Context: an optimization exercise on an open-source flow, tuned for small area, a short achievable clock period and few clock cycles. The choices shown serve that exercise and are no tape-out recipe.
RTL that was checked went through simulation tests only; none was proved equivalent to the original.
The series may have gaps, and a smaller design here may also do less where the tests do not look.
No functional check of the RTL was part of runs 1 and 10 to 15.

--- design/flow/design.v ---
`timescale 1ns / 1ps
module conv_top
  #(
    parameter integer C_S00_AXIS_TDATA_WIDTH = 32
  )
  (
    input wire CLK,
    input wire RESETN,
    output wire S_AXIS_TREADY,
    input wire [C_S00_AXIS_TDATA_WIDTH-1 : 0] S_AXIS_TDATA,
    input wire [(C_S00_AXIS_TDATA_WIDTH/8)-1 : 0] S_AXIS_TKEEP,
    input wire S_AXIS_TUSER,
    input wire S_AXIS_TLAST,
    input wire S_AXIS_TVALID,
    input wire M_AXIS_TREADY,
    output wire M_AXIS_TUSER,
    output wire [C_S00_AXIS_TDATA_WIDTH-1 : 0] M_AXIS_TDATA,
    output wire [(C_S00_AXIS_TDATA_WIDTH/8)-1 : 0] M_AXIS_TKEEP,
    output wire M_AXIS_TLAST,
    output wire M_AXIS_TVALID,
    input wire [31:0] PADDR,
    input wire PSEL,
    input wire PENABLE,
    input wire PWRITE,
    input wire [31:0] PWDATA,
    output wire PSLVERR,
    output wire PREADY,
    output wire [31:0] PRDATA,
    output wire [13:0] MEM_ADDR,
    output wire [31:0] MEM_WDATA,
    output wire MEM_EN,
    output wire MEM_WE,
    input wire [31:0] MEM_RDATA
  );
  assign PREADY  = 1'b1;
  assign PSLVERR = 1'b0;
  assign M_AXIS_TUSER = 1'b0;
  assign M_AXIS_TKEEP = 4'hF;
  wire       cmd_wr;
  wire [4:0] ic, oc;
  wire       fl8;
  wire       f_done, b_done, r_done, t_done;
  wire       prdata0;
  assign PRDATA = {31'd0, prdata0};
  conv_apb u_conv_apb (
    .clk(CLK), .rstn(RESETN),
    .paddr(PADDR[15:0]), .psel(PSEL), .penable(PENABLE), .pwrite(PWRITE), .pwdata(PWDATA),
    .prdata0(prdata0),
    .f_done(f_done), .b_done(b_done), .r_done(r_done), .t_done(t_done),
    .cmd_wr(cmd_wr), .ic(ic), .oc(oc), .fl8(fl8)
  );
  conv_module u_conv_module (
    .clk(CLK), .rstn(RESETN),
    .cmd_wr(cmd_wr), .cmd(PWDATA[2:0]), .ic(ic), .oc(oc), .fl8(fl8),
    .f_done(f_done), .b_done(b_done), .r_done(r_done), .t_done(t_done),
    .s_tready(S_AXIS_TREADY), .s_tdata(S_AXIS_TDATA), .s_tlast(S_AXIS_TLAST), .s_tvalid(S_AXIS_TVALID),
    .m_tdata(M_AXIS_TDATA), .m_tlast(M_AXIS_TLAST), .m_tvalid(M_AXIS_TVALID),
    .mem_addr(MEM_ADDR), .mem_wdata(MEM_WDATA), .mem_en(MEM_EN), .mem_we(MEM_WE), .mem_rdata(MEM_RDATA)
  );
endmodule
module conv_module (
  input  wire        clk,
  input  wire        rstn,
  input  wire        cmd_wr,
  input  wire [2:0]  cmd,
  input  wire [4:0]  ic,
  input  wire [4:0]  oc,
  input  wire        fl8,
  output reg         f_done,
  output reg         b_done,
  output reg         r_done,
  output reg         t_done,
  output reg         s_tready,
  input  wire [31:0] s_tdata,
  input  wire        s_tlast,
  input  wire        s_tvalid,
  output wire [31:0] m_tdata,
  output reg         m_tlast,
  output reg         m_tvalid,
  output wire [13:0] mem_addr,
  output wire [31:0] mem_wdata,
  output reg         mem_en,
  output reg         mem_we,
  input  wire [31:0] mem_rdata
);
  localparam P_IDLE = 3'd0, P_FEAT = 3'd1, P_BIAS = 3'd2, P_WLD = 3'd3,
             P_SEND = 3'd4, P_COMP = 3'd5;
  localparam OP_NONE = 3'd0, OP_A = 3'd1, OP_W = 3'd2, OP_B = 3'd3,
             OP_BW = 3'd4, OP_SEND = 3'd5;
  reg  [2:0]  ph;
  reg  [10:0] ma;
  reg  [63:0] rs;           
  assign mem_addr  = {3'b000, ma};
  assign mem_wdata = rs[31:0];
  assign m_tdata   = sw;
  wire take = s_tvalid & s_tready;
  reg  [9:0]  cnt;
  reg  [31:0] sw;           
  reg  [23:0] wt;           
  reg  [7:0]  bias;         
  reg  [1:0]  nrep;         
  reg         wl_last;
  reg  [1:0]  bst;          
  reg  [23:0] trip;
  always @(*) begin
    case (nrep)
      2'd0:    trip = s_tdata[23:0];
      2'd1:    trip = {s_tdata[15:0], sw[31:24]};
      2'd2:    trip = {s_tdata[7:0], sw[31:16]};
      default: trip = sw[31:8];
    endcase
  end
  reg  [3:0]  o, i;
  reg  [2:0]  r;
  reg  [1:0]  kr, q;
  reg  [2:0]  sidx;
  reg  [9:0]  wbase;
  reg  [5:0]  wi3;          
  reg  [8:0]  rptr;
  reg         have_res, dummy;
  reg         q_end, kl_r, il_r, rl_r, r0_r, ol_r;
  reg  [6:0]  ic3;         
  wire        wr_step  = have_res & ((sidx == 3'd2) | (fl8 & (sidx == 3'd3)));
  wire [1:0]  qlast    = (fl8 | (have_res & (sidx == 3'd2))) ? 2'd3 : 2'd1;
  wire        r_last   = (r == (fl8 ? 3'd7 : 3'd3));
  wire [2:0]  y        = r + {1'b0, kr} - 3'd1;
  wire [7:0]  fa0      = fl8 ? {i, y, 1'b0} : {2'b00, i, y[1:0]};
  wire [7:0]  fa1      = {i, y, 1'b1};
  wire [9:0]  waddr    = wbase + {4'd0, wi3} + {8'd0, kr};
  wire        wch_end  = ({1'b0, wi3} == ic3 - 7'd1);
  wire        fin      = q_end & dummy & (sidx == (fl8 ? 3'd3 : 3'd2));
  reg  [2:0]  op1, op2;
  reg         last1, last2;
  reg         d1a, d2a, d3a, d4a;
  reg  [1:0]  d1q, d2q, d3q;
  reg         d1f, d2f, d3f, d4f;
  wire        wl_wr    = take | ((nrep == 2'd3) & (bst == 2'd0));
  wire [1:0]  nrep_nx  = take ? nrep + 2'd1 : 2'd0;
  wire        bst_nx   = wch_end & (o[1:0] == 2'd3);
  wire        wlast_nx = wl_last | (take & s_tlast);
  wire        wl_go    = (bst == 2'd0) &
                         (wl_wr ? (wlast_nx & (nrep_nx != 2'd3) & ~bst_nx) : wl_last);
  always @(posedge clk or negedge rstn) begin
    if (!rstn) begin
      ph <= P_IDLE;
      f_done <= 1'b0; b_done <= 1'b0; r_done <= 1'b0; t_done <= 1'b0;
      s_tready <= 1'b0;
      m_tvalid <= 1'b0;
      mem_en <= 1'b0; mem_we <= 1'b0;
      op1 <= OP_NONE; op2 <= OP_NONE;
      d1a <= 1'b0; d2a <= 1'b0; d3a <= 1'b0; d4a <= 1'b0;
    end else begin
      mem_en <= 1'b0;
      mem_we <= 1'b0;
      op1 <= OP_NONE;
      op2 <= op1;
      m_tvalid <= (op2 == OP_SEND);
      if (m_tvalid && m_tlast) t_done <= 1'b1;
      d1a <= (ph == P_COMP) & (fl8 | ~q[1]);
      d2a <= d1a; d3a <= d2a; d4a <= d3a;
      case (ph)
        P_FEAT, P_BIAS: begin
          if (take) begin
            mem_en <= 1'b1; mem_we <= 1'b1;
            if (s_tlast) begin
              s_tready <= 1'b0;
              ph <= P_IDLE;
              if (ph == P_FEAT) f_done <= 1'b1; else b_done <= 1'b1;
            end
          end
        end
        P_WLD: begin
          if (bst == 2'd1) begin
            mem_en <= 1'b1; op1 <= OP_BW;
          end else if (bst == 2'd2) begin
            if (op2 == OP_BW) s_tready <= (nrep != 2'd3) & ~wl_last;
          end else if (wl_wr) begin
            mem_en <= 1'b1; mem_we <= 1'b1;
            s_tready <= (nrep_nx != 2'd3) & ~bst_nx & ~wlast_nx;
          end
          if (wl_go) ph <= P_COMP;
        end
        P_COMP: begin
          if (q == 2'd0) begin
            mem_en <= 1'b1; op1 <= OP_A;
          end else if (q == 2'd1) begin
            mem_en <= 1'b1; op1 <= OP_W;
          end else if (q == 2'd2 && fl8) begin
            mem_en <= 1'b1; op1 <= OP_B;
          end else if (wr_step && (fl8 || q == 2'd2)) begin
            mem_en <= 1'b1; mem_we <= 1'b1;
          end
          if (fin) begin
            ph <= P_IDLE;
            r_done <= 1'b1;
          end
        end
        P_SEND: begin
          if (cnt[8:0] != rptr) begin
            mem_en <= 1'b1; op1 <= OP_SEND;
          end
        end
        default: ;
      endcase
      if (cmd_wr) begin
        case (cmd)
          3'd1: begin ph <= P_FEAT; s_tready <= 1'b1; end
          3'd2: begin ph <= P_BIAS; s_tready <= 1'b1; end
          3'd3: begin ph <= P_WLD;  s_tready <= 1'b1; end
          3'd4: begin ph <= P_SEND; end
          default: begin
            ph <= P_IDLE; s_tready <= 1'b0;
            f_done <= 1'b0; b_done <= 1'b0; r_done <= 1'b0; t_done <= 1'b0;
          end
        endcase
      end
    end
  end
  reg  [7:0] x0, x1, x2, x3;
  reg  [7:0] nx0, nx1, nx2, nx3;
  always @(*) begin
    if (d3q == 2'd0) begin
      nx0 = 8'd0;  nx1 = sw[7:0];  nx2 = sw[15:8];  nx3 = sw[23:16];
    end else begin
      nx0 = x2;    nx1 = x3;
      nx2 = d3q[0] ? sw[31:24] : sw[15:8];
      nx3 = (d3q == 2'd2) ? sw[23:16] : ((d3q == 2'd1 && fl8) ? mem_rdata[7:0] : 8'd0);
    end
    if (!d3a) begin nx0 = 8'd0; nx1 = 8'd0; nx2 = 8'd0; nx3 = 8'd0; end
  end
  wire [22:0] ra0, rb0, rc0, ra1, rb1, rc1;
  csa3 u_m0 (.x0(x0), .x1(x1), .x2(x2), .w0(wt[7:0]), .w1(wt[15:8]), .w2(wt[23:16]),
             .ra(ra0), .rb(rb0), .rc(rc0));
  csa3 u_m1 (.x0(x1), .x1(x2), .x2(x3), .w0(wt[7:0]), .w1(wt[15:8]), .w2(wt[23:16]),
             .ra(ra1), .rb(rb1), .rc(rc1));
  reg  [16:0] sa0, sa1;
  reg  [15:0] sb0, sc0, sb1, sc1;
  reg  [22:0] p0a, p0b, p1a, p1b, p2a, p2b;
  reg  [11:0] mla, mlb;
  reg         mca, mcb;
  reg  [10:0] mha, mhb, mka, mkb;
  wire [22:0] bias64 = {{9{bias[7]}}, bias, 6'd0};
  wire [22:0] fin_a  = {mha + mka + {10'd0, mca}, mla};
  wire [22:0] fin_b  = {mhb + mkb + {10'd0, mcb}, mlb};
  wire [22:0] rin_a  = fl8 ? p1a : fin_a;
  wire [22:0] rin_b  = fl8 ? p1b : fin_b;
  wire [22:0] u1a, u2a, u1b, u2b;
  csa4 u_acc_a (.p(p0a), .ra({6'h3F, sa0}), .rb({7'd0, sb0}), .rc({7'd0, sc0}), .s1(u1a), .s2(u2a));
  csa4 u_acc_b (.p(p0b), .ra({6'h3F, sa1}), .rb({7'd0, sb1}), .rc({7'd0, sc1}), .s1(u1b), .s2(u2b));
  wire [12:0] lo_a = {1'b0, u1a[11:0]} + {1'b0, u2a[11:0]};
  wire [12:0] lo_b = {1'b0, u1b[11:0]} + {1'b0, u2b[11:0]};
  function [7:0] sat;
    input [22:0] v;
    begin
      if (v[22])              sat = 8'd0;
      else if (|v[21:13])     sat = 8'h7F;
      else                    sat = {1'b0, v[12:6]};
    end
  endfunction
  always @(posedge clk) begin
    d1q <= q; d2q <= d1q; d3q <= d2q;
    d1f <= (sidx == 3'd0); d2f <= d1f; d3f <= d2f; d4f <= d3f;
    x0 <= nx0; x1 <= nx1; x2 <= nx2; x3 <= nx3;
    last2 <= last1;
    sa0 <= ra0[16:0]; sb0 <= rb0[15:0]; sc0 <= rc0[15:0];
    sa1 <= ra1[16:0]; sb1 <= rb1[15:0]; sc1 <= rc1[15:0];
    ic3 <= {1'b0, ic, 1'b0} + {2'b00, ic};
    case (op2)
      OP_A:    sw <= mem_rdata;
      OP_W:    begin wt <= mem_rdata[23:0]; bias <= mem_rdata[31:24]; end
      OP_B:    sw <= mem_rdata;
      OP_BW:   {bias, wt} <= mem_rdata;
      OP_SEND: begin
        sw <= mem_rdata;
        m_tlast <= last2;
      end
      default: ;
    endcase
    p0a <= d4f ? bias64 : rin_a;
    p0b <= d4f ? bias64 : rin_b;
    p1a <= p2a; p1b <= p2b;
    p2a <= fin_a; p2b <= fin_b;
    mla <= lo_a[11:0]; mca <= lo_a[12]; mha <= u1a[22:12]; mka <= u2a[22:12];
    mlb <= lo_b[11:0]; mcb <= lo_b[12]; mhb <= u1b[22:12]; mkb <= u2b[22:12];
    if (d4a && d4f) begin
      if (fl8) rs <= {sat(rin_b), sat(rin_a), rs[63:16]};
      else     rs[31:0] <= {sat(rin_b), sat(rin_a), rs[31:16]};
    end
    if (ph == P_COMP && fl8 && sidx == 3'd3 && q == 2'd0) rs[31:0] <= rs[63:32];
    q_end <= (ph == P_COMP) & ~q_end & ((q + 2'd1) == qlast);
    kl_r  <= (kr == (r_last ? 2'd1 : 2'd2));
    il_r  <= ({1'b0, i} == ic - 5'd1);
    rl_r  <= r_last;
    r0_r  <= (r == 3'd0);
    ol_r  <= ({1'b0, o} == oc - 5'd1);
    case (ph)
      P_IDLE: begin
        cnt <= 10'd0;
        nrep <= 2'd0;
        wl_last <= 1'b0;
        bst <= 2'd0;
        o <= 4'd0;
        wi3 <= 6'd0;
      end
      P_FEAT, P_BIAS: begin
        if (take) begin
          ma <= (ph == P_FEAT) ? {3'b000, cnt[7:0]} : {9'b001000000, cnt[1:0]};
          rs[31:24] <= s_tdata[31:24];
          rs[23:0] <= trip;         
          cnt <= cnt + 10'd1;
          if (ph == P_BIAS && cnt[1:0] == 2'd0) {bias, wt} <= s_tdata;
        end
      end
      P_WLD: begin
        if (bst == 2'd1) begin
          ma <= {9'b001000000, o[3:2]};
          bst <= 2'd2;
        end else if (bst == 2'd2) begin
          if (op2 == OP_BW) bst <= 2'd0;
        end else if (wl_wr) begin
          ma <= {1'b1, cnt};
          case (o[1:0])
            2'd0: rs[31:24] <= wt[7:0];
            2'd1: rs[31:24] <= wt[15:8];
            2'd2: rs[31:24] <= wt[23:16];
            default: rs[31:24] <= bias;
          endcase
          rs[23:0] <= trip;
          cnt <= cnt + 10'd1;
          nrep <= nrep_nx;
          if (take) sw[31:8] <= s_tdata[31:8];
          if (take && s_tlast) wl_last <= 1'b1;
          if (wch_end) begin
            wi3 <= 6'd0;
            o <= o + 4'd1;
            if (bst_nx) bst <= 2'd1;
          end else begin
            wi3 <= wi3 + 6'd1;
          end
        end
        if (wl_go) begin
          o <= 4'd0; r <= 3'd0; i <= 4'd0; kr <= 2'd1; q <= 2'd0; q_end <= 1'b0;
          sidx <= 3'd0; wbase <= 10'd0; wi3 <= 6'd0; rptr <= 9'd0;
          have_res <= 1'b0; dummy <= 1'b0;
        end
      end
      P_COMP: begin
        if (q == 2'd0) ma <= {3'b000, fa0};
        else if (q == 2'd1) ma <= {1'b1, waddr};
        else if (q == 2'd2 && fl8) ma <= {3'b000, fa1};
        else begin
          ma <= {3'b010, rptr[7:0]};
          if (wr_step && (fl8 || q == 2'd2)) rptr <= rptr + 9'd1;
        end
        if (q_end) begin
          q <= 2'd0;
          if (dummy) begin
            if (sidx != 3'd4) sidx <= sidx + 3'd1;
          end else if (!kl_r) begin
            kr <= kr + 2'd1;
            if (sidx != 3'd4) sidx <= sidx + 3'd1;
          end else if (!il_r) begin
            i <= i + 4'd1;
            wi3 <= wi3 + 6'd3;
            kr <= r0_r ? 2'd1 : 2'd0;
            if (sidx != 3'd4) sidx <= sidx + 3'd1;
          end else begin
            i <= 4'd0;
            wi3 <= 6'd0;
            have_res <= 1'b1;
            sidx <= 3'd0;
            if (!rl_r) begin
              r <= r + 3'd1;
              kr <= 2'd0;
            end else begin
              r <= 3'd0;
              kr <= 2'd1;
              if (!ol_r) begin
                o <= o + 4'd1;
                wbase <= wbase + {3'd0, ic3};
              end else begin
                dummy <= 1'b1;
              end
            end
          end
        end else begin
          q <= q + 2'd1;
        end
      end
      P_SEND: begin
        if (cnt[8:0] != rptr) begin
          ma <= {3'b010, cnt[7:0]};
          last1 <= (cnt[8:0] == rptr - 9'd1);
          cnt <= cnt + 10'd1;
        end
      end
      default: ;
    endcase
  end
endmodule
module csa4 (
  input  wire [22:0] p, ra, rb, rc,
  output wire [22:0] s1, s2
);
  wire [22:0] t1 = p ^ ra ^ rb;
  wire [22:0] c1 = {(p[21:0] & ra[21:0]) | (p[21:0] & rb[21:0]) | (ra[21:0] & rb[21:0]), 1'b0};
  assign s1 = t1 ^ rc ^ c1;
  assign s2 = {(t1[21:0] & rc[21:0]) | (t1[21:0] & c1[21:0]) | (rc[21:0] & c1[21:0]), 1'b0};
endmodule
module csa3 (
  input  wire [7:0] x0, x1, x2, w0, w1, w2,
  output wire [22:0] ra, rb, rc
);
  wire t1, t2;
  assign {t2, t1} = (x0[0] & w0[6]) + (x0[1] & w0[5]) + (x0[2] & w0[4]);
  wire t3, t4;
  assign {t4, t3} = {~(x0[0] & w0[7])} + (x0[1] & w0[6]) + (x0[2] & w0[5]);
  wire t5, t6;
  assign {t6, t5} = (x0[3] & w0[4]) + (x0[4] & w0[3]) + (x0[5] & w0[2]);
  wire t7, t8;
  assign {t8, t7} = (x0[6] & w0[1]) + {~(x0[7] & w0[0])} + {~(x1[0] & w1[7])};
  wire t9, t10;
  assign {t10, t9} = {~(x0[1] & w0[7])} + (x0[2] & w0[6]) + (x0[3] & w0[5]);
  wire t11, t12;
  assign {t12, t11} = (x0[4] & w0[4]) + (x0[5] & w0[3]) + (x0[6] & w0[2]);
  wire t13, t14;
  assign {t14, t13} = {~(x0[7] & w0[1])} + {~(x1[1] & w1[7])} + (x1[2] & w1[6]);
  wire t15, t16;
  assign {t16, t15} = {~(x0[2] & w0[7])} + (x0[3] & w0[6]) + (x0[4] & w0[5]);
  wire t17, t18;
  assign {t18, t17} = (x0[5] & w0[4]) + (x0[6] & w0[3]);
  wire t19, t20;
  assign {t20, t19} = (x0[0] & w0[4]) + (x0[1] & w0[3]) + (x0[2] & w0[2]);
  wire t21, t22;
  assign {t22, t21} = (x0[0] & w0[5]) + (x0[1] & w0[4]) + (x0[2] & w0[3]);
  wire t23, t24;
  assign {t24, t23} = (x0[3] & w0[2]) + (x0[4] & w0[1]) + (x0[5] & w0[0]);
  wire t25, t26;
  assign {t26, t25} = (x1[0] & w1[5]) + (x1[1] & w1[4]) + (x1[2] & w1[3]);
  wire t27, t28;
  assign {t28, t27} = (x0[3] & w0[3]) + (x0[4] & w0[2]) + (x0[5] & w0[1]);
  wire t29, t30;
  assign {t30, t29} = (x0[6] & w0[0]) + (x1[0] & w1[6]) + (x1[1] & w1[5]);
  wire t31, t32;
  assign {t32, t31} = (x1[2] & w1[4]) + (x1[3] & w1[3]) + (x1[4] & w1[2]);
  wire t33, t34;
  assign {t34, t33} = (x1[5] & w1[1]) + (x1[6] & w1[0]) + (x2[0] & w2[6]);
  wire t35, t36;
  assign {t36, t35} = (x2[1] & w2[5]) + (x2[2] & w2[4]);
  wire t37, t38;
  assign {t38, t37} = (x1[1] & w1[6]) + (x1[2] & w1[5]) + (x1[3] & w1[4]);
  wire t39, t40;
  assign {t40, t39} = (x1[4] & w1[3]) + (x1[5] & w1[2]) + (x1[6] & w1[1]);
  wire t41, t42;
  assign {t42, t41} = {~(x1[7] & w1[0])} + {~(x2[0] & w2[7])} + (x2[1] & w2[6]);
  wire t43, t44;
  assign {t44, t43} = (x2[2] & w2[5]) + (x2[3] & w2[4]) + (x2[4] & w2[3]);
  wire t45, t46;
  assign {t46, t45} = (x2[5] & w2[2]) + (x2[6] & w2[1]) + {~(x2[7] & w2[0])};
  wire t47, t48;
  assign {t48, t47} = t2 + t3;
  wire t49, t50;
  assign {t50, t49} = (x1[3] & w1[5]) + (x1[4] & w1[4]) + (x1[5] & w1[3]);
  wire t51, t52;
  assign {t52, t51} = (x1[6] & w1[2]) + {~(x1[7] & w1[1])} + {~(x2[1] & w2[7])};
  wire t53, t54;
  assign {t54, t53} = (x2[2] & w2[6]) + (x2[3] & w2[5]) + (x2[4] & w2[4]);
  wire t55, t56;
  assign {t56, t55} = (x2[5] & w2[3]) + (x2[6] & w2[2]) + {~(x2[7] & w2[1])};
  wire t57, t58;
  assign {t58, t57} = 1'b1 + t4 + t6;
  wire t59, t60;
  assign {t60, t59} = t8 + t9 + t11;
  wire t61, t62;
  assign {t62, t61} = {~(x0[7] & w0[2])} + {~(x1[2] & w1[7])} + (x1[3] & w1[6]);
  wire t63, t64;
  assign {t64, t63} = (x1[4] & w1[5]) + (x1[5] & w1[4]) + (x1[6] & w1[3]);
  wire t65, t66;
  assign {t66, t65} = {~(x1[7] & w1[2])} + {~(x2[2] & w2[7])} + (x2[3] & w2[6]);
  wire t67, t68;
  assign {t68, t67} = (x2[4] & w2[5]) + (x2[5] & w2[4]) + (x2[6] & w2[3]);
  wire t69, t70;
  assign {t70, t69} = {~(x2[7] & w2[2])} + 1'b1 + t10;
  wire t71, t72;
  assign {t72, t71} = t12 + t14 + t15;
  wire t73, t74;
  assign {t74, t73} = {~(x0[3] & w0[7])} + (x0[4] & w0[6]) + (x0[5] & w0[5]);
  wire t75, t76;
  assign {t76, t75} = (x0[6] & w0[4]) + {~(x0[7] & w0[3])} + {~(x1[3] & w1[7])};
  wire t77, t78;
  assign {t78, t77} = (x1[4] & w1[6]) + (x1[5] & w1[5]) + (x1[6] & w1[4]);
  wire t79, t80;
  assign {t80, t79} = {~(x1[7] & w1[3])} + {~(x2[3] & w2[7])} + (x2[4] & w2[6]);
  wire t81, t82;
  assign {t82, t81} = (x2[5] & w2[5]) + (x2[6] & w2[4]) + {~(x2[7] & w2[3])};
  wire t83, t84;
  assign {t84, t83} = {~(x0[4] & w0[7])} + (x0[5] & w0[6]) + (x0[6] & w0[5]);
  wire t85, t86;
  assign {t86, t85} = {~(x0[7] & w0[4])} + {~(x1[4] & w1[7])} + (x1[5] & w1[6]);
  wire t87, t88;
  assign {t88, t87} = (x0[0] & w0[3]) + (x0[1] & w0[2]) + (x0[2] & w0[1]);
  wire t89, t90;
  assign {t90, t89} = (x0[3] & w0[0]) + (x1[0] & w1[3]);
  wire t91, t92;
  assign {t92, t91} = (x0[3] & w0[1]) + (x0[4] & w0[0]) + (x1[0] & w1[4]);
  wire t93, t94;
  assign {t94, t93} = (x1[1] & w1[3]) + (x1[2] & w1[2]) + (x1[3] & w1[1]);
  wire t95, t96;
  assign {t96, t95} = (x1[4] & w1[0]) + (x2[0] & w2[4]) + (x2[1] & w2[3]);
  wire t97, t98;
  assign {t98, t97} = (x1[3] & w1[2]) + (x1[4] & w1[1]) + (x1[5] & w1[0]);
  wire t99, t100;
  assign {t100, t99} = (x2[0] & w2[5]) + (x2[1] & w2[4]) + (x2[2] & w2[3]);
  wire t101, t102;
  assign {t102, t101} = (x2[3] & w2[2]) + (x2[4] & w2[1]) + (x2[5] & w2[0]);
  wire t103, t104;
  assign {t104, t103} = t20 + t21;
  wire t105, t106;
  assign {t106, t105} = (x2[3] & w2[3]) + (x2[4] & w2[2]) + (x2[5] & w2[1]);
  wire t107, t108;
  assign {t108, t107} = (x2[6] & w2[0]) + t1 + t22;
  wire t109, t110;
  assign {t110, t109} = t24 + t26 + t27;
  wire t111, t112;
  assign {t112, t111} = t29 + t31 + t33;
  wire t113, t114;
  assign {t114, t113} = t5 + t7 + t28;
  wire t115, t116;
  assign {t116, t115} = t30 + t32 + t34;
  wire t117, t118;
  assign {t118, t117} = t36 + t37 + t39;
  wire t119, t120;
  assign {t120, t119} = t41 + t43 + t45;
  wire t121, t122;
  assign {t122, t121} = t13 + t38 + t40;
  wire t123, t124;
  assign {t124, t123} = t42 + t44 + t46;
  wire t125, t126;
  assign {t126, t125} = t48 + t49 + t51;
  wire t127, t128;
  assign {t128, t127} = t53 + t55 + t57;
  wire t129, t130;
  assign {t130, t129} = t17 + t50 + t52;
  wire t131, t132;
  assign {t132, t131} = t54 + t56 + t58;
  wire t133, t134;
  assign {t134, t133} = t60 + t61 + t63;
  wire t135, t136;
  assign {t136, t135} = t65 + t67 + t69;
  wire t137, t138;
  assign {t138, t137} = t16 + t18 + t62;
  wire t139, t140;
  assign {t140, t139} = t64 + t66 + t68;
  wire t141, t142;
  assign {t142, t141} = t70 + t72 + t73;
  wire t143, t144;
  assign {t144, t143} = t75 + t77 + t79;
  wire t145, t146;
  assign {t146, t145} = (x1[6] & w1[5]) + {~(x1[7] & w1[4])} + {~(x2[4] & w2[7])};
  wire t147, t148;
  assign {t148, t147} = (x2[5] & w2[6]) + (x2[6] & w2[5]) + {~(x2[7] & w2[4])};
  wire t149, t150;
  assign {t150, t149} = t74 + t76 + t78;
  wire t151, t152;
  assign {t152, t151} = t80 + t82 + t83;
  wire t153, t154;
  assign {t154, t153} = {~(x0[5] & w0[7])} + (x0[6] & w0[6]) + {~(x0[7] & w0[5])};
  wire t155, t156;
  assign {t156, t155} = {~(x1[5] & w1[7])} + (x1[6] & w1[6]) + {~(x1[7] & w1[5])};
  wire t157, t158;
  assign {t158, t157} = {~(x2[5] & w2[7])} + (x2[6] & w2[6]) + {~(x2[7] & w2[5])};
  wire t159, t160;
  assign {t160, t159} = (x0[0] & w0[2]) + (x0[1] & w0[1]) + (x0[2] & w0[0]);
  wire t161, t162;
  assign {t162, t161} = (x1[0] & w1[2]) + (x1[1] & w1[1]);
  wire t163, t164;
  assign {t164, t163} = (x1[1] & w1[2]) + (x1[2] & w1[1]) + (x1[3] & w1[0]);
  wire t165, t166;
  assign {t166, t165} = (x2[0] & w2[3]) + (x2[1] & w2[2]) + (x2[2] & w2[1]);
  wire t167, t168;
  assign {t168, t167} = (x2[3] & w2[0]) + t87;
  wire t169, t170;
  assign {t170, t169} = (x2[2] & w2[2]) + (x2[3] & w2[1]) + (x2[4] & w2[0]);
  wire t171, t172;
  assign {t172, t171} = t19 + t88 + t90;
  wire t173, t174;
  assign {t174, t173} = t91 + t93 + t95;
  wire t175, t176;
  assign {t176, t175} = t23 + t25 + t92;
  wire t177, t178;
  assign {t178, t177} = t94 + t96 + t97;
  wire t179, t180;
  assign {t180, t179} = t99 + t101 + t103;
  wire t181, t182;
  assign {t182, t181} = t35 + t98 + t100;
  wire t183, t184;
  assign {t184, t183} = t102 + t104 + t105;
  wire t185, t186;
  assign {t186, t185} = t107 + t109 + t111;
  wire t187, t188;
  assign {t188, t187} = t47 + t106 + t108;
  wire t189, t190;
  assign {t190, t189} = t110 + t112 + t113;
  wire t191, t192;
  assign {t192, t191} = t115 + t117 + t119;
  wire t193, t194;
  assign {t194, t193} = t59 + t114 + t116;
  wire t195, t196;
  assign {t196, t195} = t118 + t120 + t121;
  wire t197, t198;
  assign {t198, t197} = t123 + t125 + t127;
  wire t199, t200;
  assign {t200, t199} = t71 + t122 + t124;
  wire t201, t202;
  assign {t202, t201} = t126 + t128 + t129;
  wire t203, t204;
  assign {t204, t203} = t131 + t133 + t135;
  wire t205, t206;
  assign {t206, t205} = t81 + t130 + t132;
  wire t207, t208;
  assign {t208, t207} = t134 + t136 + t137;
  wire t209, t210;
  assign {t210, t209} = t139 + t141 + t143;
  wire t211, t212;
  assign {t212, t211} = t85 + t138 + t140;
  wire t213, t214;
  assign {t214, t213} = t142 + t144 + t145;
  wire t215, t216;
  assign {t216, t215} = t147 + t149 + t151;
  wire t217, t218;
  assign {t218, t217} = t84 + t86 + t146;
  wire t219, t220;
  assign {t220, t219} = t148 + t150 + t152;
  wire t221, t222;
  assign {t222, t221} = t153 + t155 + t157;
  wire t223, t224;
  assign {t224, t223} = {~(x0[6] & w0[7])} + {~(x0[7] & w0[6])} + {~(x1[6] & w1[7])};
  wire t225, t226;
  assign {t226, t225} = {~(x1[7] & w1[6])} + {~(x2[6] & w2[7])} + {~(x2[7] & w2[6])};
  wire t227, t228;
  assign {t228, t227} = t154 + t156 + t158;
  wire t229, t230;
  assign {t230, t229} = (x0[0] & w0[1]) + (x0[1] & w0[0]) + (x1[0] & w1[1]);
  wire t231, t232;
  assign {t232, t231} = (x1[2] & w1[0]) + (x2[0] & w2[2]) + (x2[1] & w2[1]);
  wire t233, t234;
  assign {t234, t233} = (x2[2] & w2[0]) + t159;
  wire t235, t236;
  assign {t236, t235} = t89 + t160 + t162;
  wire t237, t238;
  assign {t238, t237} = t163 + t165 + t167;
  wire t239, t240;
  assign {t240, t239} = t164 + t166 + t168;
  wire t241, t242;
  assign {t242, t241} = t169 + t171 + t173;
  wire t243, t244;
  assign {t244, t243} = t170 + t172 + t174;
  wire t245, t246;
  assign {t246, t245} = t175 + t177 + t179;
  wire t247, t248;
  assign {t248, t247} = t176 + t178 + t180;
  wire t249, t250;
  assign {t250, t249} = t181 + t183 + t185;
  wire t251, t252;
  assign {t252, t251} = t182 + t184 + t186;
  wire t253, t254;
  assign {t254, t253} = t187 + t189 + t191;
  wire t255, t256;
  assign {t256, t255} = t188 + t190 + t192;
  wire t257, t258;
  assign {t258, t257} = t193 + t195 + t197;
  wire t259, t260;
  assign {t260, t259} = t194 + t196 + t198;
  wire t261, t262;
  assign {t262, t261} = t199 + t201 + t203;
  wire t263, t264;
  assign {t264, t263} = t200 + t202 + t204;
  wire t265, t266;
  assign {t266, t265} = t205 + t207 + t209;
  wire t267, t268;
  assign {t268, t267} = t206 + t208 + t210;
  wire t269, t270;
  assign {t270, t269} = t211 + t213 + t215;
  wire t271, t272;
  assign {t272, t271} = t212 + t214 + t216;
  wire t273, t274;
  assign {t274, t273} = t217 + t219 + t221;
  wire t275, t276;
  assign {t276, t275} = t218 + t220 + t222;
  wire t277, t278;
  assign {t278, t277} = t223 + t225 + t227;
  wire t279, t280;
  assign {t280, t279} = (x0[7] & w0[7]) + (x1[7] & w1[7]) + (x2[7] & w2[7]);
  wire t281, t282;
  assign {t282, t281} = t224 + t226 + t228;
  wire t283, t284;
  assign {t284, t283} = (x1[1] & w1[0]) + (x2[0] & w2[1]);
  wire t285, t286;
  assign {t286, t285} = t161 + t230 + t231;
  wire t287, t288;
  assign {t288, t287} = t232 + t234 + t235;
  wire t289, t290;
  assign {t290, t289} = t236 + t238 + t239;
  wire t291, t292;
  assign {t292, t291} = t240 + t242 + t243;
  wire t293, t294;
  assign {t294, t293} = t244 + t246 + t247;
  wire t295, t296;
  assign {t296, t295} = t248 + t250 + t251;
  wire t297, t298;
  assign {t298, t297} = t252 + t254 + t255;
  wire t299, t300;
  assign {t300, t299} = t256 + t258 + t259;
  wire t301, t302;
  assign {t302, t301} = t260 + t262 + t263;
  wire t303, t304;
  assign {t304, t303} = t264 + t266 + t267;
  wire t305, t306;
  assign {t306, t305} = t268 + t270 + t271;
  wire t307, t308;
  assign {t308, t307} = t272 + t274 + t275;
  wire t309, t310;
  assign {t310, t309} = t276 + t278 + t279;
  wire t311, t312;
  assign {t312, t311} = 1'b1 + t280;
  assign ra = {1'b1, 1'b1, 1'b1, 1'b1, 1'b1, 1'b1, t312, t282, t281, t277, t273, t269, t265, t261, t257, t253, t249, t245, t241, t237, t233, (x2[1] & w2[0]), (x0[0] & w0[0])};
  assign rb = {1'b0, 1'b0, 1'b0, 1'b0, 1'b0, 1'b0, 1'b0, t310, t308, t306, t304, t302, t300, t298, t296, t294, t292, t290, t288, t286, t284, t229, (x1[0] & w1[0])};
  assign rc = {1'b0, 1'b0, 1'b0, 1'b0, 1'b0, 1'b0, 1'b0, t311, t309, t307, t305, t303, t301, t299, t297, t295, t293, t291, t289, t287, t285, t283, (x2[0] & w2[0])};
endmodule
module conv_apb (
  input  wire        clk,
  input  wire        rstn,
  input  wire [15:0] paddr,
  input  wire        psel,
  input  wire        penable,
  input  wire        pwrite,
  input  wire [31:0] pwdata,
  output reg         prdata0,
  input  wire        f_done,
  input  wire        b_done,
  input  wire        r_done,
  input  wire        t_done,
  output wire        cmd_wr,      
  output reg  [4:0]  ic,
  output reg  [4:0]  oc,
  output reg         fl8
);
  wire hi0  = (paddr[15:6] == 10'd0);
  wire wr   = psel & penable & pwrite & hi0;
  assign cmd_wr = wr & (paddr[5:2] == 4'h0);
  always @(posedge clk) begin
    if (wr && paddr[5:2] == 4'h1) ic  <= pwdata[4:0];
    if (wr && paddr[5:2] == 4'h2) oc  <= pwdata[4:0];
    if (wr && paddr[5:2] == 4'h3) fl8 <= pwdata[3];
  end
  reg st;
  always @(*) begin
    case (paddr[5:2])
      4'h8: st = f_done;
      4'h9: st = b_done;
      4'hA: st = r_done;
      4'hB: st = t_done;
      default: st = 1'b0;
    endcase
  end
  always @(posedge clk or negedge rstn) begin
    if (!rstn) prdata0 <= 1'b0;
    else       prdata0 <= psel & ~penable & ~pwrite & hi0 & st;
  end
endmodule
--- design/flow/flow/run.sh ---
#!/bin/bash
# The standard layout, with ORFS's timing repair aiming further below the
# fixed 10 ns clock (the clock and constraints are unchanged).
set -euo pipefail
bash standard.sh SETUP_SLACK_MARGIN=7.0 finish > flow_make.log 2>&1
--- design/flow/standard.sh ---
#!/bin/bash
# synth_recipe.tcl (not shown) runs the flow's synth.tcl, then flattens the netlist and writes it again
# the make line also repeats each setting of config.mk as NAME=value (left out here)
make -C /OpenROAD-flow-scripts/flow DESIGN_CONFIG=/design/flow/config.mk WORK_HOME=/design/flow/orfs CLKGATE_MAP_FILE= SYNTH_SCRIPT=/design/flow/synth_recipe.tcl "${@:-finish}"
--- design/flow/config.mk ---
export PLATFORM = sky130hd
export DESIGN_NAME = conv_top
export DESIGN_NICKNAME = conv_top
export VERILOG_FILES = /design/flow/design.v
export SDC_FILE = /design/flow/constraint.sdc
export NUM_CORES = 4
export LEC_CHECK = 0
export CAP_MARGIN = 20
export CORE_MARGIN = 2
export CORE_UTILIZATION = 40
export SETUP_SLACK_MARGIN = 5
export SLEW_MARGIN = 20
--- design/flow/constraint.sdc ---
create_clock -name core_clock -period 10.0 [get_ports {CLK}]
set_input_delay 2.0000 -clock core_clock [delete_from_list [all_inputs] [get_ports {CLK}]]
set_output_delay 2.0000 -clock core_clock [all_outputs]
set_load 0.01 [all_outputs]
==> results by group, run 1 <==
Final layout
  – Largest registers: u_conv_module.rs (60), u_conv_module.sw (32), u_conv_module.wt (24)
  – Fill cells: 7910
  – Max reg flops: 60
  – Register ranked first by flip-flop count: u_conv_module.rs
  – Area taken by multi-input logic gates: between 20000 and 25000 um2
  – Proportion of layout cells with a drive suffix above 1: 0.2470

STA
  – Number of failing hold endpoints at the final stage: 0
  – Setup skew after layout: between 0.03 and 0.04 ns
  – Sum of negative setup slack: 0 ns
  – Shortest clock period the worst path allows after layout: ~3.6 ns
  – Setup repair after global routing missed its margin: true
  – Worst setup slack after layout: 6.440 ns
  – Post-Route Hold Slack: between 0.3 and 0.4 ns
  – Headroom to the max-slew limit: 0.2519
  – Slew Limit Fails: 0

Yosys
  – Post-synthesis instance total: 3444
  – Largest cells by area after synthesis: sky130_fd_sc_hd__dfxtp_1, sky130_fd_sc_hd__fa_1, sky130_fd_sc_hd__edfxtp_1, sky130_fd_sc_hd__and2_1, sky130_fd_sc_hd__ha_1
  – Compound-cell area share of the yosys netlist: 0.1008
  – XOR/XNOR Fraction of Synth Area: 0.02361
  – Flop and latch count out of synthesis: just under 600
  – Adder-cell area share of the yosys netlist: 0.2535
  – Post-synth cell types: 96
  – Share of the yosys chip area belonging to registers: 0.3735
  – Async set-reset flop share out of synthesis: 0.03716
  – Post-synth EDFFs: 120
  – Post-synthesis area per instance: roughly 10 um2

Route
  – Remaining DRCs: 0
  – Detailed Route WL: 109300 um
  – Overall via count from detail_route: between 20000 and 30000
  – TritonRoute pass-1 iters: 9

GRT
  – Largest net degree at the start of global routing: between 60 and 70
  – Remaining Overflow, GRT: 0

Placement
  – Post-placement cell count: 4620
  – Detail Placement HPWL: 72870 um
  – Last weighted congestion value of the routability-driven placer: approximately 0.88

Critical path
  – Critical Path Fanout Max: 5
  – Req. time, crit path: between 10 and 15 ns
  – Startpoint of the lowest-slack register-to-register path: u_conv_module.wt[4]
  – Worst r2r path cells: 9

Clocking
  – Clock latency reported for the late side of the worst-skew pair: 0.62 ns
  – Clock slew at the register clock pins of the worst setup and hold paths: 0.07 ns
  – Clock tree from TritonCTS: done
  – Clk sinks: around 590
  – Number of levels in the clock H-tree: 3

Die
  – Number of rows in the core area: approximately 110
  – Die area: 90500 um2
  – Ports placed on the boundary: 263
  – Placeable core region: between 80000 and 90000 um2

Hold path
  – Worst hold path stage count: 0
  – HP Class: reg -> reg

Outcome
  – Result of the run: complete, no violations
-- run 1: area by class of cell --
cell class | count | share of cell area
clock buffers | 104 | 0.04645
diodes | 3 | 0.0001708
clock inverters | 21 | 0.004668
multi-input cells | 2293 | 0.4834
well taps | 1155 | 0.03288
repair buffers | 428 | 0.09376
inverters | 375 | 0.03216
flip-flops and latches | 592 | 0.3065
-- run 1: routing by layer --
metal,vias to the layer above,global-route usage,routed length (um)
met5,-,0,0
met4,0,0.08162,3840
met3,225,0.04776,9005
met2,1098,0.3773,49200
met1,13110,0.3308,47210
li1,11850,-,-
-- run 1: layout by cell type (no fill, tap or decap), types with 39 or more instances in the layout --
cell / synthesis / routed
sky130_fd_sc_hd__nand2_1: 318 / 293
sky130_fd_sc_hd__and2_1: 294 / 257
sky130_fd_sc_hd__clkdlybuf4s50_1: 0 / 71
sky130_fd_sc_hd__buf_4: 74 / 179
sky130_fd_sc_hd__dfxtp_4: 0 / 70
sky130_fd_sc_hd__clkbuf_16: 0 / 72
sky130_fd_sc_hd__o21ai_0: 130 / 113
sky130_fd_sc_hd__xnor2_1: 63 / 58
sky130_fd_sc_hd__inv_2: 0 / 44
sky130_fd_sc_hd__edfxtp_1: 120 / 120
sky130_fd_sc_hd__buf_6: 1 / 112
sky130_fd_sc_hd__mux2i_1: 102 / 101
sky130_fd_sc_hd__conb_1: 2 / 41
sky130_fd_sc_hd__a21oi_1: 142 / 111
sky130_fd_sc_hd__inv_1: 375 / 329
sky130_fd_sc_hd__ha_1: 135 / 123
sky130_fd_sc_hd__a222oi_1: 39 / 39
sky130_fd_sc_hd__nand3_1: 47 / 44
sky130_fd_sc_hd__nor2_1: 165 / 155
sky130_fd_sc_hd__fa_1: 361 / 269
sky130_fd_sc_hd__fa_2: 0 / 92
sky130_fd_sc_hd__dfxtp_1: 450 / 343
-- run 1: worst max-delay path: stages, from the launching register on --
cell,delay [ns]
sky130_fd_sc_hd__dfxtp_4,0.39
sky130_fd_sc_hd__and2_4,0.16
sky130_fd_sc_hd__fa_1,0.57
sky130_fd_sc_hd__inv_2,0.05
sky130_fd_sc_hd__fa_2,0.42
sky130_fd_sc_hd__fa_2,0.47
sky130_fd_sc_hd__fa_1,0.51
sky130_fd_sc_hd__inv_2,0.04
sky130_fd_sc_hd__fa_2,0.35
sky130_fd_sc_hd__fa_2,0.53
Figure 1. Metal 1 (run 1).
Supply wires on this layer in gray.
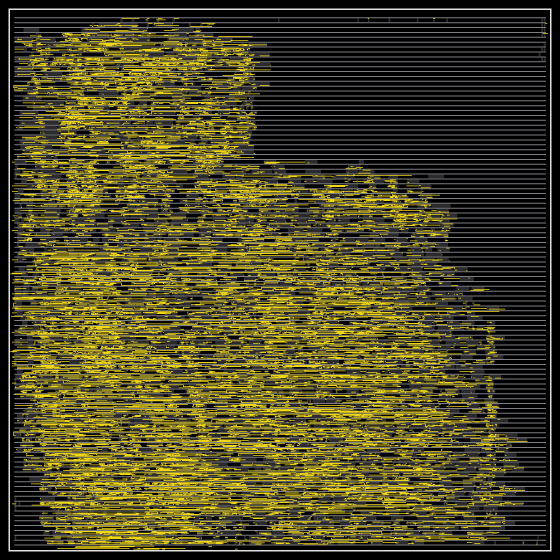
share of all routed wire = 43%
longest straight run = 162 um

Figure 2. The metal 2 layer (run 1).
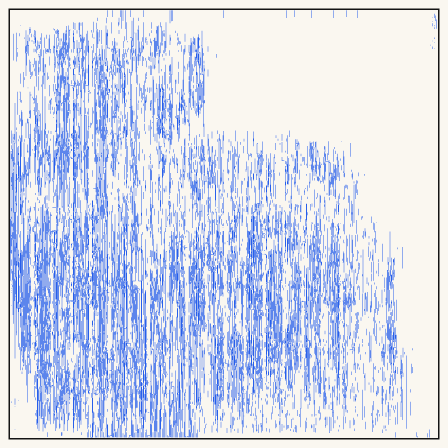
main direction = vertical
longest straight run = 103 um
wire length on this layer = 49.2 mm
share of all routed wire = 45%
nets with wire on the layer = 3646

Figure 3. Sizing map (run 1).
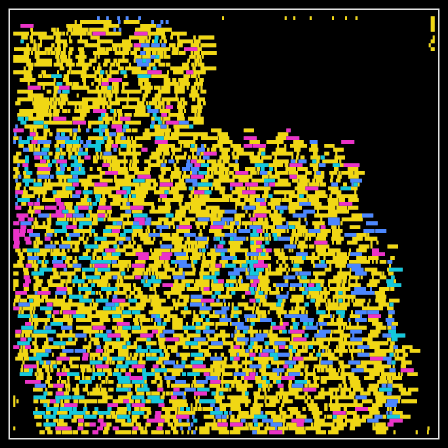
drive 6 and up -> magenta  # cells 233, share 6.1%
drive 1 or less -> yellow  # cells 2871, share 75%
drive 2 -> blue  # cells 325, share 8.5%
drive 3 to 4 -> cyan  # cells 384, share 10%

Figure 4. A small window of the routed layout (run 1).
Scale bar: 10 um. Region (63, 213) to (88, 238) um. Cells in gray, sequential cells in the stronger gray; small squares are vias.
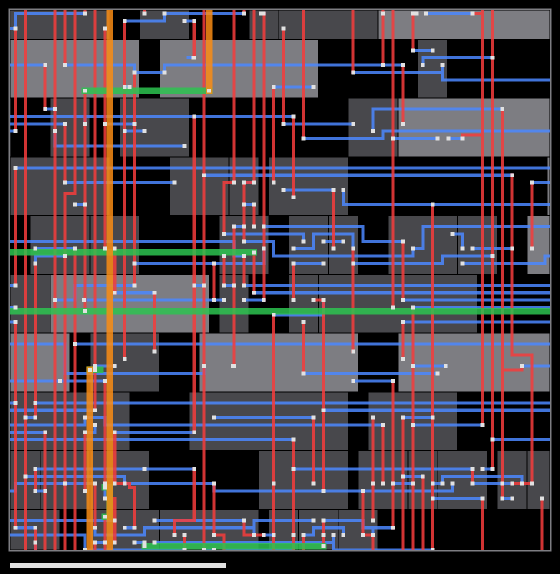

--- run 2 (diff from run 1) ---
--- a/design/flow/design.v
+++ b/design/flow/design.v
@@ -118,6 +118,8 @@
   reg  [5:0]  wi3;          
   reg  [8:0]  rptr;
   reg         have_res, dummy;
+  reg         drain;        
+  reg  [2:0]  dc;
   reg         q_end, kl_r, il_r, rl_r, r0_r, ol_r;
   reg  [6:0]  ic3;         
   wire        wr_step  = have_res & ((sidx == 3'd2) | (fl8 & (sidx == 3'd3)));
@@ -128,7 +130,8 @@
   wire [7:0]  fa1      = {i, y, 1'b1};
   wire [9:0]  waddr    = wbase + {4'd0, wi3} + {8'd0, kr};
   wire        wch_end  = ({1'b0, wi3} == ic3 - 7'd1);
-  wire        fin      = q_end & dummy & (sidx == (fl8 ? 3'd3 : 3'd2));
+  wire        dr_wr    = drain & ((dc == 3'd3) | (fl8 & (dc == 3'd4)));
+  wire        fin      = drain & (dc == (fl8 ? 3'd4 : 3'd3));
   reg  [2:0]  op1, op2;
   reg         last1, last2;
   reg         d1a, d2a, d3a, d4a;
@@ -156,7 +159,7 @@
       op2 <= op1;
       m_tvalid <= (op2 == OP_SEND);
       if (m_tvalid && m_tlast) t_done <= 1'b1;
-      d1a <= (ph == P_COMP) & (fl8 | ~q[1]);
+      d1a <= (ph == P_COMP) & ~drain & (fl8 | ~q[1]);
       d2a <= d1a; d3a <= d2a; d4a <= d3a;
       case (ph)
         P_FEAT, P_BIAS: begin
@@ -181,7 +184,11 @@
           if (wl_go) ph <= P_COMP;
         end
         P_COMP: begin
-          if (q == 2'd0) begin
+          if (drain) begin
+            if (dr_wr) begin
+              mem_en <= 1'b1; mem_we <= 1'b1;
+            end
+          end else if (q == 2'd0) begin
             mem_en <= 1'b1; op1 <= OP_A;
           end else if (q == 2'd1) begin
             mem_en <= 1'b1; op1 <= OP_W;
@@ -286,7 +293,8 @@
       if (fl8) rs <= {sat(rin_b), sat(rin_a), rs[63:16]};
       else     rs[31:0] <= {sat(rin_b), sat(rin_a), rs[31:16]};
     end
-    if (ph == P_COMP && fl8 && sidx == 3'd3 && q == 2'd0) rs[31:0] <= rs[63:32];
+    if (ph == P_COMP && fl8 && (drain ? (dc == 3'd4) : (sidx == 3'd3 && q == 2'd0)))
+      rs[31:0] <= rs[63:32];
     q_end <= (ph == P_COMP) & ~q_end & ((q + 2'd1) == qlast);
     kl_r  <= (kr == (r_last ? 2'd1 : 2'd2));
     il_r  <= ({1'b0, i} == ic - 5'd1);
@@ -341,10 +349,16 @@
         if (wl_go) begin
           o <= 4'd0; r <= 3'd0; i <= 4'd0; kr <= 2'd1; q <= 2'd0; q_end <= 1'b0;
           sidx <= 3'd0; wbase <= 10'd0; wi3 <= 6'd0; rptr <= 9'd0;
-          have_res <= 1'b0; dummy <= 1'b0;
+          have_res <= 1'b0; dummy <= 1'b0; drain <= 1'b0;
         end
       end
-      P_COMP: begin
+      P_COMP: if (drain) begin
+        dc <= dc + 3'd1;
+        if (dr_wr) begin
+          ma <= {3'b010, rptr[7:0]};
+          rptr <= rptr + 9'd1;
+        end
+      end else begin
         if (q == 2'd0) ma <= {3'b000, fa0};
         else if (q == 2'd1) ma <= {1'b1, waddr};
         else if (q == 2'd2 && fl8) ma <= {3'b000, fa1};
@@ -355,7 +369,8 @@
         if (q_end) begin
           q <= 2'd0;
           if (dummy) begin
-            if (sidx != 3'd4) sidx <= sidx + 3'd1;
+            drain <= 1'b1;
+            dc <= 3'd0;
           end else if (!kl_r) begin
             kr <= kr + 2'd1;
             if (sidx != 3'd4) sidx <= sidx + 3'd1;
==> design/flow/flow/run.sh (replaced) <==
#!/bin/bash
# The standard layout, with ORFS's timing repair aiming further below the
# fixed 10 ns clock (the clock and constraints are unchanged).
set -euo pipefail
bash standard.sh SETUP_SLACK_MARGIN=6.5 finish > flow_make.log 2>&1
--- a/design/flow/config.mk
+++ b/design/flow/config.mk
@@ -8,5 +8,6 @@
 export CAP_MARGIN = 20
 export CORE_MARGIN = 2
 export CORE_UTILIZATION = 40
+export PLACE_DENSITY = 0.75
 export SETUP_SLACK_MARGIN = 5
 export SLEW_MARGIN = 20
Figure 5. A small window of the routed layout (run 2).
Scale bar: 10 um. Region (63, 214) to (88, 239) um. Cells in gray, sequential cells in the stronger gray; small squares are vias.
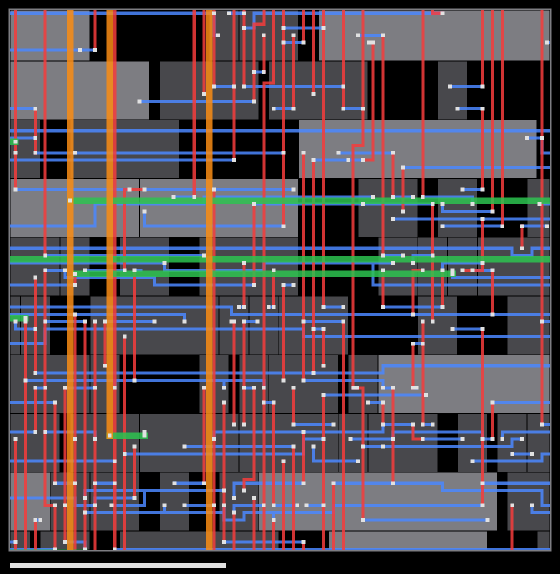
met3 -> green
met2 -> red
met4 -> orange
met1 -> blue
most frequent = nand2_1 (8), inv_1 (7)
sequential cells in the window = 7
cells with their middle in the window = 47
netlist names of flops here include = u_conv_module.i (2), u_conv_module.kr (2), u_conv_module.wi3 (2)

Figure 6. Sizing map (run 2).
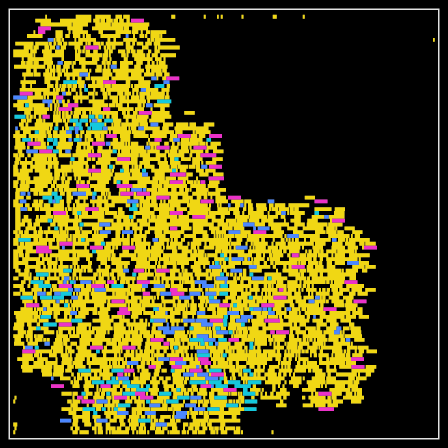
drive 6 and up -> magenta  # cells 107, share 2.9%
drive 3 to 4 -> cyan  # cells 153, share 4.1%
drive 2 -> blue  # cells 148, share 4.0%
drive 1 or less -> yellow  # cells 3310, share 89%

==> results by group, run 2 <==
Outcome
  – Result of the run: complete, no violations

STA
  – Headroom to the max-slew limit: 0.2489 (-0.002967)
  – Shortest clock period the worst path allows after layout: 3.494 ns (-0.06568 ns)
  – Setup repair after global routing missed its margin: true
  – Post-Route Hold Slack: 0.3062 ns (-0.01163 ns)
  – Slew Limit Fails: 0 (unchanged)

Route
  – Detailed Route WL: 100700 um (-7.9%)
  – Top metal layer carrying routed signals: met4
  – Overall via count from detail_route: 26330 (+0.20%)
  – Remaining DRCs: 0 (unchanged)
  – Length of routed met2 wiring: 45590 um (-7.3%)
  – Met1 WL: 38520 um (-18%)
  – TritonRoute pass-1 iters: 9 (unchanged)

Clocking
  – Clock latency reported for the late side of the worst-skew pair: 0.62 ns (about the same)
  – Clock slew at the register clock pins of the worst setup and hold paths: 0.07 ns (about the same)
  – Clock tree from TritonCTS: done

Final layout
  – Register ranked first by flip-flop count: u_conv_module.rs
  – Fill cells: 7975 (+0.82%)
  – Largest registers: u_conv_module.rs (60), u_conv_module.sw (32), u_conv_module.wt (24)

Critical path
  – Startpoint of the lowest-slack register-to-register path: u_conv_module.wt[7]
  – Critical Path Fanout Max: 4 (-1)
  – Buffering stage count on the worst path with inverters included: 2 (unchanged)
  – Req. time, crit path: 10.54 ns (-0.03 ns)
  – Critical Path, Cell by Cell: buf_12 > and2_4 > fa_1 > fa_2 > fa_1 > fa_2 > inv_2 > fa_2 > fa_2

Placement
  – Detail Placement HPWL: 70420 um (-3.4%)
  – Last weighted congestion value of the routability-driven placer: 0.9042 (+2.8%)

Die
  – Die area: 91580 um2 (+1.2%)

GRT
  – Met1 usage: 0.2815 (-0.04932)
  – Met3 track demand over resource: 0.05199 (+0.004224)
  – Largest net degree at the start of global routing: 65 (unchanged)

Yosys
  – Post-synth EDFFs: 124 (+3.3%)
  – Post-synth cell types: 95 (-1.0%)
  – Async set-reset flop share out of synthesis: 0.03691 (-0.0002494)
  – Post-synthesis area per instance: 10.12 um2 (-1.2%)
  – Flop and latch count out of synthesis: 596 (+0.68%)

Hold path
  – Worst hold path stage count: 0 (unchanged)
Testbench counts for the RTL of run 2, summed over its fixed seeds: cycles 10,530.
## run 2: cell types whose count changed after synthesis, moves of 13 or more
cell                      before  now
sky130_fd_sc_hd__nand3_1      47   60
sky130_fd_sc_hd__inv_1       375  391
sky130_fd_sc_hd__a21oi_1     142  126
sky130_fd_sc_hd__nand2_1     318  356
sky130_fd_sc_hd__o21ai_1      27    7
sky130_fd_sc_hd__o21ai_0     130  163
## run 2: worst max path at each step
stage,cells past startpoint,slack (ns),start,end
finish,9,6.51,u_conv_module.wt[7],u_conv_module.sc1[11]
global route,9,6.42,u_conv_module.wt[1],u_conv_module.sc1[10]
CTS,10,6.50,u_conv_module.wt[2],u_conv_module.sc0[10]
detailed placement,7,5.47,S_AXIS_TVALID,u_conv_module.ma[8]
global placement,7,5.49,S_AXIS_TVALID,u_conv_module.ma[8]
floorplan,7,6.38,S_AXIS_TVALID,u_conv_module.o[0]
## run 2: layout make-up
class	count	area, um2	share of cell area
clock inverters	26	345.3	0.008315
multi-input cells	2341	20360	0.4904
flip-flops and latches	596	13450	0.3238
inverters	395	1483	0.03570
diodes	2	5.005	0.0001205
repair buffers	265	2516	0.06059
well taps	1165	1458	0.03510
clock buffers	95	1913	0.04607
## run 2: cells by family (layout without fill, tap and decap cells)
logic type | after synthesis | count (layout) | share of synthesized area
and+or+nand+nor | 1059 | 1059 | 0.1480
buffers and inverters | 628 | 781 | 0.07447
DFF | 596 | 596 | 0.3724
AOI/OAI and AO/OA | 536 | 536 | 0.09843
adders and majority gates | 501 | 501 | 0.2516
muxes | 108 | 108 | 0.03094
xor gates and xnor gates | 96 | 96 | 0.02399
other | 2 | 43 | 0.0002105
## run 2: metrics by stage
| step | worst slack [ns] | cells | cell area (um2) | util |
|---|---|---|---|---|
| finish | 6.506 | 4885 | 41530 | 0.4699 |
| floorplan | 6.385 | 3565 | 35960 | - |
| global placement | 5.490 | 4698 | 38150 | 0.4317 |
| CTS | 6.501 | 4848 | 40890 | 0.4627 |
| global route | 6.421 | 4883 | 41520 | 0.4699 |
| detailed placement | 5.474 | 4698 | 38150 | 0.4317 |
Figure 7. The metal 2 layer (run 2).
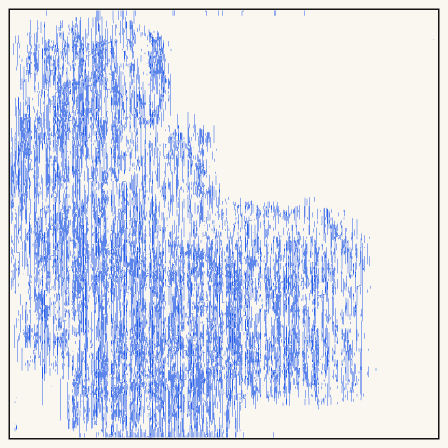

--- run 3 (diff from run 2) ---
--- a/design/flow/config.mk
+++ b/design/flow/config.mk
@@ -8,6 +8,5 @@
 export CAP_MARGIN = 20
 export CORE_MARGIN = 2
 export CORE_UTILIZATION = 40
-export PLACE_DENSITY = 0.75
 export SETUP_SLACK_MARGIN = 5
 export SLEW_MARGIN = 20
Figure 8. The metal 2 layer (run 3).
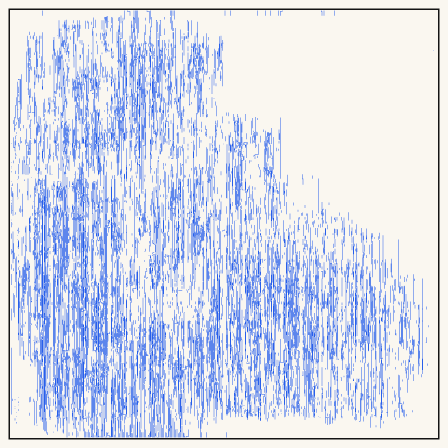
nets with wire on the layer = 3517
main direction = vertical
wire length on this layer = 45.5 mm
longest straight run = 101 um
share of all routed wire = 45%

Figure 9. A small window of the routed layout (run 3).
Scale bar: 10 um. Region (63, 214) to (88, 239) um. Cells in gray, sequential cells in the stronger gray; small squares are vias.
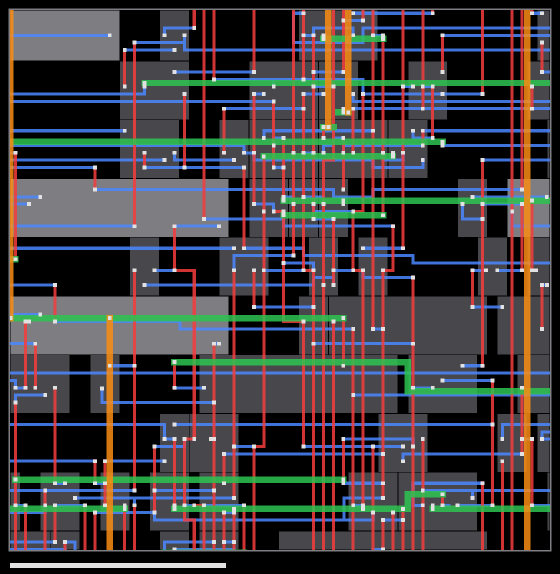
met3 -> green
met4 -> orange
met2 -> red
met1 -> blue
netlist names of flops here include = u_conv_module.bst (2)
most frequent = nor2_1 (9), o21ai_0 (4), nand2_1 (4)
sequential cells in the window = 2
cells with their middle in the window = 43

==> results by group, run 3 <==
Critical path
  – Req. time, crit path: 10.46 ns (-0.08 ns)
  – Startpoint of the lowest-slack register-to-register path: u_conv_module.wt[4]
  – Critical Path Source: u_conv_module.wt[4]
  – Critical Path Fanout Max: 5 (+1)

Yosys
  – Async set-reset flop share out of synthesis: 0.03691 (unchanged)
  – Post-synth cell types: 95 (unchanged)
  – Post-synth EDFFs: 124 (unchanged)
  – Flop and latch count out of synthesis: 596 (unchanged)
  – Post-synthesis area per instance: 10.12 um2 (unchanged)
  – Largest cells by area after synthesis: sky130_fd_sc_hd__dfxtp_1, sky130_fd_sc_hd__fa_1, sky130_fd_sc_hd__edfxtp_1, sky130_fd_sc_hd__and2_1, sky130_fd_sc_hd__ha_1

Route
  – TritonRoute pass-1 iters: 9 (unchanged)
  – Detailed Route WL: 101500 um (+0.81%)
  – Remaining DRCs: 0 (unchanged)
  – Overall via count from detail_route: 25530 (-3.0%)

Placement
  – Last weighted congestion value of the routability-driven placer: 0.8777 (-2.9%)
  – Detail Placement HPWL: 72300 um (+2.7%)
  – Worst setup timing slack at the placement stage: 5.142 ns (-0.3328 ns)

STA
  – Shortest clock period the worst path allows after layout: 3.510 ns (+0.01606 ns)
  – Worst setup slack after layout: 6.490 ns (-0.01606 ns)
  – Setup repair after global routing missed its margin: true
  – Setup Viol. Count Final: 0
  – Headroom to the max-slew limit: 0.2516 (+0.002667)
  – Slew Limit Fails: 0 (unchanged)

GRT
  – Largest net degree at the start of global routing: 65 (unchanged)

Final layout
  – Area of all sequential standard cells: 13430 um2 (-0.14%)
  – Largest registers: u_conv_module.rs (60), u_conv_module.sw (32), u_conv_module.wt (24)
  – Max reg flops: 60
  – Register ranked first by flip-flop count: u_conv_module.rs
  – Area growth syn-to-layout: 16.69%
  – Fill cells: 8296 (+4.0%)

Outcome
  – Result of the run: complete, no violations

Die
  – Die area: 91580 um2 (unchanged)

Clocking
  – Clock slew at the register clock pins of the worst setup and hold paths: 0.06 ns (about the same)
  – Clock latency reported for the late side of the worst-skew pair: 0.65 ns (+0.03 ns)
  – Clock tree from TritonCTS: done

Hold path
  – Worst hold path stage count: 0 (unchanged)
## run 3: cell counts after synthesis
No cell type changed its count.
## run 3: per-stage QoR
stage	cell area, um2	util	instances	hold WS (ns)
floorplan	35960	-	3565	0.3096
global placement	38220	0.4325	4707	0.3096
detailed placement	38220	0.4325	4707	0.3121
CTS	41290	0.4672	4879	0.3089
global route	41620	0.4709	4882	0.3095
finish	41620	0.4710	4884	0.3095
## run 3: path summary, 6_finish.rpt
path / to
max: u_conv_module.sc0[10]
min: u_conv_module.p1b[7]
max reg2reg: u_conv_module.sc0[10]
min reg2reg: u_conv_module.p1b[7]
max in group asynchronous: u_conv_module.s_tready
min in group asynchronous: u_conv_module.d1a
## run 3: critical path: stages, from the launching register on
cell and delay, ns:
sky130_fd_sc_hd__dfxtp_4 0.40, sky130_fd_sc_hd__and2_4 0.16, sky130_fd_sc_hd__fa_1 0.52, sky130_fd_sc_hd__inv_1 0.05, sky130_fd_sc_hd__fa_2 0.34, sky130_fd_sc_hd__fa_2 0.48
sky130_fd_sc_hd__fa_2 0.53, sky130_fd_sc_hd__inv_1 0.05, sky130_fd_sc_hd__fa_2 0.35, sky130_fd_sc_hd__fa_1 0.42
## run 3: layout make-up
class	instances	area share
Multi-Input combinational cell	2341	0.4908
Sequential cell	596	0.3226
Timing Repair Buffer	259	0.05958
Clock buffer	92	0.04599
Inverter	395	0.03562
Tap cell	1165	0.03502
Clock inverter	34	0.01028
Antenna cell	2	0.0001202
## run 3: cell families after synthesis
kind of cell             synth area share
buffers and inverters             0.07447
other                           0.0002105
flip-flops                         0.3724
AND/OR/NAND/NOR                    0.1480
XOR/XNOR                          0.02399
multiplexers                      0.03094
AO/OA/AOI/OAI                     0.09843
adder cells (fa/ha/maj)            0.2516
## run 3: metal layers
| metal | GRT usage | routed length [um] | vias to the layer above |
|---|---|---|---|
| met2 | 0.3526 | 45500 | 987 |
| met1 | 0.3162 | 44910 | 12600 |
| met3 | 0.03566 | 7096 | 203 |
| met4 | 0.08222 | 3966 | 0 |
| met5 | 0 | 0 | - |
| li1 | - | - | 11750 |
Figure 10. Metal 1 (run 3).
Supply wires on this layer in gray.
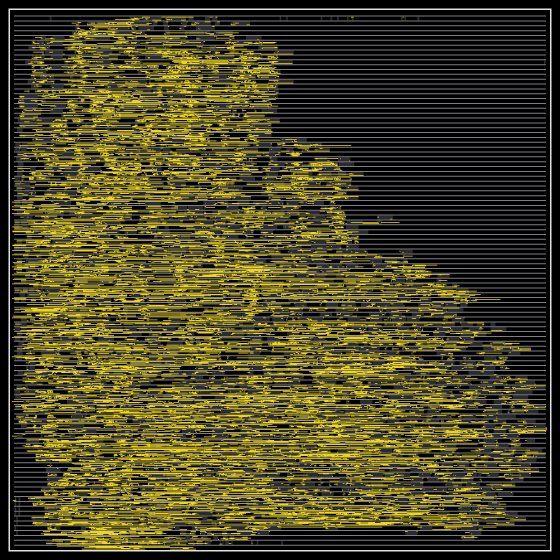

--- run 4 (diff from run 3) ---
--- a/design/flow/config.mk
+++ b/design/flow/config.mk
@@ -8,5 +8,6 @@
 export CAP_MARGIN = 20
 export CORE_MARGIN = 2
 export CORE_UTILIZATION = 40
+export CTS_BUF_LIST = sky130_fd_sc_hd__clkbuf_4 sky130_fd_sc_hd__clkbuf_8
 export SETUP_SLACK_MARGIN = 5
 export SLEW_MARGIN = 20
Figure 11. Metal 1 (run 4).
Supply wires on this layer in gray.
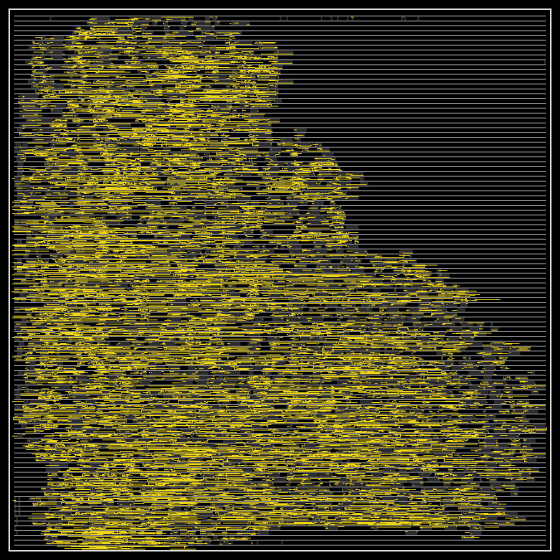
main direction = horizontal
share of all routed wire = 44%
longest straight run = 80.5 um
wire length on this layer = 45.1 mm
nets with wire on the layer = 3927

Figure 12. A small window of the routed layout (run 4).
Scale bar: 10 um. Region (63, 214) to (88, 239) um. Cells in gray, sequential cells in the stronger gray; small squares are vias.
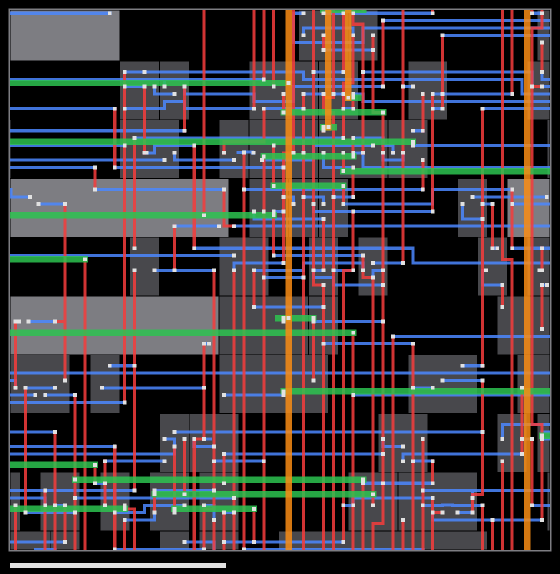
met2 -> red
met1 -> blue
met3 -> green
met4 -> orange
netlist names of flops here include = u_conv_module.bst (2)
sequential cells in the window = 2
cells with their middle in the window = 43
most frequent = nor2_1 (9), o21ai_0 (4), nand2_1 (4)

==> results by group, run 4 <==
Critical path
  – Family with the most delay on the worst path: simple AND/OR/NAND/NOR gates
  – Critical Path, Cell by Cell: clkdlybuf4s50_1 > and3_4 > or2_4 > a31o_2 > nand3_1 > nand2_1
  – Critical Path Fanout Max: 9 (+4)
  – Req. time, crit path: 10.39 ns (-0.07 ns)
  – CP max-delay cell: sky130_fd_sc_hd__nand2_1
  – CP peak stage delay: 0.59 ns (+0.06 ns)
  – Buffering stage count on the worst path with inverters included: 1 (-1)
  – Category of the most critical setup path: in -> reg

Yosys
  – Post-synth cell types: 95 (unchanged)
  – Post-synth EDFFs: 124 (unchanged)
  – Flop and latch count out of synthesis: 596 (unchanged)
  – Async set-reset flop share out of synthesis: 0.03691 (unchanged)
  – Post-synthesis area per instance: 10.12 um2 (unchanged)
  – Largest cells by area after synthesis: sky130_fd_sc_hd__dfxtp_1, sky130_fd_sc_hd__fa_1, sky130_fd_sc_hd__edfxtp_1, sky130_fd_sc_hd__and2_1, sky130_fd_sc_hd__ha_1

Clocking
  – Clock tree from TritonCTS: done
  – Number of levels in the clock H-tree: 3
  – Clock latency reported for the late side of the worst-skew pair: 0.76 ns (+0.11 ns)
  – Clock slew at the register clock pins of the worst setup and hold paths: 0.06 ns (about the same)
  – Clock Root Buffer: sky130_fd_sc_hd__clkbuf_8

Route
  – Iter 0 DRT Violations: roughly 2200
  – Via density: 5.203
  – Detailed Route WL: 102000 um (+0.50%)
  – Remaining DRCs: 0 (unchanged)
  – Overall via count from detail_route: 25820 (+1.1%)
  – TritonRoute pass-1 iters: 8 (-1)

Placement
  – Last weighted congestion value of the routability-driven placer: 0.8777 (unchanged)
  – Detail Placement HPWL: 72300 um (unchanged)
  – Post-placement cell count: 4707 (unchanged)
  – Worst setup timing slack at the placement stage: 5.142 ns (unchanged)

Final layout
  – Fill cells: 8340 (+0.53%)
  – Largest registers: u_conv_module.rs (60), u_conv_module.sw (32), u_conv_module.wt (24)
  – Register ranked first by flip-flop count: u_conv_module.rs
  – Area growth syn-to-layout: 16.95%
  – Number of standard cells in the layout, taps in and fillers out: 4962 (+1.6%)
  – Max reg flops: 60 (unchanged)

Die
  – Die span in x: about 300 um
  – Die area: 91580 um2 (unchanged)

Flow run
  – Count of maximum capacitance violations: 0

Outcome
  – Result of the run: complete, no violations

GRT
  – Met1 usage: 0.3140 (-0.002197)
  – Met2 usage in global routing: 0.3526 (about the same)
  – Largest net degree at the start of global routing: 65 (unchanged)
  – Met3 track demand over resource: 0.03824 (+0.002578)
  – Most used routing layer: met2
  – Number of antenna violations at the first check in global routing: 3

STA
  – Setup skew after layout: between 0.08 and 0.09 ns
  – Worst setup slack after layout: 6.453 ns (-0.03685 ns)
  – Slew Limit Fails: 0 (unchanged)
  – Sum of negative setup slack: 0 ns
  – Shortest clock period the worst path allows after layout: 3.547 ns (+0.03685 ns)
  – Setup repair after global routing missed its margin: true
  – Setup Viol. Count Final: 0 (unchanged)
  – Headroom to the max-slew limit: 0.2616 (+0.01003)
-- run 4: cell counts after synthesis --
Identical to the previous run, type by type.
-- run 4: timing repair --
| item | in CTS | in global routing |
|---|---|---|
| pin swaps | 38 | 56 |
| endpoints found under the setup margin | 240 | 92 |
| buffers inserted | 40 | 22 |
| gates resized for setup | 272 | 102 |
-- run 4: worst paths after layout --
check | cells after the start | slack (ns) | to | start
min in group asynchronous | 1 | 1.23 | u_conv_module.ph[1] | RESETN
min reg2reg | 0 | 0.32 | u_conv_module.d2q[1] | u_conv_module.d1q[1]
min | 0 | 0.32 | u_conv_module.d2q[1] | u_conv_module.d1q[1]
max in group asynchronous | 1 | 8.38 | u_conv_module.s_tready | RESETN
max | 6 | 6.45 | u_conv_module.rptr[1] | S_AXIS_TLAST
max reg2reg | 10 | 6.47 | u_conv_module.sc0[10] | u_conv_module.wt[5]
-- run 4: per-stage QoR --
step / utilization / hold slack (ns) / instance area, um2
2_1_floorplan: - / 0.3096 / 35960
3_3_place_gp: 0.4325 / 0.3096 / 38220
3_5_place_dp: 0.4325 / 0.3121 / 38220
4_1_cts: 0.4659 / 0.3241 / 41170
5_1_grt: 0.4720 / 0.3302 / 41710
6_report: 0.4720 / 0.3230 / 41710
-- run 4: kinds of logic (layout without fill, tap and decap cells) --
logic type / Yosys count / after routing / synth area share
other cells: 2 / 43 / 0.0002105
xor+xnor: 96 / 96 / 0.02399
simple gates: 1059 / 1059 / 0.1480
mux: 108 / 108 / 0.03094
flops: 596 / 596 / 0.3724
compound gates: 536 / 536 / 0.09843
buf+inv: 628 / 858 / 0.07447
fa+ha+maj: 501 / 501 / 0.2516
-- run 4: metal layers --
metal / wire (um) / vias to the layer above
met5: 0 / -
met4: 4096 / 0
met3: 7079 / 201
met2: 45690 / 992
met1: 45120 / 12770
li1: - / 11850
-- run 4: final cells by class --
type                            count  area [um2]  share of cell area
Clock inverter                     47       464.2             0.01113
Clock buffer                      144        1819             0.04361
Multi-Input combinational cell   2341       20460              0.4905
Antenna cell                        2       5.005           0.0001200
Sequential cell                   596       13450              0.3225
Tap cell                         1165        1458             0.03494
Timing Repair Buffer              272        2574             0.06170
Inverter                          395        1483             0.03554
Figure 13. Sizing map (run 4).
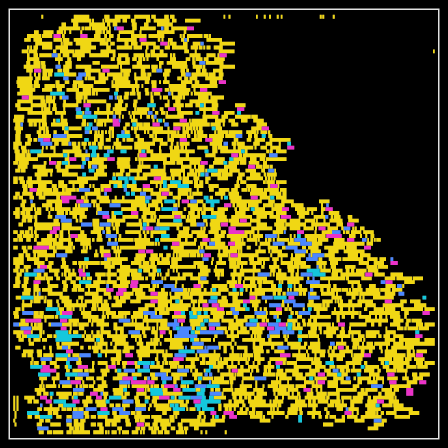

--- run 5 (diff from run 4) ---
--- a/design/flow/design.v
+++ b/design/flow/design.v
@@ -118,20 +118,22 @@
   reg  [5:0]  wi3;          
   reg  [8:0]  rptr;
   reg         have_res, dummy;
+  reg         rpar;         
   reg         drain;        
   reg  [2:0]  dc;
   reg         q_end, kl_r, il_r, rl_r, r0_r, ol_r;
   reg  [6:0]  ic3;         
-  wire        wr_step  = have_res & ((sidx == 3'd2) | (fl8 & (sidx == 3'd3)));
-  wire [1:0]  qlast    = (fl8 | (have_res & (sidx == 3'd2))) ? 2'd3 : 2'd1;
+  wire        wr_step  = have_res & (fl8 ? ((sidx == 3'd2) | (sidx == 3'd3))
+                                         : ((sidx == 3'd2) & ~rpar));
+  wire [1:0]  qlast    = (fl8 | wr_step) ? 2'd3 : 2'd1;
   wire        r_last   = (r == (fl8 ? 3'd7 : 3'd3));
   wire [2:0]  y        = r + {1'b0, kr} - 3'd1;
   wire [7:0]  fa0      = fl8 ? {i, y, 1'b0} : {2'b00, i, y[1:0]};
   wire [7:0]  fa1      = {i, y, 1'b1};
   wire [9:0]  waddr    = wbase + {4'd0, wi3} + {8'd0, kr};
   wire        wch_end  = ({1'b0, wi3} == ic3 - 7'd1);
-  wire        dr_wr    = drain & ((dc == 3'd3) | (fl8 & (dc == 3'd4)));
-  wire        fin      = drain & (dc == (fl8 ? 3'd4 : 3'd3));
+  wire        dr_wr    = drain & ((dc == 3'd3) | (dc == 3'd4));
+  wire        fin      = drain & (dc == 3'd4);
   reg  [2:0]  op1, op2;
   reg         last1, last2;
   reg         d1a, d2a, d3a, d4a;
@@ -194,7 +196,7 @@
             mem_en <= 1'b1; op1 <= OP_W;
           end else if (q == 2'd2 && fl8) begin
             mem_en <= 1'b1; op1 <= OP_B;
-          end else if (wr_step && (fl8 || q == 2'd2)) begin
+          end else if (wr_step) begin
             mem_en <= 1'b1; mem_we <= 1'b1;
           end
           if (fin) begin
@@ -291,9 +293,11 @@
     mlb <= lo_b[11:0]; mcb <= lo_b[12]; mhb <= u1b[22:12]; mkb <= u2b[22:12];
     if (d4a && d4f) begin
       if (fl8) rs <= {sat(rin_b), sat(rin_a), rs[63:16]};
-      else     rs[31:0] <= {sat(rin_b), sat(rin_a), rs[31:16]};
+      else     rs[63:32] <= {sat(rin_b), sat(rin_a), rs[63:48]};
     end
-    if (ph == P_COMP && fl8 && (drain ? (dc == 3'd4) : (sidx == 3'd3 && q == 2'd0)))
+    if (ph == P_COMP && (drain ? (dc == 3'd4) :
+        fl8 ? (sidx == 3'd3 && q == 2'd0) :
+        (have_res && (rpar ? (sidx == 3'd3 && q == 2'd1) : (sidx == 3'd2 && q == 2'd3)))))
       rs[31:0] <= rs[63:32];
     q_end <= (ph == P_COMP) & ~q_end & ((q + 2'd1) == qlast);
     kl_r  <= (kr == (r_last ? 2'd1 : 2'd2));
@@ -349,7 +353,7 @@
         if (wl_go) begin
           o <= 4'd0; r <= 3'd0; i <= 4'd0; kr <= 2'd1; q <= 2'd0; q_end <= 1'b0;
           sidx <= 3'd0; wbase <= 10'd0; wi3 <= 6'd0; rptr <= 9'd0;
-          have_res <= 1'b0; dummy <= 1'b0; drain <= 1'b0;
+          have_res <= 1'b0; dummy <= 1'b0; drain <= 1'b0; rpar <= 1'b0;
         end
       end
       P_COMP: if (drain) begin
@@ -364,7 +368,7 @@
         else if (q == 2'd2 && fl8) ma <= {3'b000, fa1};
         else begin
           ma <= {3'b010, rptr[7:0]};
-          if (wr_step && (fl8 || q == 2'd2)) rptr <= rptr + 9'd1;
+          if (wr_step) rptr <= rptr + 9'd1;
         end
         if (q_end) begin
           q <= 2'd0;
@@ -383,6 +387,7 @@
             i <= 4'd0;
             wi3 <= 6'd0;
             have_res <= 1'b1;
+            rpar <= ~rpar;
             sidx <= 3'd0;
             if (!rl_r) begin
               r <= r + 3'd1;
--- a/design/flow/config.mk
+++ b/design/flow/config.mk
@@ -8,6 +8,5 @@
 export CAP_MARGIN = 20
 export CORE_MARGIN = 2
 export CORE_UTILIZATION = 40
-export CTS_BUF_LIST = sky130_fd_sc_hd__clkbuf_4 sky130_fd_sc_hd__clkbuf_8
 export SETUP_SLACK_MARGIN = 5
 export SLEW_MARGIN = 20
Figure 14. Sizing map (run 5).
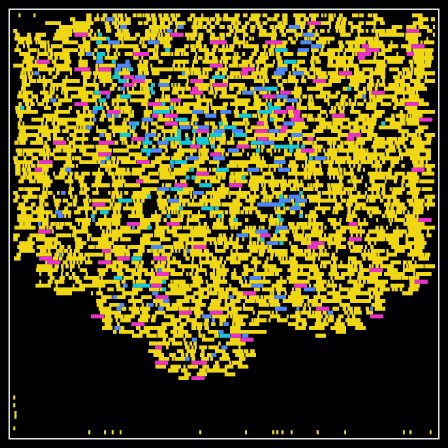
drive 1 or less -> yellow  # cells 3288, share 91%
drive 3 to 4 -> cyan  # cells 104, share 2.9%
drive 6 and up -> magenta  # cells 108, share 3.0%
drive 2 -> blue  # cells 117, share 3.2%

==> results by group, run 5 <==
Clocking
  – Gates resized, CTS repair: 186 (-32%)
  – Clock Root Buffer: sky130_fd_sc_hd__clkbuf_16
  – Clock latency reported for the late side of the worst-skew pair: 0.62 ns (-0.14 ns)
  – Total setup buffers inserted after CTS: 25 (-38%)
  – Clock slew at the register clock pins of the worst setup and hold paths: 0.06 ns (about the same)
  – Clock tree from TritonCTS: done
  – Number of levels in the clock H-tree: 3 (unchanged)

Final layout
  – Final design utilization: 0.4646 (-0.007401)
  – Area growth syn-to-layout: 15.50%
  – Largest registers: u_conv_module.rs (60), u_conv_module.sw (32), u_conv_module.wt (24)
  – Number of standard cells in the layout, taps in and fillers out: 4785 (-3.6%)
  – NumNets Final: roughly 4200
  – Post-route design area: 40930 um2 (-1.9%)
  – Register ranked first by flip-flop count: u_conv_module.rs
  – Max reg flops: 60 (unchanged)

Yosys
  – Post-synthesis area per instance: 10.30 um2 (+1.8%)
  – Flop and latch count out of synthesis: 597 (+0.17%)
  – Post-synth EDFFs: 125 (+0.81%)
  – Post-synth cell types: 88 (-7.4%)
  – Async set-reset flop share out of synthesis: 0.03685 (-0.00006183)
  – Largest cells by area after synthesis: sky130_fd_sc_hd__dfxtp_1, sky130_fd_sc_hd__fa_1, sky130_fd_sc_hd__edfxtp_1, sky130_fd_sc_hd__and2_1, sky130_fd_sc_hd__ha_1

Die
  – Die span in x: 301.7 um (-0.32%)
  – Ports placed on the boundary: approximately 260
  – Die area: 91000 um2 (-0.64%)

Route
  – Overall via count from detail_route: 24670 (-4.4%)
  – Average wire length per cell after detail routing: roughly 20 um
  – Remaining DRCs: 0 (unchanged)
  – Via density: 5.156 (-0.89%)
  – Detailed Route WL: 96140 um (-5.7%)
  – TritonRoute pass-1 iters: 6 (-2)
  – Iter 0 DRT Violations: 1636 (-25%)

Placement
  – Last weighted congestion value of the routability-driven placer: 0.8551 (-2.6%)
  – Detail Placement HPWL: 69320 um (-4.1%)
  – Worst setup timing slack at the placement stage: 5.446 ns (+0.3041 ns)
  – Post-placement cell count: 4628 (-1.7%)

GRT
  – Number of antenna violations at the first check in global routing: 8 (+5)
  – Largest net degree at the start of global routing: 65 (unchanged)

Critical path
  – Req. time, crit path: 10.54 ns (+0.15 ns)
  – Category of the most critical setup path: reg -> reg

Outcome
  – Result of the run: complete, no violations

STA
  – Setup skew after layout: 0.02456 ns (-0.06015 ns)
  – Shortest clock period the worst path allows after layout: 3.507 ns (-0.04012 ns)
  – Post-Route Hold Slack: 0.3217 ns (-0.001369 ns)
  – Setup repair after global routing missed its margin: true
  – Headroom to the max-slew limit: 0.2953 (+0.03368)
  – Slew Limit Fails: 0 (unchanged)
  – Worst setup slack after layout: 6.493 ns (+0.04012 ns)
  – Sum of negative setup slack: 0 ns (unchanged)
  – Setup Viol. Count Final: 0 (unchanged)
Testbench counts for the RTL of run 5, summed over its fixed seeds: cycles 10,440.
Figure 15. Metal 1 (run 5).
Supply wires on this layer in gray.
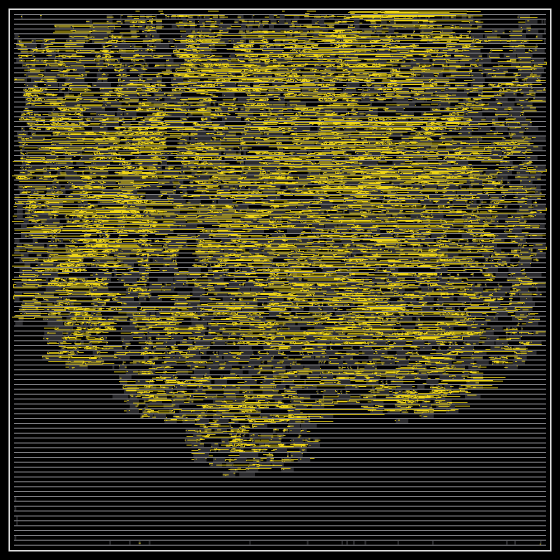
longest straight run = 100 um
nets with wire on the layer = 3809
wire length on this layer = 40.2 mm
main direction = horizontal

run 5: cell count changes after synthesis, sizes merged, moves of 7 or more:
cell,before,now
a21oi,128,110
o211ai,34,10
nand3,61,39
o221ai,10,3
inv,395,363
a211oi,19,11
mux2i,99,140
nand2,357,331
nor3,43,30
nor2,173,133
o21ai,170,212
a221o,7,0
xor2,31,42
nand2b,20,29
run 5: layout make-up:
class,instances,area (um2)
fill,8334,47170
multi-input combinational,2292,20020
sequential,597,13450
timing repair buffer,245,2384
clock buffer,94,1942
tap,1165,1458
inverter,365,1370
clock inverter,24,307.8
antenna,3,7.507
run 5: kinds of logic after synthesis:
family | share of synthesized area
AND/OR/NAND/NOR | 0.1422
other | 0.0002119
XOR/XNOR | 0.02496
flip-flops | 0.3757
multiplexers | 0.04336
adder cells (fa/ha/maj) | 0.2532
AO/OA/AOI/OAI | 0.08929
buffers and inverters | 0.07111
run 5: critical path, stage by stage, from the launching register on:
cell and delay, ns:
sky130_fd_sc_hd__dfxtp_4 0.36, sky130_fd_sc_hd__buf_12 0.13, sky130_fd_sc_hd__and2_4 0.15, sky130_fd_sc_hd__fa_1 0.47, sky130_fd_sc_hd__inv_1 0.05, sky130_fd_sc_hd__fa_2 0.35
sky130_fd_sc_hd__fa_2 0.47, sky130_fd_sc_hd__fa_1 0.51, sky130_fd_sc_hd__inv_1 0.05, sky130_fd_sc_hd__fa_2 0.34, sky130_fd_sc_hd__fa_2 0.55
run 5: path summary, 6_finish.rpt:
| check | startpoint | to | slack, ns | cells past startpoint |
|---|---|---|---|---|
| setup / recovery | u_conv_module.wt[2] | u_conv_module.sc0[10] | 6.49 | 10 |
| setup reg to reg | u_conv_module.wt[2] | u_conv_module.sc0[10] | 6.49 | 10 |
| hold / removal | u_conv_module.p2b[9] | u_conv_module.p1b[9] | 0.32 | 0 |
| max in group asynchronous | RESETN | u_conv_module.s_tready | 7.96 | 2 |
| min in group asynchronous | RESETN | u_conv_module.mem_en | 1.75 | 2 |
| hold reg to reg | u_conv_module.p2b[9] | u_conv_module.p1b[9] | 0.32 | 0 |
run 5: per-layer routing:
layer,global-route usage,part of all wire,vias up
met5,0,0,-
met4,0.08392,0.039,0
met3,0.03098,0.056,183
met2,0.3554,0.49,737
met1,0.2778,0.42,12340
li1,-,-,11410
Figure 16. The metal 2 layer (run 5).
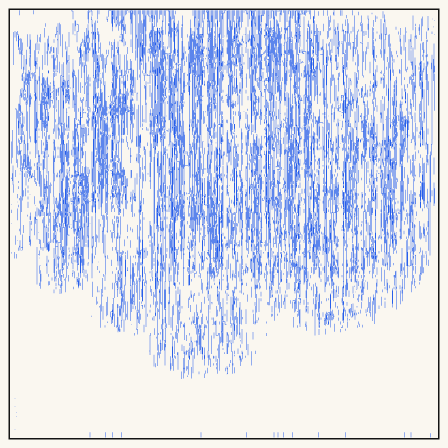

--- run 6 (diff from run 5) ---
--- a/design/flow/config.mk
+++ b/design/flow/config.mk
@@ -7,6 +7,6 @@
 export LEC_CHECK = 0
 export CAP_MARGIN = 20
 export CORE_MARGIN = 2
-export CORE_UTILIZATION = 40
+export CORE_UTILIZATION = 30
 export SETUP_SLACK_MARGIN = 5
 export SLEW_MARGIN = 20
Figure 17. The metal 2 layer (run 6).
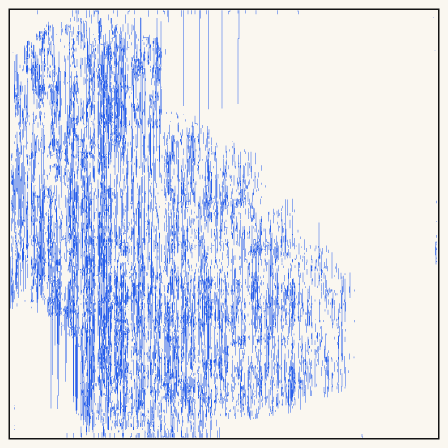
nets with wire on the layer = 3463
share of all routed wire = 44%
main direction = vertical
wire length on this layer = 47.6 mm
longest straight run = 114 um

Figure 18. Metal 1 (run 6).
Supply wires on this layer in gray.
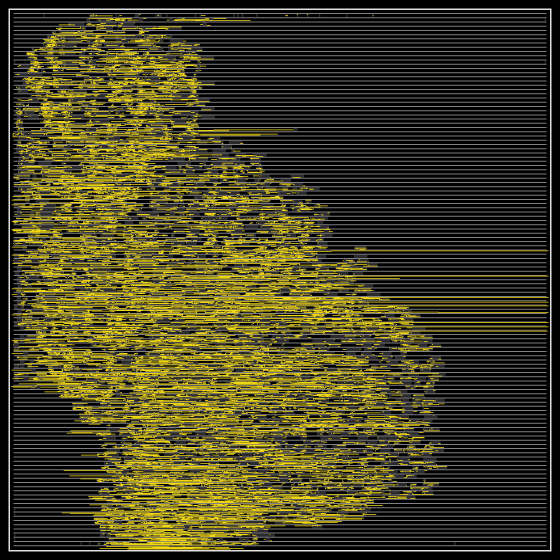
longest straight run = 251 um
main direction = horizontal

==> results by group, run 6 <==
Outcome
  – Result of the run: complete, no violations

Yosys
  – Largest cells by area after synthesis: sky130_fd_sc_hd__dfxtp_1, sky130_fd_sc_hd__fa_1, sky130_fd_sc_hd__edfxtp_1, sky130_fd_sc_hd__and2_1, sky130_fd_sc_hd__ha_1
  – Post-synthesis area per instance: 10.30 um2 (unchanged)
  – Post-synth cell types: 88 (unchanged)
  – Async set-reset flop share out of synthesis: 0.03685 (unchanged)
  – Flop and latch count out of synthesis: 597 (unchanged)
  – Post-synth EDFFs: 125 (unchanged)

Critical path
  – Req. time, crit path: 10.49 ns (-0.05 ns)
  – CP peak stage delay: 0.58 ns (+0.03 ns)
  – Worst r2r path cells: 9 (-1)
  – Critical Path Source: u_conv_module.x0[5]
  – Startpoint of the lowest-slack register-to-register path: u_conv_module.x0[5]
  – CP max-delay cell: sky130_fd_sc_hd__fa_2
  – Critical path destination: u_conv_module.sc0[10]
  – Reg-to-Reg End: u_conv_module.sc0[10]
  – Critical Path, Cell by Cell: and2_1 > fa_1 > inv_1 > fa_2 > fa_2 > fa_2 > inv_1 > fa_2 > fa_1

Final layout
  – Fill cells: 11800 (+42%)
  – Post-route design area: 41610 um2 (+1.7%)
  – Area growth syn-to-layout: 17.42%
  – Largest registers: u_conv_module.rs (60), u_conv_module.sw (32), u_conv_module.wt (24)

Clocking
  – Clock slew at the register clock pins of the worst setup and hold paths: 0.06 ns (about the same)
  – Clock tree from TritonCTS: done
  – Clock latency reported for the late side of the worst-skew pair: 0.63 ns (about the same)
  – Number of levels in the clock H-tree: 3 (unchanged)
  – Clk sinks: 597

GRT
  – Largest net degree at the start of global routing: 65 (unchanged)
  – Number of antenna violations at the first check in global routing: 19 (+11)

STA
  – Sum of negative setup slack: 0 ns (unchanged)
  – Setup skew after layout: 0.03640 ns (+0.01184 ns)
  – Setup repair after global routing missed its margin: true
  – Setup Viol. Count Final: 0 (unchanged)
  – Post-Route Hold Slack: 0.3238 ns (+0.002137 ns)
  – Headroom to the max-slew limit: 0.2699 (-0.02537)

Placement
  – Detail Placement HPWL: 79440 um (+15%)

Hold path
  – Hold path startpoint: u_conv_module.p2a[18]

Die
  – Ports placed on the boundary: 263 (unchanged)
  – Die span in x: 347.7 um (+15%)

Route
  – Average wire length per cell after detail routing: 20.88 um (+3.9%)
  – Remaining DRCs: 0 (unchanged)
  – Overall via count from detail_route: 25040 (+1.5%)
  – Via density: 4.843 (-6.1%)
run 6: cell counts after synthesis:
No cell type changed its count.
run 6: kinds of logic (layout without fill, tap and decap cells):
kind of cell / Yosys count / count (layout) / share of synthesized area
mux: 151 / 151 / 0.04336
other cells: 2 / 43 / 0.0002119
flops: 597 / 597 / 0.3757
buf+inv: 592 / 744 / 0.07111
simple gates: 991 / 991 / 0.1422
compound gates: 507 / 507 / 0.08929
xor+xnor: 101 / 101 / 0.02496
fa+ha+maj: 501 / 501 / 0.2532
run 6: layout make-up:
type                            instances  area, um2  share of cell area
Clock buffer                           92       1977             0.04751
Inverter                              365       1370             0.03292
Sequential cell                       597      13500              0.3244
Timing Repair Buffer                  258       2419             0.05812
Clock inverter                         29      397.9            0.009561
Multi-Input combinational cell       2292      20020              0.4812
Antenna cell                            2      5.005           0.0001203
Tap cell                             1536       1922             0.04618
run 6: repair_timing:
item,CTS,global route
buffers inserted,41,16
pin swaps,22,22
cloned,2,0
setup endpoints to repair,247,151
gates resized for setup,238,58
run 6: worst max-delay path, delay by kind of cell, from the launching register on:
family / cells / cell delay (ns)
buffers and inverters: 2 / 0.10
and+or+nand+nor: 1 / 0.23
DFF: 1 / 0.46
adders and majority gates: 6 / 2.61
run 6: worst min path at each step:
stage,cells past startpoint,to
after floorplan,0,u_conv_module.d2f
after global placement,0,u_conv_module.p1a[16]
after detailed placement,0,u_conv_module.d2q[0]
after CTS,0,u_conv_module.p1b[12]
after global routing,0,u_conv_module.p1b[12]
final,0,u_conv_module.p1a[18]
run 6: metrics by stage:
step	std cells	setup slack (ns)	util
after floorplan	3481	6.401	-
after global placement	4989	5.476	0.3263
after detailed placement	4989	5.431	0.3263
after CTS	5153	6.461	0.3516
after global routing	5169	6.423	0.3538
final	5171	6.482	0.3538
run 6: per-layer routing:
metal / part of all wire / routed length (um) / vias to the layer above / global-route usage
met3: 0.090 / 9764 / 177 / 0.04574
met2: 0.44 / 47580 / 962 / 0.2775
met5: 0.00097 / 105 / - / 0
met4: 0.033 / 3511 / 18 / 0.05963
li1: - / - / 11420 / -
met1: 0.44 / 47010 / 12460 / 0.2415
Figure 19. A small window of the routed layout (run 6).
Scale bar: 10 um. Region (74, 248) to (99, 273) um. Cells in gray, sequential cells in the stronger gray; small squares are vias.
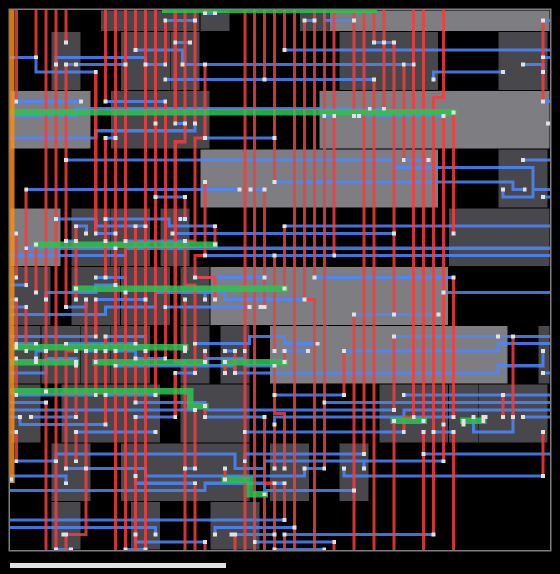

--- run 7 (diff from run 6) ---
==> design/flow/flow/run.sh (replaced) <==
#!/bin/bash
# The standard layout, with ORFS's timing repair aiming further below the
# fixed 10 ns clock (the clock and constraints are unchanged).
set -euo pipefail
bash standard.sh SETUP_SLACK_MARGIN=6.0 finish > flow_make.log 2>&1
--- a/design/flow/config.mk
+++ b/design/flow/config.mk
@@ -7,6 +7,6 @@
 export LEC_CHECK = 0
 export CAP_MARGIN = 20
 export CORE_MARGIN = 2
-export CORE_UTILIZATION = 30
+export CORE_UTILIZATION = 40
 export SETUP_SLACK_MARGIN = 5
 export SLEW_MARGIN = 20
Figure 20. A small window of the routed layout (run 7).
Scale bar: 10 um. Region (63, 214) to (88, 239) um. Cells in gray, sequential cells in the stronger gray; small squares are vias.
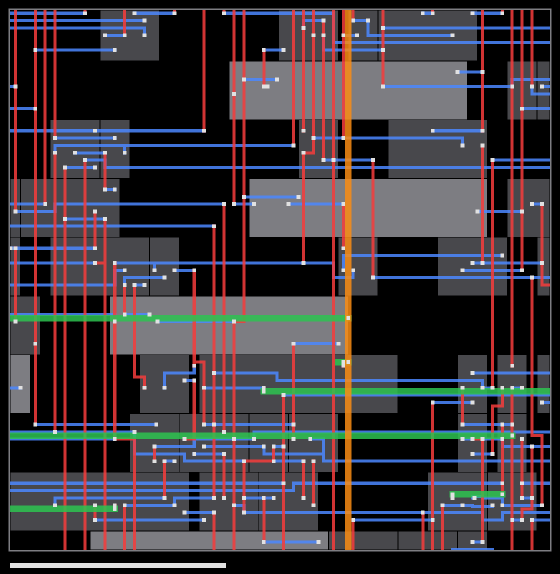
met4 -> orange
met3 -> green
met2 -> red
met1 -> blue
cells with their middle in the window = 33
most frequent = nand2_1 (6), ha_1 (4)
sequential cells in the window = 3
netlist names of flops here include = u_conv_module.r (2), u_conv_module.rpar (1)

Figure 21. Sizing map (run 7).
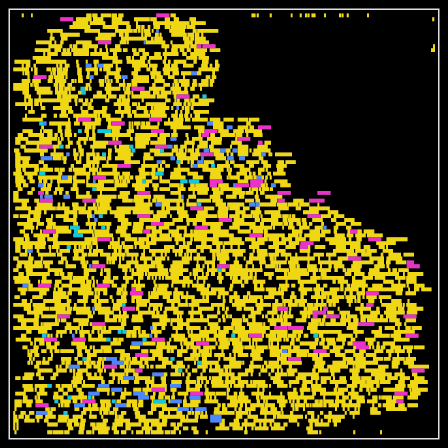
drive 1 or less -> yellow  # cells 3375, share 94%
drive 3 to 4 -> cyan  # cells 47, share 1.3%
drive 2 -> blue  # cells 72, share 2.0%
drive 6 and up -> magenta  # cells 93, share 2.6%

==> results by group, run 7 <==
Outcome
  – Result of the run: complete, no violations

Route
  – Top metal layer carrying routed signals: met4
  – Remaining DRCs: 0 (unchanged)
  – Met1 WL: 42730 um (-9.1%)
  – Average wire length per cell after detail routing: 20.38 um (-2.4%)
  – Length of routed met2 wiring: 43570 um (-8.4%)
  – Total length of routed met3 wires: 7483 um (-23%)

STA
  – Setup Viol. Count Final: 0 (unchanged)
  – Sum of negative setup slack: 0 ns (unchanged)
  – Worst setup slack after layout: 6.094 ns (-0.3884 ns)

Clocking
  – Clock slew at the register clock pins of the worst setup and hold paths: 0.06 ns (about the same)
  – Clock tree from TritonCTS: done

Placement
  – Detail Placement HPWL: 69920 um (-12%)
  – Post-placement cell count: 4623 (-7.3%)
  – Worst setup timing slack at the placement stage: 5.536 ns (+0.1042 ns)

Critical path
  – CP max-delay cell: sky130_fd_sc_hd__dfxtp_1
  – Req. time, crit path: 10.45 ns (-0.04 ns)

Yosys
  – Largest cells by area after synthesis: sky130_fd_sc_hd__dfxtp_1, sky130_fd_sc_hd__fa_1, sky130_fd_sc_hd__edfxtp_1, sky130_fd_sc_hd__and2_1, sky130_fd_sc_hd__ha_1
  – Post-synth cell types: 88 (unchanged)
  – Post-synth EDFFs: 125 (unchanged)

Final layout
  – Number of standard cells in the layout, taps in and fillers out: 4753 (-8.1%)
  – Area growth syn-to-layout: 13.54%
  – Final design utilization: 0.4567 (+0.1029)
  – Largest registers: u_conv_module.rs (60), u_conv_module.sw (32), u_conv_module.wt (24)

GRT
  – Number of antenna violations at the first check in global routing: 6 (-13)
  – Largest net degree at the start of global routing: 65 (unchanged)

Hold path
  – Worst hold path stage count: 0 (unchanged)

Die
  – Die span in x: 301.7 um (-13%)
## run 7: cell counts after synthesis
No cell type changed its count.
## run 7: final cells by class
type,instances,area (um2),area share
Multi-Input combinational cell,2292,19810,0.4923
Antenna cell,1,2.502,0.00006219
Clock buffer,96,1992,0.04950
Tap cell,1165,1458,0.03623
Clock inverter,33,301.5,0.007494
Inverter,365,1370,0.03405
Sequential cell,597,13340,0.3316
Timing Repair Buffer,204,1961,0.04873
## run 7: how the worst min path moves through the flow
stage	end	slack [ns]
final	u_conv_module.p1a[5]	0.30
after global routing	u_conv_module.p1a[5]	0.31
after CTS	u_conv_module.p1a[5]	0.29
after detailed placement	u_conv_module.p1b[14]	0.31
after global placement	u_conv_module.d4f	0.31
after floorplan	u_conv_module.d2f	0.31
## run 7: cell families (layout without fill, tap and decap cells)
group / Yosys count / in the layout / share of synthesized area
xor+xnor: 101 / 101 / 0.02496
simple gates: 991 / 991 / 0.1422
fa+ha+maj: 501 / 501 / 0.2532
other cells: 2 / 42 / 0.0002119
buf+inv: 592 / 698 / 0.07111
mux: 151 / 151 / 0.04336
compound gates: 507 / 507 / 0.08929
flops: 597 / 597 / 0.3757
## run 7: critical path, delay by kind of cell (launching register included)
family                     cells  cell delay [ns]
DFF                            1             1.00
adders and majority gates      5             2.46
buffers and inverters          1             0.06
and+or+nand+nor                1             0.19
## run 7: layer usage
layer  track usage  up-vias
met5             0        -
met4       0.07202        0
met3       0.04034      185
met2        0.3455      898
met1        0.3018    12070
li1              -    11350
## run 7: per-stage QoR
| step | area, um2 | hold slack [ns] |
|---|---|---|
| detailed placement | 37910 | 0.3121 |
| global placement | 37900 | 0.3096 |
| CTS | 40210 | 0.2948 |
| global route | 40230 | 0.3110 |
| finish | 40240 | 0.2984 |
| floorplan | 35590 | 0.3096 |
Figure 22. The metal 2 layer (run 7).
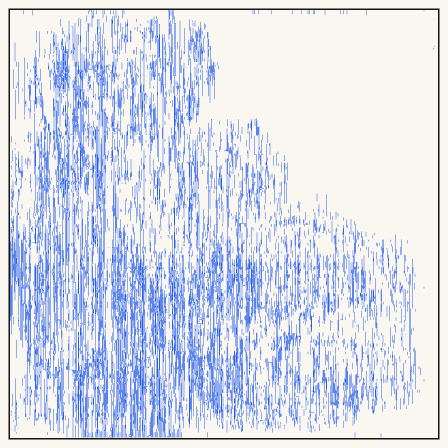

--- run 8 (diff from run 7) ---
==> design/flow/flow/run.sh (replaced) <==
#!/bin/bash
# The standard layout, with ORFS's timing repair aiming further below the
# fixed 10 ns clock (the clock and constraints are unchanged).
set -euo pipefail
bash standard.sh SETUP_SLACK_MARGIN=6.8 finish > flow_make.log 2>&1
Figure 23. The metal 2 layer (run 8).
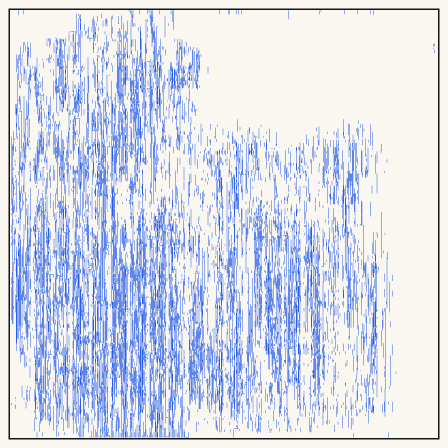
longest straight run = 110 um
main direction = vertical

==> results by group, run 8 <==
Outcome
  – Result of the run: complete, no violations

Clocking
  – Clk sinks: about 600
  – Clock slew at the register clock pins of the worst setup and hold paths: 0.06 ns (about the same)

STA
  – Sum of negative setup slack: 0 ns (unchanged)
  – Post-Route Hold Slack: 0.3209 ns (+0.02243 ns)
  – Worst slew pin tran: ~1.1 ns
  – Setup Viol. Count Final: 0 (unchanged)
  – Worst setup slack after layout: 6.477 ns (+0.3828 ns)

Die
  – Chip height: 301.7 um
  – Die span in x: 301.7 um (unchanged)

Critical path
  – Req. time, crit path: 10.56 ns (+0.11 ns)

Yosys
  – Largest cells by area after synthesis: sky130_fd_sc_hd__dfxtp_1, sky130_fd_sc_hd__fa_1, sky130_fd_sc_hd__edfxtp_1, sky130_fd_sc_hd__and2_1, sky130_fd_sc_hd__ha_1
  – Compound-cell area share of the yosys netlist: 0.08929 (unchanged)
  – Post-synth cell types: 88 (unchanged)
  – Main combinational cell family by area after synthesis: adder cells
  – Mux cell area share after synthesis: 0.04336 (unchanged)
  – XOR/XNOR Fraction of Synth Area: 0.02496 (unchanged)
  – Adder-cell area share of the yosys netlist: 0.2532 (unchanged)
  – Post-synth EDFFs: 125 (unchanged)
  – Post-Synth Simple-Gate Area: 0.1422 (unchanged)

Final layout
  – Post-route design area: 42240 um2 (+5.0%)
  – Area growth syn-to-layout: 19.20%
  – Largest registers: u_conv_module.rs (60), u_conv_module.sw (32), u_conv_module.wt (24)

GRT
  – Number of antenna violations at the first check in global routing: 7 (+1)
  – Largest net degree at the start of global routing: 65 (unchanged)

Placement
  – Area after detailed placement: 38250 um2 (+0.92%)
  – Detail Placement HPWL: 69550 um (-0.52%)
  – Post-placement cell count: 4635 (+0.26%)
Figure 24. Sizing map (run 8).
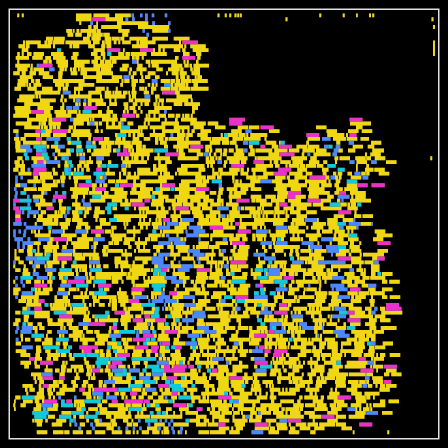
drive 6 and up -> magenta  # cells 161, share 4.3%
drive 2 -> blue  # cells 320, share 8.6%
drive 3 to 4 -> cyan  # cells 209, share 5.6%
drive 1 or less -> yellow  # cells 3017, share 81%

[run 8: area by class of cell]
class,instances,area (um2),area share
Multi-Input combinational cell,2292,20560,0.4868
Sequential cell,597,13520,0.3201
Timing Repair Buffer,323,2888,0.06836
Clock buffer,97,2006,0.04748
Tap cell,1165,1458,0.03451
Inverter,365,1370,0.03243
Clock inverter,33,429.2,0.01016
Antenna cell,3,7.507,0.0001777
[run 8: path summary, 6_finish.rpt]
kind | cells after the start | slack, ns | to
min reg2reg | 0 | 0.32 | u_conv_module.p1a[0]
max reg2reg | 10 | 6.48 | u_conv_module.sc1[10]
min in group asynchronous | 1 | 1.36 | u_conv_module.ph[0]
min | 0 | 0.32 | u_conv_module.p1a[0]
max | 10 | 6.48 | u_conv_module.sc1[10]
max in group asynchronous | 1 | 8.24 | u_conv_module.s_tready
[run 8: what timing repair did]
| action | in CTS | in global routing |
|---|---|---|
| setup buffers | 82 | 23 |
| gates resized for setup | 610 | 118 |
| endpoints found under the setup margin | 336 | 101 |
| gates cloned | 2 | 0 |
| pin swaps | 60 | 48 |
[run 8: critical path, cell delays in order (launching register included)]
cell,delay [ns]
sky130_fd_sc_hd__dfxtp_2,0.34
sky130_fd_sc_hd__buf_12,0.15
sky130_fd_sc_hd__and2_4,0.16
sky130_fd_sc_hd__fa_1,0.53
sky130_fd_sc_hd__inv_1,0.05
sky130_fd_sc_hd__fa_2,0.35
sky130_fd_sc_hd__fa_2,0.43
sky130_fd_sc_hd__fa_2,0.55
sky130_fd_sc_hd__inv_2,0.04
sky130_fd_sc_hd__fa_2,0.33
sky130_fd_sc_hd__fa_2,0.52
[run 8: routing by layer]
layer | share of wire | track usage | wire (um) | vias to the layer above
met2 | 0.45 | 0.3588 | 45480 | 956
li1 | - | - | - | 11560
met3 | 0.079 | 0.04222 | 7979 | 211
met4 | 0.039 | 0.08722 | 3889 | 4
met5 | 0.00021 | 0 | 21 | -
met1 | 0.43 | 0.3013 | 43590 | 12440
Figure 25. Metal 1 (run 8).
Supply wires on this layer in gray.
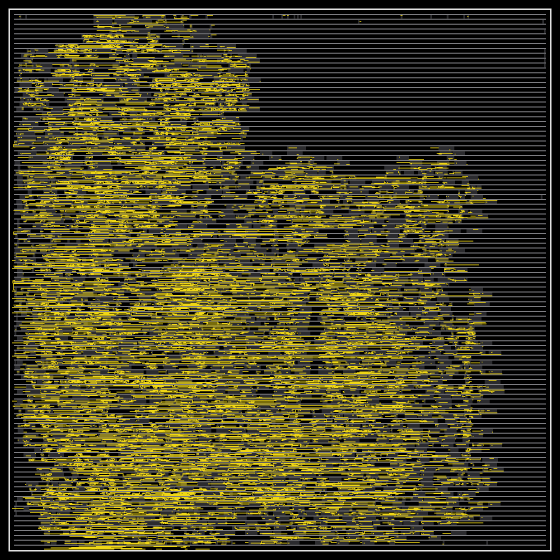

--- run 9 (diff from run 8) ---
==> design/flow/run.sh (new file) <==
#!/bin/bash
# synth_recipe.tcl (not shown) runs the flow's synth.tcl, then flattens the netlist and writes it again
# the make line also repeats each setting of config.mk as NAME=value (left out here)
make -C /OpenROAD-flow-scripts/flow DESIGN_CONFIG=/design/flow/config.mk WORK_HOME=/design/flow/orfs CLKGATE_MAP_FILE= SYNTH_SCRIPT=/design/flow/synth_recipe.tcl finish
removed: design/flow/flow/run.sh
removed: design/flow/standard.sh
Figure 26. Metal 1 (run 9).
Supply wires on this layer in gray.
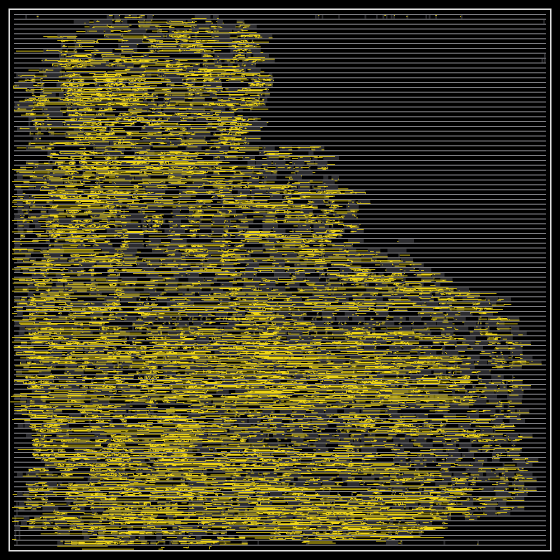
nets with wire on the layer = 3778
share of all routed wire = 44%

==> results by group, run 9 <==
Critical path
  – Family with the most delay on the worst path: adder cells
  – CP max-delay cell: sky130_fd_sc_hd__dfxtp_1
  – Worst r2r path cells: 8 (-2)
  – Critical path destination: u_conv_module.sc0[10]
  – Critical Path, Cell by Cell: nand2_1 > fa_1 > fa_1 > fa_1 > fa_1 > inv_1 > fa_1 > fa_1
  – Crit. path cell count: 8 (-2)
  – CP peak stage delay: 1.07 ns (+0.52 ns)
  – Most used cell, CP: sky130_fd_sc_hd__fa_1
  – Buffering stage count on the worst path with inverters included: 1 (-2)
  – Critical Path Source: u_conv_module.wt[1]
  – Req. time, crit path: 10.48 ns (-0.08 ns)
  – Reg-to-Reg End: u_conv_module.sc0[10]

Clocking
  – Clk sinks: 597 (unchanged)
  – Number of buffers added by the clock tree synthesis step: 70
  – Clock slew at the register clock pins of the worst setup and hold paths: 0.06 ns (about the same)
  – Total setup buffers inserted after CTS: 0 (-100%)
  – Gates resized, CTS repair: 0 (-100%)

Die
  – Die span in x: 301.7 um (unchanged)
  – Die area: 91000 um2

Outcome
  – Result of the run: complete, no violations

STA
  – Worst setup slack after layout: 5.682 ns (-0.7949 ns)
  – Highest achievable clock rate: 0.2316 GHz
  – Headroom to the max-slew limit: 0.1541
  – Setup Viol. Count Final: 0 (unchanged)
  – Post-Route Hold Slack: 0.2986 ns (-0.02228 ns)
  – Worst slew pin tran: 1.267 ns (+0.2067 ns)

GRT
  – Largest net degree at the start of global routing: 65 (unchanged)
  – Remaining Overflow, GRT: 0
  – Number of antenna violations at the first check in global routing: 6 (-1)
  – Number of global-route vias before repair: 25150

Placement
  – Area after detailed placement: 37910 um2 (-0.91%)
  – Last weighted congestion value of the routability-driven placer: 0.8750
  – Post-placement cell count: 4623 (-0.26%)
  – Detail Placement HPWL: 69920 um (+0.52%)

Final layout
  – Diodes inserted: 0 (-3)
  – Area growth syn-to-layout: 13.45%
  – Area of all sequential standard cells: 13320 um2 (-1.5%)
  – Area taken by multi-input logic gates: 19810 um2 (-3.7%)
  – Post-route design area: 40200 um2 (-4.8%)
  – Largest registers: u_conv_module.rs (60), u_conv_module.sw (32), u_conv_module.wt (24)

Yosys
  – Post-synth cell types: 88 (unchanged)
  – Post-Synthesis Cell Area: between 30000 and 40000 um2
  – Dominant register cell in the synthesized netlist: sky130_fd_sc_hd__dfxtp_1
  – Largest cells by area after synthesis: sky130_fd_sc_hd__dfxtp_1, sky130_fd_sc_hd__fa_1, sky130_fd_sc_hd__edfxtp_1, sky130_fd_sc_hd__and2_1, sky130_fd_sc_hd__ha_1
  – Post-synth EDFFs: 125 (unchanged)

Route
  – TritonRoute pass-1 iters: 12
  – Antenna violation net count after detailed routing: 0
Figure 27. The metal 2 layer (run 9).
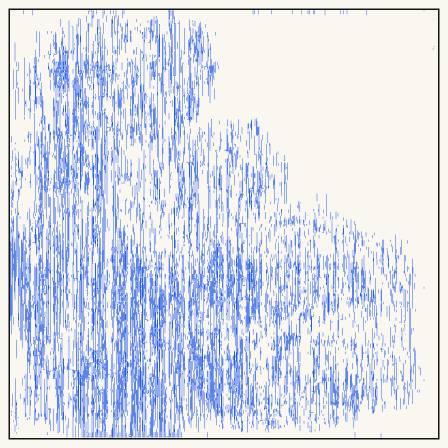
longest straight run = 96.9 um
main direction = vertical

run 9: final cells by class:
type / count / area share
clock inverters: 33 / 0.007500
flip-flops and latches: 597 / 0.3312
well taps: 1165 / 0.03626
repair buffers: 204 / 0.04867
clock buffers: 96 / 0.04954
multi-input cells: 2292 / 0.4927
inverters: 365 / 0.03408
run 9: cell families after synthesis:
| family | count (synthesis) | share of synthesized area |
|---|---|---|
| AND/OR/NAND/NOR | 991 | 0.1422 |
| flip-flops | 597 | 0.3757 |
| buffers and inverters | 592 | 0.07111 |
| AO/OA/AOI/OAI | 507 | 0.08929 |
| adder cells (fa/ha/maj) | 501 | 0.2532 |
| multiplexers | 151 | 0.04336 |
| XOR/XNOR | 101 | 0.02496 |
| other | 2 | 0.0002119 |
run 9: worst min path at each step:
stage	slack, ns	endpoint	cells after the start
global route	0.31	u_conv_module.p1a[5]	0
detailed placement	0.31	u_conv_module.p1b[14]	0
finish	0.30	u_conv_module.p1a[5]	0
global placement	0.31	u_conv_module.d4f	0
CTS	0.29	u_conv_module.p1a[5]	0
floorplan	0.31	u_conv_module.d2f	0
run 9: worst reg2reg max path: cells and delay by family (launching register included):
family | cells | cell delay (ns)
adders and majority gates | 6 | 2.86
DFF | 1 | 1.07
buffers and inverters | 1 | 0.05
and+or+nand+nor | 1 | 0.21
run 9: routing by layer:
layer | global-route usage | up-vias | part of all wire | routed length [um]
met1 | 0.3018 | 12130 | 0.44 | 42810
met5 | 0 | - | 0 | 0
met4 | 0.07202 | 0 | 0.031 | 2971
li1 | - | 11340 | - | -
met2 | 0.3455 | 906 | 0.45 | 43650
met3 | 0.04034 | 184 | 0.077 | 7422
Figure 28. Sizing map (run 9).
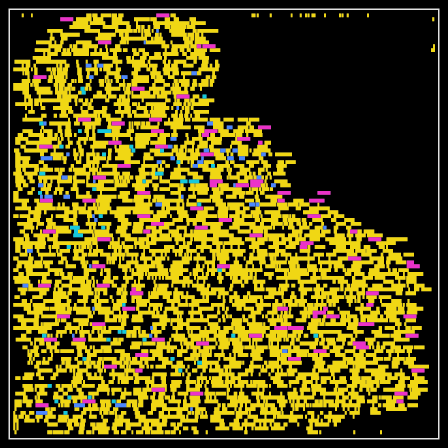

--- run 10 (diff from run 9) ---
--- a/design/flow/design.v
+++ b/design/flow/design.v
@@ -118,22 +118,17 @@
   reg  [5:0]  wi3;          
   reg  [8:0]  rptr;
   reg         have_res, dummy;
-  reg         rpar;         
-  reg         drain;        
-  reg  [2:0]  dc;
   reg         q_end, kl_r, il_r, rl_r, r0_r, ol_r;
   reg  [6:0]  ic3;         
-  wire        wr_step  = have_res & (fl8 ? ((sidx == 3'd2) | (sidx == 3'd3))
-                                         : ((sidx == 3'd2) & ~rpar));
-  wire [1:0]  qlast    = (fl8 | wr_step) ? 2'd3 : 2'd1;
+  wire        wr_step  = have_res & ((sidx == 3'd2) | (fl8 & (sidx == 3'd3)));
+  wire [1:0]  qlast    = (fl8 | (have_res & (sidx == 3'd2))) ? 2'd3 : 2'd1;
   wire        r_last   = (r == (fl8 ? 3'd7 : 3'd3));
   wire [2:0]  y        = r + {1'b0, kr} - 3'd1;
   wire [7:0]  fa0      = fl8 ? {i, y, 1'b0} : {2'b00, i, y[1:0]};
   wire [7:0]  fa1      = {i, y, 1'b1};
   wire [9:0]  waddr    = wbase + {4'd0, wi3} + {8'd0, kr};
   wire        wch_end  = ({1'b0, wi3} == ic3 - 7'd1);
-  wire        dr_wr    = drain & ((dc == 3'd3) | (dc == 3'd4));
-  wire        fin      = drain & (dc == 3'd4);
+  wire        fin      = q_end & dummy & (sidx == (fl8 ? 3'd3 : 3'd2));
   reg  [2:0]  op1, op2;
   reg         last1, last2;
   reg         d1a, d2a, d3a, d4a;
@@ -161,7 +156,7 @@
       op2 <= op1;
       m_tvalid <= (op2 == OP_SEND);
       if (m_tvalid && m_tlast) t_done <= 1'b1;
-      d1a <= (ph == P_COMP) & ~drain & (fl8 | ~q[1]);
+      d1a <= (ph == P_COMP) & (fl8 | ~q[1]);
       d2a <= d1a; d3a <= d2a; d4a <= d3a;
       case (ph)
         P_FEAT, P_BIAS: begin
@@ -186,17 +181,13 @@
           if (wl_go) ph <= P_COMP;
         end
         P_COMP: begin
-          if (drain) begin
-            if (dr_wr) begin
-              mem_en <= 1'b1; mem_we <= 1'b1;
-            end
-          end else if (q == 2'd0) begin
+          if (q == 2'd0) begin
             mem_en <= 1'b1; op1 <= OP_A;
           end else if (q == 2'd1) begin
             mem_en <= 1'b1; op1 <= OP_W;
           end else if (q == 2'd2 && fl8) begin
             mem_en <= 1'b1; op1 <= OP_B;
-          end else if (wr_step) begin
+          end else if (wr_step && (fl8 || q == 2'd2)) begin
             mem_en <= 1'b1; mem_we <= 1'b1;
           end
           if (fin) begin
@@ -237,13 +228,15 @@
     end
     if (!d3a) begin nx0 = 8'd0; nx1 = 8'd0; nx2 = 8'd0; nx3 = 8'd0; end
   end
-  wire [22:0] ra0, rb0, rc0, ra1, rb1, rc1;
+  wire [22:0] ra0, rb0, rc0, rd0, ra1, rb1, rc1, rd1;
   csa3 u_m0 (.x0(x0), .x1(x1), .x2(x2), .w0(wt[7:0]), .w1(wt[15:8]), .w2(wt[23:16]),
-             .ra(ra0), .rb(rb0), .rc(rc0));
+             .ra(ra0), .rb(rb0), .rc(rc0), .rd(rd0));
   csa3 u_m1 (.x0(x1), .x1(x2), .x2(x3), .w0(wt[7:0]), .w1(wt[15:8]), .w2(wt[23:16]),
-             .ra(ra1), .rb(rb1), .rc(rc1));
-  reg  [16:0] sa0, sa1;
+             .ra(ra1), .rb(rb1), .rc(rc1), .rd(rd1));
+  reg  [14:0] sa0, sa1;
   reg  [15:0] sb0, sc0, sb1, sc1;
+  reg  [13:0] sd0, sd1;
+  wire [22:0] csa_ka = 23'h7E8000;
   reg  [22:0] p0a, p0b, p1a, p1b, p2a, p2b;
   reg  [11:0] mla, mlb;
   reg         mca, mcb;
@@ -254,8 +247,10 @@
   wire [22:0] rin_a  = fl8 ? p1a : fin_a;
   wire [22:0] rin_b  = fl8 ? p1b : fin_b;
   wire [22:0] u1a, u2a, u1b, u2b;
-  csa4 u_acc_a (.p(p0a), .ra({6'h3F, sa0}), .rb({7'd0, sb0}), .rc({7'd0, sc0}), .s1(u1a), .s2(u2a));
-  csa4 u_acc_b (.p(p0b), .ra({6'h3F, sa1}), .rb({7'd0, sb1}), .rc({7'd0, sc1}), .s1(u1b), .s2(u2b));
+  csa5 u_acc_a (.p(p0a), .ra(csa_ka | {8'd0, sa0}), .rb({7'd0, sb0}), .rc({7'd0, sc0}),
+                .rd({8'd0, sd0, 1'b0}), .s1(u1a), .s2(u2a));
+  csa5 u_acc_b (.p(p0b), .ra(csa_ka | {8'd0, sa1}), .rb({7'd0, sb1}), .rc({7'd0, sc1}),
+                .rd({8'd0, sd1, 1'b0}), .s1(u1b), .s2(u2b));
   wire [12:0] lo_a = {1'b0, u1a[11:0]} + {1'b0, u2a[11:0]};
   wire [12:0] lo_b = {1'b0, u1b[11:0]} + {1'b0, u2b[11:0]};
   function [7:0] sat;
@@ -271,8 +266,8 @@
     d1f <= (sidx == 3'd0); d2f <= d1f; d3f <= d2f; d4f <= d3f;
     x0 <= nx0; x1 <= nx1; x2 <= nx2; x3 <= nx3;
     last2 <= last1;
-    sa0 <= ra0[16:0]; sb0 <= rb0[15:0]; sc0 <= rc0[15:0];
-    sa1 <= ra1[16:0]; sb1 <= rb1[15:0]; sc1 <= rc1[15:0];
+    sa0 <= ra0[14:0]; sb0 <= rb0[15:0]; sc0 <= rc0[15:0]; sd0 <= rd0[14:1];
+    sa1 <= ra1[14:0]; sb1 <= rb1[15:0]; sc1 <= rc1[15:0]; sd1 <= rd1[14:1];
     ic3 <= {1'b0, ic, 1'b0} + {2'b00, ic};
     case (op2)
       OP_A:    sw <= mem_rdata;
@@ -293,12 +288,9 @@
     mlb <= lo_b[11:0]; mcb <= lo_b[12]; mhb <= u1b[22:12]; mkb <= u2b[22:12];
     if (d4a && d4f) begin
       if (fl8) rs <= {sat(rin_b), sat(rin_a), rs[63:16]};
-      else     rs[63:32] <= {sat(rin_b), sat(rin_a), rs[63:48]};
+      else     rs[31:0] <= {sat(rin_b), sat(rin_a), rs[31:16]};
     end
-    if (ph == P_COMP && (drain ? (dc == 3'd4) :
-        fl8 ? (sidx == 3'd3 && q == 2'd0) :
-        (have_res && (rpar ? (sidx == 3'd3 && q == 2'd1) : (sidx == 3'd2 && q == 2'd3)))))
-      rs[31:0] <= rs[63:32];
+    if (ph == P_COMP && fl8 && sidx == 3'd3 && q == 2'd0) rs[31:0] <= rs[63:32];
     q_end <= (ph == P_COMP) & ~q_end & ((q + 2'd1) == qlast);
     kl_r  <= (kr == (r_last ? 2'd1 : 2'd2));
     il_r  <= ({1'b0, i} == ic - 5'd1);
@@ -353,28 +345,21 @@
         if (wl_go) begin
           o <= 4'd0; r <= 3'd0; i <= 4'd0; kr <= 2'd1; q <= 2'd0; q_end <= 1'b0;
           sidx <= 3'd0; wbase <= 10'd0; wi3 <= 6'd0; rptr <= 9'd0;
-          have_res <= 1'b0; dummy <= 1'b0; drain <= 1'b0; rpar <= 1'b0;
+          have_res <= 1'b0; dummy <= 1'b0;
         end
       end
-      P_COMP: if (drain) begin
-        dc <= dc + 3'd1;
-        if (dr_wr) begin
-          ma <= {3'b010, rptr[7:0]};
-          rptr <= rptr + 9'd1;
-        end
-      end else begin
+      P_COMP: begin
         if (q == 2'd0) ma <= {3'b000, fa0};
         else if (q == 2'd1) ma <= {1'b1, waddr};
         else if (q == 2'd2 && fl8) ma <= {3'b000, fa1};
         else begin
           ma <= {3'b010, rptr[7:0]};
-          if (wr_step) rptr <= rptr + 9'd1;
+          if (wr_step && (fl8 || q == 2'd2)) rptr <= rptr + 9'd1;
         end
         if (q_end) begin
           q <= 2'd0;
           if (dummy) begin
-            drain <= 1'b1;
-            dc <= 3'd0;
+            if (sidx != 3'd4) sidx <= sidx + 3'd1;
           end else if (!kl_r) begin
             kr <= kr + 2'd1;
             if (sidx != 3'd4) sidx <= sidx + 3'd1;
@@ -387,7 +372,6 @@
             i <= 4'd0;
             wi3 <= 6'd0;
             have_res <= 1'b1;
-            rpar <= ~rpar;
             sidx <= 3'd0;
             if (!rl_r) begin
               r <= r + 3'd1;
@@ -418,18 +402,20 @@
     endcase
   end
 endmodule
-module csa4 (
-  input  wire [22:0] p, ra, rb, rc,
+module csa5 (
+  input  wire [22:0] p, ra, rb, rc, rd,
   output wire [22:0] s1, s2
 );
   wire [22:0] t1 = p ^ ra ^ rb;
   wire [22:0] c1 = {(p[21:0] & ra[21:0]) | (p[21:0] & rb[21:0]) | (ra[21:0] & rb[21:0]), 1'b0};
-  assign s1 = t1 ^ rc ^ c1;
-  assign s2 = {(t1[21:0] & rc[21:0]) | (t1[21:0] & c1[21:0]) | (rc[21:0] & c1[21:0]), 1'b0};
+  wire [22:0] t2 = t1 ^ rc ^ rd;
+  wire [22:0] c2 = {(t1[21:0] & rc[21:0]) | (t1[21:0] & rd[21:0]) | (rc[21:0] & rd[21:0]), 1'b0};
+  assign s1 = t2 ^ c1 ^ c2;
+  assign s2 = {(t2[21:0] & c1[21:0]) | (t2[21:0] & c2[21:0]) | (c1[21:0] & c2[21:0]), 1'b0};
 endmodule
 module csa3 (
   input  wire [7:0] x0, x1, x2, w0, w1, w2,
-  output wire [22:0] ra, rb, rc
+  output wire [22:0] ra, rb, rc, rd
 );
   wire t1, t2;
   assign {t2, t1} = (x0[0] & w0[6]) + (x0[1] & w0[5]) + (x0[2] & w0[4]);
@@ -713,39 +699,10 @@
   assign {t280, t279} = (x0[7] & w0[7]) + (x1[7] & w1[7]) + (x2[7] & w2[7]);
   wire t281, t282;
   assign {t282, t281} = t224 + t226 + t228;
-  wire t283, t284;
-  assign {t284, t283} = (x1[1] & w1[0]) + (x2[0] & w2[1]);
-  wire t285, t286;
-  assign {t286, t285} = t161 + t230 + t231;
-  wire t287, t288;
-  assign {t288, t287} = t232 + t234 + t235;
-  wire t289, t290;
-  assign {t290, t289} = t236 + t238 + t239;
-  wire t291, t292;
-  assign {t292, t291} = t240 + t242 + t243;
-  wire t293, t294;
-  assign {t294, t293} = t244 + t246 + t247;
-  wire t295, t296;
-  assign {t296, t295} = t248 + t250 + t251;
-  wire t297, t298;
-  assign {t298, t297} = t252 + t254 + t255;
-  wire t299, t300;
-  assign {t300, t299} = t256 + t258 + t259;
-  wire t301, t302;
-  assign {t302, t301} = t260 + t262 + t263;
-  wire t303, t304;
-  assign {t304, t303} = t264 + t266 + t267;
-  wire t305, t306;
-  assign {t306, t305} = t268 + t270 + t271;
-  wire t307, t308;
-  assign {t308, t307} = t272 + t274 + t275;
-  wire t309, t310;
-  assign {t310, t309} = t276 + t278 + t279;
-  wire t311, t312;
-  assign {t312, t311} = 1'b1 + t280;
-  assign ra = {1'b1, 1'b1, 1'b1, 1'b1, 1'b1, 1'b1, t312, t282, t281, t277, t273, t269, t265, t261, t257, t253, t249, t245, t241, t237, t233, (x2[1] & w2[0]), (x0[0] & w0[0])};
-  assign rb = {1'b0, 1'b0, 1'b0, 1'b0, 1'b0, 1'b0, 1'b0, t310, t308, t306, t304, t302, t300, t298, t296, t294, t292, t290, t288, t286, t284, t229, (x1[0] & w1[0])};
-  assign rc = {1'b0, 1'b0, 1'b0, 1'b0, 1'b0, 1'b0, 1'b0, t311, t309, t307, t305, t303, t301, t299, t297, t295, t293, t291, t289, t287, t285, t283, (x2[0] & w2[0])};
+  assign ra = {1'b1, 1'b1, 1'b1, 1'b1, 1'b1, 1'b1, 1'b0, 1'b1, t276, t272, t268, t264, t260, t256, t252, t248, t244, t240, t236, t232, t161, (x1[1] & w1[0]), (x0[0] & w0[0])};
+  assign rb = {1'b0, 1'b0, 1'b0, 1'b0, 1'b0, 1'b0, 1'b0, t280, t278, t274, t270, t266, t262, t258, t254, t250, t246, t242, t238, t234, t230, (x2[0] & w2[1]), (x1[0] & w1[0])};
+  assign rc = {1'b0, 1'b0, 1'b0, 1'b0, 1'b0, 1'b0, 1'b0, t282, t279, t275, t271, t267, t263, t259, t255, t251, t247, t243, t239, t235, t231, (x2[1] & w2[0]), (x2[0] & w2[0])};
+  assign rd = {1'b0, 1'b0, 1'b0, 1'b0, 1'b0, 1'b0, 1'b0, 1'b0, t281, t277, t273, t269, t265, t261, t257, t253, t249, t245, t241, t237, t233, t229, 1'b0};
 endmodule
 module conv_apb (
   input  wire        clk,
==> design/flow/flow/run.sh (new file) <==
#!/bin/bash
# The standard layout, with ORFS's timing repair aiming further below the
# fixed 10 ns clock (the clock and constraints are unchanged).
set -euo pipefail
bash standard.sh SETUP_SLACK_MARGIN=6.5 finish > flow_make.log 2>&1
==> design/flow/standard.sh (new file) <==
#!/bin/bash
# synth_recipe.tcl (not shown) runs the flow's synth.tcl, then flattens the netlist and writes it again
# the make line also repeats each setting of config.mk as NAME=value (left out here)
make -C /OpenROAD-flow-scripts/flow DESIGN_CONFIG=/design/flow/config.mk WORK_HOME=/design/flow/orfs CLKGATE_MAP_FILE= SYNTH_SCRIPT=/design/flow/synth_recipe.tcl "${@:-finish}"
removed: design/flow/run.sh
Figure 29. Sizing map (run 10).
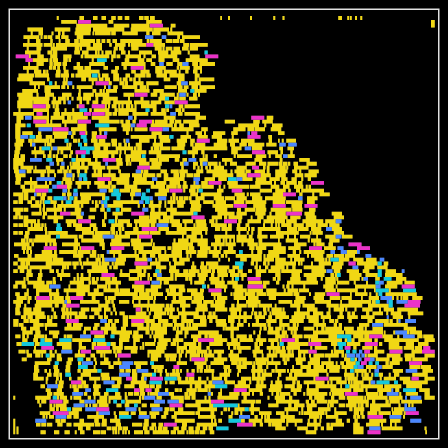
drive 2 -> blue  # cells 143, share 3.8%
drive 6 and up -> magenta  # cells 117, share 3.1%
drive 1 or less -> yellow  # cells 3374, share 90%
drive 3 to 4 -> cyan  # cells 124, share 3.3%

==> results by group, run 10 <==
GRT
  – Met3 track demand over resource: 0.04926 (+0.008918)
  – Number of antenna violations at the first check in global routing: 2 (-4)
  – Number of global-route vias before repair: 26240 (+4.3%)
  – Met1 usage: 0.3108 (+0.009024)
  – Largest net degree at the start of global routing: 65 (unchanged)
  – Met2 usage in global routing: 0.3784 (+0.03284)

Critical path
  – Critical Path Source: u_conv_module.sa0[2]
  – Worst r2r path cells: 16 (+8)
  – CP peak stage delay: 0.54 ns (-0.53 ns)
  – Family with the most delay on the worst path: adder cells
  – Critical Path, Cell by Cell: fa_1 > inv_2 > fa_1 > fa_1 > inv_2 > ha_4 > inv_2 > fa_2 > nor2b_2 > o21ai_2 > a21boi_2 > o21a_1 > o21ai_1 > nand2b_1 > a21oi_2 > xnor2_1
  – Buffering stage count on the worst path with inverters included: 3 (+2)

Placement
  – Detail Placement HPWL: 74810 um (+7.0%)
  – Last weighted congestion value of the routability-driven placer: 0.8886 (+1.6%)

Yosys
  – Post-synth EDFFs: 120 (-4.0%)
  – Dominant register cell in the synthesized netlist: sky130_fd_sc_hd__dfxtp_1
  – Post-synth cell types: 88 (unchanged)
  – Post-Synthesis Cell Area: 35880 um2 (+1.3%)

Final layout
  – Largest registers: u_conv_module.rs (60), u_conv_module.sw (32), u_conv_module.wt (24)
  – Post-route design area: 41800 um2 (+4.0%)

Outcome
  – Result of the run: complete, no violations

STA
  – Setup Viol. Count Final: 0 (unchanged)
  – Worst slew pin tran: 1.015 ns (-0.2523 ns)
  – Headroom to the max-slew limit: 0.3234 (+0.1693)

Die
  – Die area: 92120 um2 (+1.2%)
  – Die span in x: 303.5 um (+0.62%)

Clocking
  – Clock slew at the register clock pins of the worst setup and hold paths: 0.06 ns (about the same)
  – Number of buffers added by the clock tree synthesis step: 72 (+2.9%)
  – Clk sinks: 614 (+2.8%)

Route
  – Antenna violation net count after detailed routing: 0 (unchanged)

Hold path
  – Worst hold path stage count: 0 (unchanged)
  – Endpoint with the worst hold slack: u_conv_module.p1b[12]
Figure 30. A small window of the routed layout (run 10).
Scale bar: 10 um. Region (63, 215) to (88, 240) um. Cells in gray, sequential cells in the stronger gray; small squares are vias.
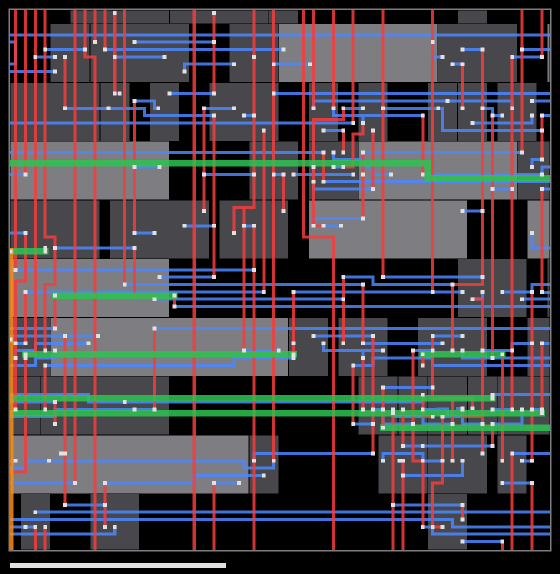
met4 -> orange
met1 -> blue
met3 -> green
met2 -> red
netlist names of flops here include = u_conv_module.r (3)
sequential cells in the window = 7
most frequent = nand2_1 (6), edfxtp_1 (4)
cells with their middle in the window = 41

==> run 10: metrics by stage <==
step           std cells  hold WS, ns
5_1_grt             4923       0.2978
3_3_place_gp        4737       0.3097
6_report            4923       0.2876
2_1_floorplan       3597       0.3096
3_5_place_dp        4737       0.3121
4_1_cts             4905       0.2885
==> run 10: what timing repair did <==
action	CTS	global route
buffers inserted	32	18
cloned	6	0
pin swaps	42	35
resized for setup	199	58
setup endpoints to repair	267	80
==> run 10: final cells by class <==
| cell class | count | area share |
|---|---|---|
| clock buffers | 94 | 0.04879 |
| clock inverters | 36 | 0.01200 |
| inverters | 475 | 0.04289 |
| multi-input cells | 2282 | 0.4775 |
| flip-flops and latches | 614 | 0.3277 |
| well taps | 1165 | 0.03487 |
| repair buffers | 256 | 0.05618 |
| repair inverters | 1 | 0.0001197 |
==> run 10: worst max path at each step <==
stage                                 end  depth (start not counted)
floorplan              u_conv_module.i[0]                          7
global placement     u_conv_module.rs[19]                          8
detailed placement   u_conv_module.rs[19]                          8
CTS                 u_conv_module.mla[10]                         16
global route        u_conv_module.mla[10]                         16
finish              u_conv_module.mla[10]                         16
==> run 10: kinds of logic (layout without fill, tap and decap cells) <==
| group | count (synthesis) | count (layout) | share of synthesized area |
|---|---|---|---|
| simple gates | 1001 | 1006 | 0.1402 |
| fa+ha+maj | 493 | 493 | 0.2477 |
| other cells | 2 | 41 | 0.0002093 |
| compound gates | 530 | 530 | 0.09306 |
| mux | 109 | 109 | 0.03121 |
| xor+xnor | 103 | 103 | 0.02514 |
| flops | 614 | 614 | 0.3791 |
| buf+inv | 706 | 862 | 0.08340 |
==> run 10: metal layers <==
metal | part of all wire | wire, um
met5 | 0 | 0
met4 | 0.039 | 4068
met3 | 0.079 | 8346
met2 | 0.46 | 48440
met1 | 0.42 | 44400
Figure 31. Metal 1 (run 10).
Supply wires on this layer in gray.
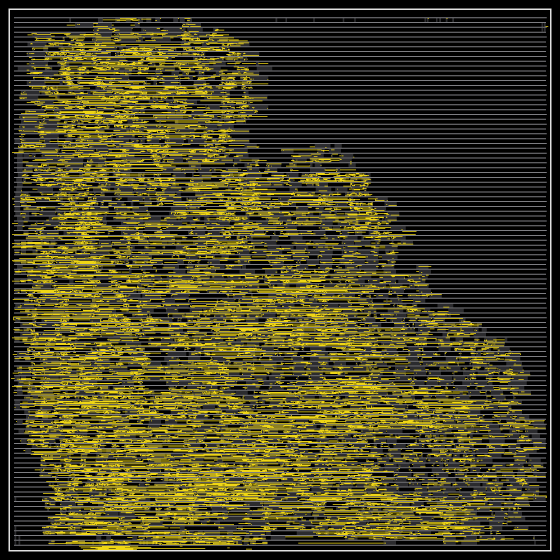

--- run 11 (diff from run 10) ---
--- a/design/flow/design.v
+++ b/design/flow/design.v
@@ -118,6 +118,8 @@
   reg  [5:0]  wi3;          
   reg  [8:0]  rptr;
   reg         have_res, dummy;
+  reg         drain;        
+  reg  [2:0]  dc;
   reg         q_end, kl_r, il_r, rl_r, r0_r, ol_r;
   reg  [6:0]  ic3;         
   wire        wr_step  = have_res & ((sidx == 3'd2) | (fl8 & (sidx == 3'd3)));
@@ -128,7 +130,8 @@
   wire [7:0]  fa1      = {i, y, 1'b1};
   wire [9:0]  waddr    = wbase + {4'd0, wi3} + {8'd0, kr};
   wire        wch_end  = ({1'b0, wi3} == ic3 - 7'd1);
-  wire        fin      = q_end & dummy & (sidx == (fl8 ? 3'd3 : 3'd2));
+  wire        dr_wr    = drain & ((dc == 3'd3) | (fl8 & (dc == 3'd4)));
+  wire        fin      = drain & (dc == (fl8 ? 3'd4 : 3'd3));
   reg  [2:0]  op1, op2;
   reg         last1, last2;
   reg         d1a, d2a, d3a, d4a;
@@ -156,7 +159,7 @@
       op2 <= op1;
       m_tvalid <= (op2 == OP_SEND);
       if (m_tvalid && m_tlast) t_done <= 1'b1;
-      d1a <= (ph == P_COMP) & (fl8 | ~q[1]);
+      d1a <= (ph == P_COMP) & ~drain & (fl8 | ~q[1]);
       d2a <= d1a; d3a <= d2a; d4a <= d3a;
       case (ph)
         P_FEAT, P_BIAS: begin
@@ -181,7 +184,11 @@
           if (wl_go) ph <= P_COMP;
         end
         P_COMP: begin
-          if (q == 2'd0) begin
+          if (drain) begin
+            if (dr_wr) begin
+              mem_en <= 1'b1; mem_we <= 1'b1;
+            end
+          end else if (q == 2'd0) begin
             mem_en <= 1'b1; op1 <= OP_A;
           end else if (q == 2'd1) begin
             mem_en <= 1'b1; op1 <= OP_W;
@@ -238,12 +245,12 @@
   reg  [13:0] sd0, sd1;
   wire [22:0] csa_ka = 23'h7E8000;
   reg  [22:0] p0a, p0b, p1a, p1b, p2a, p2b;
-  reg  [11:0] mla, mlb;
+  reg  [7:0]  mla, mlb;
   reg         mca, mcb;
-  reg  [10:0] mha, mhb, mka, mkb;
+  reg  [14:0] mha, mhb, mka, mkb;
   wire [22:0] bias64 = {{9{bias[7]}}, bias, 6'd0};
-  wire [22:0] fin_a  = {mha + mka + {10'd0, mca}, mla};
-  wire [22:0] fin_b  = {mhb + mkb + {10'd0, mcb}, mlb};
+  wire [22:0] fin_a  = {mha + mka + {14'd0, mca}, mla};
+  wire [22:0] fin_b  = {mhb + mkb + {14'd0, mcb}, mlb};
   wire [22:0] rin_a  = fl8 ? p1a : fin_a;
   wire [22:0] rin_b  = fl8 ? p1b : fin_b;
   wire [22:0] u1a, u2a, u1b, u2b;
@@ -251,8 +258,8 @@
                 .rd({8'd0, sd0, 1'b0}), .s1(u1a), .s2(u2a));
   csa5 u_acc_b (.p(p0b), .ra(csa_ka | {8'd0, sa1}), .rb({7'd0, sb1}), .rc({7'd0, sc1}),
                 .rd({8'd0, sd1, 1'b0}), .s1(u1b), .s2(u2b));
-  wire [12:0] lo_a = {1'b0, u1a[11:0]} + {1'b0, u2a[11:0]};
-  wire [12:0] lo_b = {1'b0, u1b[11:0]} + {1'b0, u2b[11:0]};
+  wire [8:0]  lo_a = {1'b0, u1a[7:0]} + {1'b0, u2a[7:0]};
+  wire [8:0]  lo_b = {1'b0, u1b[7:0]} + {1'b0, u2b[7:0]};
   function [7:0] sat;
     input [22:0] v;
     begin
@@ -284,13 +291,14 @@
     p0b <= d4f ? bias64 : rin_b;
     p1a <= p2a; p1b <= p2b;
     p2a <= fin_a; p2b <= fin_b;
-    mla <= lo_a[11:0]; mca <= lo_a[12]; mha <= u1a[22:12]; mka <= u2a[22:12];
-    mlb <= lo_b[11:0]; mcb <= lo_b[12]; mhb <= u1b[22:12]; mkb <= u2b[22:12];
+    mla <= lo_a[7:0]; mca <= lo_a[8]; mha <= u1a[22:8]; mka <= u2a[22:8];
+    mlb <= lo_b[7:0]; mcb <= lo_b[8]; mhb <= u1b[22:8]; mkb <= u2b[22:8];
     if (d4a && d4f) begin
       if (fl8) rs <= {sat(rin_b), sat(rin_a), rs[63:16]};
       else     rs[31:0] <= {sat(rin_b), sat(rin_a), rs[31:16]};
     end
-    if (ph == P_COMP && fl8 && sidx == 3'd3 && q == 2'd0) rs[31:0] <= rs[63:32];
+    if (ph == P_COMP && fl8 && (drain ? (dc == 3'd4) : (sidx == 3'd3 && q == 2'd0)))
+      rs[31:0] <= rs[63:32];
     q_end <= (ph == P_COMP) & ~q_end & ((q + 2'd1) == qlast);
     kl_r  <= (kr == (r_last ? 2'd1 : 2'd2));
     il_r  <= ({1'b0, i} == ic - 5'd1);
@@ -345,10 +353,16 @@
         if (wl_go) begin
           o <= 4'd0; r <= 3'd0; i <= 4'd0; kr <= 2'd1; q <= 2'd0; q_end <= 1'b0;
           sidx <= 3'd0; wbase <= 10'd0; wi3 <= 6'd0; rptr <= 9'd0;
-          have_res <= 1'b0; dummy <= 1'b0;
+          have_res <= 1'b0; dummy <= 1'b0; drain <= 1'b0;
         end
       end
-      P_COMP: begin
+      P_COMP: if (drain) begin
+        dc <= dc + 3'd1;
+        if (dr_wr) begin
+          ma <= {3'b010, rptr[7:0]};
+          rptr <= rptr + 9'd1;
+        end
+      end else begin
         if (q == 2'd0) ma <= {3'b000, fa0};
         else if (q == 2'd1) ma <= {1'b1, waddr};
         else if (q == 2'd2 && fl8) ma <= {3'b000, fa1};
@@ -359,7 +373,8 @@
         if (q_end) begin
           q <= 2'd0;
           if (dummy) begin
-            if (sidx != 3'd4) sidx <= sidx + 3'd1;
+            drain <= 1'b1;
+            dc <= 3'd0;
           end else if (!kl_r) begin
             kr <= kr + 2'd1;
             if (sidx != 3'd4) sidx <= sidx + 3'd1;
==> design/flow/flow/run.sh (replaced) <==
#!/bin/bash
# The standard layout, with ORFS's timing repair aiming further below the
# fixed 10 ns clock (the clock and constraints are unchanged).
set -euo pipefail
bash standard.sh SETUP_SLACK_MARGIN=7.0 finish > flow_make.log 2>&1
Figure 32. Metal 1 (run 11).
Supply wires on this layer in gray.
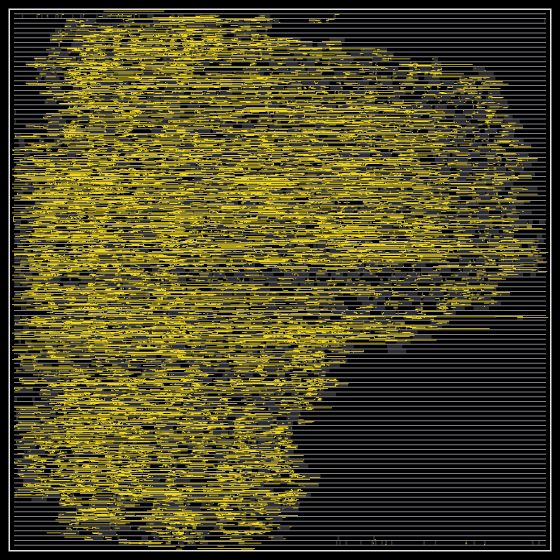
wire length on this layer = 49.1 mm
main direction = horizontal
share of all routed wire = 44%
longest straight run = 160 um

Figure 33. A small window of the routed layout (run 11).
Scale bar: 10 um. Region (64, 218) to (89, 243) um. Cells in gray, sequential cells in the stronger gray; small squares are vias.
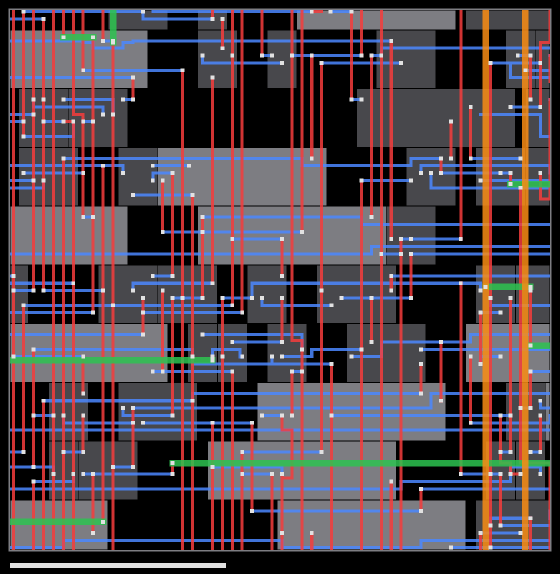
met2 -> red
met1 -> blue
met3 -> green
met4 -> orange
sequential cells in the window = 9
most frequent = dfxtp_4 (8), nand2_1 (6), o21ai_0 (5)
netlist names of flops here include = u_conv_module.rs (3), u_conv_module.wt (3), u_conv_module.sw (2)
cells with their middle in the window = 38

==> results by group, run 11 <==
Outcome
  – Result of the run: complete, no violations

Die
  – Placeable core region: 91250 um2
  – Die area: 94120 um2 (+2.2%)
  – Die span in x: 306.8 um (+1.1%)

Clocking
  – Gates resized, CTS repair: 755 (+280%)
  – Number of buffers added by the clock tree synthesis step: 72 (unchanged)
  – Clk sinks: 626 (+2.0%)
  – Total setup buffers inserted after CTS: 152 (+380%)

GRT
  – Largest net degree at the start of global routing: 65 (unchanged)
  – Met2 usage in global routing: 0.3519 (-0.02647)
  – Number of antenna violations at the first check in global routing: 9 (+7)
  – First-pass GRT wire length: between 150000 and 200000 um
  – Met1 usage: 0.3363 (+0.02549)
  – Number of global-route vias before repair: 27140 (+3.4%)
  – Met3 track demand over resource: 0.04955 (+0.0002909)

Route
  – Top metal layer carrying routed signals: met5
  – Total length of routed met3 wires: 9917 um (+19%)
  – Average wire length per cell after detail routing: around 22 um
  – Antenna violation net count after detailed routing: 0 (unchanged)
  – Detailed Route WL: 110900 um
  – Length of routed met2 wiring: 48120 um (-0.67%)
  – Met1 WL: 49140 um (+11%)

Yosys
  – Share of the yosys chip area belonging to registers: 0.3786
  – Post-synth cell types: 88 (unchanged)
  – Post-synth EDFFs: 124 (+3.3%)
  – Count leader, synth: sky130_fd_sc_hd__dfxtp_1
  – Post-Synthesis Cell Area: 36670 um2 (+2.2%)

Critical path
  – Critical path destination: M_AXIS_TDATA[5]
  – Critical Path, Cell by Cell: buf_12 > buf_6
  – CP peak stage delay: 0.41 ns (-0.13 ns)
  – Arrival time of the worst setup path: about 1.3 ns
  – Worst r2r path cells: 8 (-8)
  – Critical Path Source: u_conv_module.sw[5]

Final layout
  – Largest registers: u_conv_module.rs (60), u_conv_module.sw (32), u_conv_module.wt (24)
  – Post-route design area: 44760 um2 (+7.1%)

STA
  – Worst slew pin tran: 1.083 ns (+0.06842 ns)
  – Setup Viol. Count Final: 0 (unchanged)

Placement
  – Detail Placement HPWL: 76110 um (+1.7%)
  – Last weighted congestion value of the routability-driven placer: 0.8742 (-1.6%)
[run 11: cell count changes after synthesis, moves of 9 or more]
cell,change
sky130_fd_sc_hd__a21o_1,+17
sky130_fd_sc_hd__inv_1,-30
sky130_fd_sc_hd__a211oi_1,+16
sky130_fd_sc_hd__nor4_1,+9
sky130_fd_sc_hd__or3_1,+9
sky130_fd_sc_hd__clkbuf_1,+15
sky130_fd_sc_hd__nand2_1,-10
sky130_fd_sc_hd__and3_1,+13
[run 11: layout make-up]
class                   count  area share
multi-input cells        2357      0.4740
flip-flops and latches    626      0.3173
repair buffers            396     0.08211
clock buffers             102     0.04758
inverters                 445     0.03741
well taps                1186     0.03316
clock inverters            29    0.008331
diodes                      2   0.0001118
[run 11: per-stage QoR]
stage          cells  hold WS [ns]
6_report        5143        0.3135
5_1_grt         5142        0.3207
4_1_cts         5096        0.3205
3_5_place_dp    4811        0.3121
3_3_place_gp    4811        0.3098
2_1_floorplan   3670        0.3096
[run 11: worst min path at each step]
| stage | end | slack [ns] | startpoint | cells after the start |
|---|---|---|---|---|
| after CTS | u_conv_module.p1b[10] | 0.32 | u_conv_module.p2b[10] | 0 |
| after global routing | u_conv_module.p1b[10] | 0.32 | u_conv_module.p2b[10] | 0 |
| after floorplan | u_conv_module.d2f | 0.31 | u_conv_module.d1f | 0 |
| after detailed placement | u_conv_module.p1a[14] | 0.31 | u_conv_module.p2a[14] | 0 |
| final | u_conv_module.p1b[10] | 0.31 | u_conv_module.p2b[10] | 0 |
| after global placement | u_conv_module.p1a[19] | 0.31 | u_conv_module.p2a[19] | 0 |
[run 11: kinds of logic (layout without fill, tap and decap cells)]
logic type,after synthesis,count (layout),synth area share
AND/OR/NAND/NOR,1026,1027,0.1425
buffers and inverters,688,972,0.07902
flip-flops,626,626,0.3786
AO/OA/AOI/OAI,589,589,0.1031
adder cells (fa/ha/maj),494,494,0.2428
multiplexers,107,107,0.02972
XOR/XNOR,99,99,0.02405
other,2,43,0.0002048
[run 11: critical path: cells and delay by family (launching register included)]
kind | cells | cell delay (ns)
DFF | 1 | 0.41
buffers and inverters | 2 | 0.29
Figure 34. Sizing map (run 11).
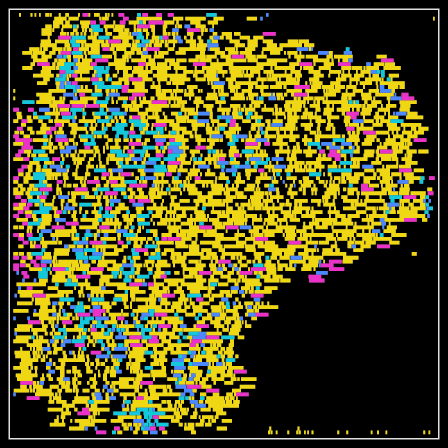

--- run 12 (diff from run 11) ---
==> design/flow/flow/run.sh (replaced) <==
#!/bin/bash
# The standard layout, with ORFS's timing repair aiming further below the
# fixed 10 ns clock (the clock and constraints are unchanged).
set -euo pipefail
bash standard.sh SETUP_SLACK_MARGIN=6.5 finish > flow_make.log 2>&1
Figure 35. Sizing map (run 12).
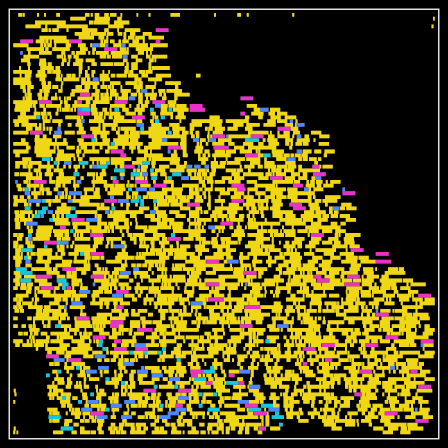
drive 2 -> blue  # cells 100, share 2.6%
drive 1 or less -> yellow  # cells 3488, share 92%
drive 3 to 4 -> cyan  # cells 95, share 2.5%
drive 6 and up -> magenta  # cells 108, share 2.8%

==> results by group, run 12 <==
Route
  – Antenna violation net count after detailed routing: 0 (unchanged)
  – Average wire length per cell after detail routing: 21.88 um (+1.5%)
  – Detailed Route WL: 109000 um (-1.7%)

Placement
  – Detail Placement HPWL: 79530 um (+4.5%)
  – Post-placement cell count: 4827 (+0.33%)
  – Last weighted congestion value of the routability-driven placer: 0.9267 (+6.0%)

Clocking
  – Clk sinks: 626 (unchanged)
  – Number of buffers added by the clock tree synthesis step: 73 (+1.4%)

Die
  – Die area: 94120 um2 (unchanged)
  – Placeable core region: 91250 um2 (unchanged)
  – Number of rows in the core area: 111
  – Die span in x: 306.8 um (unchanged)
  – Starting density of the core: 0.4019

GRT
  – First-pass GRT wire length: 165400 um (-0.36%)
  – Number of antenna violations at the first check in global routing: 5 (-4)
  – Number of global-route vias before repair: 26550 (-2.1%)
  – Largest net degree at the start of global routing: 65 (unchanged)

Critical path
  – Worst r2r path cells: 6 (-2)
  – Req. time, crit path: between 10 and 15 ns
  – Arrival time of the worst setup path: 4.00 ns (+2.66 ns)

Yosys
  – Post-Synthesis Cell Area: 36670 um2 (unchanged)
  – Post-synthesis area per instance: just over 10 um2
  – Post-synth EDFFs: 124 (unchanged)
  – Largest cells by area after synthesis: sky130_fd_sc_hd__dfxtp_1, sky130_fd_sc_hd__fa_1, sky130_fd_sc_hd__edfxtp_1, sky130_fd_sc_hd__and2_1, sky130_fd_sc_hd__inv_1
  – Count leader, synth: sky130_fd_sc_hd__dfxtp_1
  – Share of the yosys chip area belonging to registers: 0.3786 (unchanged)
  – Post-synth cell types: 88 (unchanged)

STA
  – Post-Route Hold Slack: 0.3233 ns (+0.009773 ns)
  – Setup skew after layout: approximately 0.045 ns
  – Sum of negative setup slack: 0 ns
  – Setup Viol. Count Final: 0 (unchanged)
  – Worst slew pin tran: 1.088 ns (+0.004578 ns)

Final layout
  – Post-route design area: 42100 um2 (-5.9%)
  – Number of standard cells in the layout, taps in and fillers out: 4979 (-3.2%)
  – Largest registers: u_conv_module.rs (60), u_conv_module.sw (32), u_conv_module.wt (24)
  – Register ranked first by flip-flop count: u_conv_module.rs

Hold path
  – Endpoint with the worst hold slack: u_conv_module.p1b[19]
  – Worst hold path stage count: 0 (unchanged)
  – Hold path startpoint: u_conv_module.p2b[19]

Outcome
  – Result of the run: complete, no violations
Figure 36. Metal 1 (run 12).
Supply wires on this layer in gray.
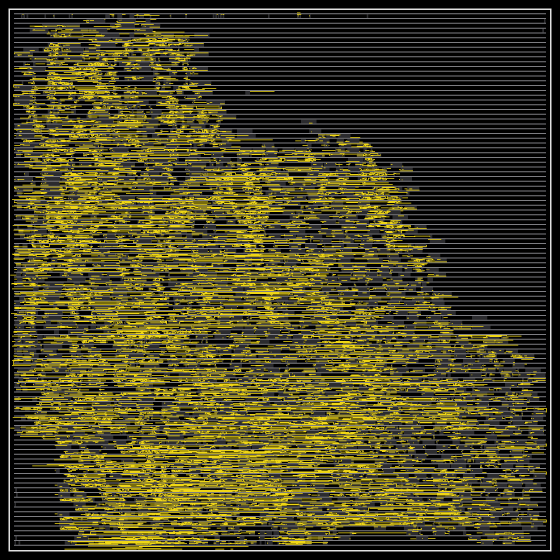
main direction = horizontal
longest straight run = 64.4 um
share of all routed wire = 41%
wire length on this layer = 45.2 mm

[run 12: layout make-up]
type                       instances  area (um2)
fill                            8543       49140
multi-input combinational       2356       20360
sequential                       626       13960
timing repair buffer             233        2143
clock buffer                      95        2031
inverter                         445        1673
tap                             1186        1484
clock inverter                    36       445.4
antenna                            2       5.005
[run 12: worst max path at each step]
stage	depth (start not counted)	endpoint	start	slack (ns)
after floorplan	7	u_conv_module.s_tready	PADDR[9]	6.40
final	6	u_conv_module.sd1[9]	u_conv_module.x2[3]	6.51
after global routing	13	u_conv_module.rs[51]	u_conv_module.mca	6.49
after detailed placement	9	u_conv_module.rs[21]	S_AXIS_TVALID	5.51
after global placement	9	u_conv_module.rs[19]	S_AXIS_TVALID	5.54
after CTS	7	u_conv_module.sd0[8]	u_conv_module.wt[22]	6.50
[run 12: layer usage]
layer | wire (um) | up-vias | share of wire | track usage
met5 | 0 | - | 0 | 0
met4 | 4960 | 0 | 0.046 | 0.09838
met3 | 8056 | 249 | 0.074 | 0.04342
met2 | 50790 | 1028 | 0.47 | 0.3823
met1 | 45160 | 13160 | 0.41 | 0.3033
li1 | - | 11990 | - | -
[run 12: logic make-up (layout without fill, tap and decap cells)]
kind of cell	after synthesis	in the layout	synth area share
compound gates	589	589	0.1031
xor+xnor	99	99	0.02405
fa+ha+maj	494	494	0.2428
buf+inv	688	809	0.07902
flops	626	626	0.3786
mux	107	107	0.02972
other cells	2	43	0.0002048
simple gates	1026	1026	0.1425
[run 12: timing repair]
item,CTS,global route
setup buffers,8,11
endpoints found under the setup margin,221,62
cloned,0,0
pin swaps,8,13
resized for setup,155,44
[run 12: worst max-delay path, cell delays in order (launching register included)]
cell                      delay (ns)
sky130_fd_sc_hd__dfxtp_1        1.01
sky130_fd_sc_hd__and2_1         0.27
sky130_fd_sc_hd__fa_1           0.45
sky130_fd_sc_hd__fa_1           0.59
sky130_fd_sc_hd__fa_1           0.46
sky130_fd_sc_hd__fa_1           0.53
sky130_fd_sc_hd__inv_1          0.04
Figure 37. A small window of the routed layout (run 12).
Scale bar: 10 um. Region (64, 218) to (89, 243) um. Cells in gray, sequential cells in the stronger gray; small squares are vias.
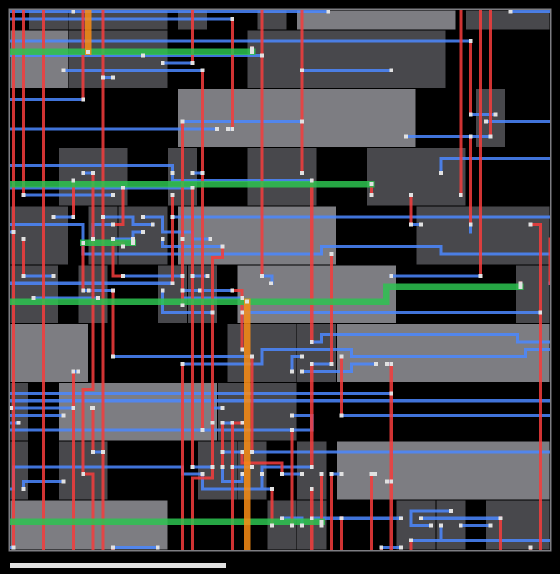

--- run 13 (changed files replaced; the others as in run 12) ---
removed: design/flow/flow/run.sh
removed: design/flow/standard.sh
==> design/flow/design.v <==
`timescale 1ns / 1ps
module conv_top
  #(
    parameter integer C_S00_AXIS_TDATA_WIDTH = 32
  )
  (
    input wire CLK,
    input wire RESETN,
    output wire S_AXIS_TREADY,
    input wire [C_S00_AXIS_TDATA_WIDTH-1 : 0] S_AXIS_TDATA,
    input wire [(C_S00_AXIS_TDATA_WIDTH/8)-1 : 0] S_AXIS_TKEEP,
    input wire S_AXIS_TUSER,
    input wire S_AXIS_TLAST,
    input wire S_AXIS_TVALID,
    input wire M_AXIS_TREADY,
    output wire M_AXIS_TUSER,
    output wire [C_S00_AXIS_TDATA_WIDTH-1 : 0] M_AXIS_TDATA,
    output wire [(C_S00_AXIS_TDATA_WIDTH/8)-1 : 0] M_AXIS_TKEEP,
    output wire M_AXIS_TLAST,
    output wire M_AXIS_TVALID,
    input wire [31:0] PADDR,
    input wire PSEL,
    input wire PENABLE,
    input wire PWRITE,
    input wire [31:0] PWDATA,
    output wire PSLVERR,
    output wire PREADY,
    output wire [31:0] PRDATA,
    output wire [13:0] MEM_ADDR,
    output wire [31:0] MEM_WDATA,
    output wire MEM_EN,
    output wire MEM_WE,
    input wire [31:0] MEM_RDATA
  );
  assign PREADY  = 1'b1;
  assign PSLVERR = 1'b0;
  assign M_AXIS_TUSER = 1'b0;
  assign M_AXIS_TKEEP = 4'hF;
  wire       cmd_wr;
  wire [4:0] ic, oc;
  wire       fl8;
  wire       f_done, b_done, r_done, t_done;
  wire       prdata0;
  assign PRDATA = {31'd0, prdata0};
  conv_apb u_conv_apb (
    .clk(CLK), .rstn(RESETN),
    .paddr(PADDR[15:0]), .psel(PSEL), .penable(PENABLE), .pwrite(PWRITE), .pwdata(PWDATA),
    .prdata0(prdata0),
    .f_done(f_done), .b_done(b_done), .r_done(r_done), .t_done(t_done),
    .cmd_wr(cmd_wr), .ic(ic), .oc(oc), .fl8(fl8)
  );
  conv_module u_conv_module (
    .clk(CLK), .rstn(RESETN),
    .cmd_wr(cmd_wr), .cmd(PWDATA[2:0]), .ic(ic), .oc(oc), .fl8(fl8),
    .f_done(f_done), .b_done(b_done), .r_done(r_done), .t_done(t_done),
    .s_tready(S_AXIS_TREADY), .s_tdata(S_AXIS_TDATA), .s_tlast(S_AXIS_TLAST), .s_tvalid(S_AXIS_TVALID),
    .m_tdata(M_AXIS_TDATA), .m_tlast(M_AXIS_TLAST), .m_tvalid(M_AXIS_TVALID),
    .mem_addr(MEM_ADDR), .mem_wdata(MEM_WDATA), .mem_en(MEM_EN), .mem_we(MEM_WE), .mem_rdata(MEM_RDATA)
  );
endmodule
module conv_module (
  input  wire        clk,
  input  wire        rstn,
  input  wire        cmd_wr,
  input  wire [2:0]  cmd,
  input  wire [4:0]  ic,
  input  wire [4:0]  oc,
  input  wire        fl8,
  output reg         f_done,
  output reg         b_done,
  output reg         r_done,
  output reg         t_done,
  output reg         s_tready,
  input  wire [31:0] s_tdata,
  input  wire        s_tlast,
  input  wire        s_tvalid,
  output wire [31:0] m_tdata,
  output reg         m_tlast,
  output reg         m_tvalid,
  output wire [13:0] mem_addr,
  output wire [31:0] mem_wdata,
  output reg         mem_en,
  output reg         mem_we,
  input  wire [31:0] mem_rdata
);
  localparam P_IDLE = 3'd0, P_FEAT = 3'd1, P_BIAS = 3'd2, P_WLD = 3'd3,
             P_SEND = 3'd4, P_COMP = 3'd5;
  localparam OP_NONE = 3'd0, OP_A = 3'd1, OP_W = 3'd2, OP_B = 3'd3,
             OP_BW = 3'd4, OP_SEND = 3'd5;
  reg  [2:0]  ph;
  reg  [10:0] ma;
  reg  [63:0] rs;           
  reg         wsel;
  assign mem_addr  = {3'b000, ma};
  assign mem_wdata = wsel ? rs[63:32] : rs[31:0];
  assign m_tdata   = rs[31:0];
  wire take = s_tvalid & s_tready;
  reg  [9:0]  cnt;
  reg  [31:0] sw;           
  reg  [23:0] wt;           
  reg  [7:0]  bias;         
  reg  [1:0]  nrep;         
  reg         wl_last;
  reg  [1:0]  bst;          
  reg  [23:0] trip;
  always @(*) begin
    case (nrep)
      2'd0:    trip = s_tdata[23:0];
      2'd1:    trip = {s_tdata[15:0], sw[31:24]};
      2'd2:    trip = {s_tdata[7:0], sw[31:16]};
      default: trip = sw[31:8];
    endcase
  end
  reg  [3:0]  o, i;
  reg  [2:0]  r;
  reg  [1:0]  kr, q;
  reg  [2:0]  sidx;
  reg  [9:0]  wbase;
  reg  [5:0]  wi3;          
  reg  [8:0]  rptr;
  reg         have_res, dummy;
  reg         q_end, kl_r, il_r, rl_r, r0_r, ol_r;
  wire [6:0]  ic3      = {1'b0, ic, 1'b0} + {2'b00, ic};
  wire        wr_step  = have_res & ((sidx == 3'd2) | (fl8 & (sidx == 3'd3)));
  wire [1:0]  qlast    = (fl8 | (have_res & (sidx == 3'd2))) ? 2'd3 : 2'd1;
  wire        r_last   = (r == (fl8 ? 3'd7 : 3'd3));
  wire [2:0]  y        = r + {1'b0, kr} - 3'd1;
  wire [7:0]  fa0      = fl8 ? {i, y, 1'b0} : {2'b00, i, y[1:0]};
  wire [7:0]  fa1      = {i, y, 1'b1};
  wire [9:0]  waddr    = wbase + {4'd0, wi3} + {8'd0, kr};
  wire        wch_end  = ({1'b0, wi3} == ic3 - 7'd1);
  wire        fin      = q_end & dummy & (sidx == (fl8 ? 3'd3 : 3'd2));
  reg  [2:0]  op1, op2;
  reg         last1, last2;
  reg         d1a, d2a, d3a, d4a;
  reg  [1:0]  d1q, d2q, d3q;
  reg         d1f, d2f, d3f, d4f;
  wire        wl_wr    = take | ((nrep == 2'd3) & (bst == 2'd0));
  wire [1:0]  nrep_nx  = take ? nrep + 2'd1 : 2'd0;
  wire        bst_nx   = wch_end & (o[1:0] == 2'd3);
  wire        wlast_nx = wl_last | (take & s_tlast);
  wire        wl_go    = (bst == 2'd0) &
                         (wl_wr ? (wlast_nx & (nrep_nx != 2'd3) & ~bst_nx) : wl_last);
  always @(posedge clk or negedge rstn) begin
    if (!rstn) begin
      ph <= P_IDLE;
      f_done <= 1'b0; b_done <= 1'b0; r_done <= 1'b0; t_done <= 1'b0;
      s_tready <= 1'b0;
      m_tvalid <= 1'b0;
      mem_en <= 1'b0; mem_we <= 1'b0;
      op1 <= OP_NONE; op2 <= OP_NONE;
      d1a <= 1'b0; d2a <= 1'b0; d3a <= 1'b0; d4a <= 1'b0;
    end else begin
      mem_en <= 1'b0;
      mem_we <= 1'b0;
      op1 <= OP_NONE;
      op2 <= op1;
      m_tvalid <= (op2 == OP_SEND);
      if (m_tvalid && m_tlast) t_done <= 1'b1;
      d1a <= (ph == P_COMP) & (fl8 | ~q[1]);
      d2a <= d1a; d3a <= d2a; d4a <= d3a;
      case (ph)
        P_FEAT, P_BIAS: begin
          if (take) begin
            mem_en <= 1'b1; mem_we <= 1'b1;
            if (s_tlast) begin
              s_tready <= 1'b0;
              ph <= P_IDLE;
              if (ph == P_FEAT) f_done <= 1'b1; else b_done <= 1'b1;
            end
          end
        end
        P_WLD: begin
          if (bst == 2'd1) begin
            mem_en <= 1'b1; op1 <= OP_BW;
          end else if (bst == 2'd2) begin
            if (op2 == OP_BW) s_tready <= (nrep != 2'd3) & ~wl_last;
          end else if (wl_wr) begin
            mem_en <= 1'b1; mem_we <= 1'b1;
            s_tready <= (nrep_nx != 2'd3) & ~bst_nx & ~wlast_nx;
          end
          if (wl_go) ph <= P_COMP;
        end
        P_COMP: begin
          if (q == 2'd0) begin
            mem_en <= 1'b1; op1 <= OP_A;
          end else if (q == 2'd1) begin
            mem_en <= 1'b1; op1 <= OP_W;
          end else if (q == 2'd2 && fl8) begin
            mem_en <= 1'b1; op1 <= OP_B;
          end else if (wr_step && (fl8 || q == 2'd2)) begin
            mem_en <= 1'b1; mem_we <= 1'b1;
          end
          if (fin) begin
            ph <= P_IDLE;
            r_done <= 1'b1;
          end
        end
        P_SEND: begin
          if (cnt[8:0] != rptr) begin
            mem_en <= 1'b1; op1 <= OP_SEND;
          end
        end
        default: ;
      endcase
      if (cmd_wr) begin
        case (cmd)
          3'd1: begin ph <= P_FEAT; s_tready <= 1'b1; end
          3'd2: begin ph <= P_BIAS; s_tready <= 1'b1; end
          3'd3: begin ph <= P_WLD;  s_tready <= 1'b1; end
          3'd4: begin ph <= P_SEND; end
          default: begin
            ph <= P_IDLE; s_tready <= 1'b0;
            f_done <= 1'b0; b_done <= 1'b0; r_done <= 1'b0; t_done <= 1'b0;
          end
        endcase
      end
    end
  end
  reg  [7:0] x0, x1, x2, x3;
  reg  [7:0] nx0, nx1, nx2, nx3;
  always @(*) begin
    if (d3q == 2'd0) begin
      nx0 = 8'd0;  nx1 = sw[7:0];  nx2 = sw[15:8];  nx3 = sw[23:16];
    end else begin
      nx0 = x2;    nx1 = x3;
      nx2 = d3q[0] ? sw[31:24] : sw[15:8];
      nx3 = (d3q == 2'd2) ? sw[23:16] : ((d3q == 2'd1 && fl8) ? mem_rdata[7:0] : 8'd0);
    end
    if (!d3a) begin nx0 = 8'd0; nx1 = 8'd0; nx2 = 8'd0; nx3 = 8'd0; end
  end
  wire [15:0] ra0, rb0, rc0, ra1, rb1, rc1;
  csa3 u_m0 (.x0(x0), .x1(x1), .x2(x2), .w0(wt[7:0]), .w1(wt[15:8]), .w2(wt[23:16]),
             .ra(ra0), .rb(rb0), .rc(rc0));
  csa3 u_m1 (.x0(x1), .x1(x2), .x2(x3), .w0(wt[7:0]), .w1(wt[15:8]), .w2(wt[23:16]),
             .ra(ra1), .rb(rb1), .rc(rc1));
  reg  [15:0] sa0, sb0, sc0, sa1, sb1, sc1;
  localparam [22:0] KCONST = 23'h7E8300;    
  reg  [22:0] p0a, p0b, p1a, p1b, p2a, p2b, p3a, p3b;
  wire [22:0] bias64 = {{9{bias[7]}}, bias, 6'd0};
  wire [22:0] rin_a  = fl8 ? p1a : p3a;
  wire [22:0] rin_b  = fl8 ? p1b : p3b;
  wire [22:0] new_a  = p0a + {7'd0, sa0} + {7'd0, sb0} + {7'd0, sc0} + KCONST;
  wire [22:0] new_b  = p0b + {7'd0, sa1} + {7'd0, sb1} + {7'd0, sc1} + KCONST;
  function [7:0] sat;
    input [22:0] v;
    begin
      if (v[22])              sat = 8'd0;
      else if (|v[21:13])     sat = 8'h7F;
      else                    sat = {1'b0, v[12:6]};
    end
  endfunction
  always @(posedge clk) begin
    d1q <= q; d2q <= d1q; d3q <= d2q;
    d1f <= (sidx == 3'd0); d2f <= d1f; d3f <= d2f; d4f <= d3f;
    x0 <= nx0; x1 <= nx1; x2 <= nx2; x3 <= nx3;
    last2 <= last1;
    sa0 <= ra0; sb0 <= rb0; sc0 <= rc0;
    sa1 <= ra1; sb1 <= rb1; sc1 <= rc1;
    case (op2)
      OP_A:    sw <= mem_rdata;
      OP_W:    begin wt <= mem_rdata[23:0]; bias <= mem_rdata[31:24]; end
      OP_B:    sw <= mem_rdata;
      OP_BW:   rs[63:32] <= mem_rdata;
      OP_SEND: begin
        rs[31:0] <= mem_rdata;
        m_tlast <= last2;
      end
      default: ;
    endcase
    p0a <= d4f ? bias64 : rin_a;
    p0b <= d4f ? bias64 : rin_b;
    p1a <= p2a; p1b <= p2b;
    p2a <= p3a; p2b <= p3b;
    p3a <= new_a; p3b <= new_b;
    if (d4a && d4f) rs <= {sat(rin_b), sat(rin_a), rs[63:16]};
    q_end <= (ph == P_COMP) & ~q_end & ((q + 2'd1) == qlast);
    kl_r  <= (kr == (r_last ? 2'd1 : 2'd2));
    il_r  <= ({1'b0, i} == ic - 5'd1);
    rl_r  <= r_last;
    r0_r  <= (r == 3'd0);
    ol_r  <= ({1'b0, o} == oc - 5'd1);
    case (ph)
      P_IDLE: begin
        cnt <= 10'd0;
        nrep <= 2'd0;
        wl_last <= 1'b0;
        bst <= 2'd0;
        o <= 4'd0;
        wi3 <= 6'd0;
      end
      P_FEAT, P_BIAS: begin
        if (take) begin
          ma <= (ph == P_FEAT) ? {3'b000, cnt[7:0]} : {9'b001000000, cnt[1:0]};
          wsel <= 1'b0;
          rs[31:0] <= s_tdata;
          cnt <= cnt + 10'd1;
          if (ph == P_BIAS && cnt[1:0] == 2'd0) rs[63:32] <= s_tdata;
        end
      end
      P_WLD: begin
        if (bst == 2'd1) begin
          ma <= {9'b001000000, o[3:2]};
          bst <= 2'd2;
        end else if (bst == 2'd2) begin
          if (op2 == OP_BW) bst <= 2'd0;
        end else if (wl_wr) begin
          ma <= {1'b1, cnt};
          wsel <= 1'b0;
          case (o[1:0])
            2'd0: rs[31:24] <= rs[39:32];
            2'd1: rs[31:24] <= rs[47:40];
            2'd2: rs[31:24] <= rs[55:48];
            default: rs[31:24] <= rs[63:56];
          endcase
          rs[23:0] <= trip;
          cnt <= cnt + 10'd1;
          nrep <= nrep_nx;
          if (take) sw[31:8] <= s_tdata[31:8];
          if (take && s_tlast) wl_last <= 1'b1;
          if (wch_end) begin
            wi3 <= 6'd0;
            o <= o + 4'd1;
            if (bst_nx) bst <= 2'd1;
          end else begin
            wi3 <= wi3 + 6'd1;
          end
        end
        if (wl_go) begin
          o <= 4'd0; r <= 3'd0; i <= 4'd0; kr <= 2'd1; q <= 2'd0; q_end <= 1'b0;
          sidx <= 3'd0; wbase <= 10'd0; wi3 <= 6'd0; rptr <= 9'd0;
          have_res <= 1'b0; dummy <= 1'b0;
        end
      end
      P_COMP: begin
        if (q == 2'd0) ma <= {3'b000, fa0};
        else if (q == 2'd1) ma <= {1'b1, waddr};
        else if (q == 2'd2 && fl8) ma <= {3'b000, fa1};
        else begin
          ma <= {3'b010, rptr[7:0]};
          wsel <= ~fl8 | (sidx == 3'd3);
          if (wr_step && (fl8 || q == 2'd2)) rptr <= rptr + 9'd1;
        end
        if (q_end) begin
          q <= 2'd0;
          if (dummy) begin
            if (sidx != 3'd4) sidx <= sidx + 3'd1;
          end else if (!kl_r) begin
            kr <= kr + 2'd1;
            if (sidx != 3'd4) sidx <= sidx + 3'd1;
          end else if (!il_r) begin
            i <= i + 4'd1;
            wi3 <= wi3 + 6'd3;
            kr <= r0_r ? 2'd1 : 2'd0;
            if (sidx != 3'd4) sidx <= sidx + 3'd1;
          end else begin
            i <= 4'd0;
            wi3 <= 6'd0;
            have_res <= 1'b1;
            sidx <= 3'd0;
            if (!rl_r) begin
              r <= r + 3'd1;
              kr <= 2'd0;
            end else begin
              r <= 3'd0;
              kr <= 2'd1;
              if (!ol_r) begin
                o <= o + 4'd1;
                wbase <= wbase + {3'd0, ic3};
              end else begin
                dummy <= 1'b1;
              end
            end
          end
        end else begin
          q <= q + 2'd1;
        end
      end
      P_SEND: begin
        if (cnt[8:0] != rptr) begin
          ma <= {3'b010, cnt[7:0]};
          last1 <= (cnt[8:0] == rptr - 9'd1);
          cnt <= cnt + 10'd1;
        end
      end
      default: ;
    endcase
  end
endmodule
module csa3 (
  input  wire [7:0] x0, x1, x2, w0, w1, w2,
  output wire [15:0] ra, rb, rc
);
  wire t1, t2;
  assign {t2, t1} = (x0[0] & w0[6]) + (x0[1] & w0[5]) + (x0[2] & w0[4]);
  wire t3, t4;
  assign {t4, t3} = {~(x0[0] & w0[7])} + (x0[1] & w0[6]) + (x0[2] & w0[5]);
  wire t5, t6;
  assign {t6, t5} = (x0[3] & w0[4]) + (x0[4] & w0[3]) + (x0[5] & w0[2]);
  wire t7, t8;
  assign {t8, t7} = (x0[6] & w0[1]) + {~(x0[7] & w0[0])} + {~(x1[0] & w1[7])};
  wire t9, t10;
  assign {t10, t9} = {~(x0[1] & w0[7])} + (x0[2] & w0[6]) + (x0[3] & w0[5]);
  wire t11, t12;
  assign {t12, t11} = (x0[4] & w0[4]) + (x0[5] & w0[3]) + (x0[6] & w0[2]);
  wire t13, t14;
  assign {t14, t13} = {~(x0[7] & w0[1])} + {~(x1[1] & w1[7])};
  wire t15, t16;
  assign {t16, t15} = {~(x0[2] & w0[7])} + (x0[3] & w0[6]) + (x0[4] & w0[5]);
  wire t17, t18;
  assign {t18, t17} = (x0[0] & w0[4]) + (x0[1] & w0[3]) + (x0[2] & w0[2]);
  wire t19, t20;
  assign {t20, t19} = (x0[0] & w0[5]) + (x0[1] & w0[4]) + (x0[2] & w0[3]);
  wire t21, t22;
  assign {t22, t21} = (x0[3] & w0[2]) + (x0[4] & w0[1]) + (x0[5] & w0[0]);
  wire t23, t24;
  assign {t24, t23} = (x1[0] & w1[5]) + (x1[1] & w1[4]) + (x1[2] & w1[3]);
  wire t25, t26;
  assign {t26, t25} = (x0[3] & w0[3]) + (x0[4] & w0[2]) + (x0[5] & w0[1]);
  wire t27, t28;
  assign {t28, t27} = (x0[6] & w0[0]) + (x1[0] & w1[6]) + (x1[1] & w1[5]);
  wire t29, t30;
  assign {t30, t29} = (x1[2] & w1[4]) + (x1[3] & w1[3]) + (x1[4] & w1[2]);
  wire t31, t32;
  assign {t32, t31} = (x1[5] & w1[1]) + (x1[6] & w1[0]) + (x2[0] & w2[6]);
  wire t33, t34;
  assign {t34, t33} = (x2[1] & w2[5]) + (x2[2] & w2[4]);
  wire t35, t36;
  assign {t36, t35} = (x1[1] & w1[6]) + (x1[2] & w1[5]) + (x1[3] & w1[4]);
  wire t37, t38;
  assign {t38, t37} = (x1[4] & w1[3]) + (x1[5] & w1[2]) + (x1[6] & w1[1]);
  wire t39, t40;
  assign {t40, t39} = {~(x1[7] & w1[0])} + {~(x2[0] & w2[7])} + (x2[1] & w2[6]);
  wire t41, t42;
  assign {t42, t41} = (x2[2] & w2[5]) + (x2[3] & w2[4]) + (x2[4] & w2[3]);
  wire t43, t44;
  assign {t44, t43} = (x2[5] & w2[2]) + (x2[6] & w2[1]) + {~(x2[7] & w2[0])};
  wire t45, t46;
  assign {t46, t45} = t2 + t3;
  wire t47, t48;
  assign {t48, t47} = (x1[2] & w1[6]) + (x1[3] & w1[5]) + (x1[4] & w1[4]);
  wire t49, t50;
  assign {t50, t49} = (x1[5] & w1[3]) + (x1[6] & w1[2]) + {~(x1[7] & w1[1])};
  wire t51, t52;
  assign {t52, t51} = {~(x2[1] & w2[7])} + (x2[2] & w2[6]) + (x2[3] & w2[5]);
  wire t53, t54;
  assign {t54, t53} = (x2[4] & w2[4]) + (x2[5] & w2[3]) + (x2[6] & w2[2]);
  wire t55, t56;
  assign {t56, t55} = {~(x2[7] & w2[1])} + t4 + t6;
  wire t57, t58;
  assign {t58, t57} = t8 + t9 + t11;
  wire t59, t60;
  assign {t60, t59} = (x0[5] & w0[4]) + (x0[6] & w0[3]) + {~(x0[7] & w0[2])};
  wire t61, t62;
  assign {t62, t61} = {~(x1[2] & w1[7])} + (x1[3] & w1[6]) + (x1[4] & w1[5]);
  wire t63, t64;
  assign {t64, t63} = (x1[5] & w1[4]) + (x1[6] & w1[3]) + {~(x1[7] & w1[2])};
  wire t65, t66;
  assign {t66, t65} = {~(x2[2] & w2[7])} + (x2[3] & w2[6]) + (x2[4] & w2[5]);
  wire t67, t68;
  assign {t68, t67} = (x2[5] & w2[4]) + (x2[6] & w2[3]) + {~(x2[7] & w2[2])};
  wire t69, t70;
  assign {t70, t69} = t10 + t12 + t14;
  wire t71, t72;
  assign {t72, t71} = {~(x0[3] & w0[7])} + (x0[4] & w0[6]) + (x0[5] & w0[5]);
  wire t73, t74;
  assign {t74, t73} = (x0[6] & w0[4]) + {~(x0[7] & w0[3])} + {~(x1[3] & w1[7])};
  wire t75, t76;
  assign {t76, t75} = (x1[4] & w1[6]) + (x1[5] & w1[5]) + (x1[6] & w1[4]);
  wire t77, t78;
  assign {t78, t77} = {~(x1[7] & w1[3])} + {~(x2[3] & w2[7])} + (x2[4] & w2[6]);
  wire t79, t80;
  assign {t80, t79} = (x2[5] & w2[5]) + (x2[6] & w2[4]);
  wire t81, t82;
  assign {t82, t81} = {~(x0[4] & w0[7])} + (x0[5] & w0[6]) + (x0[6] & w0[5]);
  wire t83, t84;
  assign {t84, t83} = {~(x0[7] & w0[4])} + {~(x1[4] & w1[7])} + (x1[5] & w1[6]);
  wire t85, t86;
  assign {t86, t85} = (x0[0] & w0[3]) + (x0[1] & w0[2]) + (x0[2] & w0[1]);
  wire t87, t88;
  assign {t88, t87} = (x0[3] & w0[0]) + (x1[0] & w1[3]);
  wire t89, t90;
  assign {t90, t89} = (x0[3] & w0[1]) + (x0[4] & w0[0]) + (x1[0] & w1[4]);
  wire t91, t92;
  assign {t92, t91} = (x1[1] & w1[3]) + (x1[2] & w1[2]) + (x1[3] & w1[1]);
  wire t93, t94;
  assign {t94, t93} = (x1[4] & w1[0]) + (x2[0] & w2[4]) + (x2[1] & w2[3]);
  wire t95, t96;
  assign {t96, t95} = (x1[3] & w1[2]) + (x1[4] & w1[1]) + (x1[5] & w1[0]);
  wire t97, t98;
  assign {t98, t97} = (x2[0] & w2[5]) + (x2[1] & w2[4]) + (x2[2] & w2[3]);
  wire t99, t100;
  assign {t100, t99} = (x2[3] & w2[2]) + (x2[4] & w2[1]) + (x2[5] & w2[0]);
  wire t101, t102;
  assign {t102, t101} = t18 + t19;
  wire t103, t104;
  assign {t104, t103} = (x2[3] & w2[3]) + (x2[4] & w2[2]) + (x2[5] & w2[1]);
  wire t105, t106;
  assign {t106, t105} = (x2[6] & w2[0]) + t1 + t20;
  wire t107, t108;
  assign {t108, t107} = t22 + t24 + t25;
  wire t109, t110;
  assign {t110, t109} = t27 + t29 + t31;
  wire t111, t112;
  assign {t112, t111} = t5 + t7 + t26;
  wire t113, t114;
  assign {t114, t113} = t28 + t30 + t32;
  wire t115, t116;
  assign {t116, t115} = t34 + t35 + t37;
  wire t117, t118;
  assign {t118, t117} = t39 + t41 + t43;
  wire t119, t120;
  assign {t120, t119} = t13 + t36 + t38;
  wire t121, t122;
  assign {t122, t121} = t40 + t42 + t44;
  wire t123, t124;
  assign {t124, t123} = t46 + t47 + t49;
  wire t125, t126;
  assign {t126, t125} = t51 + t53 + t55;
  wire t127, t128;
  assign {t128, t127} = t15 + t48 + t50;
  wire t129, t130;
  assign {t130, t129} = t52 + t54 + t56;
  wire t131, t132;
  assign {t132, t131} = t58 + t59 + t61;
  wire t133, t134;
  assign {t134, t133} = t63 + t65 + t67;
  wire t135, t136;
  assign {t136, t135} = {~(x2[7] & w2[3])} + t16 + t60;
  wire t137, t138;
  assign {t138, t137} = t62 + t64 + t66;
  wire t139, t140;
  assign {t140, t139} = t68 + t70 + t71;
  wire t141, t142;
  assign {t142, t141} = t73 + t75 + t77;
  wire t143, t144;
  assign {t144, t143} = (x1[6] & w1[5]) + {~(x1[7] & w1[4])} + {~(x2[4] & w2[7])};
  wire t145, t146;
  assign {t146, t145} = (x2[5] & w2[6]) + (x2[6] & w2[5]) + {~(x2[7] & w2[4])};
  wire t147, t148;
  assign {t148, t147} = t72 + t74 + t76;
  wire t149, t150;
  assign {t150, t149} = t78 + t80 + t81;
  wire t151, t152;
  assign {t152, t151} = {~(x0[5] & w0[7])} + (x0[6] & w0[6]) + {~(x0[7] & w0[5])};
  wire t153, t154;
  assign {t154, t153} = {~(x1[5] & w1[7])} + (x1[6] & w1[6]) + {~(x1[7] & w1[5])};
  wire t155, t156;
  assign {t156, t155} = {~(x2[5] & w2[7])} + (x2[6] & w2[6]) + {~(x2[7] & w2[5])};
  wire t157, t158;
  assign {t158, t157} = (x0[0] & w0[2]) + (x0[1] & w0[1]) + (x0[2] & w0[0]);
  wire t159, t160;
  assign {t160, t159} = (x1[0] & w1[2]) + (x1[1] & w1[1]);
  wire t161, t162;
  assign {t162, t161} = (x1[1] & w1[2]) + (x1[2] & w1[1]) + (x1[3] & w1[0]);
  wire t163, t164;
  assign {t164, t163} = (x2[0] & w2[3]) + (x2[1] & w2[2]) + (x2[2] & w2[1]);
  wire t165, t166;
  assign {t166, t165} = (x2[3] & w2[0]) + t85;
  wire t167, t168;
  assign {t168, t167} = (x2[2] & w2[2]) + (x2[3] & w2[1]) + (x2[4] & w2[0]);
  wire t169, t170;
  assign {t170, t169} = t17 + t86 + t88;
  wire t171, t172;
  assign {t172, t171} = t89 + t91 + t93;
  wire t173, t174;
  assign {t174, t173} = t21 + t23 + t90;
  wire t175, t176;
  assign {t176, t175} = t92 + t94 + t95;
  wire t177, t178;
  assign {t178, t177} = t97 + t99 + t101;
  wire t179, t180;
  assign {t180, t179} = t33 + t96 + t98;
  wire t181, t182;
  assign {t182, t181} = t100 + t102 + t103;
  wire t183, t184;
  assign {t184, t183} = t105 + t107 + t109;
  wire t185, t186;
  assign {t186, t185} = t45 + t104 + t106;
  wire t187, t188;
  assign {t188, t187} = t108 + t110 + t111;
  wire t189, t190;
  assign {t190, t189} = t113 + t115 + t117;
  wire t191, t192;
  assign {t192, t191} = t57 + t112 + t114;
  wire t193, t194;
  assign {t194, t193} = t116 + t118 + t119;
  wire t195, t196;
  assign {t196, t195} = t121 + t123 + t125;
  wire t197, t198;
  assign {t198, t197} = t69 + t120 + t122;
  wire t199, t200;
  assign {t200, t199} = t124 + t126 + t127;
  wire t201, t202;
  assign {t202, t201} = t129 + t131 + t133;
  wire t203, t204;
  assign {t204, t203} = t79 + t128 + t130;
  wire t205, t206;
  assign {t206, t205} = t132 + t134 + t135;
  wire t207, t208;
  assign {t208, t207} = t137 + t139 + t141;
  wire t209, t210;
  assign {t210, t209} = t83 + t136 + t138;
  wire t211, t212;
  assign {t212, t211} = t140 + t142 + t143;
  wire t213, t214;
  assign {t214, t213} = t145 + t147 + t149;
  wire t215, t216;
  assign {t216, t215} = t82 + t84 + t144;
  wire t217, t218;
  assign {t218, t217} = t146 + t148 + t150;
  wire t219, t220;
  assign {t220, t219} = t151 + t153 + t155;
  wire t221, t222;
  assign {t222, t221} = {~(x0[6] & w0[7])} + {~(x0[7] & w0[6])} + {~(x1[6] & w1[7])};
  wire t223, t224;
  assign {t224, t223} = {~(x1[7] & w1[6])} + {~(x2[6] & w2[7])} + {~(x2[7] & w2[6])};
  wire t225, t226;
  assign {t226, t225} = t152 + t154 + t156;
  wire t227, t228;
  assign {t228, t227} = (x0[0] & w0[1]) + (x0[1] & w0[0]) + (x1[0] & w1[1]);
  wire t229, t230;
  assign {t230, t229} = (x1[2] & w1[0]) + (x2[0] & w2[2]) + (x2[1] & w2[1]);
  wire t231, t232;
  assign {t232, t231} = (x2[2] & w2[0]) + t157;
  wire t233, t234;
  assign {t234, t233} = t87 + t158 + t160;
  wire t235, t236;
  assign {t236, t235} = t161 + t163 + t165;
  wire t237, t238;
  assign {t238, t237} = t162 + t164 + t166;
  wire t239, t240;
  assign {t240, t239} = t167 + t169 + t171;
  wire t241, t242;
  assign {t242, t241} = t168 + t170 + t172;
  wire t243, t244;
  assign {t244, t243} = t173 + t175 + t177;
  wire t245, t246;
  assign {t246, t245} = t174 + t176 + t178;
  wire t247, t248;
  assign {t248, t247} = t179 + t181 + t183;
  wire t249, t250;
  assign {t250, t249} = t180 + t182 + t184;
  wire t251, t252;
  assign {t252, t251} = t185 + t187 + t189;
  wire t253, t254;
  assign {t254, t253} = t186 + t188 + t190;
  wire t255, t256;
  assign {t256, t255} = t191 + t193 + t195;
  wire t257, t258;
  assign {t258, t257} = t192 + t194 + t196;
  wire t259, t260;
  assign {t260, t259} = t197 + t199 + t201;
  wire t261, t262;
  assign {t262, t261} = t198 + t200 + t202;
  wire t263, t264;
  assign {t264, t263} = t203 + t205 + t207;
  wire t265, t266;
  assign {t266, t265} = t204 + t206 + t208;
  wire t267, t268;
  assign {t268, t267} = t209 + t211 + t213;
  wire t269, t270;
  assign {t270, t269} = t210 + t212 + t214;
  wire t271, t272;
  assign {t272, t271} = t215 + t217 + t219;
  wire t273, t274;
  assign {t274, t273} = t216 + t218 + t220;
  wire t275, t276;
  assign {t276, t275} = t221 + t223 + t225;
  wire t277, t278;
  assign {t278, t277} = (x0[7] & w0[7]) + (x1[7] & w1[7]) + (x2[7] & w2[7]);
  wire t279, t280;
  assign {t280, t279} = t222 + t224 + t226;
  wire t281, t282;
  assign {t282, t281} = (x1[1] & w1[0]) + (x2[0] & w2[1]);
  wire t283, t284;
  assign {t284, t283} = t159 + t228 + t229;
  wire t285, t286;
  assign {t286, t285} = t230 + t232 + t233;
  wire t287, t288;
  assign {t288, t287} = t234 + t236 + t237;
  wire t289, t290;
  assign {t290, t289} = t238 + t240 + t241;
  wire t291, t292;
  assign {t292, t291} = t242 + t244 + t245;
  wire t293, t294;
  assign {t294, t293} = t246 + t248 + t249;
  wire t295, t296;
  assign {t296, t295} = t250 + t252 + t253;
  wire t297, t298;
  assign {t298, t297} = t254 + t256 + t257;
  wire t299, t300;
  assign {t300, t299} = t258 + t260 + t261;
  wire t301, t302;
  assign {t302, t301} = t262 + t264 + t265;
  wire t303, t304;
  assign {t304, t303} = t266 + t268 + t269;
  wire t305, t306;
  assign {t306, t305} = t270 + t272 + t273;
  wire t307, t308;
  assign {t308, t307} = t274 + t276 + t277;
  assign ra = {t278, t279, t275, t271, t267, t263, t259, t255, t251, t247, t243, t239, t235, t231, (x2[1] & w2[0]), (x0[0] & w0[0])};
  assign rb = {t280, t306, t304, t302, t300, t298, t296, t294, t292, t290, t288, t286, t284, t282, t227, (x1[0] & w1[0])};
  assign rc = {t308, t307, t305, t303, t301, t299, t297, t295, t293, t291, t289, t287, t285, t283, t281, (x2[0] & w2[0])};
endmodule
module conv_apb (
  input  wire        clk,
  input  wire        rstn,
  input  wire [15:0] paddr,
  input  wire        psel,
  input  wire        penable,
  input  wire        pwrite,
  input  wire [31:0] pwdata,
  output reg         prdata0,
  input  wire        f_done,
  input  wire        b_done,
  input  wire        r_done,
  input  wire        t_done,
  output wire        cmd_wr,      
  output reg  [4:0]  ic,
  output reg  [4:0]  oc,
  output reg         fl8
);
  wire hi0  = (paddr[15:6] == 10'd0);
  wire wr   = psel & penable & pwrite & hi0;
  assign cmd_wr = wr & (paddr[5:2] == 4'h0);
  always @(posedge clk) begin
    if (wr && paddr[5:2] == 4'h1) ic  <= pwdata[4:0];
    if (wr && paddr[5:2] == 4'h2) oc  <= pwdata[4:0];
    if (wr && paddr[5:2] == 4'h3) fl8 <= pwdata[3];
  end
  reg st;
  always @(*) begin
    case (paddr[5:2])
      4'h8: st = f_done;
      4'h9: st = b_done;
      4'hA: st = r_done;
      4'hB: st = t_done;
      default: st = 1'b0;
    endcase
  end
  always @(posedge clk or negedge rstn) begin
    if (!rstn) prdata0 <= 1'b0;
    else       prdata0 <= psel & ~penable & ~pwrite & hi0 & st;
  end
endmodule
==> design/flow/run.sh <==
#!/bin/bash
# synth_recipe.tcl (not shown) runs the flow's synth.tcl, then flattens the netlist and writes it again
# the make line also repeats each setting of config.mk as NAME=value (left out here)
make -C /OpenROAD-flow-scripts/flow DESIGN_CONFIG=/design/flow/config.mk WORK_HOME=/design/flow/orfs CLKGATE_MAP_FILE= SYNTH_SCRIPT=/design/flow/synth_recipe.tcl finish
Figure 38. A small window of the routed layout (run 13).
Scale bar: 10 um. Region (63, 213) to (88, 238) um. Cells in gray, sequential cells in the stronger gray; small squares are vias.
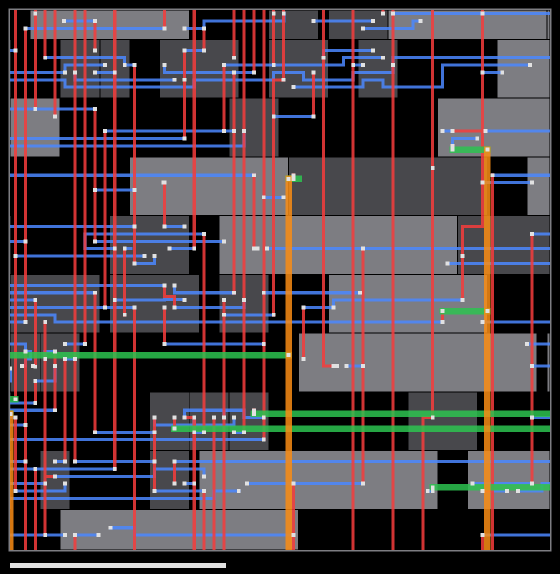
met4 -> orange
met1 -> blue
met2 -> red
met3 -> green
netlist names of flops here include = u_conv_module.bias (3)
cells with their middle in the window = 24
most frequent = a21oi_1 (4), edfxtp_1 (4)
sequential cells in the window = 6

Figure 39. Metal 1 (run 13).
Supply wires on this layer in gray.
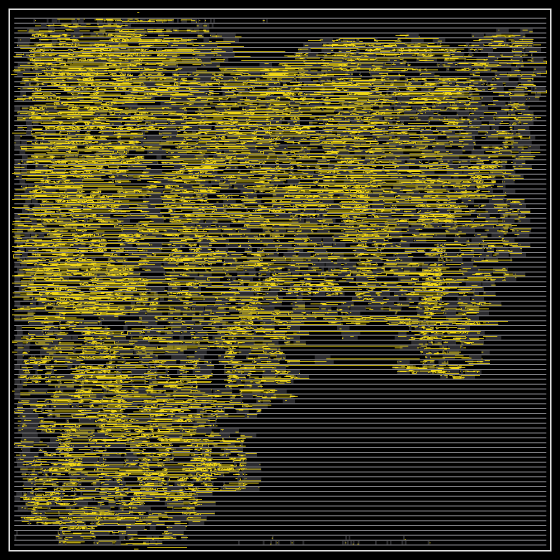
longest straight run = 107 um
main direction = horizontal
share of all routed wire = 44%

==> results by group, run 13 <==
Yosys
  – Adder-cell area share of the yosys netlist: 0.2612 (+0.01843)
  – Largest cells by area after synthesis: sky130_fd_sc_hd__dfxtp_1, sky130_fd_sc_hd__fa_1, sky130_fd_sc_hd__edfxtp_1, sky130_fd_sc_hd__ha_1, sky130_fd_sc_hd__and2_1
  – Compound-cell area share of the yosys netlist: 0.09881 (-0.004258)
  – Post-Synth Simple-Gate Area: 0.1389 (-0.003683)
  – Main combinational cell family by area after synthesis: adder cells
  – Mux cell area share after synthesis: 0.04483 (+0.01512)
  – XOR/XNOR Fraction of Synth Area: 0.02775 (+0.003698)

Final layout
  – Multi-input gate share of the layout cell area: 0.5100 (+0.02630)
  – Fill cells: 8301 (-2.8%)
  – Number of clock buffer instances in the layout: 98 (+3.2%)
  – Non-Clock Inverter Count: 355 (-20%)
  – Area of all sequential standard cells: 12650 um2 (-9.4%)
  – Register ranked first by flip-flop count: u_conv_module.rs
  – Multi-Input Combinational: 2364 (+0.34%)
  – Largest class: multi-input gates
  – Largest registers: u_conv_module.rs (64), u_conv_module.sw (32), u_conv_module.wt (24)
  – Number of non-clock buffers in the layout: 189 (-19%)
  – Diodes inserted: 5 (+3)

GRT
  – Number of global-route vias before repair: 25850 (-2.6%)
  – Number of antenna violations at the first check in global routing: 5 (unchanged)
  – Largest net degree at the start of global routing: 98 (+51%)
  – First-pass GRT wire length: 152200 um (-8.0%)

Placement
  – Last weighted congestion value of the routability-driven placer: 0.8813 (-4.9%)
  – Post-placement cell count: 4627 (-4.1%)
  – Detail Placement HPWL: 70900 um (-11%)

Outcome
  – Result of the run: complete, no violations

Die
  – Starting density of the core: 0.4050 (+0.003130)
  – Die span in x: 301.1 um (-1.9%)

Clocking
  – Number of buffers added by the clock tree synthesis step: 67 (-8.2%)

Route
  – Antenna violation net count after detailed routing: 0 (unchanged)
  – Detailed Route WL: 97610 um (-10%)

STA
  – Setup Viol. Count Final: 0 (unchanged)
  – Sum of negative setup slack: 0 ns (unchanged)
  – Worst slew pin tran: 1.157 ns (+0.06881 ns)

Critical path
  – Arrival time of the worst setup path: 5.17 ns (+1.17 ns)
-- run 13: cell types whose count changed after synthesis, sizes merged, moves of 31 or more --
| cell | before | now |
|---|---|---|
| nand2 | 311 | 359 |
| mux2 | 5 | 50 |
| ha | 130 | 165 |
| nor2 | 154 | 123 |
| dfxtp | 480 | 417 |
| inv | 443 | 351 |
| o21ai | 179 | 210 |
-- run 13: worst max-delay path, stage by stage, from the launching register on --
cell and delay [ns]:
sky130_fd_sc_hd__dfxtp_1 0.32, sky130_fd_sc_hd__fa_1 0.56, sky130_fd_sc_hd__fa_1 0.42, sky130_fd_sc_hd__ha_1 0.30, sky130_fd_sc_hd__ha_1 0.23, sky130_fd_sc_hd__fa_1 0.50
sky130_fd_sc_hd__a211o_1 0.35, sky130_fd_sc_hd__a2111oi_1 0.57, sky130_fd_sc_hd__nor3_1 0.21, sky130_fd_sc_hd__o2111ai_1 0.24, sky130_fd_sc_hd__a21boi_0 0.15, sky130_fd_sc_hd__o21a_1 0.23
sky130_fd_sc_hd__a221o_1 0.34, sky130_fd_sc_hd__xnor2_1 0.12
-- run 13: worst paths after layout --
kind                       slack, ns                     end                   from  cells after the start
setup reg to reg                5.33   u_conv_module.p3b[22]   u_conv_module.p0b[2]                     13
hold reg to reg                 0.32   u_conv_module.p1b[15]  u_conv_module.p2b[15]                      0
min in group asynchronous       1.33  u_conv_module.m_tvalid                 RESETN                      1
setup / recovery                5.33   u_conv_module.p3b[22]   u_conv_module.p0b[2]                     13
hold / removal                  0.32   u_conv_module.p1b[15]  u_conv_module.p2b[15]                      0
max in group asynchronous       8.29       u_conv_module.d2a                 RESETN                      1
-- run 13: timing repair --
| item | 4_1_cts | 5_1_grt |
|---|---|---|
| setup buffers | 0 | 0 |
| setup endpoints to repair | 0 | 1 |
| resized for setup | 0 | 1 |
-- run 13: routing by layer --
metal / global-route usage / wire [um] / vias to the layer above
li1: - / - / 11520
met1: 0.3057 / 43040 / 12500
met2: 0.3433 / 44860 / 873
met3: 0.04193 / 7175 / 177
met4: 0.06053 / 2518 / 2
met5: 0 / 14 / -
Figure 40. The metal 2 layer (run 13).
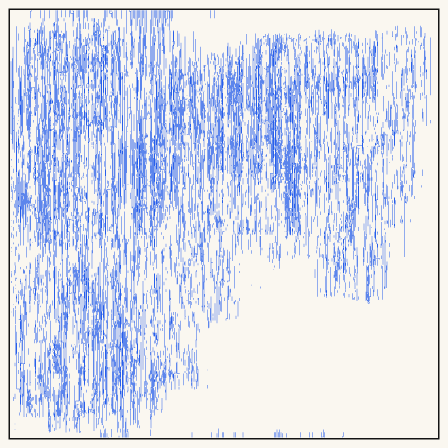

--- run 14 (diff from run 13) ---
--- a/design/flow/config.mk
+++ b/design/flow/config.mk
@@ -7,6 +7,6 @@
 export LEC_CHECK = 0
 export CAP_MARGIN = 20
 export CORE_MARGIN = 2
-export CORE_UTILIZATION = 40
+export CORE_UTILIZATION = 60
 export SETUP_SLACK_MARGIN = 5
 export SLEW_MARGIN = 20
Figure 41. The metal 2 layer (run 14).
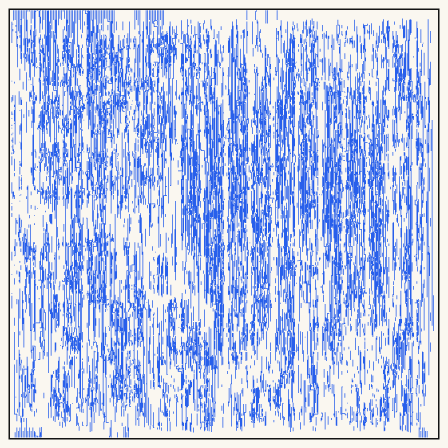
nets with wire on the layer = 3543
longest straight run = 118 um
share of all routed wire = 47%
main direction = vertical

==> results by group, run 14 <==
Final layout
  – Largest registers: u_conv_module.rs (64), u_conv_module.sw (32), u_conv_module.wt (24)
  – Final design utilization: 0.6794
  – Area of all sequential standard cells: 12650 um2 (about the same)
  – Register ranked first by flip-flop count: u_conv_module.rs
  – Area growth syn-to-layout: 11.45%
  – Fill cells: 4532 (-45%)

Yosys
  – Library cell with the largest summed area after synthesis: sky130_fd_sc_hd__dfxtp_1
  – Flop and latch count out of synthesis: between 500 and 600
  – Post-synthesis area per instance: about 10 um2
  – Count of synthesis-stage warnings from yosys: 2
  – Post-Synthesis Cell Area: 35300 um2
  – Share of the yosys chip area belonging to registers: 0.3584
  – Largest cells by area after synthesis: sky130_fd_sc_hd__dfxtp_1, sky130_fd_sc_hd__fa_1, sky130_fd_sc_hd__edfxtp_1, sky130_fd_sc_hd__ha_1, sky130_fd_sc_hd__and2_1

STA
  – Worst slew pin tran: 1.201 ns (+0.04378 ns)
  – Worst setup slack after layout: about 5.2 ns
  – Number of failing hold endpoints at the final stage: 0
  – Share of the clock period used by the worst path: 0.4848
  – Slew Limit Fails: 0
  – Headroom to the max-slew limit: 0.1986
  – Sum of negative setup slack: 0 ns (unchanged)
  – Setup Viol. Count Final: 0 (unchanged)

Clocking
  – Number of levels in the clock H-tree: 2
  – Clock slew at the register clock pins of the worst setup and hold paths: around 0.06 ns
  – Number of buffers added by the clock tree synthesis step: 61 (-9.0%)
  – Gates resized, CTS repair: 0 (unchanged)
  – Total setup buffers inserted after CTS: 0 (unchanged)
  – Cts hold-fix bufs: 0

Critical path
  – CP max-delay cell: sky130_fd_sc_hd__a2111oi_1
  – Req. time, crit path: approximately 11 ns
  – Arrival time of the worst setup path: 5.36 ns (+0.19 ns)
  – CP peak stage delay: 0.63 ns (+0.06 ns)
  – Startpoint of the lowest-slack register-to-register path: u_conv_module.p0a[5]
  – Critical Path Source: u_conv_module.p0a[5]
  – Critical Path, Cell by Cell: fa_1 > fa_1 > ha_1 > ha_1 > and2_1 > a2111oi_1 > o21ai_0 > a21oi_1 > o21ai_0 > a311o_1 > o31a_1 > xor2_1

GRT
  – First-pass GRT wire length: 153200 um (+0.65%)
  – Number of antenna violations at the first check in global routing: 1 (-4)
  – Largest net degree at the start of global routing: 98 (unchanged)
  – Number of global-route vias before repair: 26690 (+3.2%)

Die
  – Die span in x: 246.6 um (-18%)
  – Starting density of the core: 0.6096 (+0.2045)
  – Die area: just over 60000 um2
  – Chip height: about 250 um

Placement
  – Last weighted congestion value of the routability-driven placer: 0.9581 (+8.7%)
  – Detail Placement HPWL: 72390 um (+2.1%)

Route
  – Iter 0 DRT Violations: about 2500
  – Antenna violation net count after detailed routing: 0 (unchanged)
  – Detailed Route WL: 99860 um (+2.3%)

Hold path
  – HP Class: reg -> reg
  – Hold path startpoint: u_conv_module.p2b[0]

Flow run
  – Count of maximum capacitance violations: 0

Outcome
  – Result of the run: complete, no violations
Figure 42. Metal 1 (run 14).
Supply wires on this layer in gray.
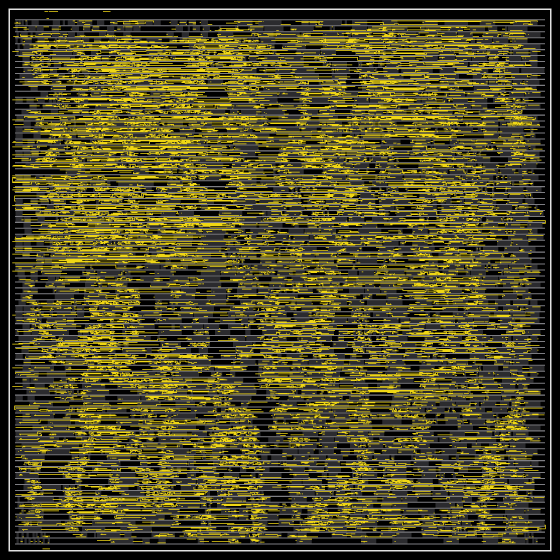
share of all routed wire = 40%
wire length on this layer = 39.8 mm
main direction = horizontal

[run 14: cell type report]
type,instances,area share
multi-input cells,2364,0.5181
repair buffers,196,0.04808
diodes,2,0.0001272
clock inverters,31,0.009954
clock buffers,85,0.04395
flip-flops and latches,564,0.3216
well taps,765,0.02433
inverters,355,0.03387
[run 14: kinds of logic (layout without fill, tap and decap cells)]
family	Yosys count	count (layout)	share of synthesized area
other cells	2	43	0.0002127
buf+inv	583	667	0.06989
fa+ha+maj	523	523	0.2612
xor+xnor	111	111	0.02775
flops	564	564	0.3584
compound gates	551	551	0.09881
mux	149	149	0.04483
simple gates	989	989	0.1389
[run 14: final timing paths]
path                       slack, ns  cells after the start               endpoint
max reg2reg                     5.15                     12  u_conv_module.p3a[21]
min                             0.32                      0   u_conv_module.p1b[0]
min reg2reg                     0.32                      0   u_conv_module.p1b[0]
min in group asynchronous       1.35                      1   u_conv_module.mem_we
max                             5.15                     12  u_conv_module.p3a[21]
max in group asynchronous       8.28                      1      u_conv_module.d4a
[run 14: stage by stage]
step | std cells | hold WS, ns
2_1_floorplan | 3511 | 0.3096
4_1_cts | 4360 | 0.3236
5_1_grt | 4360 | 0.3278
3_5_place_dp | 4244 | 0.3121
3_3_place_gp | 4244 | 0.3102
6_report | 4362 | 0.3180
[run 14: routing by layer]
metal  up-vias  global-route usage  wire length [um]
met5         -                   0                 0
met4         0              0.1439              4675
met3       297             0.06057              8547
met2      1275              0.5436             46860
met1     12860              0.4347             39770
li1      11520                   -                 -
[run 14: critical path, delay by kind of cell (launching register included)]
family                     cells  cell delay (ns)
AOI/OAI and AO/OA              6             2.41
adders and majority gates      4             1.67
and+or+nand+nor                1             0.19
DFF                            1             0.32
xor gates and xnor gates       1             0.14
Figure 43. Sizing map (run 14).
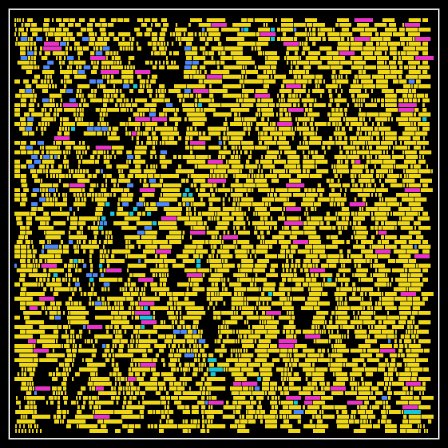

--- run 15 (diff from run 14) ---
==> design/flow/flow/run.sh (new file) <==
#!/bin/bash
# The standard layout, with ORFS's timing repair aiming further below the
# fixed 10 ns clock (the clock and constraints are unchanged).
set -euo pipefail
bash standard.sh SETUP_SLACK_MARGIN=6.5 finish > flow_make.log 2>&1
==> design/flow/standard.sh (new file) <==
#!/bin/bash
# synth_recipe.tcl (not shown) runs the flow's synth.tcl, then flattens the netlist and writes it again
# the make line also repeats each setting of config.mk as NAME=value (left out here)
make -C /OpenROAD-flow-scripts/flow DESIGN_CONFIG=/design/flow/config.mk WORK_HOME=/design/flow/orfs CLKGATE_MAP_FILE= SYNTH_SCRIPT=/design/flow/synth_recipe.tcl "${@:-finish}"
--- a/design/flow/config.mk
+++ b/design/flow/config.mk
@@ -7,6 +7,6 @@
 export LEC_CHECK = 0
 export CAP_MARGIN = 20
 export CORE_MARGIN = 2
-export CORE_UTILIZATION = 60
+export CORE_UTILIZATION = 40
 export SETUP_SLACK_MARGIN = 5
 export SLEW_MARGIN = 20
removed: design/flow/run.sh
Figure 44. Sizing map (run 15).
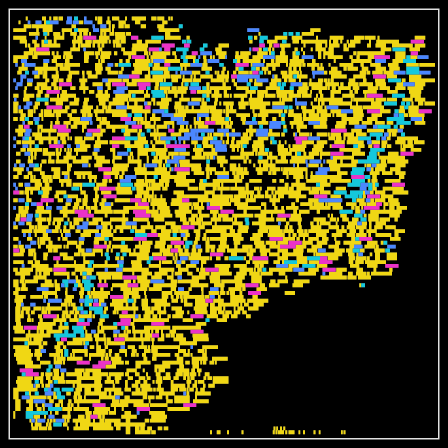
drive 1 or less -> yellow  # cells 3129, share 84%
drive 3 to 4 -> cyan  # cells 231, share 6.2%
drive 2 -> blue  # cells 251, share 6.7%
drive 6 and up -> magenta  # cells 127, share 3.4%

Figure 45. Metal 1 (run 15).
Supply wires on this layer in gray.
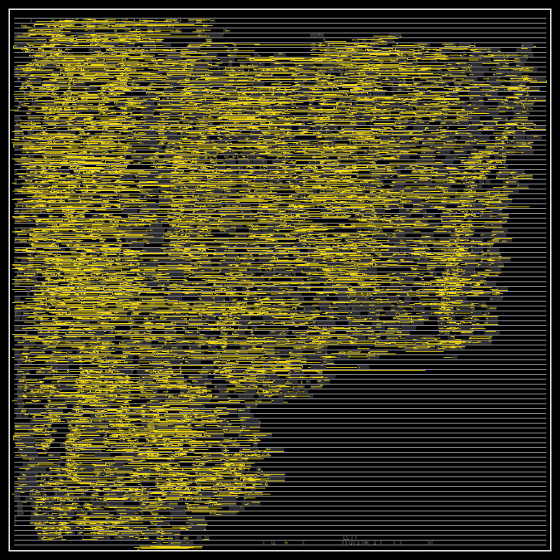
longest straight run = 121 um
main direction = horizontal

==> results by group, run 15 <==
STA
  – Setup Viol. Count Final: 0 (unchanged)
  – Sum of negative setup slack: 0 ns (unchanged)
  – Headroom to the max-slew limit: 0.2650 (+0.06641)
  – Worst slew pin tran: 1.103 ns (-0.09797 ns)

Critical path
  – Reg-to-Reg End: u_conv_module.p3b[22]
  – CP max-delay cell: sky130_fd_sc_hd__fa_1
  – Crit. path cell count: 13 (+1)
  – Arrival time of the worst setup path: 4.62 ns (-0.74 ns)

Route
  – Iter 0 DRT Violations: 1962 (-22%)
  – Antenna violation net count after detailed routing: 0 (unchanged)

Yosys
  – Flop and latch count out of synthesis: 564 (unchanged)
  – Post-Synthesis Cell Area: 35300 um2 (unchanged)

Die
  – Tapcell Cnt: 1155 (+51%)

Placement
  – Last weighted congestion value of the routability-driven placer: 0.8841 (-7.7%)

GRT
  – Met2 usage in global routing: 0.3591 (-0.1845)
  – Number of antenna violations at the first check in global routing: 3 (+2)
  – Most used routing layer: met2
  – First-pass GRT wire length: 156300 um (+2.0%)

Clocking
  – Number of levels in the clock H-tree: 2 (unchanged)
  – Cts hold-fix bufs: 0 (unchanged)

Final layout
  – Area growth syn-to-layout: 19.46%
  – Non-clock buffers, area share: 0.07218 (+0.02410)
  – Sequential fraction of total cell area: 0.3018 (-0.01979)
  – Non-Clock Inverter Count: 355 (unchanged)
  – Diodes inserted: 0 (-2)

Outcome
  – Result of the run: complete, no violations
[run 15: worst min-delay path by stage]
| stage | endpoint | depth (start not counted) | slack, ns |
|---|---|---|---|
| after floorplan | u_conv_module.d2f | 0 | 0.31 |
| after global placement | u_conv_module.p1a[1] | 0 | 0.31 |
| after detailed placement | u_conv_module.p1a[15] | 0 | 0.31 |
| after CTS | u_conv_module.p1b[8] | 0 | 0.26 |
| after global routing | u_conv_module.p1b[8] | 0 | 0.28 |
| final | u_conv_module.p1b[8] | 0 | 0.26 |
[run 15: cell families (layout without fill, tap and decap cells)]
logic type,after synthesis,count (layout),share of synthesized area
adders and majority gates,523,523,0.2612
and+or+nand+nor,989,992,0.1389
buffers and inverters,583,807,0.06989
other,2,41,0.0002127
xor gates and xnor gates,111,111,0.02775
AOI/OAI and AO/OA,551,551,0.09881
DFF,564,564,0.3584
muxes,149,149,0.04483
[run 15: per-stage QoR]
stage / util / setup slack (ns) / instance area, um2 / hold WS [ns]
finish: 0.4839 / 5.871 / 42170 / 0.2587
global route: 0.4839 / 5.717 / 42170 / 0.2798
CTS: 0.4770 / 5.873 / 41570 / 0.2592
detailed placement: 0.4352 / 5.313 / 37940 / 0.3121
global placement: 0.4352 / 5.343 / 37940 / 0.3101
floorplan: - / 6.099 / 35790 / 0.3096
[run 15: worst register-to-register path, cell delays in order, from the launching register on]
cell	delay [ns]
sky130_fd_sc_hd__dfxtp_2	0.32
sky130_fd_sc_hd__fa_1	0.50
sky130_fd_sc_hd__fa_1	0.59
sky130_fd_sc_hd__ha_4	0.21
sky130_fd_sc_hd__ha_4	0.16
sky130_fd_sc_hd__fa_2	0.34
sky130_fd_sc_hd__a211o_1	0.36
sky130_fd_sc_hd__a2111oi_4	0.43
sky130_fd_sc_hd__nor3_2	0.11
sky130_fd_sc_hd__o2111ai_2	0.22
sky130_fd_sc_hd__a21boi_2	0.10
sky130_fd_sc_hd__o21a_1	0.22
sky130_fd_sc_hd__a221o_1	0.33
sky130_fd_sc_hd__xnor2_1	0.13
[run 15: routing by layer]
layer	vias up	part of all wire
met4	2	0.037
li1	11810	-
met2	986	0.46
met1	12970	0.43
met5	-	0.00013
met3	221	0.072
[run 15: timing repair]
action / in CTS / in global routing
pin swaps: 78 / 91
resized for setup: 224 / 182
endpoints found under the setup margin: 259 / 197
hold endpoints to repair: 0 / 0
cloned: 4 / 2
setup buffers: 105 / 39

[afterwards: timing with drivers on the ports]
No port has a modelled driver above. Below, the same layouts with a new extraction and two added sets of constraints. Step 1: set_driving_cell puts a clkbuf_16 on CLK and a buf_2 on each other input, an assumption about the parent block. Step 2 adds t to the input delays and takes it off the output delays; t is the mean of the earliest and latest rising clock arrival at the registers after step 1. Input paths then give back, and output paths get back, about the clock's delay inside the block. a / b / c = ideal ports / drivers / drivers and shift; a / b = the first two.
| run | t, ns | slack for setup (ns) | latest minus earliest clock arrival (ns) |
|---|---|---|---|
| run 1 | 0.685 | 6.440 / 6.440 / 6.223 | 0.040 / 0.040 |
| run 2 | 0.657 | 6.506 / 6.494 / 5.999 | 0.055 / 0.055 |
| run 3 | 0.689 | 6.490 / 6.485 / 5.874 | 0.073 / 0.072 |
| run 4 | 0.785 | 6.453 / 6.467 / 5.691 | 0.085 / 0.085 |
| run 5 | 0.675 | 6.493 / 6.453 / 5.969 | 0.026 / 0.026 |
| run 6 | 0.682 | 6.482 / 6.438 / 5.931 | 0.041 / 0.041 |
| run 7 | 0.667 | 6.094 / 6.094 / 5.539 | 0.062 / 0.062 |
| run 8 | 0.669 | 6.477 / 6.477 / 6.219 | 0.042 / 0.042 |
| run 9 | 0.666 | 5.682 / 5.682 / 5.499 | 0.060 / 0.060 |
| run 10 | 0.676 | 6.380 / 6.380 / 5.907 | 0.056 / 0.056 |
| run 11 | 0.708 | 6.656 / 6.584 / 6.202 | 0.059 / 0.058 |
| run 12 | 0.695 | 6.515 / 6.467 / 5.940 | 0.049 / 0.050 |
| run 13 | 0.688 | 5.333 / 5.333 / 5.049 | 0.042 / 0.042 |
| run 14 | 0.700 | 5.152 / 5.152 / 4.949 | 0.028 / 0.028 |
| run 15 | 0.711 | 5.871 / 5.871 / 5.815 | 0.084 / 0.083 |
After both steps every run listed still meets setup and hold. For run 4, which loses most, drivers alone change the setup slack by +0.014 ns; drivers and shift together by -0.762 ns.
